This design comes from an exercise in tuning for small area and a short achievable clock period on the open sky130 flow, not from production work.
At most, simulation tests tie the RTL to the original design; equivalence was not proved.
Not every run is shown, and edits may drop behaviour that the tests do not exercise.
For run 7, only the layout was checked, not whether the RTL still works.

`flow/config.mk`:
```
export PLATFORM = sky130hd
export DESIGN_NAME = fma
export DESIGN_NICKNAME = fma
export VERILOG_FILES = /design/flow/design.v
export SDC_FILE = /design/flow/constraint.sdc
export NUM_CORES = 4
export LEC_CHECK = 0
export ABC_AREA = 1
export CAP_MARGIN = 20
export CORE_MARGIN = 2
export CORE_UTILIZATION = 40
export SLEW_MARGIN = 20
export SYNTH_HIERARCHICAL = 1
export SYNTH_MINIMUM_KEEP_SIZE = 0
```
`flow/constraint.sdc`:
```
create_clock -name core_clock -period 55.0 [get_ports {clk}]
set_input_delay 11.0000 -clock core_clock [delete_from_list [all_inputs] [get_ports {clk}]]
set_output_delay 11.0000 -clock core_clock [all_outputs]
set_load 0.01 [all_outputs]
```
`flow/design.v`:
```
module mul24 (
    input  logic [23:0] a,
    input  logic [23:0] b,
    output logic [47:0] p
);
    logic pp1, pp2, pp3, pp4, pp5, pp6, pp7, pp8;
    logic pp9, pp10, pp11, pp12, pp13, pp14, pp15, pp16;
    logic pp17, pp18, pp19, pp20, pp21, pp22, pp23, pp24;
    logic pp25, nn26, pp27, pp28, pp29, pp30, pp31, pp32;
    logic pp33, pp34, pp35, pp36, pp37, pp38, pp39, pp40;
    logic pp41, pp42, pp43, pp44, pp45, pp46, pp47, pp48;
    logic pp49, pp50, pp51, nn52, pp53, pp54, pp55, pp56;
    logic pp57, pp58, pp59, pp60, pp61, pp62, pp63, pp64;
    logic pp65, pp66, pp67, pp68, pp69, pp70, pp71, pp72;
    logic pp73, pp74, pp75, pp76, pp77, nn78, pp79, pp80;
    logic pp81, pp82, pp83, pp84, pp85, pp86, pp87, pp88;
    logic pp89, pp90, pp91, pp92, pp93, pp94, pp95, pp96;
    logic pp97, pp98, pp99, pp100, pp101, pp102, pp103, nn104;
    logic pp105, pp106, pp107, pp108, pp109, pp110, pp111, pp112;
    logic pp113, pp114, pp115, pp116, pp117, pp118, pp119, pp120;
    logic pp121, pp122, pp123, pp124, pp125, pp126, pp127, pp128;
    logic pp129, nn130, pp131, pp132, pp133, pp134, pp135, pp136;
    logic pp137, pp138, pp139, pp140, pp141, pp142, pp143, pp144;
    logic pp145, pp146, pp147, pp148, pp149, pp150, pp151, pp152;
    logic pp153, pp154, pp155, nn156, pp157, pp158, pp159, pp160;
    logic pp161, pp162, pp163, pp164, pp165, pp166, pp167, pp168;
    logic pp169, pp170, pp171, pp172, pp173, pp174, pp175, pp176;
    logic pp177, pp178, pp179, pp180, pp181, nn182, pp183, pp184;
    logic pp185, pp186, pp187, pp188, pp189, pp190, pp191, pp192;
    logic pp193, pp194, pp195, pp196, pp197, pp198, pp199, pp200;
    logic pp201, pp202, pp203, pp204, pp205, pp206, pp207, nn208;
    logic pp209, pp210, pp211, pp212, pp213, pp214, pp215, pp216;
    logic pp217, pp218, pp219, pp220, pp221, pp222, pp223, pp224;
    logic pp225, pp226, pp227, pp228, pp229, pp230, pp231, pp232;
    logic pp233, nn234, pp235, pp236, pp237, pp238, pp239, pp240;
    logic pp241, pp242, pp243, pp244, pp245, pp246, pp247, pp248;
    logic pp249, pp250, pp251, pp252, pp253, pp254, pp255, pp256;
    logic pp257, pp258, pp259, nn260, pp261, pp262, pp263, pp264;
    logic pp265, pp266, pp267, pp268, pp269, pp270, pp271, pp272;
    logic pp273, pp274, pp275, pp276, pp277, pp278, pp279, pp280;
    logic pp281, pp282, pp283, pp284, pp285, nn286, pp287, pp288;
    logic pp289, pp290, pp291, pp292, pp293, pp294, pp295, pp296;
    logic pp297, pp298, pp299, pp300, pp301, pp302, pp303, pp304;
    logic pp305, pp306, pp307, pp308, pp309, pp310, pp311, nn312;
    logic pp313, pp314, pp315, pp316, pp317, pp318, pp319, pp320;
    logic pp321, pp322, pp323, pp324, pp325, pp326, pp327, pp328;
    logic pp329, pp330, pp331, pp332, pp333, pp334, pp335, pp336;
    logic s337, c338, s339, c340, s341, c342, s343, c344;
    logic s345, c346, s347, c348, s349, c350, s351, c352;
    logic s353, c354, s355, c356, s357, c358, s359, c360;
    logic s361, c362, s363, c364, s365, c366, s367, c368;
    logic s369, c370, s371, c372, s373, c374, s375, c376;
    logic s377, c378, s379, c380, s381, c382, s383, c384;
    logic s385, c386, s387, c388, s389, c390, s391, c392;
    logic s393, c394, s395, c396, s397, c398, s399, c400;
    logic s401, c402, s403, c404, s405, c406, s407, c408;
    logic s409, c410, s411, c412, s413, c414, s415, c416;
    logic s417, c418, s419, c420, s421, c422, s423, c424;
    logic s425, c426, s427, c428, s429, c430, s431, c432;
    logic s433, c434, s435, c436, s437, c438, s439, c440;
    logic s441, c442, s443, c444, s445, c446, s447, c448;
    logic s449, c450, s451, c452, s453, c454, s455, c456;
    logic s457, c458, s459, c460, s461, c462, s463, c464;
    logic s465, c466, s467, c468, s469, c470, s471, c472;
    logic s473, c474, s475, c476, s477, c478, s479, c480;
    logic s481, c482, s483, c484, s485, c486, s487, c488;
    logic s489, c490, s491, c492, s493, c494, s495, c496;
    logic s497, c498, s499, c500, s501, c502, s503, c504;
    logic s505, c506, s507, c508, s509, c510, s511, c512;
    logic s513, c514, s515, c516, s517, c518, s519, c520;
    logic s521, c522, s523, c524, s525, c526, s527, c528;
    logic s529, c530, s531, c532, s533, c534, s535, c536;
    logic s537, c538, s539, c540, s541, c542, s543, c544;
    logic s545, c546, s547, c548, s549, c550, s551, c552;
    logic s553, c554, s555, c556, s557, c558, s559, c560;
    logic s561, c562, s563, c564, s565, c566, s567, c568;
    logic s569, c570, s571, c572, s573, c574, s575, c576;
    logic s577, c578, s579, c580, s581, c582, s583, c584;
    logic s585, c586, s587, c588, s589, c590, s591, c592;
    logic s593, c594, s595, c596, s597, c598, s599, c600;
    logic s601, c602, s603, c604, s605, c606, s607, c608;
    logic s609, c610, s611, c612, s613, c614, s615, c616;
    logic s617, c618, s619, c620, s621, c622, s623, c624;
    logic s625, c626, s627, c628, s629, c630, s631, c632;
    logic s633, c634, s635, c636, s637, c638, s639, c640;
    logic s641, c642, s643, c644, s645, c646, s647, c648;
    logic s649, c650, s651, c652, s653, c654, s655, c656;
    logic s657, c658, s659, c660, s661, c662, s663, c664;
    logic s665, c666, s667, c668, s669, c670, s671, c672;
    logic s673, c674, s675, c676, s677, c678, s679, c680;
    logic s681, c682, s683, c684, s685, c686, s687, c688;
    logic s689, c690, s691, c692, s693, c694, s695, c696;
    logic s697, c698, s699, c700, s701, c702, s703, c704;
    logic s705, c706, s707, c708, s709, c710, s711, c712;
    logic s713, c714, s715, c716, s717, c718, s719, c720;
    logic s721, c722, s723, c724, s725, c726, s727, c728;
    logic s729, c730, s731, c732, s733, c734, s735, c736;
    logic s737, c738, s739, c740, s741, c742, s743, c744;
    logic s745, c746, s747, c748, s749, c750, s751, c752;
    logic s753, c754, s755, c756, s757, c758, s759, c760;
    logic s761, c762, s763, c764, s765, c766, s767, c768;
    logic s769, c770, s771, c772, s773, c774, s775, c776;
    logic s777, c778, s779, c780, s781, c782, s783, c784;
    logic s785, c786, s787, c788, s789, c790, s791, c792;
    logic s793, c794, s795, c796, s797, c798, s799, c800;
    logic s801, c802, s803, c804, s805, c806, s807, c808;
    logic s809, c810, s811, c812, s813, c814, s815, c816;
    logic s817, c818, s819, c820, s821, c822, s823, c824;
    logic s825, c826, s827, c828, s829, c830, s831, c832;
    logic s833, c834, s835, c836, s837, c838, s839, c840;
    logic s841, c842, s843, c844, s845, c846, s847, c848;
    logic s849, c850, s851, c852, s853, c854, s855, c856;
    logic s857, c858, s859, c860, s861, c862, s863, c864;
    logic s865, c866, s867, c868, s869, c870, s871, c872;
    logic s873, c874, s875, c876, s877, c878, s879, c880;
    logic s881, c882, s883, c884, s885, c886, s887, c888;
    logic s889, c890, s891, c892, s893, c894, s895, c896;
    logic s897, c898, s899, c900, s901, c902, s903, c904;
    logic s905, c906, s907, c908, s909, c910, s911, c912;
    logic s913, c914, s915, c916, s917, c918, s919, c920;
    logic s921, c922, s923, c924, s925, c926, s927, c928;
    logic s929, c930, s931, c932;
    logic [25:0] bx;
    assign bx = {2'b00, b, 1'b0};
    logic neg0, one0, two0;
    assign neg0 = bx[2];
    assign one0 = bx[1] ^ bx[0];
    assign two0 = (bx[2] & ~bx[1] & ~bx[0]) | (~bx[2] & bx[1] & bx[0]);
    assign pp1 = ((one0 & a[0]) | 1'b0) ^ neg0;
    assign pp2 = ((one0 & a[1]) | (two0 & a[0])) ^ neg0;
    assign pp3 = ((one0 & a[2]) | (two0 & a[1])) ^ neg0;
    assign pp4 = ((one0 & a[3]) | (two0 & a[2])) ^ neg0;
    assign pp5 = ((one0 & a[4]) | (two0 & a[3])) ^ neg0;
    assign pp6 = ((one0 & a[5]) | (two0 & a[4])) ^ neg0;
    assign pp7 = ((one0 & a[6]) | (two0 & a[5])) ^ neg0;
    assign pp8 = ((one0 & a[7]) | (two0 & a[6])) ^ neg0;
    assign pp9 = ((one0 & a[8]) | (two0 & a[7])) ^ neg0;
    assign pp10 = ((one0 & a[9]) | (two0 & a[8])) ^ neg0;
    assign pp11 = ((one0 & a[10]) | (two0 & a[9])) ^ neg0;
    assign pp12 = ((one0 & a[11]) | (two0 & a[10])) ^ neg0;
    assign pp13 = ((one0 & a[12]) | (two0 & a[11])) ^ neg0;
    assign pp14 = ((one0 & a[13]) | (two0 & a[12])) ^ neg0;
    assign pp15 = ((one0 & a[14]) | (two0 & a[13])) ^ neg0;
    assign pp16 = ((one0 & a[15]) | (two0 & a[14])) ^ neg0;
    assign pp17 = ((one0 & a[16]) | (two0 & a[15])) ^ neg0;
    assign pp18 = ((one0 & a[17]) | (two0 & a[16])) ^ neg0;
    assign pp19 = ((one0 & a[18]) | (two0 & a[17])) ^ neg0;
    assign pp20 = ((one0 & a[19]) | (two0 & a[18])) ^ neg0;
    assign pp21 = ((one0 & a[20]) | (two0 & a[19])) ^ neg0;
    assign pp22 = ((one0 & a[21]) | (two0 & a[20])) ^ neg0;
    assign pp23 = ((one0 & a[22]) | (two0 & a[21])) ^ neg0;
    assign pp24 = ((one0 & a[23]) | (two0 & a[22])) ^ neg0;
    assign pp25 = (1'b0 | (two0 & a[23])) ^ neg0;
    assign nn26 = ~neg0;
    logic neg1, one1, two1;
    assign neg1 = bx[4];
    assign one1 = bx[3] ^ bx[2];
    assign two1 = (bx[4] & ~bx[3] & ~bx[2]) | (~bx[4] & bx[3] & bx[2]);
    assign pp27 = ((one1 & a[0]) | 1'b0) ^ neg1;
    assign pp28 = ((one1 & a[1]) | (two1 & a[0])) ^ neg1;
    assign pp29 = ((one1 & a[2]) | (two1 & a[1])) ^ neg1;
    assign pp30 = ((one1 & a[3]) | (two1 & a[2])) ^ neg1;
    assign pp31 = ((one1 & a[4]) | (two1 & a[3])) ^ neg1;
    assign pp32 = ((one1 & a[5]) | (two1 & a[4])) ^ neg1;
    assign pp33 = ((one1 & a[6]) | (two1 & a[5])) ^ neg1;
    assign pp34 = ((one1 & a[7]) | (two1 & a[6])) ^ neg1;
    assign pp35 = ((one1 & a[8]) | (two1 & a[7])) ^ neg1;
    assign pp36 = ((one1 & a[9]) | (two1 & a[8])) ^ neg1;
    assign pp37 = ((one1 & a[10]) | (two1 & a[9])) ^ neg1;
    assign pp38 = ((one1 & a[11]) | (two1 & a[10])) ^ neg1;
    assign pp39 = ((one1 & a[12]) | (two1 & a[11])) ^ neg1;
    assign pp40 = ((one1 & a[13]) | (two1 & a[12])) ^ neg1;
    assign pp41 = ((one1 & a[14]) | (two1 & a[13])) ^ neg1;
    assign pp42 = ((one1 & a[15]) | (two1 & a[14])) ^ neg1;
    assign pp43 = ((one1 & a[16]) | (two1 & a[15])) ^ neg1;
    assign pp44 = ((one1 & a[17]) | (two1 & a[16])) ^ neg1;
    assign pp45 = ((one1 & a[18]) | (two1 & a[17])) ^ neg1;
    assign pp46 = ((one1 & a[19]) | (two1 & a[18])) ^ neg1;
    assign pp47 = ((one1 & a[20]) | (two1 & a[19])) ^ neg1;
    assign pp48 = ((one1 & a[21]) | (two1 & a[20])) ^ neg1;
    assign pp49 = ((one1 & a[22]) | (two1 & a[21])) ^ neg1;
    assign pp50 = ((one1 & a[23]) | (two1 & a[22])) ^ neg1;
    assign pp51 = (1'b0 | (two1 & a[23])) ^ neg1;
    assign nn52 = ~neg1;
    logic neg2, one2, two2;
    assign neg2 = bx[6];
    assign one2 = bx[5] ^ bx[4];
    assign two2 = (bx[6] & ~bx[5] & ~bx[4]) | (~bx[6] & bx[5] & bx[4]);
    assign pp53 = ((one2 & a[0]) | 1'b0) ^ neg2;
    assign pp54 = ((one2 & a[1]) | (two2 & a[0])) ^ neg2;
    assign pp55 = ((one2 & a[2]) | (two2 & a[1])) ^ neg2;
    assign pp56 = ((one2 & a[3]) | (two2 & a[2])) ^ neg2;
    assign pp57 = ((one2 & a[4]) | (two2 & a[3])) ^ neg2;
    assign pp58 = ((one2 & a[5]) | (two2 & a[4])) ^ neg2;
    assign pp59 = ((one2 & a[6]) | (two2 & a[5])) ^ neg2;
    assign pp60 = ((one2 & a[7]) | (two2 & a[6])) ^ neg2;
    assign pp61 = ((one2 & a[8]) | (two2 & a[7])) ^ neg2;
    assign pp62 = ((one2 & a[9]) | (two2 & a[8])) ^ neg2;
    assign pp63 = ((one2 & a[10]) | (two2 & a[9])) ^ neg2;
    assign pp64 = ((one2 & a[11]) | (two2 & a[10])) ^ neg2;
    assign pp65 = ((one2 & a[12]) | (two2 & a[11])) ^ neg2;
    assign pp66 = ((one2 & a[13]) | (two2 & a[12])) ^ neg2;
    assign pp67 = ((one2 & a[14]) | (two2 & a[13])) ^ neg2;
    assign pp68 = ((one2 & a[15]) | (two2 & a[14])) ^ neg2;
    assign pp69 = ((one2 & a[16]) | (two2 & a[15])) ^ neg2;
    assign pp70 = ((one2 & a[17]) | (two2 & a[16])) ^ neg2;
    assign pp71 = ((one2 & a[18]) | (two2 & a[17])) ^ neg2;
    assign pp72 = ((one2 & a[19]) | (two2 & a[18])) ^ neg2;
    assign pp73 = ((one2 & a[20]) | (two2 & a[19])) ^ neg2;
    assign pp74 = ((one2 & a[21]) | (two2 & a[20])) ^ neg2;
    assign pp75 = ((one2 & a[22]) | (two2 & a[21])) ^ neg2;
    assign pp76 = ((one2 & a[23]) | (two2 & a[22])) ^ neg2;
    assign pp77 = (1'b0 | (two2 & a[23])) ^ neg2;
    assign nn78 = ~neg2;
    logic neg3, one3, two3;
    assign neg3 = bx[8];
    assign one3 = bx[7] ^ bx[6];
    assign two3 = (bx[8] & ~bx[7] & ~bx[6]) | (~bx[8] & bx[7] & bx[6]);
    assign pp79 = ((one3 & a[0]) | 1'b0) ^ neg3;
    assign pp80 = ((one3 & a[1]) | (two3 & a[0])) ^ neg3;
    assign pp81 = ((one3 & a[2]) | (two3 & a[1])) ^ neg3;
    assign pp82 = ((one3 & a[3]) | (two3 & a[2])) ^ neg3;
    assign pp83 = ((one3 & a[4]) | (two3 & a[3])) ^ neg3;
    assign pp84 = ((one3 & a[5]) | (two3 & a[4])) ^ neg3;
    assign pp85 = ((one3 & a[6]) | (two3 & a[5])) ^ neg3;
    assign pp86 = ((one3 & a[7]) | (two3 & a[6])) ^ neg3;
    assign pp87 = ((one3 & a[8]) | (two3 & a[7])) ^ neg3;
    assign pp88 = ((one3 & a[9]) | (two3 & a[8])) ^ neg3;
    assign pp89 = ((one3 & a[10]) | (two3 & a[9])) ^ neg3;
    assign pp90 = ((one3 & a[11]) | (two3 & a[10])) ^ neg3;
    assign pp91 = ((one3 & a[12]) | (two3 & a[11])) ^ neg3;
    assign pp92 = ((one3 & a[13]) | (two3 & a[12])) ^ neg3;
    assign pp93 = ((one3 & a[14]) | (two3 & a[13])) ^ neg3;
    assign pp94 = ((one3 & a[15]) | (two3 & a[14])) ^ neg3;
    assign pp95 = ((one3 & a[16]) | (two3 & a[15])) ^ neg3;
    assign pp96 = ((one3 & a[17]) | (two3 & a[16])) ^ neg3;
    assign pp97 = ((one3 & a[18]) | (two3 & a[17])) ^ neg3;
    assign pp98 = ((one3 & a[19]) | (two3 & a[18])) ^ neg3;
    assign pp99 = ((one3 & a[20]) | (two3 & a[19])) ^ neg3;
    assign pp100 = ((one3 & a[21]) | (two3 & a[20])) ^ neg3;
    assign pp101 = ((one3 & a[22]) | (two3 & a[21])) ^ neg3;
    assign pp102 = ((one3 & a[23]) | (two3 & a[22])) ^ neg3;
    assign pp103 = (1'b0 | (two3 & a[23])) ^ neg3;
    assign nn104 = ~neg3;
    logic neg4, one4, two4;
    assign neg4 = bx[10];
    assign one4 = bx[9] ^ bx[8];
    assign two4 = (bx[10] & ~bx[9] & ~bx[8]) | (~bx[10] & bx[9] & bx[8]);
    assign pp105 = ((one4 & a[0]) | 1'b0) ^ neg4;
    assign pp106 = ((one4 & a[1]) | (two4 & a[0])) ^ neg4;
    assign pp107 = ((one4 & a[2]) | (two4 & a[1])) ^ neg4;
    assign pp108 = ((one4 & a[3]) | (two4 & a[2])) ^ neg4;
    assign pp109 = ((one4 & a[4]) | (two4 & a[3])) ^ neg4;
    assign pp110 = ((one4 & a[5]) | (two4 & a[4])) ^ neg4;
    assign pp111 = ((one4 & a[6]) | (two4 & a[5])) ^ neg4;
    assign pp112 = ((one4 & a[7]) | (two4 & a[6])) ^ neg4;
    assign pp113 = ((one4 & a[8]) | (two4 & a[7])) ^ neg4;
    assign pp114 = ((one4 & a[9]) | (two4 & a[8])) ^ neg4;
    assign pp115 = ((one4 & a[10]) | (two4 & a[9])) ^ neg4;
    assign pp116 = ((one4 & a[11]) | (two4 & a[10])) ^ neg4;
    assign pp117 = ((one4 & a[12]) | (two4 & a[11])) ^ neg4;
    assign pp118 = ((one4 & a[13]) | (two4 & a[12])) ^ neg4;
    assign pp119 = ((one4 & a[14]) | (two4 & a[13])) ^ neg4;
    assign pp120 = ((one4 & a[15]) | (two4 & a[14])) ^ neg4;
    assign pp121 = ((one4 & a[16]) | (two4 & a[15])) ^ neg4;
    assign pp122 = ((one4 & a[17]) | (two4 & a[16])) ^ neg4;
    assign pp123 = ((one4 & a[18]) | (two4 & a[17])) ^ neg4;
    assign pp124 = ((one4 & a[19]) | (two4 & a[18])) ^ neg4;
    assign pp125 = ((one4 & a[20]) | (two4 & a[19])) ^ neg4;
    assign pp126 = ((one4 & a[21]) | (two4 & a[20])) ^ neg4;
    assign pp127 = ((one4 & a[22]) | (two4 & a[21])) ^ neg4;
    assign pp128 = ((one4 & a[23]) | (two4 & a[22])) ^ neg4;
    assign pp129 = (1'b0 | (two4 & a[23])) ^ neg4;
    assign nn130 = ~neg4;
    logic neg5, one5, two5;
    assign neg5 = bx[12];
    assign one5 = bx[11] ^ bx[10];
    assign two5 = (bx[12] & ~bx[11] & ~bx[10]) | (~bx[12] & bx[11] & bx[10]);
    assign pp131 = ((one5 & a[0]) | 1'b0) ^ neg5;
    assign pp132 = ((one5 & a[1]) | (two5 & a[0])) ^ neg5;
    assign pp133 = ((one5 & a[2]) | (two5 & a[1])) ^ neg5;
    assign pp134 = ((one5 & a[3]) | (two5 & a[2])) ^ neg5;
    assign pp135 = ((one5 & a[4]) | (two5 & a[3])) ^ neg5;
    assign pp136 = ((one5 & a[5]) | (two5 & a[4])) ^ neg5;
    assign pp137 = ((one5 & a[6]) | (two5 & a[5])) ^ neg5;
    assign pp138 = ((one5 & a[7]) | (two5 & a[6])) ^ neg5;
    assign pp139 = ((one5 & a[8]) | (two5 & a[7])) ^ neg5;
    assign pp140 = ((one5 & a[9]) | (two5 & a[8])) ^ neg5;
    assign pp141 = ((one5 & a[10]) | (two5 & a[9])) ^ neg5;
    assign pp142 = ((one5 & a[11]) | (two5 & a[10])) ^ neg5;
    assign pp143 = ((one5 & a[12]) | (two5 & a[11])) ^ neg5;
    assign pp144 = ((one5 & a[13]) | (two5 & a[12])) ^ neg5;
    assign pp145 = ((one5 & a[14]) | (two5 & a[13])) ^ neg5;
    assign pp146 = ((one5 & a[15]) | (two5 & a[14])) ^ neg5;
    assign pp147 = ((one5 & a[16]) | (two5 & a[15])) ^ neg5;
    assign pp148 = ((one5 & a[17]) | (two5 & a[16])) ^ neg5;
    assign pp149 = ((one5 & a[18]) | (two5 & a[17])) ^ neg5;
    assign pp150 = ((one5 & a[19]) | (two5 & a[18])) ^ neg5;
    assign pp151 = ((one5 & a[20]) | (two5 & a[19])) ^ neg5;
    assign pp152 = ((one5 & a[21]) | (two5 & a[20])) ^ neg5;
    assign pp153 = ((one5 & a[22]) | (two5 & a[21])) ^ neg5;
    assign pp154 = ((one5 & a[23]) | (two5 & a[22])) ^ neg5;
    assign pp155 = (1'b0 | (two5 & a[23])) ^ neg5;
    assign nn156 = ~neg5;
    logic neg6, one6, two6;
    assign neg6 = bx[14];
    assign one6 = bx[13] ^ bx[12];
    assign two6 = (bx[14] & ~bx[13] & ~bx[12]) | (~bx[14] & bx[13] & bx[12]);
    assign pp157 = ((one6 & a[0]) | 1'b0) ^ neg6;
    assign pp158 = ((one6 & a[1]) | (two6 & a[0])) ^ neg6;
    assign pp159 = ((one6 & a[2]) | (two6 & a[1])) ^ neg6;
    assign pp160 = ((one6 & a[3]) | (two6 & a[2])) ^ neg6;
    assign pp161 = ((one6 & a[4]) | (two6 & a[3])) ^ neg6;
    assign pp162 = ((one6 & a[5]) | (two6 & a[4])) ^ neg6;
    assign pp163 = ((one6 & a[6]) | (two6 & a[5])) ^ neg6;
    assign pp164 = ((one6 & a[7]) | (two6 & a[6])) ^ neg6;
    assign pp165 = ((one6 & a[8]) | (two6 & a[7])) ^ neg6;
    assign pp166 = ((one6 & a[9]) | (two6 & a[8])) ^ neg6;
    assign pp167 = ((one6 & a[10]) | (two6 & a[9])) ^ neg6;
    assign pp168 = ((one6 & a[11]) | (two6 & a[10])) ^ neg6;
    assign pp169 = ((one6 & a[12]) | (two6 & a[11])) ^ neg6;
    assign pp170 = ((one6 & a[13]) | (two6 & a[12])) ^ neg6;
    assign pp171 = ((one6 & a[14]) | (two6 & a[13])) ^ neg6;
    assign pp172 = ((one6 & a[15]) | (two6 & a[14])) ^ neg6;
    assign pp173 = ((one6 & a[16]) | (two6 & a[15])) ^ neg6;
    assign pp174 = ((one6 & a[17]) | (two6 & a[16])) ^ neg6;
    assign pp175 = ((one6 & a[18]) | (two6 & a[17])) ^ neg6;
    assign pp176 = ((one6 & a[19]) | (two6 & a[18])) ^ neg6;
    assign pp177 = ((one6 & a[20]) | (two6 & a[19])) ^ neg6;
    assign pp178 = ((one6 & a[21]) | (two6 & a[20])) ^ neg6;
    assign pp179 = ((one6 & a[22]) | (two6 & a[21])) ^ neg6;
    assign pp180 = ((one6 & a[23]) | (two6 & a[22])) ^ neg6;
    assign pp181 = (1'b0 | (two6 & a[23])) ^ neg6;
    assign nn182 = ~neg6;
    logic neg7, one7, two7;
    assign neg7 = bx[16];
    assign one7 = bx[15] ^ bx[14];
    assign two7 = (bx[16] & ~bx[15] & ~bx[14]) | (~bx[16] & bx[15] & bx[14]);
    assign pp183 = ((one7 & a[0]) | 1'b0) ^ neg7;
    assign pp184 = ((one7 & a[1]) | (two7 & a[0])) ^ neg7;
    assign pp185 = ((one7 & a[2]) | (two7 & a[1])) ^ neg7;
    assign pp186 = ((one7 & a[3]) | (two7 & a[2])) ^ neg7;
    assign pp187 = ((one7 & a[4]) | (two7 & a[3])) ^ neg7;
    assign pp188 = ((one7 & a[5]) | (two7 & a[4])) ^ neg7;
    assign pp189 = ((one7 & a[6]) | (two7 & a[5])) ^ neg7;
    assign pp190 = ((one7 & a[7]) | (two7 & a[6])) ^ neg7;
    assign pp191 = ((one7 & a[8]) | (two7 & a[7])) ^ neg7;
    assign pp192 = ((one7 & a[9]) | (two7 & a[8])) ^ neg7;
    assign pp193 = ((one7 & a[10]) | (two7 & a[9])) ^ neg7;
    assign pp194 = ((one7 & a[11]) | (two7 & a[10])) ^ neg7;
    assign pp195 = ((one7 & a[12]) | (two7 & a[11])) ^ neg7;
    assign pp196 = ((one7 & a[13]) | (two7 & a[12])) ^ neg7;
    assign pp197 = ((one7 & a[14]) | (two7 & a[13])) ^ neg7;
    assign pp198 = ((one7 & a[15]) | (two7 & a[14])) ^ neg7;
    assign pp199 = ((one7 & a[16]) | (two7 & a[15])) ^ neg7;
    assign pp200 = ((one7 & a[17]) | (two7 & a[16])) ^ neg7;
    assign pp201 = ((one7 & a[18]) | (two7 & a[17])) ^ neg7;
    assign pp202 = ((one7 & a[19]) | (two7 & a[18])) ^ neg7;
    assign pp203 = ((one7 & a[20]) | (two7 & a[19])) ^ neg7;
    assign pp204 = ((one7 & a[21]) | (two7 & a[20])) ^ neg7;
    assign pp205 = ((one7 & a[22]) | (two7 & a[21])) ^ neg7;
    assign pp206 = ((one7 & a[23]) | (two7 & a[22])) ^ neg7;
    assign pp207 = (1'b0 | (two7 & a[23])) ^ neg7;
    assign nn208 = ~neg7;
    logic neg8, one8, two8;
    assign neg8 = bx[18];
    assign one8 = bx[17] ^ bx[16];
    assign two8 = (bx[18] & ~bx[17] & ~bx[16]) | (~bx[18] & bx[17] & bx[16]);
    assign pp209 = ((one8 & a[0]) | 1'b0) ^ neg8;
    assign pp210 = ((one8 & a[1]) | (two8 & a[0])) ^ neg8;
    assign pp211 = ((one8 & a[2]) | (two8 & a[1])) ^ neg8;
    assign pp212 = ((one8 & a[3]) | (two8 & a[2])) ^ neg8;
    assign pp213 = ((one8 & a[4]) | (two8 & a[3])) ^ neg8;
    assign pp214 = ((one8 & a[5]) | (two8 & a[4])) ^ neg8;
    assign pp215 = ((one8 & a[6]) | (two8 & a[5])) ^ neg8;
    assign pp216 = ((one8 & a[7]) | (two8 & a[6])) ^ neg8;
    assign pp217 = ((one8 & a[8]) | (two8 & a[7])) ^ neg8;
    assign pp218 = ((one8 & a[9]) | (two8 & a[8])) ^ neg8;
    assign pp219 = ((one8 & a[10]) | (two8 & a[9])) ^ neg8;
    assign pp220 = ((one8 & a[11]) | (two8 & a[10])) ^ neg8;
    assign pp221 = ((one8 & a[12]) | (two8 & a[11])) ^ neg8;
    assign pp222 = ((one8 & a[13]) | (two8 & a[12])) ^ neg8;
    assign pp223 = ((one8 & a[14]) | (two8 & a[13])) ^ neg8;
    assign pp224 = ((one8 & a[15]) | (two8 & a[14])) ^ neg8;
    assign pp225 = ((one8 & a[16]) | (two8 & a[15])) ^ neg8;
    assign pp226 = ((one8 & a[17]) | (two8 & a[16])) ^ neg8;
    assign pp227 = ((one8 & a[18]) | (two8 & a[17])) ^ neg8;
    assign pp228 = ((one8 & a[19]) | (two8 & a[18])) ^ neg8;
    assign pp229 = ((one8 & a[20]) | (two8 & a[19])) ^ neg8;
    assign pp230 = ((one8 & a[21]) | (two8 & a[20])) ^ neg8;
    assign pp231 = ((one8 & a[22]) | (two8 & a[21])) ^ neg8;
    assign pp232 = ((one8 & a[23]) | (two8 & a[22])) ^ neg8;
    assign pp233 = (1'b0 | (two8 & a[23])) ^ neg8;
    assign nn234 = ~neg8;
    logic neg9, one9, two9;
    assign neg9 = bx[20];
    assign one9 = bx[19] ^ bx[18];
    assign two9 = (bx[20] & ~bx[19] & ~bx[18]) | (~bx[20] & bx[19] & bx[18]);
    assign pp235 = ((one9 & a[0]) | 1'b0) ^ neg9;
    assign pp236 = ((one9 & a[1]) | (two9 & a[0])) ^ neg9;
    assign pp237 = ((one9 & a[2]) | (two9 & a[1])) ^ neg9;
    assign pp238 = ((one9 & a[3]) | (two9 & a[2])) ^ neg9;
    assign pp239 = ((one9 & a[4]) | (two9 & a[3])) ^ neg9;
    assign pp240 = ((one9 & a[5]) | (two9 & a[4])) ^ neg9;
    assign pp241 = ((one9 & a[6]) | (two9 & a[5])) ^ neg9;
    assign pp242 = ((one9 & a[7]) | (two9 & a[6])) ^ neg9;
    assign pp243 = ((one9 & a[8]) | (two9 & a[7])) ^ neg9;
    assign pp244 = ((one9 & a[9]) | (two9 & a[8])) ^ neg9;
    assign pp245 = ((one9 & a[10]) | (two9 & a[9])) ^ neg9;
    assign pp246 = ((one9 & a[11]) | (two9 & a[10])) ^ neg9;
    assign pp247 = ((one9 & a[12]) | (two9 & a[11])) ^ neg9;
    assign pp248 = ((one9 & a[13]) | (two9 & a[12])) ^ neg9;
    assign pp249 = ((one9 & a[14]) | (two9 & a[13])) ^ neg9;
    assign pp250 = ((one9 & a[15]) | (two9 & a[14])) ^ neg9;
    assign pp251 = ((one9 & a[16]) | (two9 & a[15])) ^ neg9;
    assign pp252 = ((one9 & a[17]) | (two9 & a[16])) ^ neg9;
    assign pp253 = ((one9 & a[18]) | (two9 & a[17])) ^ neg9;
    assign pp254 = ((one9 & a[19]) | (two9 & a[18])) ^ neg9;
    assign pp255 = ((one9 & a[20]) | (two9 & a[19])) ^ neg9;
    assign pp256 = ((one9 & a[21]) | (two9 & a[20])) ^ neg9;
    assign pp257 = ((one9 & a[22]) | (two9 & a[21])) ^ neg9;
    assign pp258 = ((one9 & a[23]) | (two9 & a[22])) ^ neg9;
    assign pp259 = (1'b0 | (two9 & a[23])) ^ neg9;
    assign nn260 = ~neg9;
    logic neg10, one10, two10;
    assign neg10 = bx[22];
    assign one10 = bx[21] ^ bx[20];
    assign two10 = (bx[22] & ~bx[21] & ~bx[20]) | (~bx[22] & bx[21] & bx[20]);
    assign pp261 = ((one10 & a[0]) | 1'b0) ^ neg10;
    assign pp262 = ((one10 & a[1]) | (two10 & a[0])) ^ neg10;
    assign pp263 = ((one10 & a[2]) | (two10 & a[1])) ^ neg10;
    assign pp264 = ((one10 & a[3]) | (two10 & a[2])) ^ neg10;
    assign pp265 = ((one10 & a[4]) | (two10 & a[3])) ^ neg10;
    assign pp266 = ((one10 & a[5]) | (two10 & a[4])) ^ neg10;
    assign pp267 = ((one10 & a[6]) | (two10 & a[5])) ^ neg10;
    assign pp268 = ((one10 & a[7]) | (two10 & a[6])) ^ neg10;
    assign pp269 = ((one10 & a[8]) | (two10 & a[7])) ^ neg10;
    assign pp270 = ((one10 & a[9]) | (two10 & a[8])) ^ neg10;
    assign pp271 = ((one10 & a[10]) | (two10 & a[9])) ^ neg10;
    assign pp272 = ((one10 & a[11]) | (two10 & a[10])) ^ neg10;
    assign pp273 = ((one10 & a[12]) | (two10 & a[11])) ^ neg10;
    assign pp274 = ((one10 & a[13]) | (two10 & a[12])) ^ neg10;
    assign pp275 = ((one10 & a[14]) | (two10 & a[13])) ^ neg10;
    assign pp276 = ((one10 & a[15]) | (two10 & a[14])) ^ neg10;
    assign pp277 = ((one10 & a[16]) | (two10 & a[15])) ^ neg10;
    assign pp278 = ((one10 & a[17]) | (two10 & a[16])) ^ neg10;
    assign pp279 = ((one10 & a[18]) | (two10 & a[17])) ^ neg10;
    assign pp280 = ((one10 & a[19]) | (two10 & a[18])) ^ neg10;
    assign pp281 = ((one10 & a[20]) | (two10 & a[19])) ^ neg10;
    assign pp282 = ((one10 & a[21]) | (two10 & a[20])) ^ neg10;
    assign pp283 = ((one10 & a[22]) | (two10 & a[21])) ^ neg10;
    assign pp284 = ((one10 & a[23]) | (two10 & a[22])) ^ neg10;
    assign pp285 = (1'b0 | (two10 & a[23])) ^ neg10;
    assign nn286 = ~neg10;
    logic neg11, one11, two11;
    assign neg11 = bx[24];
    assign one11 = bx[23] ^ bx[22];
    assign two11 = (bx[24] & ~bx[23] & ~bx[22]) | (~bx[24] & bx[23] & bx[22]);
    assign pp287 = ((one11 & a[0]) | 1'b0) ^ neg11;
    assign pp288 = ((one11 & a[1]) | (two11 & a[0])) ^ neg11;
    assign pp289 = ((one11 & a[2]) | (two11 & a[1])) ^ neg11;
    assign pp290 = ((one11 & a[3]) | (two11 & a[2])) ^ neg11;
    assign pp291 = ((one11 & a[4]) | (two11 & a[3])) ^ neg11;
    assign pp292 = ((one11 & a[5]) | (two11 & a[4])) ^ neg11;
    assign pp293 = ((one11 & a[6]) | (two11 & a[5])) ^ neg11;
    assign pp294 = ((one11 & a[7]) | (two11 & a[6])) ^ neg11;
    assign pp295 = ((one11 & a[8]) | (two11 & a[7])) ^ neg11;
    assign pp296 = ((one11 & a[9]) | (two11 & a[8])) ^ neg11;
    assign pp297 = ((one11 & a[10]) | (two11 & a[9])) ^ neg11;
    assign pp298 = ((one11 & a[11]) | (two11 & a[10])) ^ neg11;
    assign pp299 = ((one11 & a[12]) | (two11 & a[11])) ^ neg11;
    assign pp300 = ((one11 & a[13]) | (two11 & a[12])) ^ neg11;
    assign pp301 = ((one11 & a[14]) | (two11 & a[13])) ^ neg11;
    assign pp302 = ((one11 & a[15]) | (two11 & a[14])) ^ neg11;
    assign pp303 = ((one11 & a[16]) | (two11 & a[15])) ^ neg11;
    assign pp304 = ((one11 & a[17]) | (two11 & a[16])) ^ neg11;
    assign pp305 = ((one11 & a[18]) | (two11 & a[17])) ^ neg11;
    assign pp306 = ((one11 & a[19]) | (two11 & a[18])) ^ neg11;
    assign pp307 = ((one11 & a[20]) | (two11 & a[19])) ^ neg11;
    assign pp308 = ((one11 & a[21]) | (two11 & a[20])) ^ neg11;
    assign pp309 = ((one11 & a[22]) | (two11 & a[21])) ^ neg11;
    assign pp310 = ((one11 & a[23]) | (two11 & a[22])) ^ neg11;
    assign pp311 = (1'b0 | (two11 & a[23])) ^ neg11;
    assign nn312 = ~neg11;
    assign pp313 = a[0] & b[23];
    assign pp314 = a[1] & b[23];
    assign pp315 = a[2] & b[23];
    assign pp316 = a[3] & b[23];
    assign pp317 = a[4] & b[23];
    assign pp318 = a[5] & b[23];
    assign pp319 = a[6] & b[23];
    assign pp320 = a[7] & b[23];
    assign pp321 = a[8] & b[23];
    assign pp322 = a[9] & b[23];
    assign pp323 = a[10] & b[23];
    assign pp324 = a[11] & b[23];
    assign pp325 = a[12] & b[23];
    assign pp326 = a[13] & b[23];
    assign pp327 = a[14] & b[23];
    assign pp328 = a[15] & b[23];
    assign pp329 = a[16] & b[23];
    assign pp330 = a[17] & b[23];
    assign pp331 = a[18] & b[23];
    assign pp332 = a[19] & b[23];
    assign pp333 = a[20] & b[23];
    assign pp334 = a[21] & b[23];
    assign pp335 = a[22] & b[23];
    assign pp336 = a[23] & b[23];
    ha2 us337 (.a(nn26), .b(pp50), .s(s337), .co(c338));
    ha2 us339 (.a(pp51), .b(pp75), .s(s339), .co(c340));
    ha2 us341 (.a(pp17), .b(pp41), .s(s341), .co(c342));
    ha2 us343 (.a(pp18), .b(pp42), .s(s343), .co(c344));
    fa3 us345 (.a(pp19), .b(pp43), .c(pp67), .s(s345), .co(c346));
    ha2 us347 (.a(pp91), .b(pp115), .s(s347), .co(c348));
    fa3 us349 (.a(pp20), .b(pp44), .c(pp68), .s(s349), .co(c350));
    ha2 us351 (.a(pp92), .b(pp116), .s(s351), .co(c352));
    fa3 us353 (.a(pp21), .b(pp45), .c(pp69), .s(s353), .co(c354));
    fa3 us355 (.a(pp93), .b(pp117), .c(pp141), .s(s355), .co(c356));
    ha2 us357 (.a(pp165), .b(pp189), .s(s357), .co(c358));
    fa3 us359 (.a(pp22), .b(pp46), .c(pp70), .s(s359), .co(c360));
    fa3 us361 (.a(pp94), .b(pp118), .c(pp142), .s(s361), .co(c362));
    ha2 us363 (.a(pp166), .b(pp190), .s(s363), .co(c364));
    fa3 us365 (.a(pp23), .b(pp47), .c(pp71), .s(s365), .co(c366));
    fa3 us367 (.a(pp95), .b(pp119), .c(pp143), .s(s367), .co(c368));
    fa3 us369 (.a(pp167), .b(pp191), .c(pp215), .s(s369), .co(c370));
    ha2 us371 (.a(pp239), .b(pp263), .s(s371), .co(c372));
    fa3 us373 (.a(pp24), .b(pp48), .c(pp72), .s(s373), .co(c374));
    fa3 us375 (.a(pp96), .b(pp120), .c(pp144), .s(s375), .co(c376));
    fa3 us377 (.a(pp168), .b(pp192), .c(pp216), .s(s377), .co(c378));
    ha2 us379 (.a(pp240), .b(pp264), .s(s379), .co(c380));
    fa3 us381 (.a(pp25), .b(pp49), .c(pp73), .s(s381), .co(c382));
    fa3 us383 (.a(pp97), .b(pp121), .c(pp145), .s(s383), .co(c384));
    fa3 us385 (.a(pp169), .b(pp193), .c(pp217), .s(s385), .co(c386));
    fa3 us387 (.a(pp241), .b(pp265), .c(pp289), .s(s387), .co(c388));
    fa3 us389 (.a(s337), .b(pp74), .c(pp98), .s(s389), .co(c390));
    fa3 us391 (.a(pp122), .b(pp146), .c(pp170), .s(s391), .co(c392));
    fa3 us393 (.a(pp194), .b(pp218), .c(pp242), .s(s393), .co(c394));
    fa3 us395 (.a(pp266), .b(pp290), .c(pp314), .s(s395), .co(c396));
    fa3 us397 (.a(c338), .b(s339), .c(pp99), .s(s397), .co(c398));
    fa3 us399 (.a(pp123), .b(pp147), .c(pp171), .s(s399), .co(c400));
    fa3 us401 (.a(pp195), .b(pp219), .c(pp243), .s(s401), .co(c402));
    fa3 us403 (.a(pp267), .b(pp291), .c(pp315), .s(s403), .co(c404));
    fa3 us405 (.a(c340), .b(nn52), .c(pp76), .s(s405), .co(c406));
    fa3 us407 (.a(pp100), .b(pp124), .c(pp148), .s(s407), .co(c408));
    fa3 us409 (.a(pp172), .b(pp196), .c(pp220), .s(s409), .co(c410));
    fa3 us411 (.a(pp244), .b(pp268), .c(pp292), .s(s411), .co(c412));
    fa3 us413 (.a(pp77), .b(pp101), .c(pp125), .s(s413), .co(c414));
    fa3 us415 (.a(pp149), .b(pp173), .c(pp197), .s(s415), .co(c416));
    fa3 us417 (.a(pp221), .b(pp245), .c(pp269), .s(s417), .co(c418));
    ha2 us419 (.a(pp293), .b(pp317), .s(s419), .co(c420));
    fa3 us421 (.a(nn78), .b(pp102), .c(pp126), .s(s421), .co(c422));
    fa3 us423 (.a(pp150), .b(pp174), .c(pp198), .s(s423), .co(c424));
    fa3 us425 (.a(pp222), .b(pp246), .c(pp270), .s(s425), .co(c426));
    fa3 us427 (.a(pp103), .b(pp127), .c(pp151), .s(s427), .co(c428));
    fa3 us429 (.a(pp175), .b(pp199), .c(pp223), .s(s429), .co(c430));
    ha2 us431 (.a(pp247), .b(pp271), .s(s431), .co(c432));
    fa3 us433 (.a(nn104), .b(pp128), .c(pp152), .s(s433), .co(c434));
    fa3 us435 (.a(pp176), .b(pp200), .c(pp224), .s(s435), .co(c436));
    fa3 us437 (.a(pp129), .b(pp153), .c(pp177), .s(s437), .co(c438));
    ha2 us439 (.a(pp201), .b(pp225), .s(s439), .co(c440));
    fa3 us441 (.a(nn130), .b(pp154), .c(pp178), .s(s441), .co(c442));
    ha2 us443 (.a(pp155), .b(pp179), .s(s443), .co(c444));
    ha2 us445 (.a(pp11), .b(pp35), .s(s445), .co(c446));
    ha2 us447 (.a(pp12), .b(pp36), .s(s447), .co(c448));
    fa3 us449 (.a(pp13), .b(pp37), .c(pp61), .s(s449), .co(c450));
    ha2 us451 (.a(pp85), .b(pp109), .s(s451), .co(c452));
    fa3 us453 (.a(pp14), .b(pp38), .c(pp62), .s(s453), .co(c454));
    ha2 us455 (.a(pp86), .b(pp110), .s(s455), .co(c456));
    fa3 us457 (.a(pp15), .b(pp39), .c(pp63), .s(s457), .co(c458));
    fa3 us459 (.a(pp87), .b(pp111), .c(pp135), .s(s459), .co(c460));
    ha2 us461 (.a(pp159), .b(pp183), .s(s461), .co(c462));
    fa3 us463 (.a(pp16), .b(pp40), .c(pp64), .s(s463), .co(c464));
    fa3 us465 (.a(pp88), .b(pp112), .c(pp136), .s(s465), .co(c466));
    ha2 us467 (.a(pp160), .b(pp184), .s(s467), .co(c468));
    fa3 us469 (.a(s341), .b(pp65), .c(pp89), .s(s469), .co(c470));
    fa3 us471 (.a(pp113), .b(pp137), .c(pp161), .s(s471), .co(c472));
    fa3 us473 (.a(pp185), .b(pp209), .c(neg8), .s(s473), .co(c474));
    fa3 us475 (.a(c342), .b(s343), .c(pp66), .s(s475), .co(c476));
    fa3 us477 (.a(pp90), .b(pp114), .c(pp138), .s(s477), .co(c478));
    fa3 us479 (.a(pp162), .b(pp186), .c(pp210), .s(s479), .co(c480));
    fa3 us481 (.a(c344), .b(s345), .c(s347), .s(s481), .co(c482));
    fa3 us483 (.a(pp139), .b(pp163), .c(pp187), .s(s483), .co(c484));
    fa3 us485 (.a(pp211), .b(pp235), .c(neg9), .s(s485), .co(c486));
    fa3 us487 (.a(c346), .b(c348), .c(s349), .s(s487), .co(c488));
    fa3 us489 (.a(s351), .b(pp140), .c(pp164), .s(s489), .co(c490));
    fa3 us491 (.a(pp188), .b(pp212), .c(pp236), .s(s491), .co(c492));
    fa3 us493 (.a(c350), .b(c352), .c(s353), .s(s493), .co(c494));
    fa3 us495 (.a(s355), .b(s357), .c(pp213), .s(s495), .co(c496));
    fa3 us497 (.a(pp237), .b(pp261), .c(neg10), .s(s497), .co(c498));
    fa3 us499 (.a(c354), .b(c356), .c(c358), .s(s499), .co(c500));
    fa3 us501 (.a(s359), .b(s361), .c(s363), .s(s501), .co(c502));
    fa3 us503 (.a(pp214), .b(pp238), .c(pp262), .s(s503), .co(c504));
    fa3 us505 (.a(c360), .b(c362), .c(c364), .s(s505), .co(c506));
    fa3 us507 (.a(s365), .b(s367), .c(s369), .s(s507), .co(c508));
    fa3 us509 (.a(s371), .b(pp287), .c(neg11), .s(s509), .co(c510));
    fa3 us511 (.a(c366), .b(c368), .c(c370), .s(s511), .co(c512));
    fa3 us513 (.a(c372), .b(s373), .c(s375), .s(s513), .co(c514));
    fa3 us515 (.a(s377), .b(s379), .c(pp288), .s(s515), .co(c516));
    fa3 us517 (.a(c374), .b(c376), .c(c378), .s(s517), .co(c518));
    fa3 us519 (.a(c380), .b(s381), .c(s383), .s(s519), .co(c520));
    fa3 us521 (.a(s385), .b(s387), .c(pp313), .s(s521), .co(c522));
    fa3 us523 (.a(c382), .b(c384), .c(c386), .s(s523), .co(c524));
    fa3 us525 (.a(c388), .b(s389), .c(s391), .s(s525), .co(c526));
    fa3 us527 (.a(s393), .b(s395), .c(1'b1), .s(s527), .co(c528));
    fa3 us529 (.a(c390), .b(c392), .c(c394), .s(s529), .co(c530));
    fa3 us531 (.a(c396), .b(s397), .c(s399), .s(s531), .co(c532));
    fa3 us533 (.a(s401), .b(s403), .c(1'b1), .s(s533), .co(c534));
    fa3 us535 (.a(c398), .b(c400), .c(c402), .s(s535), .co(c536));
    fa3 us537 (.a(c404), .b(s405), .c(s407), .s(s537), .co(c538));
    fa3 us539 (.a(s409), .b(s411), .c(pp316), .s(s539), .co(c540));
    fa3 us541 (.a(c406), .b(c408), .c(c410), .s(s541), .co(c542));
    fa3 us543 (.a(c412), .b(s413), .c(s415), .s(s543), .co(c544));
    fa3 us545 (.a(s417), .b(s419), .c(1'b1), .s(s545), .co(c546));
    fa3 us547 (.a(c414), .b(c416), .c(c418), .s(s547), .co(c548));
    fa3 us549 (.a(c420), .b(s421), .c(s423), .s(s549), .co(c550));
    fa3 us551 (.a(s425), .b(pp294), .c(pp318), .s(s551), .co(c552));
    fa3 us553 (.a(c422), .b(c424), .c(c426), .s(s553), .co(c554));
    fa3 us555 (.a(s427), .b(s429), .c(s431), .s(s555), .co(c556));
    fa3 us557 (.a(pp295), .b(pp319), .c(1'b1), .s(s557), .co(c558));
    fa3 us559 (.a(c428), .b(c430), .c(c432), .s(s559), .co(c560));
    fa3 us561 (.a(s433), .b(s435), .c(pp248), .s(s561), .co(c562));
    fa3 us563 (.a(pp272), .b(pp296), .c(pp320), .s(s563), .co(c564));
    fa3 us565 (.a(c434), .b(c436), .c(s437), .s(s565), .co(c566));
    fa3 us567 (.a(s439), .b(pp249), .c(pp273), .s(s567), .co(c568));
    fa3 us569 (.a(pp297), .b(pp321), .c(1'b1), .s(s569), .co(c570));
    fa3 us571 (.a(c438), .b(c440), .c(s441), .s(s571), .co(c572));
    fa3 us573 (.a(pp202), .b(pp226), .c(pp250), .s(s573), .co(c574));
    fa3 us575 (.a(pp274), .b(pp298), .c(pp322), .s(s575), .co(c576));
    fa3 us577 (.a(c442), .b(s443), .c(pp203), .s(s577), .co(c578));
    fa3 us579 (.a(pp227), .b(pp251), .c(pp275), .s(s579), .co(c580));
    fa3 us581 (.a(pp299), .b(pp323), .c(1'b1), .s(s581), .co(c582));
    fa3 us583 (.a(c444), .b(nn156), .c(pp180), .s(s583), .co(c584));
    fa3 us585 (.a(pp204), .b(pp228), .c(pp252), .s(s585), .co(c586));
    fa3 us587 (.a(pp276), .b(pp300), .c(pp324), .s(s587), .co(c588));
    fa3 us589 (.a(pp181), .b(pp205), .c(pp229), .s(s589), .co(c590));
    fa3 us591 (.a(pp253), .b(pp277), .c(pp301), .s(s591), .co(c592));
    ha2 us593 (.a(pp325), .b(1'b1), .s(s593), .co(c594));
    fa3 us595 (.a(nn182), .b(pp206), .c(pp230), .s(s595), .co(c596));
    fa3 us597 (.a(pp254), .b(pp278), .c(pp302), .s(s597), .co(c598));
    fa3 us599 (.a(pp207), .b(pp231), .c(pp255), .s(s599), .co(c600));
    ha2 us601 (.a(pp279), .b(pp303), .s(s601), .co(c602));
    fa3 us603 (.a(nn208), .b(pp232), .c(pp256), .s(s603), .co(c604));
    ha2 us605 (.a(pp233), .b(pp257), .s(s605), .co(c606));
    ha2 us607 (.a(pp7), .b(pp31), .s(s607), .co(c608));
    ha2 us609 (.a(pp8), .b(pp32), .s(s609), .co(c610));
    fa3 us611 (.a(pp9), .b(pp33), .c(pp57), .s(s611), .co(c612));
    ha2 us613 (.a(pp81), .b(pp105), .s(s613), .co(c614));
    fa3 us615 (.a(pp10), .b(pp34), .c(pp58), .s(s615), .co(c616));
    ha2 us617 (.a(pp82), .b(pp106), .s(s617), .co(c618));
    fa3 us619 (.a(s445), .b(pp59), .c(pp83), .s(s619), .co(c620));
    fa3 us621 (.a(pp107), .b(pp131), .c(neg5), .s(s621), .co(c622));
    fa3 us623 (.a(c446), .b(s447), .c(pp60), .s(s623), .co(c624));
    fa3 us625 (.a(pp84), .b(pp108), .c(pp132), .s(s625), .co(c626));
    fa3 us627 (.a(c448), .b(s449), .c(s451), .s(s627), .co(c628));
    fa3 us629 (.a(pp133), .b(pp157), .c(neg6), .s(s629), .co(c630));
    fa3 us631 (.a(c450), .b(c452), .c(s453), .s(s631), .co(c632));
    fa3 us633 (.a(s455), .b(pp134), .c(pp158), .s(s633), .co(c634));
    fa3 us635 (.a(c454), .b(c456), .c(s457), .s(s635), .co(c636));
    fa3 us637 (.a(s459), .b(s461), .c(neg7), .s(s637), .co(c638));
    fa3 us639 (.a(c458), .b(c460), .c(c462), .s(s639), .co(c640));
    fa3 us641 (.a(s463), .b(s465), .c(s467), .s(s641), .co(c642));
    fa3 us643 (.a(c464), .b(c466), .c(c468), .s(s643), .co(c644));
    fa3 us645 (.a(s469), .b(s471), .c(s473), .s(s645), .co(c646));
    fa3 us647 (.a(c470), .b(c472), .c(c474), .s(s647), .co(c648));
    fa3 us649 (.a(s475), .b(s477), .c(s479), .s(s649), .co(c650));
    fa3 us651 (.a(c476), .b(c478), .c(c480), .s(s651), .co(c652));
    fa3 us653 (.a(s481), .b(s483), .c(s485), .s(s653), .co(c654));
    fa3 us655 (.a(c482), .b(c484), .c(c486), .s(s655), .co(c656));
    fa3 us657 (.a(s487), .b(s489), .c(s491), .s(s657), .co(c658));
    fa3 us659 (.a(c488), .b(c490), .c(c492), .s(s659), .co(c660));
    fa3 us661 (.a(s493), .b(s495), .c(s497), .s(s661), .co(c662));
    fa3 us663 (.a(c494), .b(c496), .c(c498), .s(s663), .co(c664));
    fa3 us665 (.a(s499), .b(s501), .c(s503), .s(s665), .co(c666));
    fa3 us667 (.a(c500), .b(c502), .c(c504), .s(s667), .co(c668));
    fa3 us669 (.a(s505), .b(s507), .c(s509), .s(s669), .co(c670));
    fa3 us671 (.a(c506), .b(c508), .c(c510), .s(s671), .co(c672));
    fa3 us673 (.a(s511), .b(s513), .c(s515), .s(s673), .co(c674));
    fa3 us675 (.a(c512), .b(c514), .c(c516), .s(s675), .co(c676));
    fa3 us677 (.a(s517), .b(s519), .c(s521), .s(s677), .co(c678));
    fa3 us679 (.a(c518), .b(c520), .c(c522), .s(s679), .co(c680));
    fa3 us681 (.a(s523), .b(s525), .c(s527), .s(s681), .co(c682));
    fa3 us683 (.a(c524), .b(c526), .c(c528), .s(s683), .co(c684));
    fa3 us685 (.a(s529), .b(s531), .c(s533), .s(s685), .co(c686));
    fa3 us687 (.a(c530), .b(c532), .c(c534), .s(s687), .co(c688));
    fa3 us689 (.a(s535), .b(s537), .c(s539), .s(s689), .co(c690));
    fa3 us691 (.a(c536), .b(c538), .c(c540), .s(s691), .co(c692));
    fa3 us693 (.a(s541), .b(s543), .c(s545), .s(s693), .co(c694));
    fa3 us695 (.a(c542), .b(c544), .c(c546), .s(s695), .co(c696));
    fa3 us697 (.a(s547), .b(s549), .c(s551), .s(s697), .co(c698));
    fa3 us699 (.a(c548), .b(c550), .c(c552), .s(s699), .co(c700));
    fa3 us701 (.a(s553), .b(s555), .c(s557), .s(s701), .co(c702));
    fa3 us703 (.a(c554), .b(c556), .c(c558), .s(s703), .co(c704));
    fa3 us705 (.a(s559), .b(s561), .c(s563), .s(s705), .co(c706));
    fa3 us707 (.a(c560), .b(c562), .c(c564), .s(s707), .co(c708));
    fa3 us709 (.a(s565), .b(s567), .c(s569), .s(s709), .co(c710));
    fa3 us711 (.a(c566), .b(c568), .c(c570), .s(s711), .co(c712));
    fa3 us713 (.a(s571), .b(s573), .c(s575), .s(s713), .co(c714));
    fa3 us715 (.a(c572), .b(c574), .c(c576), .s(s715), .co(c716));
    fa3 us717 (.a(s577), .b(s579), .c(s581), .s(s717), .co(c718));
    fa3 us719 (.a(c578), .b(c580), .c(c582), .s(s719), .co(c720));
    fa3 us721 (.a(s583), .b(s585), .c(s587), .s(s721), .co(c722));
    fa3 us723 (.a(c584), .b(c586), .c(c588), .s(s723), .co(c724));
    fa3 us725 (.a(s589), .b(s591), .c(s593), .s(s725), .co(c726));
    fa3 us727 (.a(c590), .b(c592), .c(c594), .s(s727), .co(c728));
    fa3 us729 (.a(s595), .b(s597), .c(pp326), .s(s729), .co(c730));
    fa3 us731 (.a(c596), .b(c598), .c(s599), .s(s731), .co(c732));
    fa3 us733 (.a(s601), .b(pp327), .c(1'b1), .s(s733), .co(c734));
    fa3 us735 (.a(c600), .b(c602), .c(s603), .s(s735), .co(c736));
    fa3 us737 (.a(pp280), .b(pp304), .c(pp328), .s(s737), .co(c738));
    fa3 us739 (.a(c604), .b(s605), .c(pp281), .s(s739), .co(c740));
    fa3 us741 (.a(pp305), .b(pp329), .c(1'b1), .s(s741), .co(c742));
    fa3 us743 (.a(c606), .b(nn234), .c(pp258), .s(s743), .co(c744));
    fa3 us745 (.a(pp282), .b(pp306), .c(pp330), .s(s745), .co(c746));
    fa3 us747 (.a(pp259), .b(pp283), .c(pp307), .s(s747), .co(c748));
    ha2 us749 (.a(pp331), .b(1'b1), .s(s749), .co(c750));
    fa3 us751 (.a(nn260), .b(pp284), .c(pp308), .s(s751), .co(c752));
    ha2 us753 (.a(pp285), .b(pp309), .s(s753), .co(c754));
    ha2 us755 (.a(pp5), .b(pp29), .s(s755), .co(c756));
    ha2 us757 (.a(pp6), .b(pp30), .s(s757), .co(c758));
    fa3 us759 (.a(s607), .b(pp55), .c(pp79), .s(s759), .co(c760));
    fa3 us761 (.a(c608), .b(s609), .c(pp56), .s(s761), .co(c762));
    fa3 us763 (.a(c610), .b(s611), .c(s613), .s(s763), .co(c764));
    fa3 us765 (.a(c612), .b(c614), .c(s615), .s(s765), .co(c766));
    fa3 us767 (.a(c616), .b(c618), .c(s619), .s(s767), .co(c768));
    fa3 us769 (.a(c620), .b(c622), .c(s623), .s(s769), .co(c770));
    fa3 us771 (.a(c624), .b(c626), .c(s627), .s(s771), .co(c772));
    fa3 us773 (.a(c628), .b(c630), .c(s631), .s(s773), .co(c774));
    fa3 us775 (.a(c632), .b(c634), .c(s635), .s(s775), .co(c776));
    fa3 us777 (.a(c636), .b(c638), .c(s639), .s(s777), .co(c778));
    fa3 us779 (.a(c640), .b(c642), .c(s643), .s(s779), .co(c780));
    fa3 us781 (.a(c644), .b(c646), .c(s647), .s(s781), .co(c782));
    fa3 us783 (.a(c648), .b(c650), .c(s651), .s(s783), .co(c784));
    fa3 us785 (.a(c652), .b(c654), .c(s655), .s(s785), .co(c786));
    fa3 us787 (.a(c656), .b(c658), .c(s659), .s(s787), .co(c788));
    fa3 us789 (.a(c660), .b(c662), .c(s663), .s(s789), .co(c790));
    fa3 us791 (.a(c664), .b(c666), .c(s667), .s(s791), .co(c792));
    fa3 us793 (.a(c668), .b(c670), .c(s671), .s(s793), .co(c794));
    fa3 us795 (.a(c672), .b(c674), .c(s675), .s(s795), .co(c796));
    fa3 us797 (.a(c676), .b(c678), .c(s679), .s(s797), .co(c798));
    fa3 us799 (.a(c680), .b(c682), .c(s683), .s(s799), .co(c800));
    fa3 us801 (.a(c684), .b(c686), .c(s687), .s(s801), .co(c802));
    fa3 us803 (.a(c688), .b(c690), .c(s691), .s(s803), .co(c804));
    fa3 us805 (.a(c692), .b(c694), .c(s695), .s(s805), .co(c806));
    fa3 us807 (.a(c696), .b(c698), .c(s699), .s(s807), .co(c808));
    fa3 us809 (.a(c700), .b(c702), .c(s703), .s(s809), .co(c810));
    fa3 us811 (.a(c704), .b(c706), .c(s707), .s(s811), .co(c812));
    fa3 us813 (.a(c708), .b(c710), .c(s711), .s(s813), .co(c814));
    fa3 us815 (.a(c712), .b(c714), .c(s715), .s(s815), .co(c816));
    fa3 us817 (.a(c716), .b(c718), .c(s719), .s(s817), .co(c818));
    fa3 us819 (.a(c720), .b(c722), .c(s723), .s(s819), .co(c820));
    fa3 us821 (.a(c724), .b(c726), .c(s727), .s(s821), .co(c822));
    fa3 us823 (.a(c728), .b(c730), .c(s731), .s(s823), .co(c824));
    fa3 us825 (.a(c732), .b(c734), .c(s735), .s(s825), .co(c826));
    fa3 us827 (.a(c736), .b(c738), .c(s739), .s(s827), .co(c828));
    fa3 us829 (.a(c740), .b(c742), .c(s743), .s(s829), .co(c830));
    fa3 us831 (.a(c744), .b(c746), .c(s747), .s(s831), .co(c832));
    fa3 us833 (.a(c748), .b(c750), .c(s751), .s(s833), .co(c834));
    fa3 us835 (.a(c752), .b(s753), .c(pp333), .s(s835), .co(c836));
    fa3 us837 (.a(c754), .b(nn286), .c(pp310), .s(s837), .co(c838));
    ha2 us839 (.a(pp311), .b(pp335), .s(s839), .co(c840));
    ha2 us841 (.a(pp3), .b(pp27), .s(s841), .co(c842));
    ha2 us843 (.a(pp4), .b(pp28), .s(s843), .co(c844));
    fa3 us845 (.a(s755), .b(pp53), .c(neg2), .s(s845), .co(c846));
    fa3 us847 (.a(c756), .b(s757), .c(pp54), .s(s847), .co(c848));
    fa3 us849 (.a(c758), .b(s759), .c(neg3), .s(s849), .co(c850));
    fa3 us851 (.a(c760), .b(s761), .c(pp80), .s(s851), .co(c852));
    fa3 us853 (.a(c762), .b(s763), .c(neg4), .s(s853), .co(c854));
    fa3 us855 (.a(c764), .b(s765), .c(s617), .s(s855), .co(c856));
    fa3 us857 (.a(c766), .b(s767), .c(s621), .s(s857), .co(c858));
    fa3 us859 (.a(c768), .b(s769), .c(s625), .s(s859), .co(c860));
    fa3 us861 (.a(c770), .b(s771), .c(s629), .s(s861), .co(c862));
    fa3 us863 (.a(c772), .b(s773), .c(s633), .s(s863), .co(c864));
    fa3 us865 (.a(c774), .b(s775), .c(s637), .s(s865), .co(c866));
    fa3 us867 (.a(c776), .b(s777), .c(s641), .s(s867), .co(c868));
    fa3 us869 (.a(c778), .b(s779), .c(s645), .s(s869), .co(c870));
    fa3 us871 (.a(c780), .b(s781), .c(s649), .s(s871), .co(c872));
    fa3 us873 (.a(c782), .b(s783), .c(s653), .s(s873), .co(c874));
    fa3 us875 (.a(c784), .b(s785), .c(s657), .s(s875), .co(c876));
    fa3 us877 (.a(c786), .b(s787), .c(s661), .s(s877), .co(c878));
    fa3 us879 (.a(c788), .b(s789), .c(s665), .s(s879), .co(c880));
    fa3 us881 (.a(c790), .b(s791), .c(s669), .s(s881), .co(c882));
    fa3 us883 (.a(c792), .b(s793), .c(s673), .s(s883), .co(c884));
    fa3 us885 (.a(c794), .b(s795), .c(s677), .s(s885), .co(c886));
    fa3 us887 (.a(c796), .b(s797), .c(s681), .s(s887), .co(c888));
    fa3 us889 (.a(c798), .b(s799), .c(s685), .s(s889), .co(c890));
    fa3 us891 (.a(c800), .b(s801), .c(s689), .s(s891), .co(c892));
    fa3 us893 (.a(c802), .b(s803), .c(s693), .s(s893), .co(c894));
    fa3 us895 (.a(c804), .b(s805), .c(s697), .s(s895), .co(c896));
    fa3 us897 (.a(c806), .b(s807), .c(s701), .s(s897), .co(c898));
    fa3 us899 (.a(c808), .b(s809), .c(s705), .s(s899), .co(c900));
    fa3 us901 (.a(c810), .b(s811), .c(s709), .s(s901), .co(c902));
    fa3 us903 (.a(c812), .b(s813), .c(s713), .s(s903), .co(c904));
    fa3 us905 (.a(c814), .b(s815), .c(s717), .s(s905), .co(c906));
    fa3 us907 (.a(c816), .b(s817), .c(s721), .s(s907), .co(c908));
    fa3 us909 (.a(c818), .b(s819), .c(s725), .s(s909), .co(c910));
    fa3 us911 (.a(c820), .b(s821), .c(s729), .s(s911), .co(c912));
    fa3 us913 (.a(c822), .b(s823), .c(s733), .s(s913), .co(c914));
    fa3 us915 (.a(c824), .b(s825), .c(s737), .s(s915), .co(c916));
    fa3 us917 (.a(c826), .b(s827), .c(s741), .s(s917), .co(c918));
    fa3 us919 (.a(c828), .b(s829), .c(s745), .s(s919), .co(c920));
    fa3 us921 (.a(c830), .b(s831), .c(s749), .s(s921), .co(c922));
    fa3 us923 (.a(c832), .b(s833), .c(pp332), .s(s923), .co(c924));
    fa3 us925 (.a(c834), .b(s835), .c(1'b1), .s(s925), .co(c926));
    fa3 us927 (.a(c836), .b(s837), .c(pp334), .s(s927), .co(c928));
    fa3 us929 (.a(c838), .b(s839), .c(1'b1), .s(s929), .co(c930));
    fa3 us931 (.a(c840), .b(nn312), .c(pp336), .s(s931), .co(c932));
    logic [47:0] ra, rb;
    assign ra = {c930, c928, c926, c924, c922, c920, c918, c916, c914, c912, c910, c908, c906, c904, c902, c900, c898, c896, c894, c892, c890, c888, c886, c884, c882, c880, c878, c876, c874, c872, c870, c868, c866, c864, c862, c860, c858, c856, c854, c852, c850, c848, c846, c844, c842, s841, pp2, pp1};
    assign rb = {s931, s929, s927, s925, s923, s921, s919, s917, s915, s913, s911, s909, s907, s905, s903, s901, s899, s897, s895, s893, s891, s889, s887, s885, s883, s881, s879, s877, s875, s873, s871, s869, s867, s865, s863, s861, s859, s857, s855, s853, s851, s849, s847, s845, s843, neg1, 1'b0, neg0};
    logic [47:0] g, t, G, P;
    assign g = ra & rb;
    assign t = ra ^ rb;
    always_comb begin
        G = g;
        P = t;
        for (int l = 0; l < 6; l++)
            for (int i = 0; i < 48; i++)
                if (((i + 1) % (2 << l)) == 0) begin
                    G[i] = G[i] | (P[i] & G[i - (1 << l)]);
                    P[i] = P[i] & P[i - (1 << l)];
                end
        for (int l = 4; l >= 0; l--)
            for (int i = 0; i < 48; i++)
                if (((i + 1) % (2 << l)) == (1 << l) && i >= (2 << l)) begin
                    G[i] = G[i] | (P[i] & G[i - (1 << l)]);
                    P[i] = P[i] & P[i - (1 << l)];
                end
    end
    assign p = t ^ {G[46:0], 1'b0};
endmodule
module fa3 (input logic a, b, c, output logic s, co);
    assign s  = a ^ b ^ c;
    assign co = (a & b) | (a & c) | (b & c);
endmodule
module ha2 (input logic a, b, output logic s, co);
    assign s  = a ^ b;
    assign co = a & b;
endmodule
module falign (
    input  logic [47:0] M,       
    input  logic [23:0] C,       
    input  logic        comp,    
    input  logic [5:0]  sh,
    input  logic        shz,     
    output logic [47:0] big,
    output logic [47:0] sml
);
    logic [47:0] s0;
    assign big = comp ? M : {C, 24'd0};
    assign s0  = comp ? {C, 24'd0} : M;
    logic [47:0] rs [0:6];
    assign rs[0] = s0;
    genvar k;
    generate
        for (k = 0; k < 6; k++) begin : g_rs
            assign rs[k + 1] = sh[k] ? (rs[k] >> (1 << k)) : rs[k];
        end
    endgenerate
    assign sml = rs[6] & {48{~shz}};
endmodule
module faddsub (
    input  logic [47:0] big,
    input  logic [47:0] sml,
    input  logic        sub,
    output logic [48:0] S,
    output logic        gt,      
    output logic        ge       
);
    logic [47:0] y, g, p, G, P;
    assign y = sml ^ {48{sub}};
    assign g = big & y;
    assign p = big ^ y;
    always_comb begin
        G = g;
        P = p;
        for (int l = 0; l < 6; l++)
            for (int i = 0; i < 48; i++)
                if (((i + 1) % (2 << l)) == 0) begin
                    G[i] = G[i] | (P[i] & G[i - (1 << l)]);
                    P[i] = P[i] & P[i - (1 << l)];
                end
        for (int l = 4; l >= 0; l--)
            for (int i = 0; i < 48; i++)
                if (((i + 1) % (2 << l)) == (1 << l) && i >= (2 << l)) begin
                    G[i] = G[i] | (P[i] & G[i - (1 << l)]);
                    P[i] = P[i] & P[i - (1 << l)];
                end
    end
    assign gt = G[47];
    assign ge = G[47] | P[47];
    logic [47:0] cy0, cy1, cs;
    assign cy0 = {G[46:0], 1'b0};
    assign cy1 = {G[46:0] | P[46:0], 1'b1};
    assign cs  = sub ? (gt ? cy1 : ~cy0) : cy0;
    assign S   = {~sub & G[47], p ^ cs};
endmodule
module fnorm (
    input  logic [48:0] Sx,
    input  logic [5:0]  E,       
    input  logic        Elt48,   
    output logic [5:0]  lz,
    output logic [22:0] fr,      
    output logic        lsb,
    output logic        guard,
    output logic        rnd,
    output logic        sticky
);
    logic [47:0] sent;
    logic [48:0] T;
    assign sent = Elt48 ? (48'd1 << (6'd47 - E)) : 48'd0;
    assign T = Sx | {1'b0, sent};
    logic [63:0] t64;
    assign t64 = {T, 1'b1, 14'd0};
    logic [6:0] lzt [0:31];
    always_comb begin
        for (int i = 0; i < 32; i++)
            lzt[i] = t64[63 - 2 * i] ? 7'd0 : (t64[62 - 2 * i] ? 7'd1 : 7'd2);
        for (int l = 1; l < 6; l++)
            for (int i = 0; i < (32 >> l); i++)
                lzt[i] = ~lzt[2 * i][l] ? lzt[2 * i] :
                         lzt[2 * i + 1][l] ? 7'(2 << l) : 7'((1 << l) | lzt[2 * i + 1]);
    end
    assign lz = lzt[0][5:0];
    logic [48:0] ls [0:6];
    assign ls[6] = Sx;
    genvar k;
    generate
        for (k = 5; k >= 0; k--) begin : g_ls
            assign ls[k] = lz[k] ? (ls[k + 1] << (1 << k)) : ls[k + 1];
        end
    endgenerate
    logic [22:0] po;
    always_comb begin
        po = Sx[22:0];
        for (int l = 0; l < 5; l++)
            for (int i = 0; i < 23; i++)
                if ((i >> l) & 1)
                    po[i] = po[i] | po[((i >> l) << l) - 1];
    end
    assign sticky = (lz <= 6'd22) ? po[5'd22 - lz[4:0]] : 1'b0;
    assign fr    = ls[0][47:25];
    assign lsb   = ls[0][25];
    assign guard = ls[0][24];
    assign rnd   = ls[0][23];
endmodule
module fpost (
    input  logic [22:0] fr,
    input  logic        lsb,
    input  logic        guard,
    input  logic        rnd,
    input  logic        sticky,
    input  logic [2:0]  rm,
    input  logic        sgn,
    input  logic [7:0]  E,
    input  logic [5:0]  lz,
    input  logic        nan,
    input  logic        inf,
    input  logic        zero,
    output logic [31:0] res
);
    logic plus_one;
    assign plus_one = (rm == 3'b000 && guard && (rnd || sticky || lsb)) ||
                      (rm == 3'b010 && sgn && (guard || rnd || sticky)) ||
                      (rm == 3'b011 && !sgn && (guard || rnd || sticky)) ||
                      (rm == 3'b100 && guard);
    logic [22:0] ap;
    always_comb begin
        ap = {fr[21:0], 1'b1};
        for (int l = 0; l < 5; l++)
            for (int i = 0; i < 23; i++)
                if ((i >> l) & 1)
                    ap[i] = ap[i] & ap[((i >> l) << l) - 1];
    end
    logic [22:0] frac;
    assign frac = fr ^ (ap & {23{plus_one}});
    logic [7:0] expo;
    assign expo = E + 8'd1 - {2'b0, lz};
    assign res = nan  ? {sgn, 31'h7fffffff} :
                 inf  ? {sgn, 8'hff, 23'h0} :
                 zero ? {sgn, 31'h0} :
                        {sgn, expo, frac};
endmodule
module fma #(
                parameter int FW = 23,
                parameter int EW = 8
            )(
                input logic clk,
                input logic [2 : 0] rm,
                input logic [3:0] op,
                input logic [EW + FW : 0]  opA,
                input logic [EW + FW : 0]  opB,
                input logic [EW + FW : 0]  opC,
                output logic [EW + FW : 0]  result
            );
    logic [2:0]  rm1;
    logic [3:0]  op1;
    logic [31:0] a1r, b1r, c1r;
    always_ff @(posedge clk) begin
        rm1 <= rm;
        op1 <= op;
        a1r <= opA;
        b1r <= opB;
        c1r <= opC;
    end
    logic [31:0] x1, x2, x3;
    always_comb begin
        case (op1[1:0])
            2'b01: begin
                x1 = a1r;
                x2 = {b1r[31] ^ op1[2], b1r[30:0]};
                x3 = 32'h0;
            end
            2'b10: begin
                x1 = 32'h3f800000;
                x2 = a1r;
                x3 = {b1r[31] ^ op1[3], b1r[30:0]};
            end
            2'b11: begin
                x1 = a1r;
                x2 = {b1r[31] ^ op1[2], b1r[30:0]};
                x3 = {c1r[31] ^ op1[3], c1r[30:0]};
            end
            default: begin
                x1 = 32'h0;
                x2 = 32'h0;
                x3 = 32'h0;
            end
        endcase
    end
    logic        sM1;
    logic [30:0] a1, b1;
    logic [31:0] c1;
    assign sM1 = x1[31] ^ x2[31];
    assign a1  = x1[30:0];
    assign b1  = x2[30:0];
    assign c1  = x3;
    logic [7:0] e1, e2, e3;
    logic [22:0] f1, f2, f3;
    assign e1 = a1[30:23];
    assign e2 = b1[30:23];
    assign e3 = c1[30:23];
    assign f1 = a1[22:0];
    assign f2 = b1[22:0];
    assign f3 = c1[22:0];
    logic ez1, ez2, ez3, eo1, eo2, eo3, fz1, fz2, fz3;
    assign ez1 = ~|e1;  assign eo1 = &e1;  assign fz1 = ~|f1;
    assign ez2 = ~|e2;  assign eo2 = &e2;  assign fz2 = ~|f2;
    assign ez3 = ~|e3;  assign eo3 = &e3;  assign fz3 = ~|f3;
    logic inf1, inf2, inf3, nan1, nan2, nan3, zero1, zero2, zero3;
    assign inf1 = eo1 & fz1;  assign nan1 = eo1 & ~fz1;  assign zero1 = ez1 & fz1;
    assign inf2 = eo2 & fz2;  assign nan2 = eo2 & ~fz2;  assign zero2 = ez2 & fz2;
    assign inf3 = eo3 & fz3;  assign nan3 = eo3 & ~fz3;  assign zero3 = ez3 & fz3;
    logic nanM, infM, zeroM, s3;
    assign nanM  = nan1 | nan2 | (zero1 & inf2) | (inf1 & zero2);
    assign infM  = (inf1 & ~(zero2 | nan2)) | (inf2 & ~(zero1 | nan1));
    assign zeroM = (zero1 & ~(inf2 | nan2)) | (zero2 & ~(inf1 | nan1));
    assign s3    = c1[31];
    logic [47:0] prod;
    mul24 u_mul (.a({~ez1, f1}), .b({~ez2, f2}), .p(prod));
    logic pm;
    assign pm = prod[47];
    logic [9:0] e12, e12p;
    assign e12  = {2'b0, e1} + {2'b0, e2} + 10'd897;
    assign e12p = e12 + 10'd1;
    logic [10:0] d;                  
    assign d = {1'b0, e12} - {3'b0, e3};
    logic dneg, dz, wrap;
    assign dneg = d[10];
    assign dz   = ~|d;
    assign wrap = &e12;              
    logic [9:0] u, u1;
    assign u  = d[9:0] ^ {10{dneg}};
    assign u1 = u + 10'd1;
    logic comp;
    logic [9:0] shamt, expM;
    assign comp  = pm ? (~dneg & ~wrap) : (~dneg & ~dz);
    assign shamt = (pm & wrap) ? {2'b0, e3} : ((pm ^ dneg) ? u1 : u);
    assign expM  = pm ? e12p : e12;
    logic [47:0] sigM;
    assign sigM = pm ? prod : {prod[46:0], 1'b0};
    logic [47:0] M2;
    logic [23:0] C2;
    logic [5:0]  sh2;
    logic        shz2, comp2, sM2, s32, nan2q, inf2q, zp2;
    logic [7:0]  E2;
    logic        El2;
    logic [2:0]  rm2;
    always_ff @(posedge clk) begin
        M2    <= sigM;
        C2    <= {~ez3, f3};
        sh2   <= shamt[5:0];
        shz2  <= shamt >= 10'd48;
        comp2 <= comp;
        E2    <= comp ? expM[7:0] : e3;
        El2   <= comp ? (expM < 10'd48) : (e3 < 8'd48);
        sM2   <= sM1;
        s32   <= s3;
        nan2q <= nanM | nan3 | (infM & inf3 & (sM1 ^ s3));
        inf2q <= infM | inf3;
        zp2   <= zeroM & zero3;
        rm2   <= rm1;
    end
    logic eff;
    assign eff = sM2 ^ s32;
    logic [47:0] big, sml;
    falign u_align (.M(M2), .C(C2), .comp(comp2), .sh(sh2), .shz(shz2), .big(big), .sml(sml));
    logic [48:0] S;
    logic gt, ge;
    faddsub u_add (.big(big), .sml(sml), .sub(eff), .S(S), .gt(gt), .ge(ge));
    logic a_ge_b, sgn;
    assign a_ge_b = comp2 ? ge : ~gt;
    assign sgn = eff ? (a_ge_b ? sM2 : s32) : sM2;
    logic [48:0] Sx;
    assign Sx = {S[48:1], S[0] & ~S[48]};
    logic [5:0] lz;
    logic [22:0] fr;
    logic lsb, guard, rnd, sticky;
    fnorm u_norm (.Sx(Sx), .E(E2[5:0]), .Elt48(El2), .lz(lz), .fr(fr), .lsb(lsb), .guard(guard), .rnd(rnd), .sticky(sticky));
    logic [31:0] res;
    fpost u_post (.fr(fr), .lsb(lsb), .guard(guard), .rnd(rnd), .sticky(sticky), .rm(rm2), .sgn(sgn),
                  .E(E2), .lz(lz), .nan(nan2q), .inf(inf2q), .zero(zp2 | ~|S), .res(res));
    always_ff @(posedge clk) result <= res;
endmodule
```
`flow/flow/run.sh`:
```
#!/bin/bash
# The standard layout (bash standard.sh), with plain buffers on the ports
# instead of the delay buffers buffer_ports picks by default.
set -euo pipefail
export BUFFER_PORTS_ARGS="-buffer_cell sky130_fd_sc_hd__buf_1"
bash standard.sh > standard.log 2>&1
```
`flow/standard.sh`:
```
#!/bin/bash
# synth_recipe.tcl (not shown) runs the flow's synth.tcl, then flattens the netlist and writes it again
# the make line also repeats each setting of config.mk as NAME=value (left out here)
make -C /OpenROAD-flow-scripts/flow DESIGN_CONFIG=/design/flow/config.mk WORK_HOME=/design/flow/orfs CLKGATE_MAP_FILE= SYNTH_SCRIPT=/design/flow/synth_recipe.tcl "${@:-finish}"
```
==> run_1/io_placement.png <==
Scale: 1.5 px per um. Pins as bars across the die edge, other pins in grey.
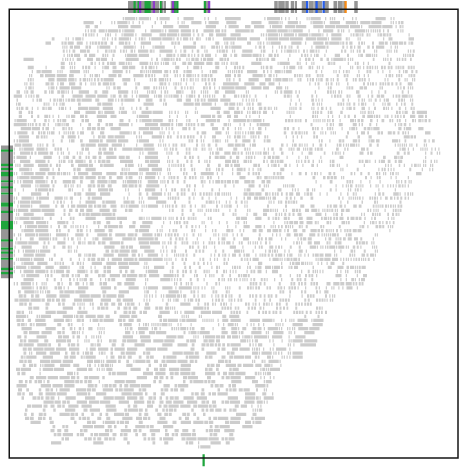
[rm] blue | pins: 3 | direction: input | edge: top
[opB] green | pins: 32 | direction: input | edge: 21 left, 10 top, 1 bottom
[op] purple | pins: 4 | direction: input | edge: top
[clk] orange | pins: 1 | direction: input | edge: top
all pins by edge: 70 top, 65 left, 1 bottom

==> run_1/layer_met1.png <==
Scale: 1 px per um.
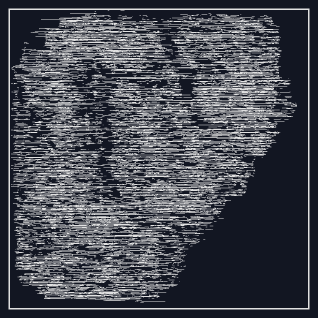
longest straight run: 62.3 um
share of all routed wire: 44%

==> run_1/io_fan.png <==
Scale: 1.5 px per um.
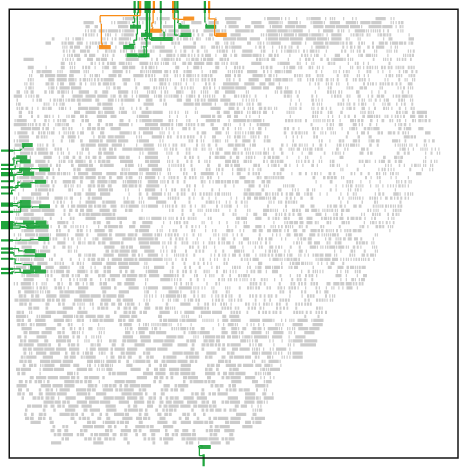
[opB] green | bits: 32 | direction: input | end cells: 32 | buffers: 32 | wire: 553 um
[op] orange | bits: 4 | direction: input | end cells: 4 | buffers: 4 | wire: 102 um

==> run_1/power_grid.png <==
Scale: 1.5 px per um. Pins as bars on the die edge.
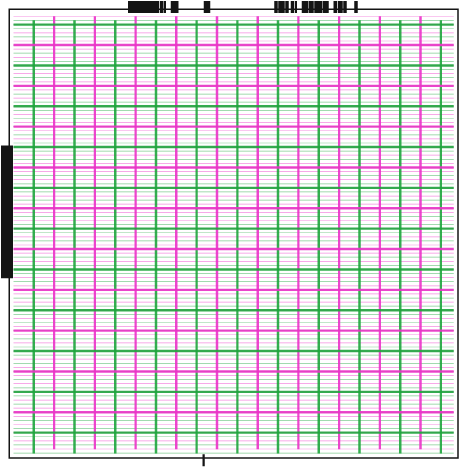
[VSS] green
[VDD] magenta
met5 straps: 21
signal pins: 136

==> results.sh, run 1 <==
export IMPL_setup_violations=0
export IMPL_cp_start_kind="flop"
export IMPL_postCtsHoldBufs=0
export IMPL_overflow=0
export IMPL_drc=0
export IMPL_crit_fanout=1
export IMPL_rsz0062_at_grt="no"
export IMPL_status="no timing/DRC/antenna violations"
export IMPL_gp_congestion=1.01
export IMPL_clk_pin_slew_worst_paths_ps=60
export IMPL_grt_first_pass_wirelength_mm=188
export IMPL_numClockSinks=232
export IMPL_non_clock_buffer_area_share=0.0278
export IMPL_hold_violations=0
export IMPL_met3WireLength_mm=9.40
export IMPL_max_stage_delay_ps=300
export IMPL_wire_per_inst_um=19.8
export IMPL_cts_resized=0
export IMPL_critical_path_cell_chain="buf_1"
export IMPL_die_h_um=298
export IMPL_synth_seq_area_share=0.134
export IMPL_post_route_period_util=0.219
export IMPL_insertion_delay_ps=560
export IMPL_slowest_stage="dfxtp_1"
export IMPL_die_x_um=298
export IMPL_gr_usage_met1=0.364
export IMPL_period_minus_slack_ps=12020
export IMPL_maxSlewViolCount=0
export IMPL_seq_cell_share=0.127
export IMPL_worstSetupEndpointType="output pin"
export IMPL_seq_area_um2=4650
export IMPL_clockRootBuffer="clkbuf_16"
export IMPL_crit_buf_inv=1
export IMPL_final_cell_area_um2=36600
export IMPL_synth_edf_count=0
export IMPL_synthArstFlopShare=0
export IMPL_ant_nets=0
export IMPL_nMultiInputCombCells=3908
export IMPL_critical_path_class="reg -> out"
export IMPL_critical_path_top_delay_family="flip-flops"
export IMPL_fin_setup_tns_ps=0
export IMPL_highest_layer="met4"
export IMPL_post_synth_num_cell_types=68
export IMPL_hpwl_mm=92.0
export IMPL_tap_cells=1144
export IMPL_seq_cell_count=232
export IMPL_synth_area_top_cells="fa_1, dfxtp_1, nand2_1"
export IMPL_synth_area_um2=34600
export IMPL_wl_met2_mm=53.3
export IMPL_die_area_um2=88900
export IMPL_core_um2=85400
export IMPL_yosysTopAreaCellShare=0.168
export IMPL_max_cap_violations=0
export IMPL_synth_ff_type="dfxtp_1"
export IMPL_clock_tree_area_fraction=0.0236
export IMPL_multi_input_area_share=0.726
export IMPL_met2_usage=0.424
export IMPL_hp_class="reg -> reg"
export IMPL_required_ps=44000
export IMPL_routed_wirelength_mm=121
export IMPL_rows=107
export IMPL_yosysMostFrequentCell="nand2_1"
export IMPL_grt_pass1_vias=32800
export IMPL_layout_common_cells="nand2_1, nand3_1, inv_1"
export IMPL_cts_made_buffers=24
export IMPL_inv_count=545
export IMPL_num_nets_final=5473
export IMPL_use_met3=0.0352
export IMPL_ctsLongestPathBuffers=3
export IMPL_dominant_cells="multi-input combinational cells"
export IMPL_buffers=203
export IMPL_n_fill_cell=9083
export IMPL_grt_usage=0.265
export IMPL_layout_commonest_cell="nand2_1"
export IMPL_antenna_found_initial=0
export IMPL_vias=33900
export IMPL_drt_initial_drc_count=3305
export IMPL_ios=136
export IMPL_drt_pass1_iter_count=6
export IMPL_synth_area_per_cell_um2=6.95
export IMPL_num_clock_buffers=28
export IMPL_initial_core_util=0.405
export IMPL_wirelength_met1_mm=53.0
export IMPL_synthCells=4979
export IMPL_synth_top_area_cell="fa_1"
export IMPL_h_tree_depth=1
export IMPL_skew_ps=16.3
export IMPL_max_freq_ghz=0.0832
export IMPL_multi_input_area_um2=26600
export IMPL_yosys_warnings=15
export IMPL_crit_arrival_ps=1020
export IMPL_portBuffers=135
export IMPL_top_usage_layer="met2"
export IMPL_antennaDiodeCount=0
export IMPL_cts_tree="yes"
export IMPL_grt_max_degree=94
export IMPL_fin_hold_ws_ps=336
export IMPL_place_area_um2=35700
export IMPL_cts_setup_buffers=0
export IMPL_worst_slew_margin_rel=0.249
==> run 1: sequential cells by signal (all words and copies together), names as in the netlist, 3 cells and up <==
register,cells
E2,8
result,32
M2,48
b1r,32
rm2,3
C2,24
op1,4
rm1,3
c1r,32
a1r,32
sh2,6
==> run 1: final timing paths <==
kind | start | endpoint | slack [ps] | cells after the start
hold / removal | rm1[2]$_DFF_P_ | rm2[2]$_DFF_P_ | 340 | 0
setup reg to reg | op1[0]$_DFF_P_ | E2[1]$_DFF_P_ | 43560 | 50
hold reg to reg | rm1[2]$_DFF_P_ | rm2[2]$_DFF_P_ | 340 | 0
setup / recovery | result[27]$_DFF_P_ | result[27] | 42980 | 1
==> run 1: metrics by stage <==
step	worst slack (ps)	cells
3_5_place_dp	43540	6032
5_1_grt	42750	6075
2_1_floorplan	43670	4990
6_report	42980	6075
4_1_cts	42950	6075
3_3_place_gp	43550	6032
==> run 1: cell families after synthesis <==
kind of cell               count (synthesis)  synth area share
DFF                                      232             0.134
and+or+nand+nor                         2232             0.290
buffers and inverters                    850             0.105
other                                      1          0.000108
muxes                                      4           0.00119
xor gates and xnor gates                 425             0.108
adders and majority gates                455             0.227
AOI/OAI and AO/OA                        780             0.134
==> inputs of run 2 (changes only) <==
--- a/flow/design.v
+++ b/flow/design.v
@@ -1004,27 +1004,16 @@
     end
     logic [31:0] x1, x2, x3;
     always_comb begin
+        x1 = (op1[1] | op1[0]) ? a1r : 32'h0;
         case (op1[1:0])
-            2'b01: begin
-                x1 = a1r;
-                x2 = {b1r[31] ^ op1[2], b1r[30:0]};
-                x3 = 32'h0;
-            end
-            2'b10: begin
-                x1 = 32'h3f800000;
-                x2 = a1r;
-                x3 = {b1r[31] ^ op1[3], b1r[30:0]};
-            end
-            2'b11: begin
-                x1 = a1r;
-                x2 = {b1r[31] ^ op1[2], b1r[30:0]};
-                x3 = {c1r[31] ^ op1[3], c1r[30:0]};
-            end
-            default: begin
-                x1 = 32'h0;
-                x2 = 32'h0;
-                x3 = 32'h0;
-            end
+            2'b01, 2'b11: x2 = {b1r[31] ^ op1[2], b1r[30:0]};
+            2'b10:        x2 = 32'h3f800000;
+            default:      x2 = 32'h0;
+        endcase
+        case (op1[1:0])
+            2'b10:   x3 = {b1r[31] ^ op1[3], b1r[30:0]};
+            2'b11:   x3 = {c1r[31] ^ op1[3], c1r[30:0]};
+            default: x3 = 32'h0;
         endcase
     end
     logic        sM1;
==> results.sh, run 2 <==
export IMPL_status="no timing/DRC/antenna violations"
export IMPL_ios=136
export IMPL_yosysMostFrequentCell="nand2_1"
export IMPL_drt_initial_drc_count=3553
export IMPL_hpwl_mm=91.2
export IMPL_drive_gt1_frac=0.0645
export IMPL_cp_endpoint="result[22]"
export IMPL_synth_edf_count=0
export IMPL_synth_compound_area_share=0.127
export IMPL_placed_cells=6008
export IMPL_yosys_warnings=15
export IMPL_r2r_end="result[1]$_DFF_P_"
export IMPL_portBuffers=135
export IMPL_synth_top_family_by_area="simple AND/OR/NAND/NOR gates"
export IMPL_ant_nets=0
export IMPL_cts_made_buffers=26
export IMPL_largest_reg_flops=48
export IMPL_post_synth_num_cell_types=68
export IMPL_rsz0062_at_grt="no"
export IMPL_use_met3=0.0283
export IMPL_worstSetupEndpointType="output pin"
export IMPL_critical_path_top_delay_family="flip-flops"
export IMPL_hp_start="rm1[1]$_DFF_P_"
export IMPL_crit_arrival_ps=1060
export IMPL_layout_commonest_cell="nand2_1"
export IMPL_netlist_top_cells_count="nand2_1, nand3_1, inv_1"
export IMPL_synthCells=4954
export IMPL_critPathLaunch="result[22]$_DFF_P_"
export IMPL_synthAdderAreaFrac=0.230
export IMPL_slowest_stage="dfxtp_1"
export IMPL_via_per_inst=5.52
export IMPL_synth_ff_type="dfxtp_1"
export IMPL_largest_register="M2"
export IMPL_gp_congestion=1.01
export IMPL_hp_class="reg -> reg"
export IMPL_rows=107
export IMPL_post_route_period_util=0.219
export IMPL_fin_setup_tns_ps=0
export IMPL_synthSimpleGateAreaFrac=0.292
export IMPL_maxSlewViolCount=0
export IMPL_synth_top_area_cell="fa_1"
export IMPL_required_ps=44000
export IMPL_h_tree_depth=1
export IMPL_worst_slew_pin_slew_ps=1200
export IMPL_hold_violations=0
export IMPL_syn_to_final_growth_pct=5.46
export IMPL_grt_first_pass_wirelength_mm=184
export IMPL_worst_slew_margin_rel=0.198
export IMPL_fin_hold_ws_ps=384
export IMPL_min_path_cells=0
export IMPL_ctsLongestPathBuffers=3
export IMPL_synth_area_top_cells="fa_1, dfxtp_1, nand2_1"
export IMPL_layout_common_cells="nand2_1, nand3_1, inv_1"
export IMPL_crit_cells=1
export IMPL_crit_buf_inv=1
export IMPL_cts_tree="yes"
export IMPL_synthXorXnorAreaFrac=0.109
export IMPL_initial_core_util=0.404
export IMPL_period_minus_slack_ps=12060
export IMPL_synth_seq_area_share=0.135
export IMPL_drc=0
export IMPL_max_freq_ghz=0.0829
export IMPL_die_h_um=297
export IMPL_grt_pass1_vias=31900
export IMPL_max_cap_violations=0
export IMPL_skew_ps=17.3
export IMPL_drt_pass1_iter_count=8
export IMPL_synth_area_um2=34400
export IMPL_synthArstFlopShare=0
export IMPL_met2_usage=0.423
export IMPL_die_area_um2=88400
export IMPL_worstHoldEndpoint="rm2[1]$_DFF_P_"
export IMPL_cp_start_kind="flop"
export IMPL_ff2ff_path_depth=51
export IMPL_antenna_found_initial=0
export IMPL_synth_mux_area_frac=0.00120
export IMPL_ys_seq_elements=232
export IMPL_critical_path_cell_chain="buf_1"
export IMPL_core_um2=85100
export IMPL_critical_path_class="reg -> out"
export IMPL_cts_setup_buffers=0
export IMPL_yosysTopAreaCellShare=0.169
export IMPL_top_usage_layer="met2"
export IMPL_antennaDiodeCount=0
export IMPL_layout_cells_non_filler=6056
export IMPL_clk_pin_slew_worst_paths_ps=60
export IMPL_postCtsHoldBufs=0
export IMPL_clockRootBuffer="clkbuf_16"
export IMPL_grt_usage=0.260
export IMPL_max_stage_delay_ps=310
export IMPL_reg2reg_from="sh2[0]$_DFF_P_"
export IMPL_n_fill_cell=9071
export IMPL_synth_area_per_cell_um2=6.94
export IMPL_numClockSinks=232
export IMPL_setup_violations=0
export IMPL_overflow=0
export IMPL_insertion_delay_ps=590
export IMPL_num_nets_final=5455
export IMPL_r2r_slack_ps=43840
export IMPL_cts_resized=0
export IMPL_crit_fanout=1
export IMPL_die_x_um=297
export IMPL_grt_max_degree=94
[run 2: layout make-up]
| type | instances | area [um2] | share of cell area |
|---|---|---|---|
| clock buffers | 31 | 699 | 0.0193 |
| clock inverters | 16 | 214 | 0.00590 |
| inverters | 543 | 2040 | 0.0562 |
| multi-input cells | 3888 | 26200 | 0.723 |
| flip-flops and latches | 232 | 4650 | 0.128 |
| well taps | 1144 | 1430 | 0.0395 |
| repair buffers | 202 | 1020 | 0.0280 |
[run 2: layer usage]
metal | up-vias | wire length (um) | part of all wire
met3 | 296 | 8660 | 0.074
met5 | - | 0 | 0
met4 | 0 | 5590 | 0.048
met1 | 15500 | 50300 | 0.43
li1 | 16100 | - | -
met2 | 1537 | 52800 | 0.45
[run 2: through the flow]
step	util	instance area, um2	setup WS (ps)
after floorplan	-	34400	43670
after global placement	0.415	35300	43550
after detailed placement	0.415	35300	43540
after CTS	0.426	36300	42900
after global routing	0.426	36300	42880
final	0.426	36300	42940
==> run_2/layer_met1.png <==
Scale: 1 px per um.
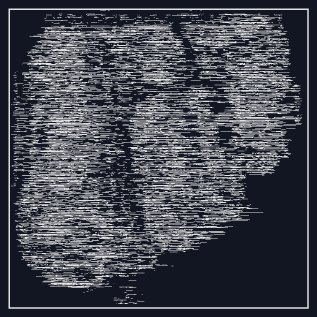
main direction: horizontal
share of all routed wire: 43%
WL final: 117 mm
GR Util met1: 0.351

==> run_2/routing.png <==
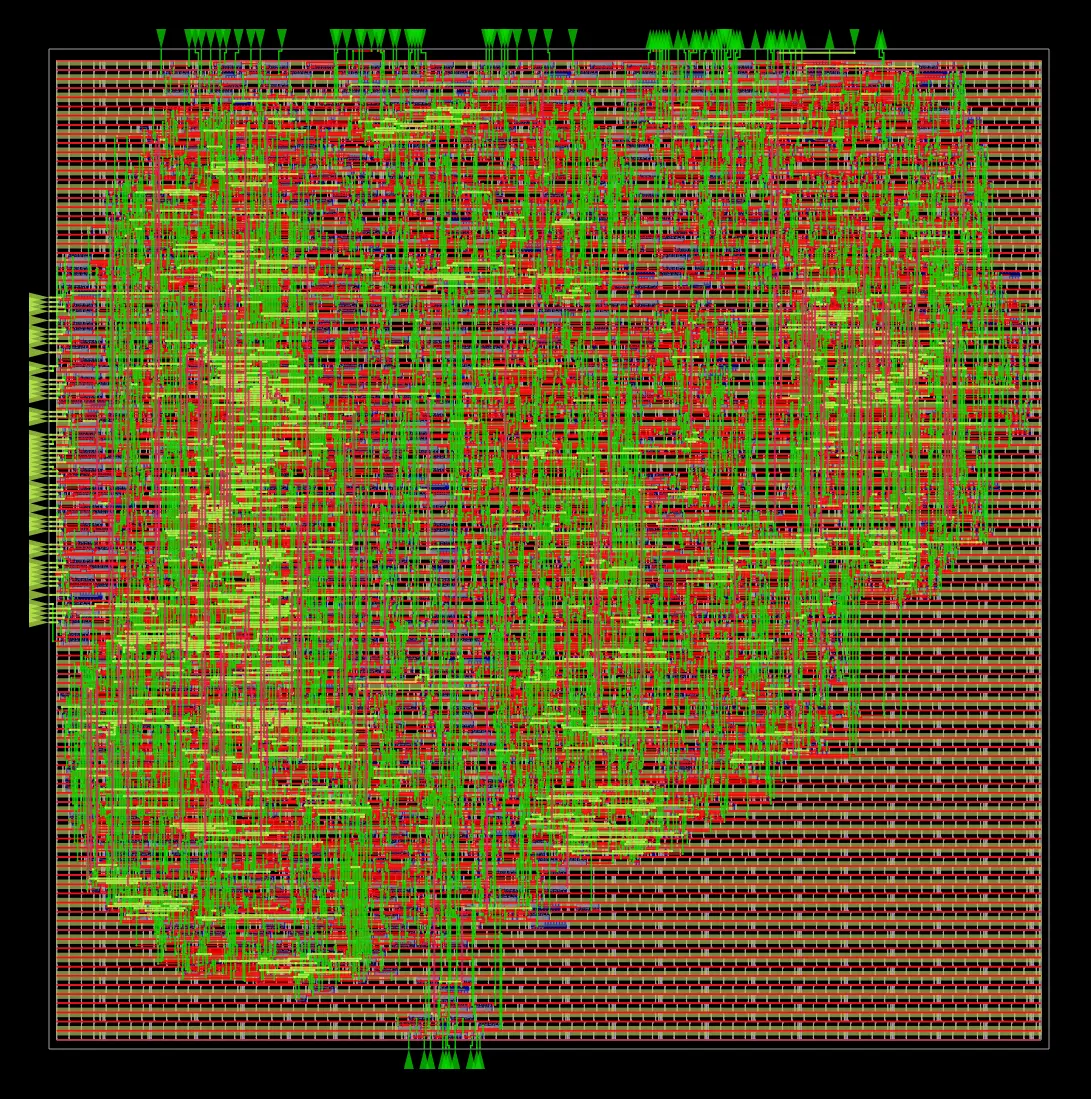
drt wl/cell: 19.4 um
WL met3: 8.66 mm
DRT met1 WL: 50.3 mm
DR vias: 33,400

==> inputs of run 3 (changes only) <==
--- a/flow/config.mk
+++ b/flow/config.mk
@@ -8,7 +8,9 @@
 export ABC_AREA = 1
 export CAP_MARGIN = 20
 export CORE_MARGIN = 2
-export CORE_UTILIZATION = 40
+export CORE_UTILIZATION = 60
+export CTS_CLUSTER_DIAMETER = 120
+export CTS_CLUSTER_SIZE = 20
 export SLEW_MARGIN = 20
 export SYNTH_HIERARCHICAL = 1
 export SYNTH_MINIMUM_KEEP_SIZE = 0
==> run_3/io_fan.png <==
Scale: 2 px per um.
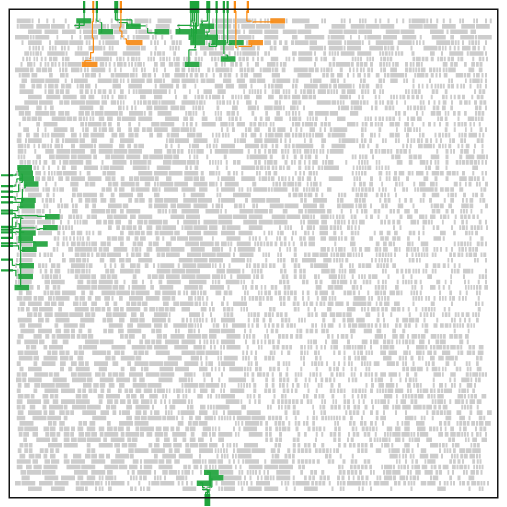
[opB] green | bits: 32 | direction: input | end cells: 32 | buffers: 32 | wire: 499 um
[op] orange | bits: 4 | direction: input | end cells: 4 | buffers: 4 | wire: 97.9 um
Ports: 136
I/O Buffers: 135

==> run_3/routing.png <==
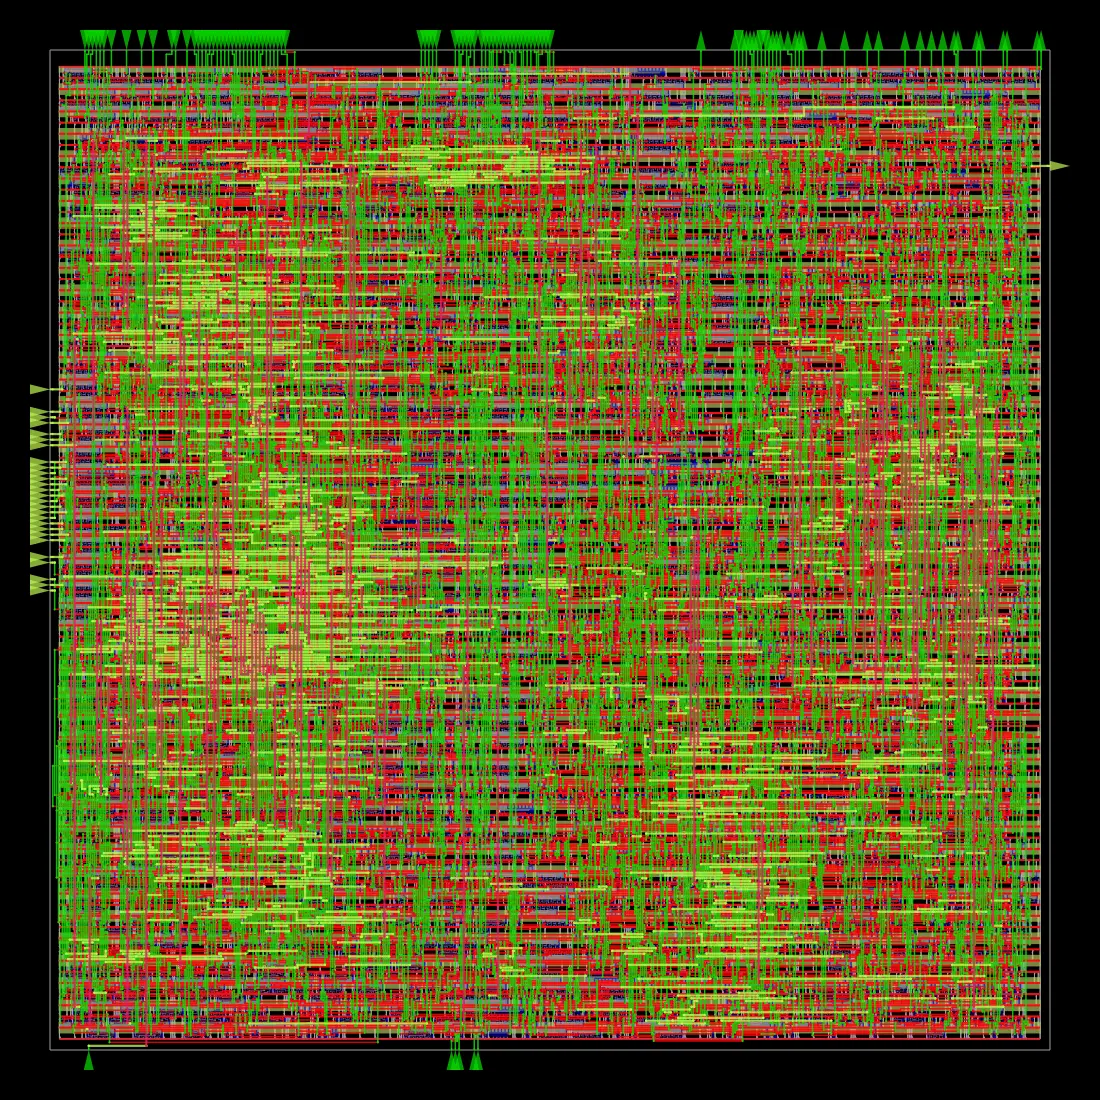
drt wl/cell: 20.3 um
GRT Util Overall: 0.378

==> results.sh, run 3 <==
export IMPL_status="no timing/DRC/antenna violations"
export IMPL_vias=34000
export IMPL_multi_input_area_um2=26200
export IMPL_met2_usage=0.612
export IMPL_grt_first_pass_wirelength_mm=178
export IMPL_place_ws_ps=43540
export IMPL_largest_reg_flops=48
export IMPL_hpwl_mm=87.8
export IMPL_yosys_warnings=15
export IMPL_synth_compound_area_share=0.127
export IMPL_worstHoldEndpoint="rm2[0]$_DFF_P_"
export IMPL_setup_violations=0
export IMPL_synth_ff_type="dfxtp_1"
export IMPL_drt_initial_drc_count=3368
export IMPL_cts_setup_buffers=0
export IMPL_worst_slack_ps=42990
export IMPL_max_cap_violations=0
export IMPL_layout_common_cells="nand2_1, nand3_1, inv_1"
export IMPL_synth_top_area_cell="fa_1"
export IMPL_die_area_um2=59300
export IMPL_post_route_period_util=0.218
export IMPL_slowest_stage="dfxtp_1"
export IMPL_ant_nets=0
export IMPL_die_h_um=243
export IMPL_hold_violations=0
export IMPL_ff2ff_path_depth=53
export IMPL_insertion_delay_ps=540
export IMPL_synthArstFlopShare=0
export IMPL_synthXorXnorAreaFrac=0.109
export IMPL_fin_hold_ws_ps=345
export IMPL_die_x_um=243
export IMPL_synth_area_um2=34400
export IMPL_top_usage_layer="met2"
export IMPL_fin_setup_tns_ps=0
export IMPL_placed_cells=5624
export IMPL_synthAdderAreaFrac=0.230
export IMPL_synth_seq_area_share=0.135
export IMPL_clk_pin_slew_worst_paths_ps=80
export IMPL_critical_path_top_delay_family="flip-flops"
export IMPL_synth_area_top_cells="fa_1, dfxtp_1, nand2_1"
export IMPL_rsz0062_at_grt="no"
export IMPL_synth_mux_area_frac=0.00120
export IMPL_reg2reg_from="comp2$_DFF_P_"
export IMPL_hp_start="rm1[0]$_DFF_P_"
export IMPL_num_nets_final=5450
export IMPL_n_fill_cell=5471
export IMPL_critical_path_cell_chain="buf_1"
export IMPL_gr_usage_met1=0.491
export IMPL_max_freq_ghz=0.0833
export IMPL_maxSlewViolCount=0
export IMPL_core_um2=56500
export IMPL_largest_register="M2"
export IMPL_gp_congestion=1.06
export IMPL_r2r_end="result[1]$_DFF_P_"
export IMPL_cp_start_kind="flop"
export IMPL_netlist_top_cells_count="nand2_1, nand3_1, inv_1"
export IMPL_via_per_inst=6.01
export IMPL_cts_made_buffers=18
export IMPL_r2r_slack_ps=44240
export IMPL_synthCells=4954
export IMPL_max_stage_delay_ps=310
export IMPL_syn_to_final_growth_pct=3.02
export IMPL_layout_cells_non_filler=5650
export IMPL_layout_commonest_cell="nand2_1"
export IMPL_required_ps=44000
export IMPL_drt_pass1_iter_count=7
export IMPL_worst_slew_margin_rel=0.260
export IMPL_cts_tree="yes"
export IMPL_overflow=0
export IMPL_clockRootBuffer="clkbuf_16"
export IMPL_post_synth_num_cell_types=68
export IMPL_place_area_um2=34900
export IMPL_period_minus_slack_ps=12010
export IMPL_crit_buf_inv=1
export IMPL_numClockSinks=232
export IMPL_min_path_cells=0
export IMPL_grt_pass1_vias=31900
export IMPL_initial_core_util=0.609
export IMPL_yosysMostFrequentCell="nand2_1"
export IMPL_antenna_found_initial=0
export IMPL_hp_class="reg -> reg"
export IMPL_skew_ps=23.6
export IMPL_worst_slew_pin_slew_ps=1110
export IMPL_ys_seq_elements=232
export IMPL_h_tree_depth=1
export IMPL_seq_area_um2=4650
export IMPL_ctsLongestPathBuffers=3
export IMPL_critPathLaunch="result[27]$_DFF_P_"
export IMPL_synth_top_family_by_area="simple AND/OR/NAND/NOR gates"
export IMPL_rows=87
export IMPL_cts_resized=0
export IMPL_drc=0
export IMPL_crit_fanout=1
export IMPL_drive_gt1_frac=0.0613
export IMPL_synth_area_per_cell_um2=6.94
export IMPL_worstSetupEndpointType="output pin"
export IMPL_final_cell_area_um2=35400
export IMPL_postCtsHoldBufs=0
export IMPL_routed_wirelength_mm=114
export IMPL_crit_cells=1
export IMPL_crit_arrival_ps=1010
export IMPL_cp_endpoint="result[27]"
export IMPL_synth_edf_count=0
export IMPL_yosysTopAreaCellShare=0.169
export IMPL_grt_max_degree=94
export IMPL_use_met3=0.0647
export IMPL_synthSimpleGateAreaFrac=0.292
export IMPL_critical_path_class="reg -> out"
-- run 3: cell types whose count changed in the layout (fill, tap and decap cells not counted), sizes merged --
cell      previous run  this run
bufinv               3         0
buf                202       205
diode                0         1
clkbuf              31        18
clkinv              11         7
clkinvlp             3         1
-- run 3: through the flow --
stage          utilization
6_report             0.627
2_1_floorplan            -
5_1_grt              0.627
4_1_cts              0.627
3_3_place_gp         0.617
3_5_place_dp         0.617
-- run 3: final cells by class --
type | instances | share of cell area
clock inverters | 7 | 0.00282
diodes | 1 | 0.0000706
multi-input cells | 3888 | 0.740
clock buffers | 18 | 0.0127
repair buffers | 205 | 0.0291
flip-flops and latches | 232 | 0.131
well taps | 756 | 0.0267
inverters | 543 | 0.0576
-- run 3: per-layer routing --
layer | share of wire | wire, um | vias up
li1 | - | - | 16100
met1 | 0.40 | 45800 | 15800
met2 | 0.46 | 52200 | 1770
met3 | 0.091 | 10400 | 368
met4 | 0.053 | 6050 | 0
met5 | 0 | 0 | -
==> run_3/io_placement.png <==
Scale: 2 px per um. Pins as bars across the die edge, other pins in grey.
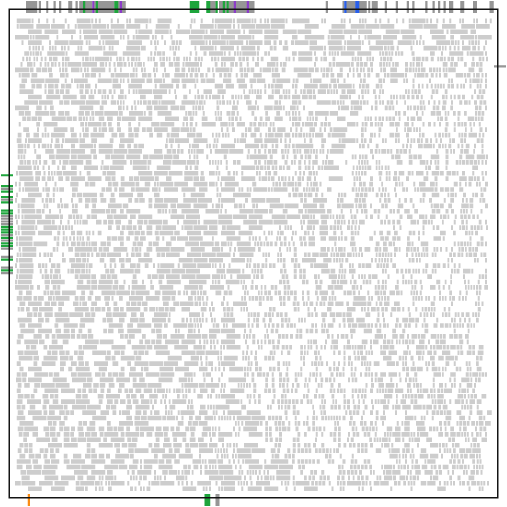

==> inputs of run 4 (changes only) <==
--- a/flow/config.mk
+++ b/flow/config.mk
@@ -10,7 +10,7 @@
 export CORE_MARGIN = 2
 export CORE_UTILIZATION = 60
 export CTS_CLUSTER_DIAMETER = 120
-export CTS_CLUSTER_SIZE = 20
+export CTS_CLUSTER_SIZE = 28
 export SLEW_MARGIN = 20
 export SYNTH_HIERARCHICAL = 1
 export SYNTH_MINIMUM_KEEP_SIZE = 0
==> run_4/io_placement.png <==
Scale: 2 px per um. Pins as bars across the die edge, other pins in grey.
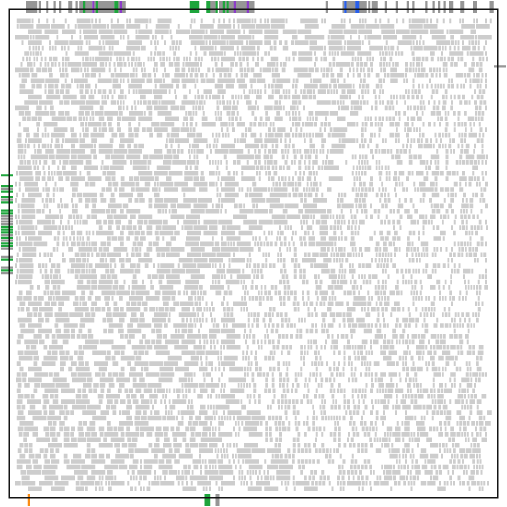
[opB] green | pins: 32 | direction: input | edge: 15 left, 14 top, 3 bottom
[clk] orange | pins: 1 | direction: input | edge: bottom
[rm] blue | pins: 3 | direction: input | edge: top
[op] purple | pins: 4 | direction: input | edge: top

==> results.sh, run 4 <==
export IMPL_status="no timing/DRC/antenna violations"
export IMPL_synth_ff_type="dfxtp_1"
export IMPL_highest_layer="met4"
export IMPL_cts_made_buffers=15
export IMPL_clk_pin_slew_worst_paths_ps=90
export IMPL_hold_violations=0
export IMPL_final_cell_area_um2=35400
export IMPL_synthXorXnorAreaFrac=0.109
export IMPL_drt_initial_drc_count=3482
export IMPL_skew_ps=57.0
export IMPL_initial_core_util=0.609
export IMPL_die_area_um2=59300
export IMPL_rows=87
export IMPL_h_tree_depth=1
export IMPL_worst_slew_pin_slew_ps=1100
export IMPL_hpwl_mm=87.8
export IMPL_required_ps=44000
export IMPL_wirelength_met1_mm=46.1
export IMPL_synth_area_top_cells="fa_1, dfxtp_1, nand2_1"
export IMPL_met2_usage=0.609
export IMPL_synthCells=4954
export IMPL_fin_setup_tns_ps=0
export IMPL_post_route_period_util=0.219
export IMPL_ctsLongestPathBuffers=3
export IMPL_setup_violations=0
export IMPL_drive_gt1_frac=0.0607
export IMPL_portBuffers=135
export IMPL_ios=136
export IMPL_postCtsHoldBufs=0
export IMPL_rsz0062_at_grt="no"
export IMPL_die_x_um=243
export IMPL_yosys_warnings=15
export IMPL_layout_commonest_cell="nand2_1"
export IMPL_critical_path_cell_chain="buf_1"
export IMPL_use_met3=0.0646
export IMPL_insertion_delay_ps=550
export IMPL_grt_pass1_vias=31800
export IMPL_cts_setup_buffers=0
export IMPL_worst_slew_margin_rel=0.265
export IMPL_yosysMostFrequentCell="nand2_1"
export IMPL_clockRootBuffer="clkbuf_16"
export IMPL_num_nets_final=5447
export IMPL_grt_max_degree=94
export IMPL_max_cap_violations=0
export IMPL_largest_reg_flops=48
export IMPL_ys_seq_elements=232
export IMPL_gp_congestion=1.06
export IMPL_ant_nets=0
export IMPL_syn_to_final_growth_pct=2.91
export IMPL_maxSlewViolCount=0
export IMPL_critical_path_top_delay_family="flip-flops"
export IMPL_numClockSinks=232
export IMPL_cts_resized=0
export IMPL_core_um2=56500
export IMPL_period_minus_slack_ps=12030
export IMPL_synth_mux_area_frac=0.00120
export IMPL_routed_wirelength_mm=114
export IMPL_slowest_stage="dfxtp_1"
export IMPL_synth_seq_area_share=0.135
export IMPL_post_synth_num_cell_types=68
export IMPL_critical_path_class="reg -> out"
export IMPL_cp_start_kind="flop"
export IMPL_netlist_top_cells_count="nand2_1, nand3_1, inv_1"
export IMPL_max_stage_delay_ps=320
export IMPL_drc=0
export IMPL_worstSetupEndpointType="output pin"
export IMPL_crit_arrival_ps=1030
export IMPL_hp_class="reg -> reg"
export IMPL_die_h_um=243
export IMPL_crit_buf_inv=1
export IMPL_top_usage_layer="met2"
export IMPL_drt_pass1_iter_count=7
export IMPL_synthSimpleGateAreaFrac=0.292
export IMPL_synth_compound_area_share=0.127
export IMPL_overflow=0
export IMPL_grt_first_pass_wirelength_mm=178
export IMPL_yosysTopAreaCellShare=0.169
export IMPL_place_area_um2=34900
export IMPL_synth_top_area_cell="fa_1"
export IMPL_via_per_inst=5.99
export IMPL_layout_common_cells="nand2_1, nand3_1, inv_1"
export IMPL_crit_fanout=1
export IMPL_gr_usage_met1=0.492
export IMPL_cts_tree="yes"
export IMPL_largest_register="M2"
export IMPL_synth_area_per_cell_um2=6.94
export IMPL_synth_area_um2=34400
export IMPL_synthArstFlopShare=0
export IMPL_synth_top_family_by_area="simple AND/OR/NAND/NOR gates"
export IMPL_grt_usage=0.377
export IMPL_antenna_found_initial=0
export IMPL_synthAdderAreaFrac=0.230
export IMPL_synth_edf_count=0
export IMPL_max_freq_ghz=0.0831
==> run_4/routing.png <==
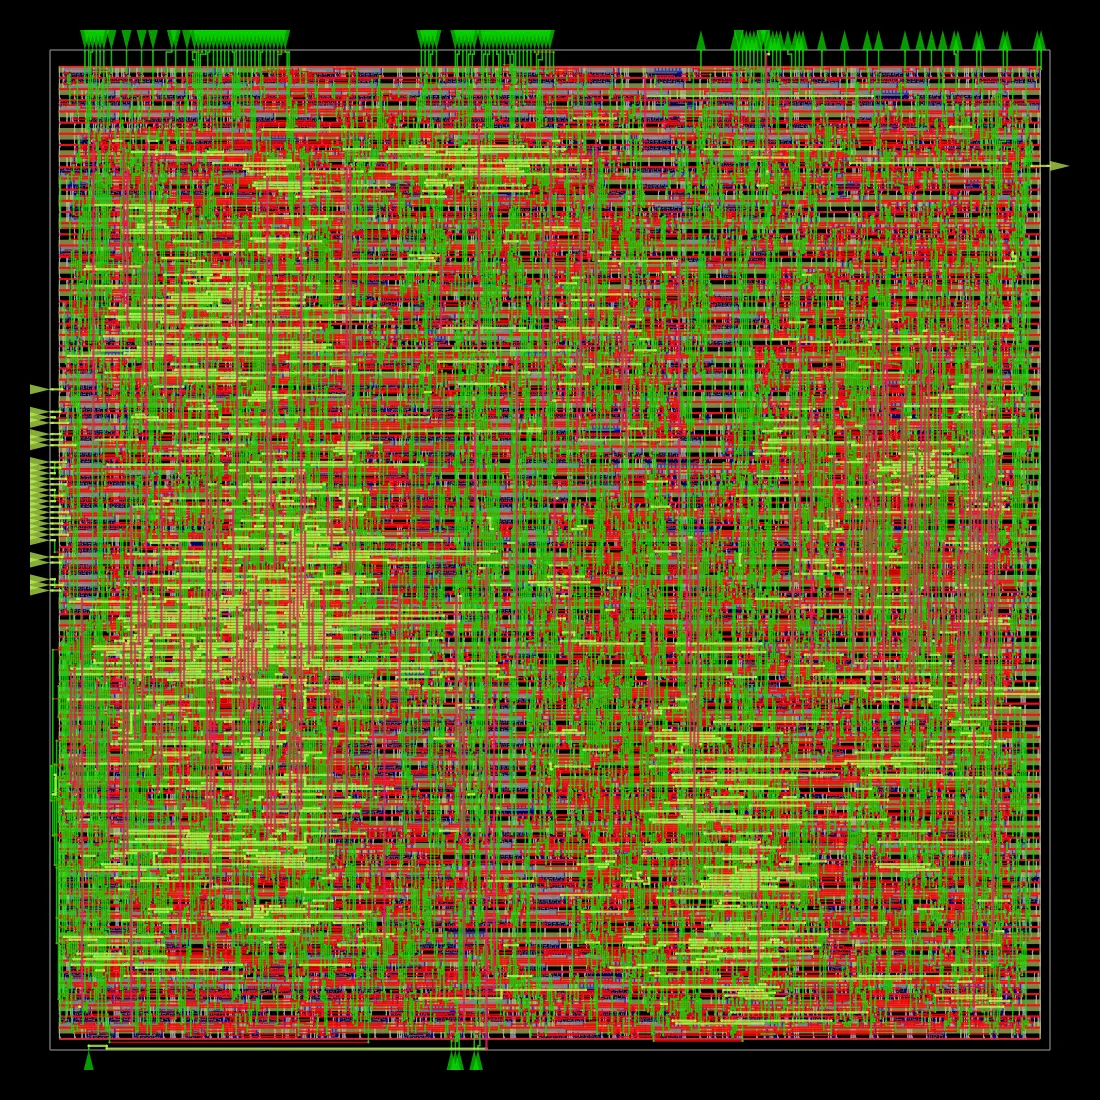
DR vias: 33,900
drt wl/cell: 20.2 um
WL met3: 10.5 mm
Detail Route met2 WL: 51.7 mm

## run 4: final timing paths
path	endpoint	cells past startpoint	from	slack, ps
setup / recovery	result[27]	1	result[27]$_DFF_P_	42970
hold / removal	rm2[0]$_DFF_P_	0	rm1[0]$_DFF_P_	350
setup reg to reg	result[1]$_DFF_P_	55	comp2$_DFF_P_	44200
hold reg to reg	rm2[0]$_DFF_P_	0	rm1[0]$_DFF_P_	350
## run 4: area by class of cell
| class | count | area [um2] |
|---|---|---|
| Multi-Input combinational cell | 3888 | 26200 |
| Tap cell | 756 | 946 |
| Sequential cell | 232 | 4650 |
| Clock inverter | 6 | 125 |
| Clock buffer | 16 | 389 |
| Fill cell | 5464 | 21100 |
| Timing Repair Buffer | 205 | 1030 |
| Antenna cell | 1 | 2.50 |
| Inverter | 543 | 2040 |
## run 4: per-stage QoR
step,worst slack (ps),hold slack (ps),util,std cells
after floorplan,43670,310,-,4965
after global placement,43550,324,0.617,5624
after CTS,42940,351,0.627,5646
after detailed placement,43540,328,0.617,5624
final,42970,350,0.627,5647
after global routing,42900,362,0.627,5646
==> run_4/layer_met1.png <==
Scale: 1.5 px per um.
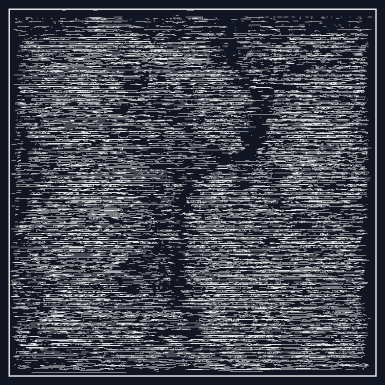

==> inputs of run 5 (changes only) <==
--- a/flow/config.mk
+++ b/flow/config.mk
@@ -8,7 +8,7 @@
 export ABC_AREA = 1
 export CAP_MARGIN = 20
 export CORE_MARGIN = 2
-export CORE_UTILIZATION = 60
+export CORE_UTILIZATION = 40
 export CTS_CLUSTER_DIAMETER = 120
 export CTS_CLUSTER_SIZE = 28
 export SLEW_MARGIN = 20
==> run_5/layer_met1.png <==
Scale: 1 px per um.
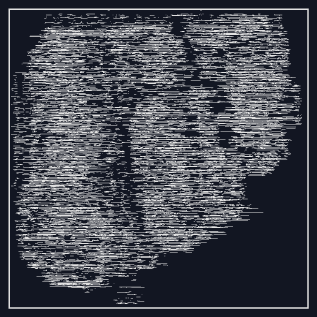
wire length on this layer: 50.3 mm
nets with wire on the layer: 5,096
longest straight run: 71.3 um

==> run_5/io_placement.png <==
Scale: 1.5 px per um. Pins as bars across the die edge, other pins in grey.
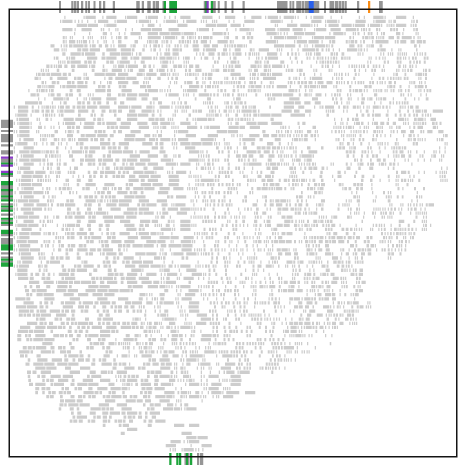
[rm] blue | pins: 3 | direction: input | edge: top
[clk] orange | pins: 1 | direction: input | edge: top
[op] purple | pins: 4 | direction: input | edge: 3 left, 1 top
[opB] green | pins: 32 | direction: input | edge: 19 left, 8 top, 5 bottom

==> results.sh, run 5 <==
export IMPL_status="no timing/DRC/antenna violations"
export IMPL_cts_setup_buffers=0
export IMPL_min_path_cells=0
export IMPL_synth_top_family_by_area="simple AND/OR/NAND/NOR gates"
export IMPL_postCtsHoldBufs=0
export IMPL_synthAdderAreaFrac=0.230
export IMPL_ant_nets=0
export IMPL_portBuffers=135
export IMPL_critical_path_cell_chain="buf_1"
export IMPL_num_clock_buffers=17
export IMPL_grt_max_degree=94
export IMPL_inv_count=543
export IMPL_ctsLongestPathBuffers=3
export IMPL_period_minus_slack_ps=12020
export IMPL_place_ws_ps=43540
export IMPL_fin_setup_tns_ps=0
export IMPL_crit_cells=1
export IMPL_cp_endpoint="result[16]"
export IMPL_yosysMostFrequentCell="nand2_1"
export IMPL_hpwl_mm=91.2
export IMPL_maxSlewViolCount=0
export IMPL_multi_input_area_um2=26200
export IMPL_gr_usage_met1=0.351
export IMPL_cts_tree="yes"
export IMPL_slowest_stage="dfxtp_1"
export IMPL_critical_path_top_delay_family="flip-flops"
export IMPL_seq_cell_count=232
export IMPL_critPathLaunch="result[16]$_DFF_P_"
export IMPL_cts_resized=0
export IMPL_num_nets_final=5443
export IMPL_routed_wirelength_mm=117
export IMPL_rows=107
export IMPL_grt_first_pass_wirelength_mm=184
export IMPL_antennaDiodeCount=1
export IMPL_dominant_cells="multi-input combinational cells"
export IMPL_crit_fanout=1
export IMPL_vias=33400
export IMPL_tap_cells=1144
export IMPL_yosys_warnings=15
export IMPL_cts_made_buffers=14
export IMPL_hp_class="reg -> reg"
export IMPL_clock_tree_area_fraction=0.0133
export IMPL_clk_pin_slew_worst_paths_ps=100
export IMPL_wire_per_inst_um=19.4
export IMPL_hp_start="rm1[0]$_DFF_P_"
export IMPL_top_usage_layer="met2"
export IMPL_initial_core_util=0.404
export IMPL_nMultiInputCombCells=3888
export IMPL_via_per_inst=5.54
export IMPL_rsz0062_at_grt="no"
export IMPL_drt_initial_drc_count=3672
export IMPL_worst_slew_margin_rel=0.177
export IMPL_non_clock_buffer_area_share=0.0284
export IMPL_post_synth_num_cell_types=68
export IMPL_core_um2=85100
export IMPL_worstHoldEndpoint="rm2[0]$_DFF_P_"
export IMPL_netlist_top_cells_count="nand2_1, nand3_1, inv_1"
export IMPL_grt_pass1_vias=31800
export IMPL_worstSetupEndpointType="output pin"
export IMPL_synth_area_per_cell_um2=6.94
export IMPL_crit_buf_inv=1
export IMPL_hold_violations=0
export IMPL_use_met3=0.0266
export IMPL_overflow=0
export IMPL_synth_top_area_cell="fa_1"
export IMPL_synth_edf_count=0
export IMPL_clockRootBuffer="clkbuf_16"
export IMPL_die_h_um=297
export IMPL_drive_gt1_frac=0.0600
export IMPL_max_cap_violations=0
export IMPL_synth_seq_area_share=0.135
export IMPL_ys_seq_elements=232
export IMPL_yosysTopAreaCellShare=0.169
export IMPL_ios=136
export IMPL_synthCells=4954
export IMPL_reg2reg_from="sh2[0]$_DFF_P_"
export IMPL_synthArstFlopShare=0
export IMPL_grt_usage=0.259
export IMPL_largest_register="M2"
export IMPL_r2r_end="result[1]$_DFF_P_"
export IMPL_h_tree_depth=1
export IMPL_max_stage_delay_ps=320
export IMPL_synthSimpleGateAreaFrac=0.292
export IMPL_multi_input_area_share=0.732
export IMPL_met2_usage=0.420
export IMPL_required_ps=44000
export IMPL_critical_path_class="reg -> out"
export IMPL_seq_cell_share=0.130
export IMPL_cp_start_kind="flop"
export IMPL_die_x_um=297
export IMPL_r2r_slack_ps=43740
export IMPL_die_area_um2=88400
export IMPL_synth_ff_type="dfxtp_1"
export IMPL_synth_area_top_cells="fa_1, dfxtp_1, nand2_1"
export IMPL_synth_area_um2=34400
export IMPL_syn_to_final_growth_pct=4.19
export IMPL_synth_compound_area_share=0.127
export IMPL_post_route_period_util=0.219
export IMPL_largest_reg_flops=48
export IMPL_worst_slew_pin_slew_ps=1230
export IMPL_drc=0
export IMPL_seq_area_um2=4650
export IMPL_drt_pass1_iter_count=8
export IMPL_n_fill_cell=9108
export IMPL_setup_violations=0
export IMPL_synth_mux_area_frac=0.00120
export IMPL_numClockSinks=232
export IMPL_worst_slack_ps=42980
export IMPL_antenna_found_initial=0
export IMPL_ff2ff_path_depth=51
export IMPL_layout_common_cells="nand2_1, nand3_1, inv_1"
export IMPL_skew_ps=24.5
export IMPL_crit_arrival_ps=1020
export IMPL_max_freq_ghz=0.0832
export IMPL_buffers=202
export IMPL_layout_commonest_cell="nand2_1"
export IMPL_insertion_delay_ps=540
export IMPL_synthXorXnorAreaFrac=0.109
export IMPL_gp_congestion=1.01
[run 5: cell types whose count changed in the layout (fill, tap and decap cells not counted)]
| cell | delta |
|---|---|
| inv_6 | -1 |
| a21oi_4 | +1 |
| buf_8 | +1 |
| a21oi_2 | -1 |
| buf_4 | -4 |
| inv_12 | +1 |
| clkbuf_1 | +1 |
| inv_8 | +1 |
| clkinv_16 | -2 |
[run 5: through the flow]
| stage | area (um2) | cells | util | hold WS [ps] |
|---|---|---|---|---|
| final | 35800 | 6032 | 0.421 | 409 |
| after global routing | 35800 | 6031 | 0.421 | 415 |
| after CTS | 35800 | 6030 | 0.421 | 406 |
| after detailed placement | 35300 | 6008 | 0.415 | 368 |
| after global placement | 35300 | 6008 | 0.415 | 376 |
| after floorplan | 34400 | 4965 | - | 310 |
[run 5: routing by layer]
layer,vias to the layer above,wire length [um]
met1,15500,50300
met2,1568,52800
met3,278,8340
li1,16100,-
met4,0,5780
met5,-,0
==> inputs of run 6 (changes only) <==
--- a/flow/config.mk
+++ b/flow/config.mk
@@ -10,7 +10,7 @@
 export CORE_MARGIN = 2
 export CORE_UTILIZATION = 40
 export CTS_CLUSTER_DIAMETER = 120
-export CTS_CLUSTER_SIZE = 28
+export CTS_CLUSTER_SIZE = 20
 export SLEW_MARGIN = 20
 export SYNTH_HIERARCHICAL = 1
 export SYNTH_MINIMUM_KEEP_SIZE = 0
==> run_6/layer_met1.png <==
Scale: 1 px per um.
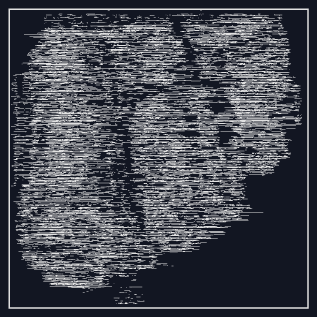
nets with wire on the layer: 5,095
main direction: horizontal
share of all routed wire: 43%
longest straight run: 81.0 um
wire length on this layer: 50.7 mm

==> run_6/io_placement.png <==
Scale: 1.5 px per um. Pins as bars across the die edge, other pins in grey.
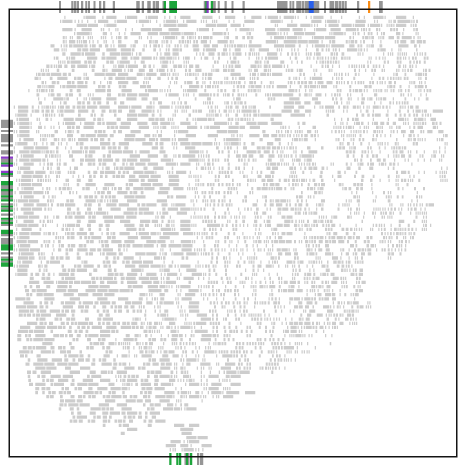
[clk] orange | pins: 1 | direction: input | edge: top
[op] purple | pins: 4 | direction: input | edge: 3 left, 1 top
[opB] green | pins: 32 | direction: input | edge: 19 left, 8 top, 5 bottom
[rm] blue | pins: 3 | direction: input | edge: top
all pins by edge: 72 top, 54 left, 10 bottom
DIE HEIGHT: 297 um
die width: 297 um

==> results.sh, run 6 <==
export IMPL_initial_core_util=0.404
export IMPL_ios=136
export IMPL_max_freq_ghz=0.0830
export IMPL_synthAdderAreaFrac=0.230
export IMPL_layout_cells_non_filler=6036
export IMPL_drc=0
export IMPL_r2r_slack_ps=43780
export IMPL_setup_violations=0
export IMPL_worst_slew_margin_rel=0.157
export IMPL_core_um2=85100
export IMPL_ys_seq_elements=232
export IMPL_num_nets_final=5447
export IMPL_synth_ff_type="dfxtp_1"
export IMPL_yosys_warnings=15
export IMPL_grt_pass1_vias=31800
export IMPL_crit_buf_inv=1
export IMPL_overflow=0
export IMPL_r2r_end="result[1]$_DFF_P_"
export IMPL_status="no timing/DRC/antenna violations"
export IMPL_synth_area_top_cells="fa_1, dfxtp_1, nand2_1"
export IMPL_antennaDiodeCount=0
export IMPL_final_cell_area_um2=35900
export IMPL_ctsLongestPathBuffers=3
export IMPL_synth_seq_area_share=0.135
export IMPL_layout_common_cells="nand2_1, nand3_1, inv_1"
export IMPL_hp_start="rm1[0]$_DFF_P_"
export IMPL_netlist_top_cells_count="nand2_1, nand3_1, inv_1"
export IMPL_crit_fanout=1
export IMPL_synth_compound_area_share=0.127
export IMPL_synthCells=4954
export IMPL_largest_register="M2"
export IMPL_met2_usage=0.424
export IMPL_ant_nets=0
export IMPL_max_cap_violations=0
export IMPL_via_per_inst=5.53
export IMPL_drive_gt1_frac=0.0609
export IMPL_drt_initial_drc_count=3617
export IMPL_gr_usage_met1=0.352
export IMPL_wl_met2_mm=52.9
export IMPL_met3WireLength_mm=8.56
export IMPL_crit_arrival_ps=1050
export IMPL_synth_edf_count=0
export IMPL_ff2ff_path_depth=51
export IMPL_worst_slack_ps=42950
export IMPL_place_area_um2=35300
export IMPL_grt_first_pass_wirelength_mm=184
export IMPL_cts_setup_buffers=0
export IMPL_slowest_stage="dfxtp_1"
export IMPL_layout_commonest_cell="nand2_1"
export IMPL_cts_resized=0
export IMPL_n_fill_cell=9102
export IMPL_clk_pin_slew_worst_paths_ps=80
export IMPL_postCtsHoldBufs=0
export IMPL_syn_to_final_growth_pct=4.49
export IMPL_placed_cells=6008
export IMPL_numClockSinks=232
export IMPL_worstHoldEndpoint="rm2[0]$_DFF_P_"
export IMPL_largest_reg_flops=48
export IMPL_yosysMostFrequentCell="nand2_1"
export IMPL_reg2reg_from="sh2[0]$_DFF_P_"
export IMPL_post_route_period_util=0.219
export IMPL_die_area_um2=88400
export IMPL_antenna_found_initial=0
export IMPL_rows=107
export IMPL_use_met3=0.0275
export IMPL_h_tree_depth=1
export IMPL_cts_tree="yes"
export IMPL_rsz0062_at_grt="no"
export IMPL_synth_top_area_cell="fa_1"
export IMPL_worst_slew_pin_slew_ps=1260
export IMPL_fin_setup_tns_ps=0
export IMPL_place_ws_ps=43540
export IMPL_period_minus_slack_ps=12050
export IMPL_cp_start_kind="flop"
export IMPL_insertion_delay_ps=560
export IMPL_routed_wirelength_mm=118
export IMPL_grt_max_degree=94
export IMPL_synthXorXnorAreaFrac=0.109
export IMPL_highest_layer="met4"
export IMPL_drt_pass1_iter_count=6
export IMPL_synth_mux_area_frac=0.00120
export IMPL_worstSetupEndpointType="output pin"
export IMPL_min_path_cells=0
export IMPL_yosysTopAreaCellShare=0.169
export IMPL_required_ps=44000
export IMPL_hold_violations=0
export IMPL_vias=33400
export IMPL_top_usage_layer="met2"
export IMPL_portBuffers=135
export IMPL_hpwl_mm=91.2
export IMPL_cts_made_buffers=18
export IMPL_fin_hold_ws_ps=396
export IMPL_skew_ps=42.4
export IMPL_synth_top_family_by_area="simple AND/OR/NAND/NOR gates"
export IMPL_wirelength_met1_mm=50.7
export IMPL_synth_area_um2=34400
export IMPL_synthSimpleGateAreaFrac=0.292
export IMPL_wire_per_inst_um=19.5
export IMPL_critical_path_top_delay_family="flip-flops"
export IMPL_critical_path_cell_chain="buf_1"
export IMPL_synth_area_per_cell_um2=6.94
export IMPL_final_util=0.422
export IMPL_synthArstFlopShare=0
export IMPL_critical_path_class="reg -> out"
export IMPL_max_stage_delay_ps=320
export IMPL_gp_congestion=1.01
export IMPL_grt_usage=0.260
export IMPL_post_synth_num_cell_types=68
export IMPL_clockRootBuffer="clkbuf_16"
export IMPL_maxSlewViolCount=0
export IMPL_hp_class="reg -> reg"
[run 6: cell counts after synthesis]
No cell type changed its count.
[run 6: worst max path at each step]
stage,cells after the start,endpoint,slack (ps),from
after detailed placement,1,result[16],43540,result[16]$_DFF_P_
after CTS,1,result[16],42930,result[16]$_DFF_P_
after global routing,1,result[6],42900,result[6]$_DFF_P_
final,1,result[16],42950,result[16]$_DFF_P_
after global placement,1,result[28],43550,result[28]$_DFF_P_
after floorplan,0,result[0],43670,result[0]$_DFF_P_
[run 6: layout make-up]
type | count | area, um2 | area share
clock buffer | 19 | 454 | 0.0126
clock inverter | 8 | 128 | 0.00355
inverter | 543 | 2040 | 0.0567
multi-input combinational | 3888 | 26200 | 0.730
sequential | 232 | 4650 | 0.129
tap | 1144 | 1430 | 0.0398
timing repair buffer | 202 | 1020 | 0.0283
[run 6: modules after synthesis, one instance, submodules excluded]
| module | flops+latches | cells | times used |
|---|---|---|---|
| ha2 | 0 | 1 | 34 |
| fnorm | 0 | 789 | 1 |
| faddsub | 0 | 589 | 1 |
| mul24 | 0 | 1182 | 1 |
| falign | 0 | 844 | 1 |
| fpost | 0 | 236 | 1 |
| fma | 232 | 1016 | 1 |
| fa3 | 0 | 1 | 264 |
==> inputs of run 7 (changes only) <==
--- a/flow/design.v
+++ b/flow/design.v
@@ -992,37 +992,33 @@
                 input logic [EW + FW : 0]  opC,
                 output logic [EW + FW : 0]  result
             );
+    logic g1d, selBd, sel1d, s3Bd, s3Cd;
+    assign g1d   = op[1] | op[0];            
+    assign selBd = op[0];                    
+    assign sel1d = op[1] & ~op[0];           
+    assign s3Bd  = op[1] & ~op[0];           
+    assign s3Cd  = op[1] & op[0];            
     logic [2:0]  rm1;
-    logic [3:0]  op1;
-    logic [31:0] a1r, b1r, c1r;
+    logic        g1, selB, sel1, s3B, s3C, sM1, s31;
+    logic [30:0] a1r, b1r, c1r;
     always_ff @(posedge clk) begin
-        rm1 <= rm;
-        op1 <= op;
-        a1r <= opA;
-        b1r <= opB;
-        c1r <= opC;
+        rm1  <= rm;
+        g1   <= g1d;
+        selB <= selBd;
+        sel1 <= sel1d;
+        s3B  <= s3Bd;
+        s3C  <= s3Cd;
+        sM1  <= (g1d & opA[31]) ^ (selBd & (opB[31] ^ op[2]));
+        s31  <= (s3Bd & (opB[31] ^ op[3])) | (s3Cd & (opC[31] ^ op[3]));
+        a1r  <= opA[30:0];
+        b1r  <= opB[30:0];
+        c1r  <= opC[30:0];
     end
-    logic [31:0] x1, x2, x3;
-    always_comb begin
-        x1 = (op1[1] | op1[0]) ? a1r : 32'h0;
-        case (op1[1:0])
-            2'b01, 2'b11: x2 = {b1r[31] ^ op1[2], b1r[30:0]};
-            2'b10:        x2 = 32'h3f800000;
-            default:      x2 = 32'h0;
-        endcase
-        case (op1[1:0])
-            2'b10:   x3 = {b1r[31] ^ op1[3], b1r[30:0]};
-            2'b11:   x3 = {c1r[31] ^ op1[3], c1r[30:0]};
-            default: x3 = 32'h0;
-        endcase
-    end
-    logic        sM1;
     logic [30:0] a1, b1;
     logic [31:0] c1;
-    assign sM1 = x1[31] ^ x2[31];
-    assign a1  = x1[30:0];
-    assign b1  = x2[30:0];
-    assign c1  = x3;
+    assign a1 = a1r & {31{g1}};
+    assign b1 = (b1r & {31{selB}}) | ({8'h7f, 23'h0} & {31{sel1}});
+    assign c1 = {s31, (b1r & {31{s3B}}) | (c1r & {31{s3C}})};
     logic [7:0] e1, e2, e3;
     logic [22:0] f1, f2, f3;
     assign e1 = a1[30:23];
--- a/flow/config.mk
+++ b/flow/config.mk
@@ -10,7 +10,7 @@
 export CORE_MARGIN = 2
 export CORE_UTILIZATION = 40
 export CTS_CLUSTER_DIAMETER = 120
-export CTS_CLUSTER_SIZE = 20
+export CTS_CLUSTER_SIZE = 28
 export SLEW_MARGIN = 20
 export SYNTH_HIERARCHICAL = 1
 export SYNTH_MINIMUM_KEEP_SIZE = 0
==> results.sh, run 7 <==
export IMPL_drt_pass1_iter_count=6
export IMPL_synth_mux_area_frac=0.000910
export IMPL_n_fill_cell=9140
export IMPL_worstSetupEndpointType="output pin"
export IMPL_max_cap_violations=0
export IMPL_drc=0
export IMPL_fin_hold_ws_ps=330
export IMPL_placed_cells=5991
export IMPL_postCtsHoldBufs=0
export IMPL_cts_tree="yes"
export IMPL_crit_fanout=1
export IMPL_slowest_stage="dfxtp_1"
export IMPL_synthSimpleGateAreaFrac=0.292
export IMPL_syn_to_final_growth_pct=4.30
export IMPL_h_tree_depth=1
export IMPL_largest_register="M2"
export IMPL_setup_violations=0
export IMPL_layout_cells_non_filler=6013
export IMPL_worst_slack_ps=42960
export IMPL_maxSlewViolCount=0
export IMPL_post_synth_num_cell_types=68
export IMPL_core_um2=85100
export IMPL_portBuffers=135
export IMPL_reg_top3="M2 x48, result x32"
export IMPL_final_cell_area_um2=35800
export IMPL_synth_top_area_cell="fa_1"
export IMPL_grt_max_degree=94
export IMPL_max_stage_delay_ps=350
export IMPL_ys_seq_elements=231
export IMPL_synth_edf_count=0
export IMPL_rsz0062_at_grt="no"
export IMPL_status="no timing/DRC/antenna violations"
export IMPL_synth_top_family_by_area="simple AND/OR/NAND/NOR gates"
export IMPL_layout_common_cells="nand2_1, nand3_1, inv_1"
export IMPL_via_per_inst=5.54
export IMPL_r2r_slack_ps=43920
export IMPL_yosysMostFrequentCell="nand2_1"
export IMPL_max_freq_ghz=0.0831
export IMPL_grt_first_pass_wirelength_mm=185
export IMPL_multi_input_area_um2=26300
export IMPL_clk_pin_slew_worst_paths_ps=110
export IMPL_seq_area_um2=4630
export IMPL_required_ps=44000
export IMPL_grt_usage=0.262
export IMPL_synth_area_top_cells="fa_1, dfxtp_1, nand2_1"
export IMPL_overflow=0
export IMPL_yosys_warnings=15
export IMPL_period_minus_slack_ps=12040
export IMPL_synth_seq_area_share=0.135
export IMPL_ant_nets=0
export IMPL_clockRootBuffer="clkbuf_16"
export IMPL_worst_slew_pin_slew_ps=1260
export IMPL_synthAdderAreaFrac=0.229
export IMPL_hold_violations=0
export IMPL_crit_arrival_ps=1040
export IMPL_synth_compound_area_share=0.130
export IMPL_place_area_um2=35300
export IMPL_yosysTopAreaCellShare=0.169
export IMPL_cts_made_buffers=14
export IMPL_cp_start_kind="flop"
export IMPL_ff2ff_path_depth=51
export IMPL_hpwl_mm=90.7
export IMPL_synth_ff_type="dfxtp_1"
export IMPL_critPathLaunch="result[31]$_DFF_P_"
export IMPL_gp_congestion=0.966
export IMPL_rows=107
export IMPL_post_route_period_util=0.219
export IMPL_r2r_end="result[1]$_DFF_P_"
export IMPL_initial_core_util=0.404
export IMPL_cts_resized=0
export IMPL_cp_endpoint="result[31]"
export IMPL_crit_buf_inv=1
export IMPL_synth_area_per_cell_um2=6.96
export IMPL_synthXorXnorAreaFrac=0.109
export IMPL_cts_setup_buffers=0
export IMPL_hp_class="reg -> reg"
export IMPL_place_ws_ps=43260
export IMPL_critical_path_class="reg -> out"
export IMPL_antennaDiodeCount=0
export IMPL_ios=136
export IMPL_antenna_found_initial=1
export IMPL_wire_per_inst_um=19.8
export IMPL_drt_initial_drc_count=3153
export IMPL_die_area_um2=88300
export IMPL_final_util=0.421
export IMPL_insertion_delay_ps=540
export IMPL_grt_pass1_vias=31700
export IMPL_synth_area_um2=34400
export IMPL_critical_path_top_delay_family="flip-flops"
export IMPL_num_nets_final=5424
export IMPL_drive_gt1_frac=0.0585
export IMPL_layout_commonest_cell="nand2_1"
export IMPL_skew_ps=37.9
export IMPL_ctsLongestPathBuffers=3
export IMPL_netlist_top_cells_count="nand2_1, nand3_1, inv_1"
export IMPL_largest_reg_flops=48
export IMPL_crit_cells=1
export IMPL_critical_path_cell_chain="buf_1"
export IMPL_numClockSinks=231
export IMPL_synthArstFlopShare=0
export IMPL_fin_setup_tns_ps=0
export IMPL_synthCells=4935
export IMPL_reg2reg_from="sh2[1]$_DFF_P_"
export IMPL_worst_slew_margin_rel=0.162
[run 7: cell type report]
cell class / count / share of cell area
Inverter: 552 / 0.0578
Clock inverter: 5 / 0.00251
Multi-Input combinational cell: 3868 / 0.732
Clock buffer: 16 / 0.0109
Tap cell: 1144 / 0.0399
Sequential cell: 231 / 0.129
Timing Repair Buffer: 197 / 0.0273
[run 7: worst min-delay path by stage]
stage,from,slack [ps],to,cells after the start
floorplan,rm1[0]$_DFF_P_,310,rm2[0]$_DFF_P_,0
CTS,rm1[1]$_DFF_P_,330,rm2[1]$_DFF_P_,0
global route,rm1[1]$_DFF_P_,330,rm2[1]$_DFF_P_,0
detailed placement,rm1[0]$_DFF_P_,330,rm2[0]$_DFF_P_,0
global placement,rm1[0]$_DFF_P_,320,rm2[0]$_DFF_P_,0
finish,rm1[1]$_DFF_P_,330,rm2[1]$_DFF_P_,0
[run 7: layer usage]
metal / global-route usage / vias to the layer above / wire [um]
met3: 0.0359 / 290 / 9250
met5: 0 / - / 14
li1: - / 16000 / -
met4: 0.102 / 2 / 5270
met1: 0.354 / 15500 / 51400
met2: 0.424 / 1496 / 53000
==> run_7/layer_met1.png <==
Scale: 1 px per um.
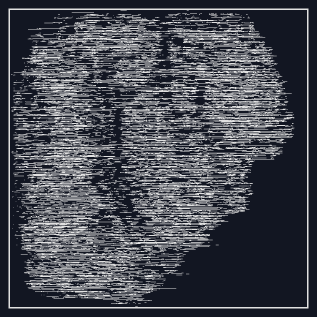
share of all routed wire: 43%
longest straight run: 65.8 um
GR Util met1: 0.354
WL final: 119 mm
DR vias: 33,300

==> run_7/io_placement.png <==
Scale: 1.5 px per um. Pins as bars across the die edge, other pins in grey.
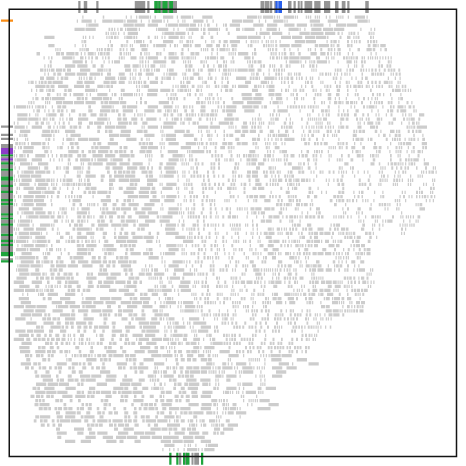
[opB] green | pins: 32 | direction: input | edge: 18 left, 8 top, 6 bottom
[op] purple | pins: 4 | direction: input | edge: left
[clk] orange | pins: 1 | direction: input | edge: left
[rm] blue | pins: 3 | direction: input | edge: top
die width: 297 um
DIE HEIGHT: 297 um

==> run 8: too many edits to list; what changed since run 7 <==
flow/design.v: 1108 -> 905 lines; modules unchanged: 7
  mul24: edited, 830 -> 627 lines
--- a/flow/config.mk
+++ b/flow/config.mk
@@ -9,5 +9,5 @@
 export CAP_MARGIN = 20
 export CORE_MARGIN = 2
-export CORE_UTILIZATION = 40
+export CORE_UTILIZATION = 55
 export CTS_CLUSTER_DIAMETER = 120
 export CTS_CLUSTER_SIZE = 28
==> results.sh, run 8 <==
export IMPL_worstSetupEndpointType="output pin"
export IMPL_num_nets_final=5452
export IMPL_synth_edf_count=0
export IMPL_highest_layer="met5"
export IMPL_period_minus_slack_ps=12040
export IMPL_ff2ff_path_depth=48
export IMPL_hold_violations=0
export IMPL_top_usage_layer="met2"
export IMPL_postCtsHoldBufs=0
export IMPL_ctsLongestPathBuffers=3
export IMPL_seq_cell_count=231
export IMPL_layout_common_cells="nand2_1, nand3_1, inv_1"
export IMPL_skew_ps=29.1
export IMPL_fin_setup_tns_ps=0
export IMPL_synthCells=4995
export IMPL_r2r_slack_ps=43480
export IMPL_multi_input_area_um2=25700
export IMPL_crit_arrival_ps=1040
export IMPL_wire_per_inst_um=22.9
export IMPL_cts_made_buffers=16
export IMPL_antennaDiodeCount=0
export IMPL_dominant_cells="multi-input combinational cells"
export IMPL_multi_input_area_share=0.733
export IMPL_hpwl_mm=102
export IMPL_status="no timing/DRC/antenna violations"
export IMPL_hp_start="rm1[1]$_DFF_P_"
export IMPL_reg2reg_from="g1$_DFF_P_"
export IMPL_rows=90
export IMPL_max_cap_violations=0
export IMPL_clk_pin_slew_worst_paths_ps=100
export IMPL_ys_seq_elements=231
export IMPL_crit_fanout=1
export IMPL_largest_reg_flops=48
export IMPL_yosysMostFrequentCell="nand2_1"
export IMPL_cp_start_kind="flop"
export IMPL_place_ws_ps=43290
export IMPL_min_path_cells=0
export IMPL_yosysTopAreaCellShare=0.138
export IMPL_maxSlewViolCount=0
export IMPL_nMultiInputCombCells=3958
export IMPL_seq_cell_share=0.132
export IMPL_grt_usage=0.404
export IMPL_num_clock_buffers=17
export IMPL_drc=0
export IMPL_largest_register="M2"
export IMPL_hp_class="reg -> reg"
export IMPL_synth_area_um2=33600
export IMPL_syn_to_final_growth_pct=4.28
export IMPL_insertion_delay_ps=570
export IMPL_wirelength_met1_mm=49.6
export IMPL_crit_buf_inv=1
export IMPL_place_area_um2=34400
export IMPL_layout_cells_non_filler=5742
export IMPL_tap_cells=782
export IMPL_die_area_um2=63100
export IMPL_wl_met2_mm=57.5
==> run 8: cell types whose count changed after synthesis, sizes merged, moves of 17 or more <==
cell and delta:
nor2 +93, xor2 -64, a221oi +87, a22oi +17, nand2 -28, o21ai +23
ha +25, clkbuf +64, buf -58, inv -34, o22ai -30, fa -86
o221ai +18
==> run 8: cell families after synthesis <==
family,Yosys count,share of synthesized area
simple gates,2317,0.307
mux,3,0.000931
compound gates,868,0.165
buf+inv,820,0.102
flops,231,0.138
xor+xnor,360,0.0941
other cells,1,0.000112
fa+ha+maj,395,0.193
==> run 8: worst max-delay path by stage <==
stage                             from          end  slack, ps  depth (start not counted)
floorplan                        op[1]  sM1$_DFF_P_      43460                          3
global placement                 op[0]  sM1$_DFF_P_      43290                          4
detailed placement               op[0]  sM1$_DFF_P_      43290                          4
CTS                 result[19]$_DFF_P_   result[19]      42930                          1
global route                g1$_DFF_P_  El2$_DFF_P_      42650                         49
finish              result[19]$_DFF_P_   result[19]      42960                          1
==> run 8: Yosys stat by module (local to each module, per instance) <==
module | cells | copies in the design
fa3 | 1 | 168
mul24 | 1365 | 1
ha2 | 1 | 36
faddsub | 589 | 1
fnorm | 789 | 1
fpost | 236 | 1
fma | 968 | 1
falign | 844 | 1
==> run_8/io_fan.png <==
Scale: 2 px per um.
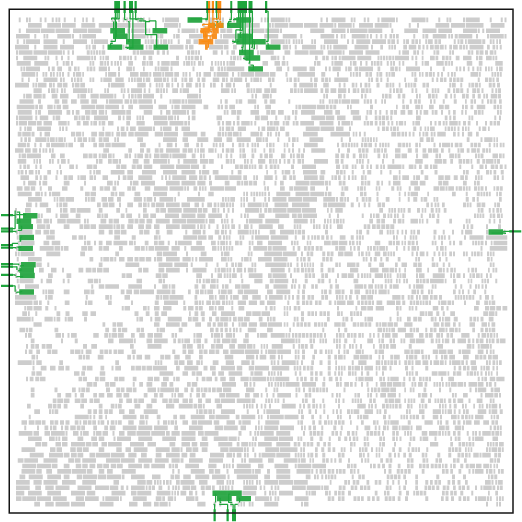
[op] orange | bits: 4 | direction: input | end cells: 11 | buffers: 4 | wire: 90.7 um
[opB] green | bits: 32 | direction: input | end cells: 33 | buffers: 32 | wire: 464 um

==> run_8/routing.png <==
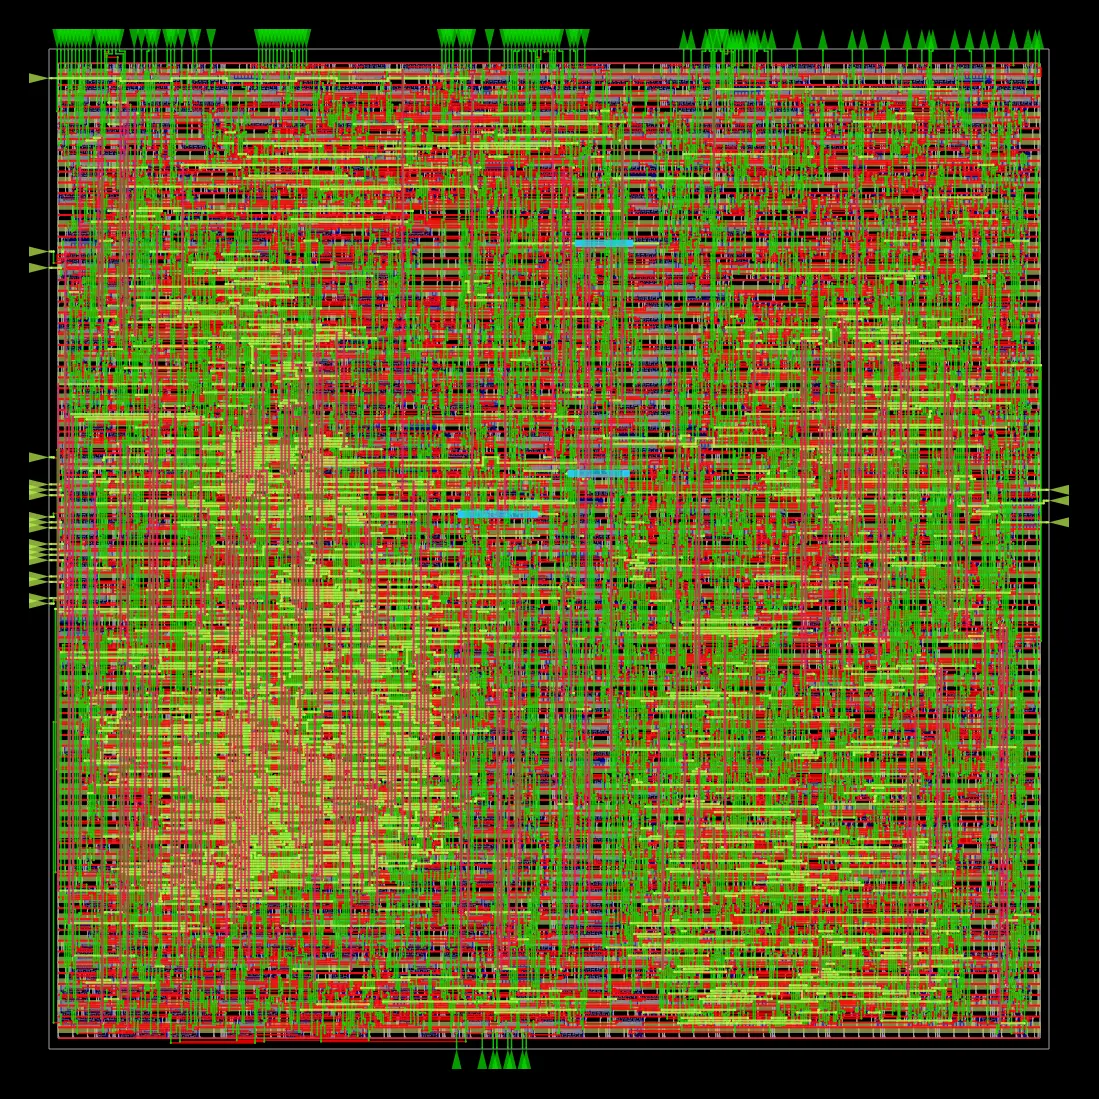
DR vias: 35,700
WL met3: 13.9 mm

==> inputs of run 9 (changes only) <==
--- a/flow/config.mk
+++ b/flow/config.mk
@@ -8,7 +8,7 @@
 export ABC_AREA = 1
 export CAP_MARGIN = 20
 export CORE_MARGIN = 2
-export CORE_UTILIZATION = 55
+export CORE_UTILIZATION = 40
 export CTS_CLUSTER_DIAMETER = 120
 export CTS_CLUSTER_SIZE = 28
 export SLEW_MARGIN = 20
==> run_9/io_placement.png <==
Scale: 1.5 px per um. Pins as bars across the die edge, other pins in grey.
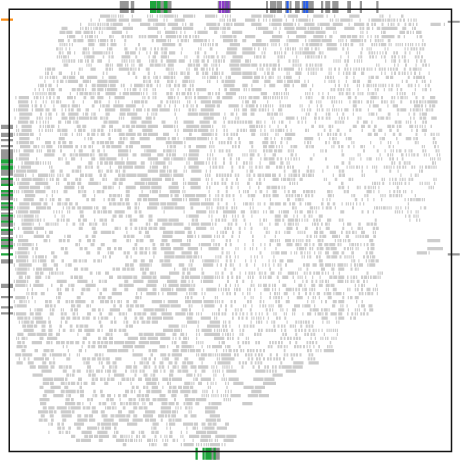
[rm] blue | pins: 3 | direction: input | edge: top
[clk] orange | pins: 1 | direction: input | edge: left
[op] purple | pins: 4 | direction: input | edge: top
[opB] green | pins: 32 | direction: input | edge: 16 left, 9 top, 7 bottom
all pins by edge: 65 top, 57 left, 12 bottom, 2 right
die width: 294 um
DIE HEIGHT: 294 um

==> run_9/power_grid.png <==
Scale: 1.5 px per um. Pins as bars on the die edge.
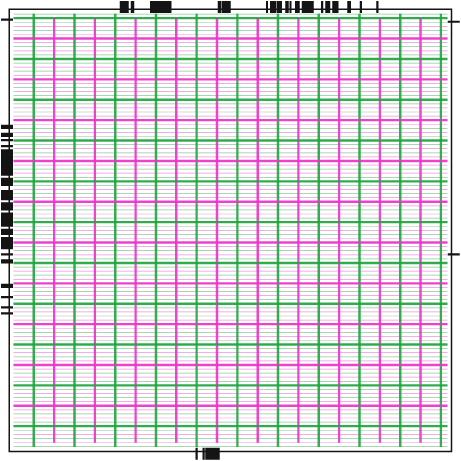
[VSS] green
[VDD] magenta
rows: 106
met5 straps: 21
signal pins: 136
met1 rails: 107
met4 straps: 21

==> results.sh, run 9 <==
export IMPL_hold_violations=0
export IMPL_drt_pass1_iter_count=6
export IMPL_reg_top3="M2 x48, result x32"
export IMPL_placed_cells=5998
export IMPL_critical_path_cell_chain="buf_1"
export IMPL_antenna_found_initial=1
export IMPL_drive_gt1_frac=0.0577
export IMPL_synthSimpleGateAreaFrac=0.307
export IMPL_grt_usage=0.296
export IMPL_synth_mux_area_frac=0.000931
export IMPL_place_area_um2=34700
export IMPL_required_ps=44000
export IMPL_clk_pin_slew_worst_paths_ps=100
export IMPL_synthAdderAreaFrac=0.193
export IMPL_fin_hold_ws_ps=344
export IMPL_slowest_stage="dfxtp_1"
export IMPL_drt_initial_drc_count=3674
export IMPL_h_tree_depth=1
export IMPL_core_um2=83400
export IMPL_max_stage_delay_ps=330
export IMPL_cts_resized=0
export IMPL_rsz0062_at_grt="no"
export IMPL_cts_made_buffers=16
export IMPL_worstSetupEndpointType="output pin"
export IMPL_multi_input_area_um2=25700
export IMPL_largest_register="M2"
export IMPL_rows=106
export IMPL_num_nets_final=5435
export IMPL_status="no timing/DRC/antenna violations"
export IMPL_crit_buf_inv=1
export IMPL_ctsLongestPathBuffers=3
export IMPL_setup_violations=0
export IMPL_portBuffers=135
export IMPL_cts_setup_buffers=0
export IMPL_grt_first_pass_wirelength_mm=199
export IMPL_synth_area_top_cells="dfxtp_1, nand2_1, fa_1"
export IMPL_hpwl_mm=102
export IMPL_skew_ps=23.6
export IMPL_vias=34800
export IMPL_period_minus_slack_ps=12040
export IMPL_via_per_inst=5.78
export IMPL_clockRootBuffer="clkbuf_16"
export IMPL_final_cell_area_um2=35200
export IMPL_max_freq_ghz=0.0830
export IMPL_layout_cells_non_filler=6022
export IMPL_synth_top_area_cell="dfxtp_1"
export IMPL_layout_common_cells="nand2_1, nand3_1, inv_1"
export IMPL_critical_path_class="reg -> out"
export IMPL_critical_path_top_delay_family="flip-flops"
export IMPL_postCtsHoldBufs=0
export IMPL_cp_start_kind="flop"
export IMPL_layout_commonest_cell="nand2_1"
export IMPL_initial_core_util=0.403
export IMPL_maxSlewViolCount=0
export IMPL_hp_class="reg -> reg"
export IMPL_numClockSinks=231
export IMPL_netlist_top_cells_count="nand2_1, nand3_1, inv_1"
export IMPL_max_cap_violations=0
export IMPL_place_ws_ps=43280
export IMPL_grt_pass1_vias=33200
export IMPL_overflow=0
export IMPL_synth_seq_area_share=0.138
export IMPL_fin_setup_tns_ps=0
export IMPL_insertion_delay_ps=560
export IMPL_die_area_um2=86300
export IMPL_synthXorXnorAreaFrac=0.0941
export IMPL_yosysMostFrequentCell="nand2_1"
==> run 9: metal layers <==
layer	vias up	GRT usage	wire length, um
met5	-	0	0
met4	0	0.159	8040
met3	442	0.0627	12100
met2	1727	0.468	56800
met1	16000	0.377	53500
li1	16600	-	-
==> run 9: final cells by class <==
cell class / count / area share
repair buffers: 210 / 0.0304
multi-input cells: 3958 / 0.728
clock buffers: 17 / 0.0121
flip-flops and latches: 231 / 0.131
well taps: 1080 / 0.0384
inverters: 519 / 0.0554
clock inverters: 7 / 0.00419
==> run 9: worst paths after layout <==
path                                         start        endpoint  slack [ps]  depth (start not counted)
worst max-delay path            result[23]$_DFF_P_      result[23]       42960                          1
worst min register to register      rm1[1]$_DFF_P_  rm2[1]$_DFF_P_         340                          0
worst max register to register          g1$_DFF_P_     El2$_DFF_P_       43790                         46
worst min-delay path                rm1[1]$_DFF_P_  rm2[1]$_DFF_P_         340                          0

[port drivers added, routing unchanged]
The results above use ideal ports. As a check the final layouts listed here were re-extracted and re-timed, cells and wires unchanged.
Step 1 sets driving cells, clkbuf_16 on the clock port and buf_2 on the other inputs (assumed; they add their load-dependent delay and slew).
Step 2, shift: input delay + t, output delay - t, t = (earliest + latest rising clock arrival at the registers) / 2. This alone moves slack from input paths to output paths.
a / b / c = ideal / step 1 / step 2; a / b = the first two.
| run | shift t [ns] | slack for setup (ns) | worst setup path at the end | worst data-port slew with drivers (ns) | pins driven straight from the clock port |
|---|---|---|---|---|---|
| run 1 | 0.605 | 42.980 / 42.920 / 43.526 | register to output | 0.05 | 1 |
| run 2 | 0.643 | 42.944 / 42.878 / 43.521 | register to output | 0.04 | 1 |
| run 3 | 0.589 | 42.994 / 42.928 / 43.518 | register to output | 0.05 | 1 |
| run 4 | 0.579 | 42.968 / 42.911 / 43.489 | register to output | 0.04 | 1 |
| run 5 | 0.587 | 42.975 / 42.915 / 43.502 | register to output | 0.04 | 1 |
| run 6 | 0.609 | 42.949 / 42.880 / 43.489 | register to output | 0.04 | 1 |
| run 7 | 0.594 | 42.964 / 42.896 / 43.273 | input to register | 0.04 | 1 |
| run 8 | 0.610 | 42.959 / 42.895 / 43.293 | input to register | 0.04 | 1 |
| run 9 | 0.617 | 42.957 / 42.889 / 43.282 | input to register | 0.04 | 1 |
After both steps setup and hold are still met in every run listed.
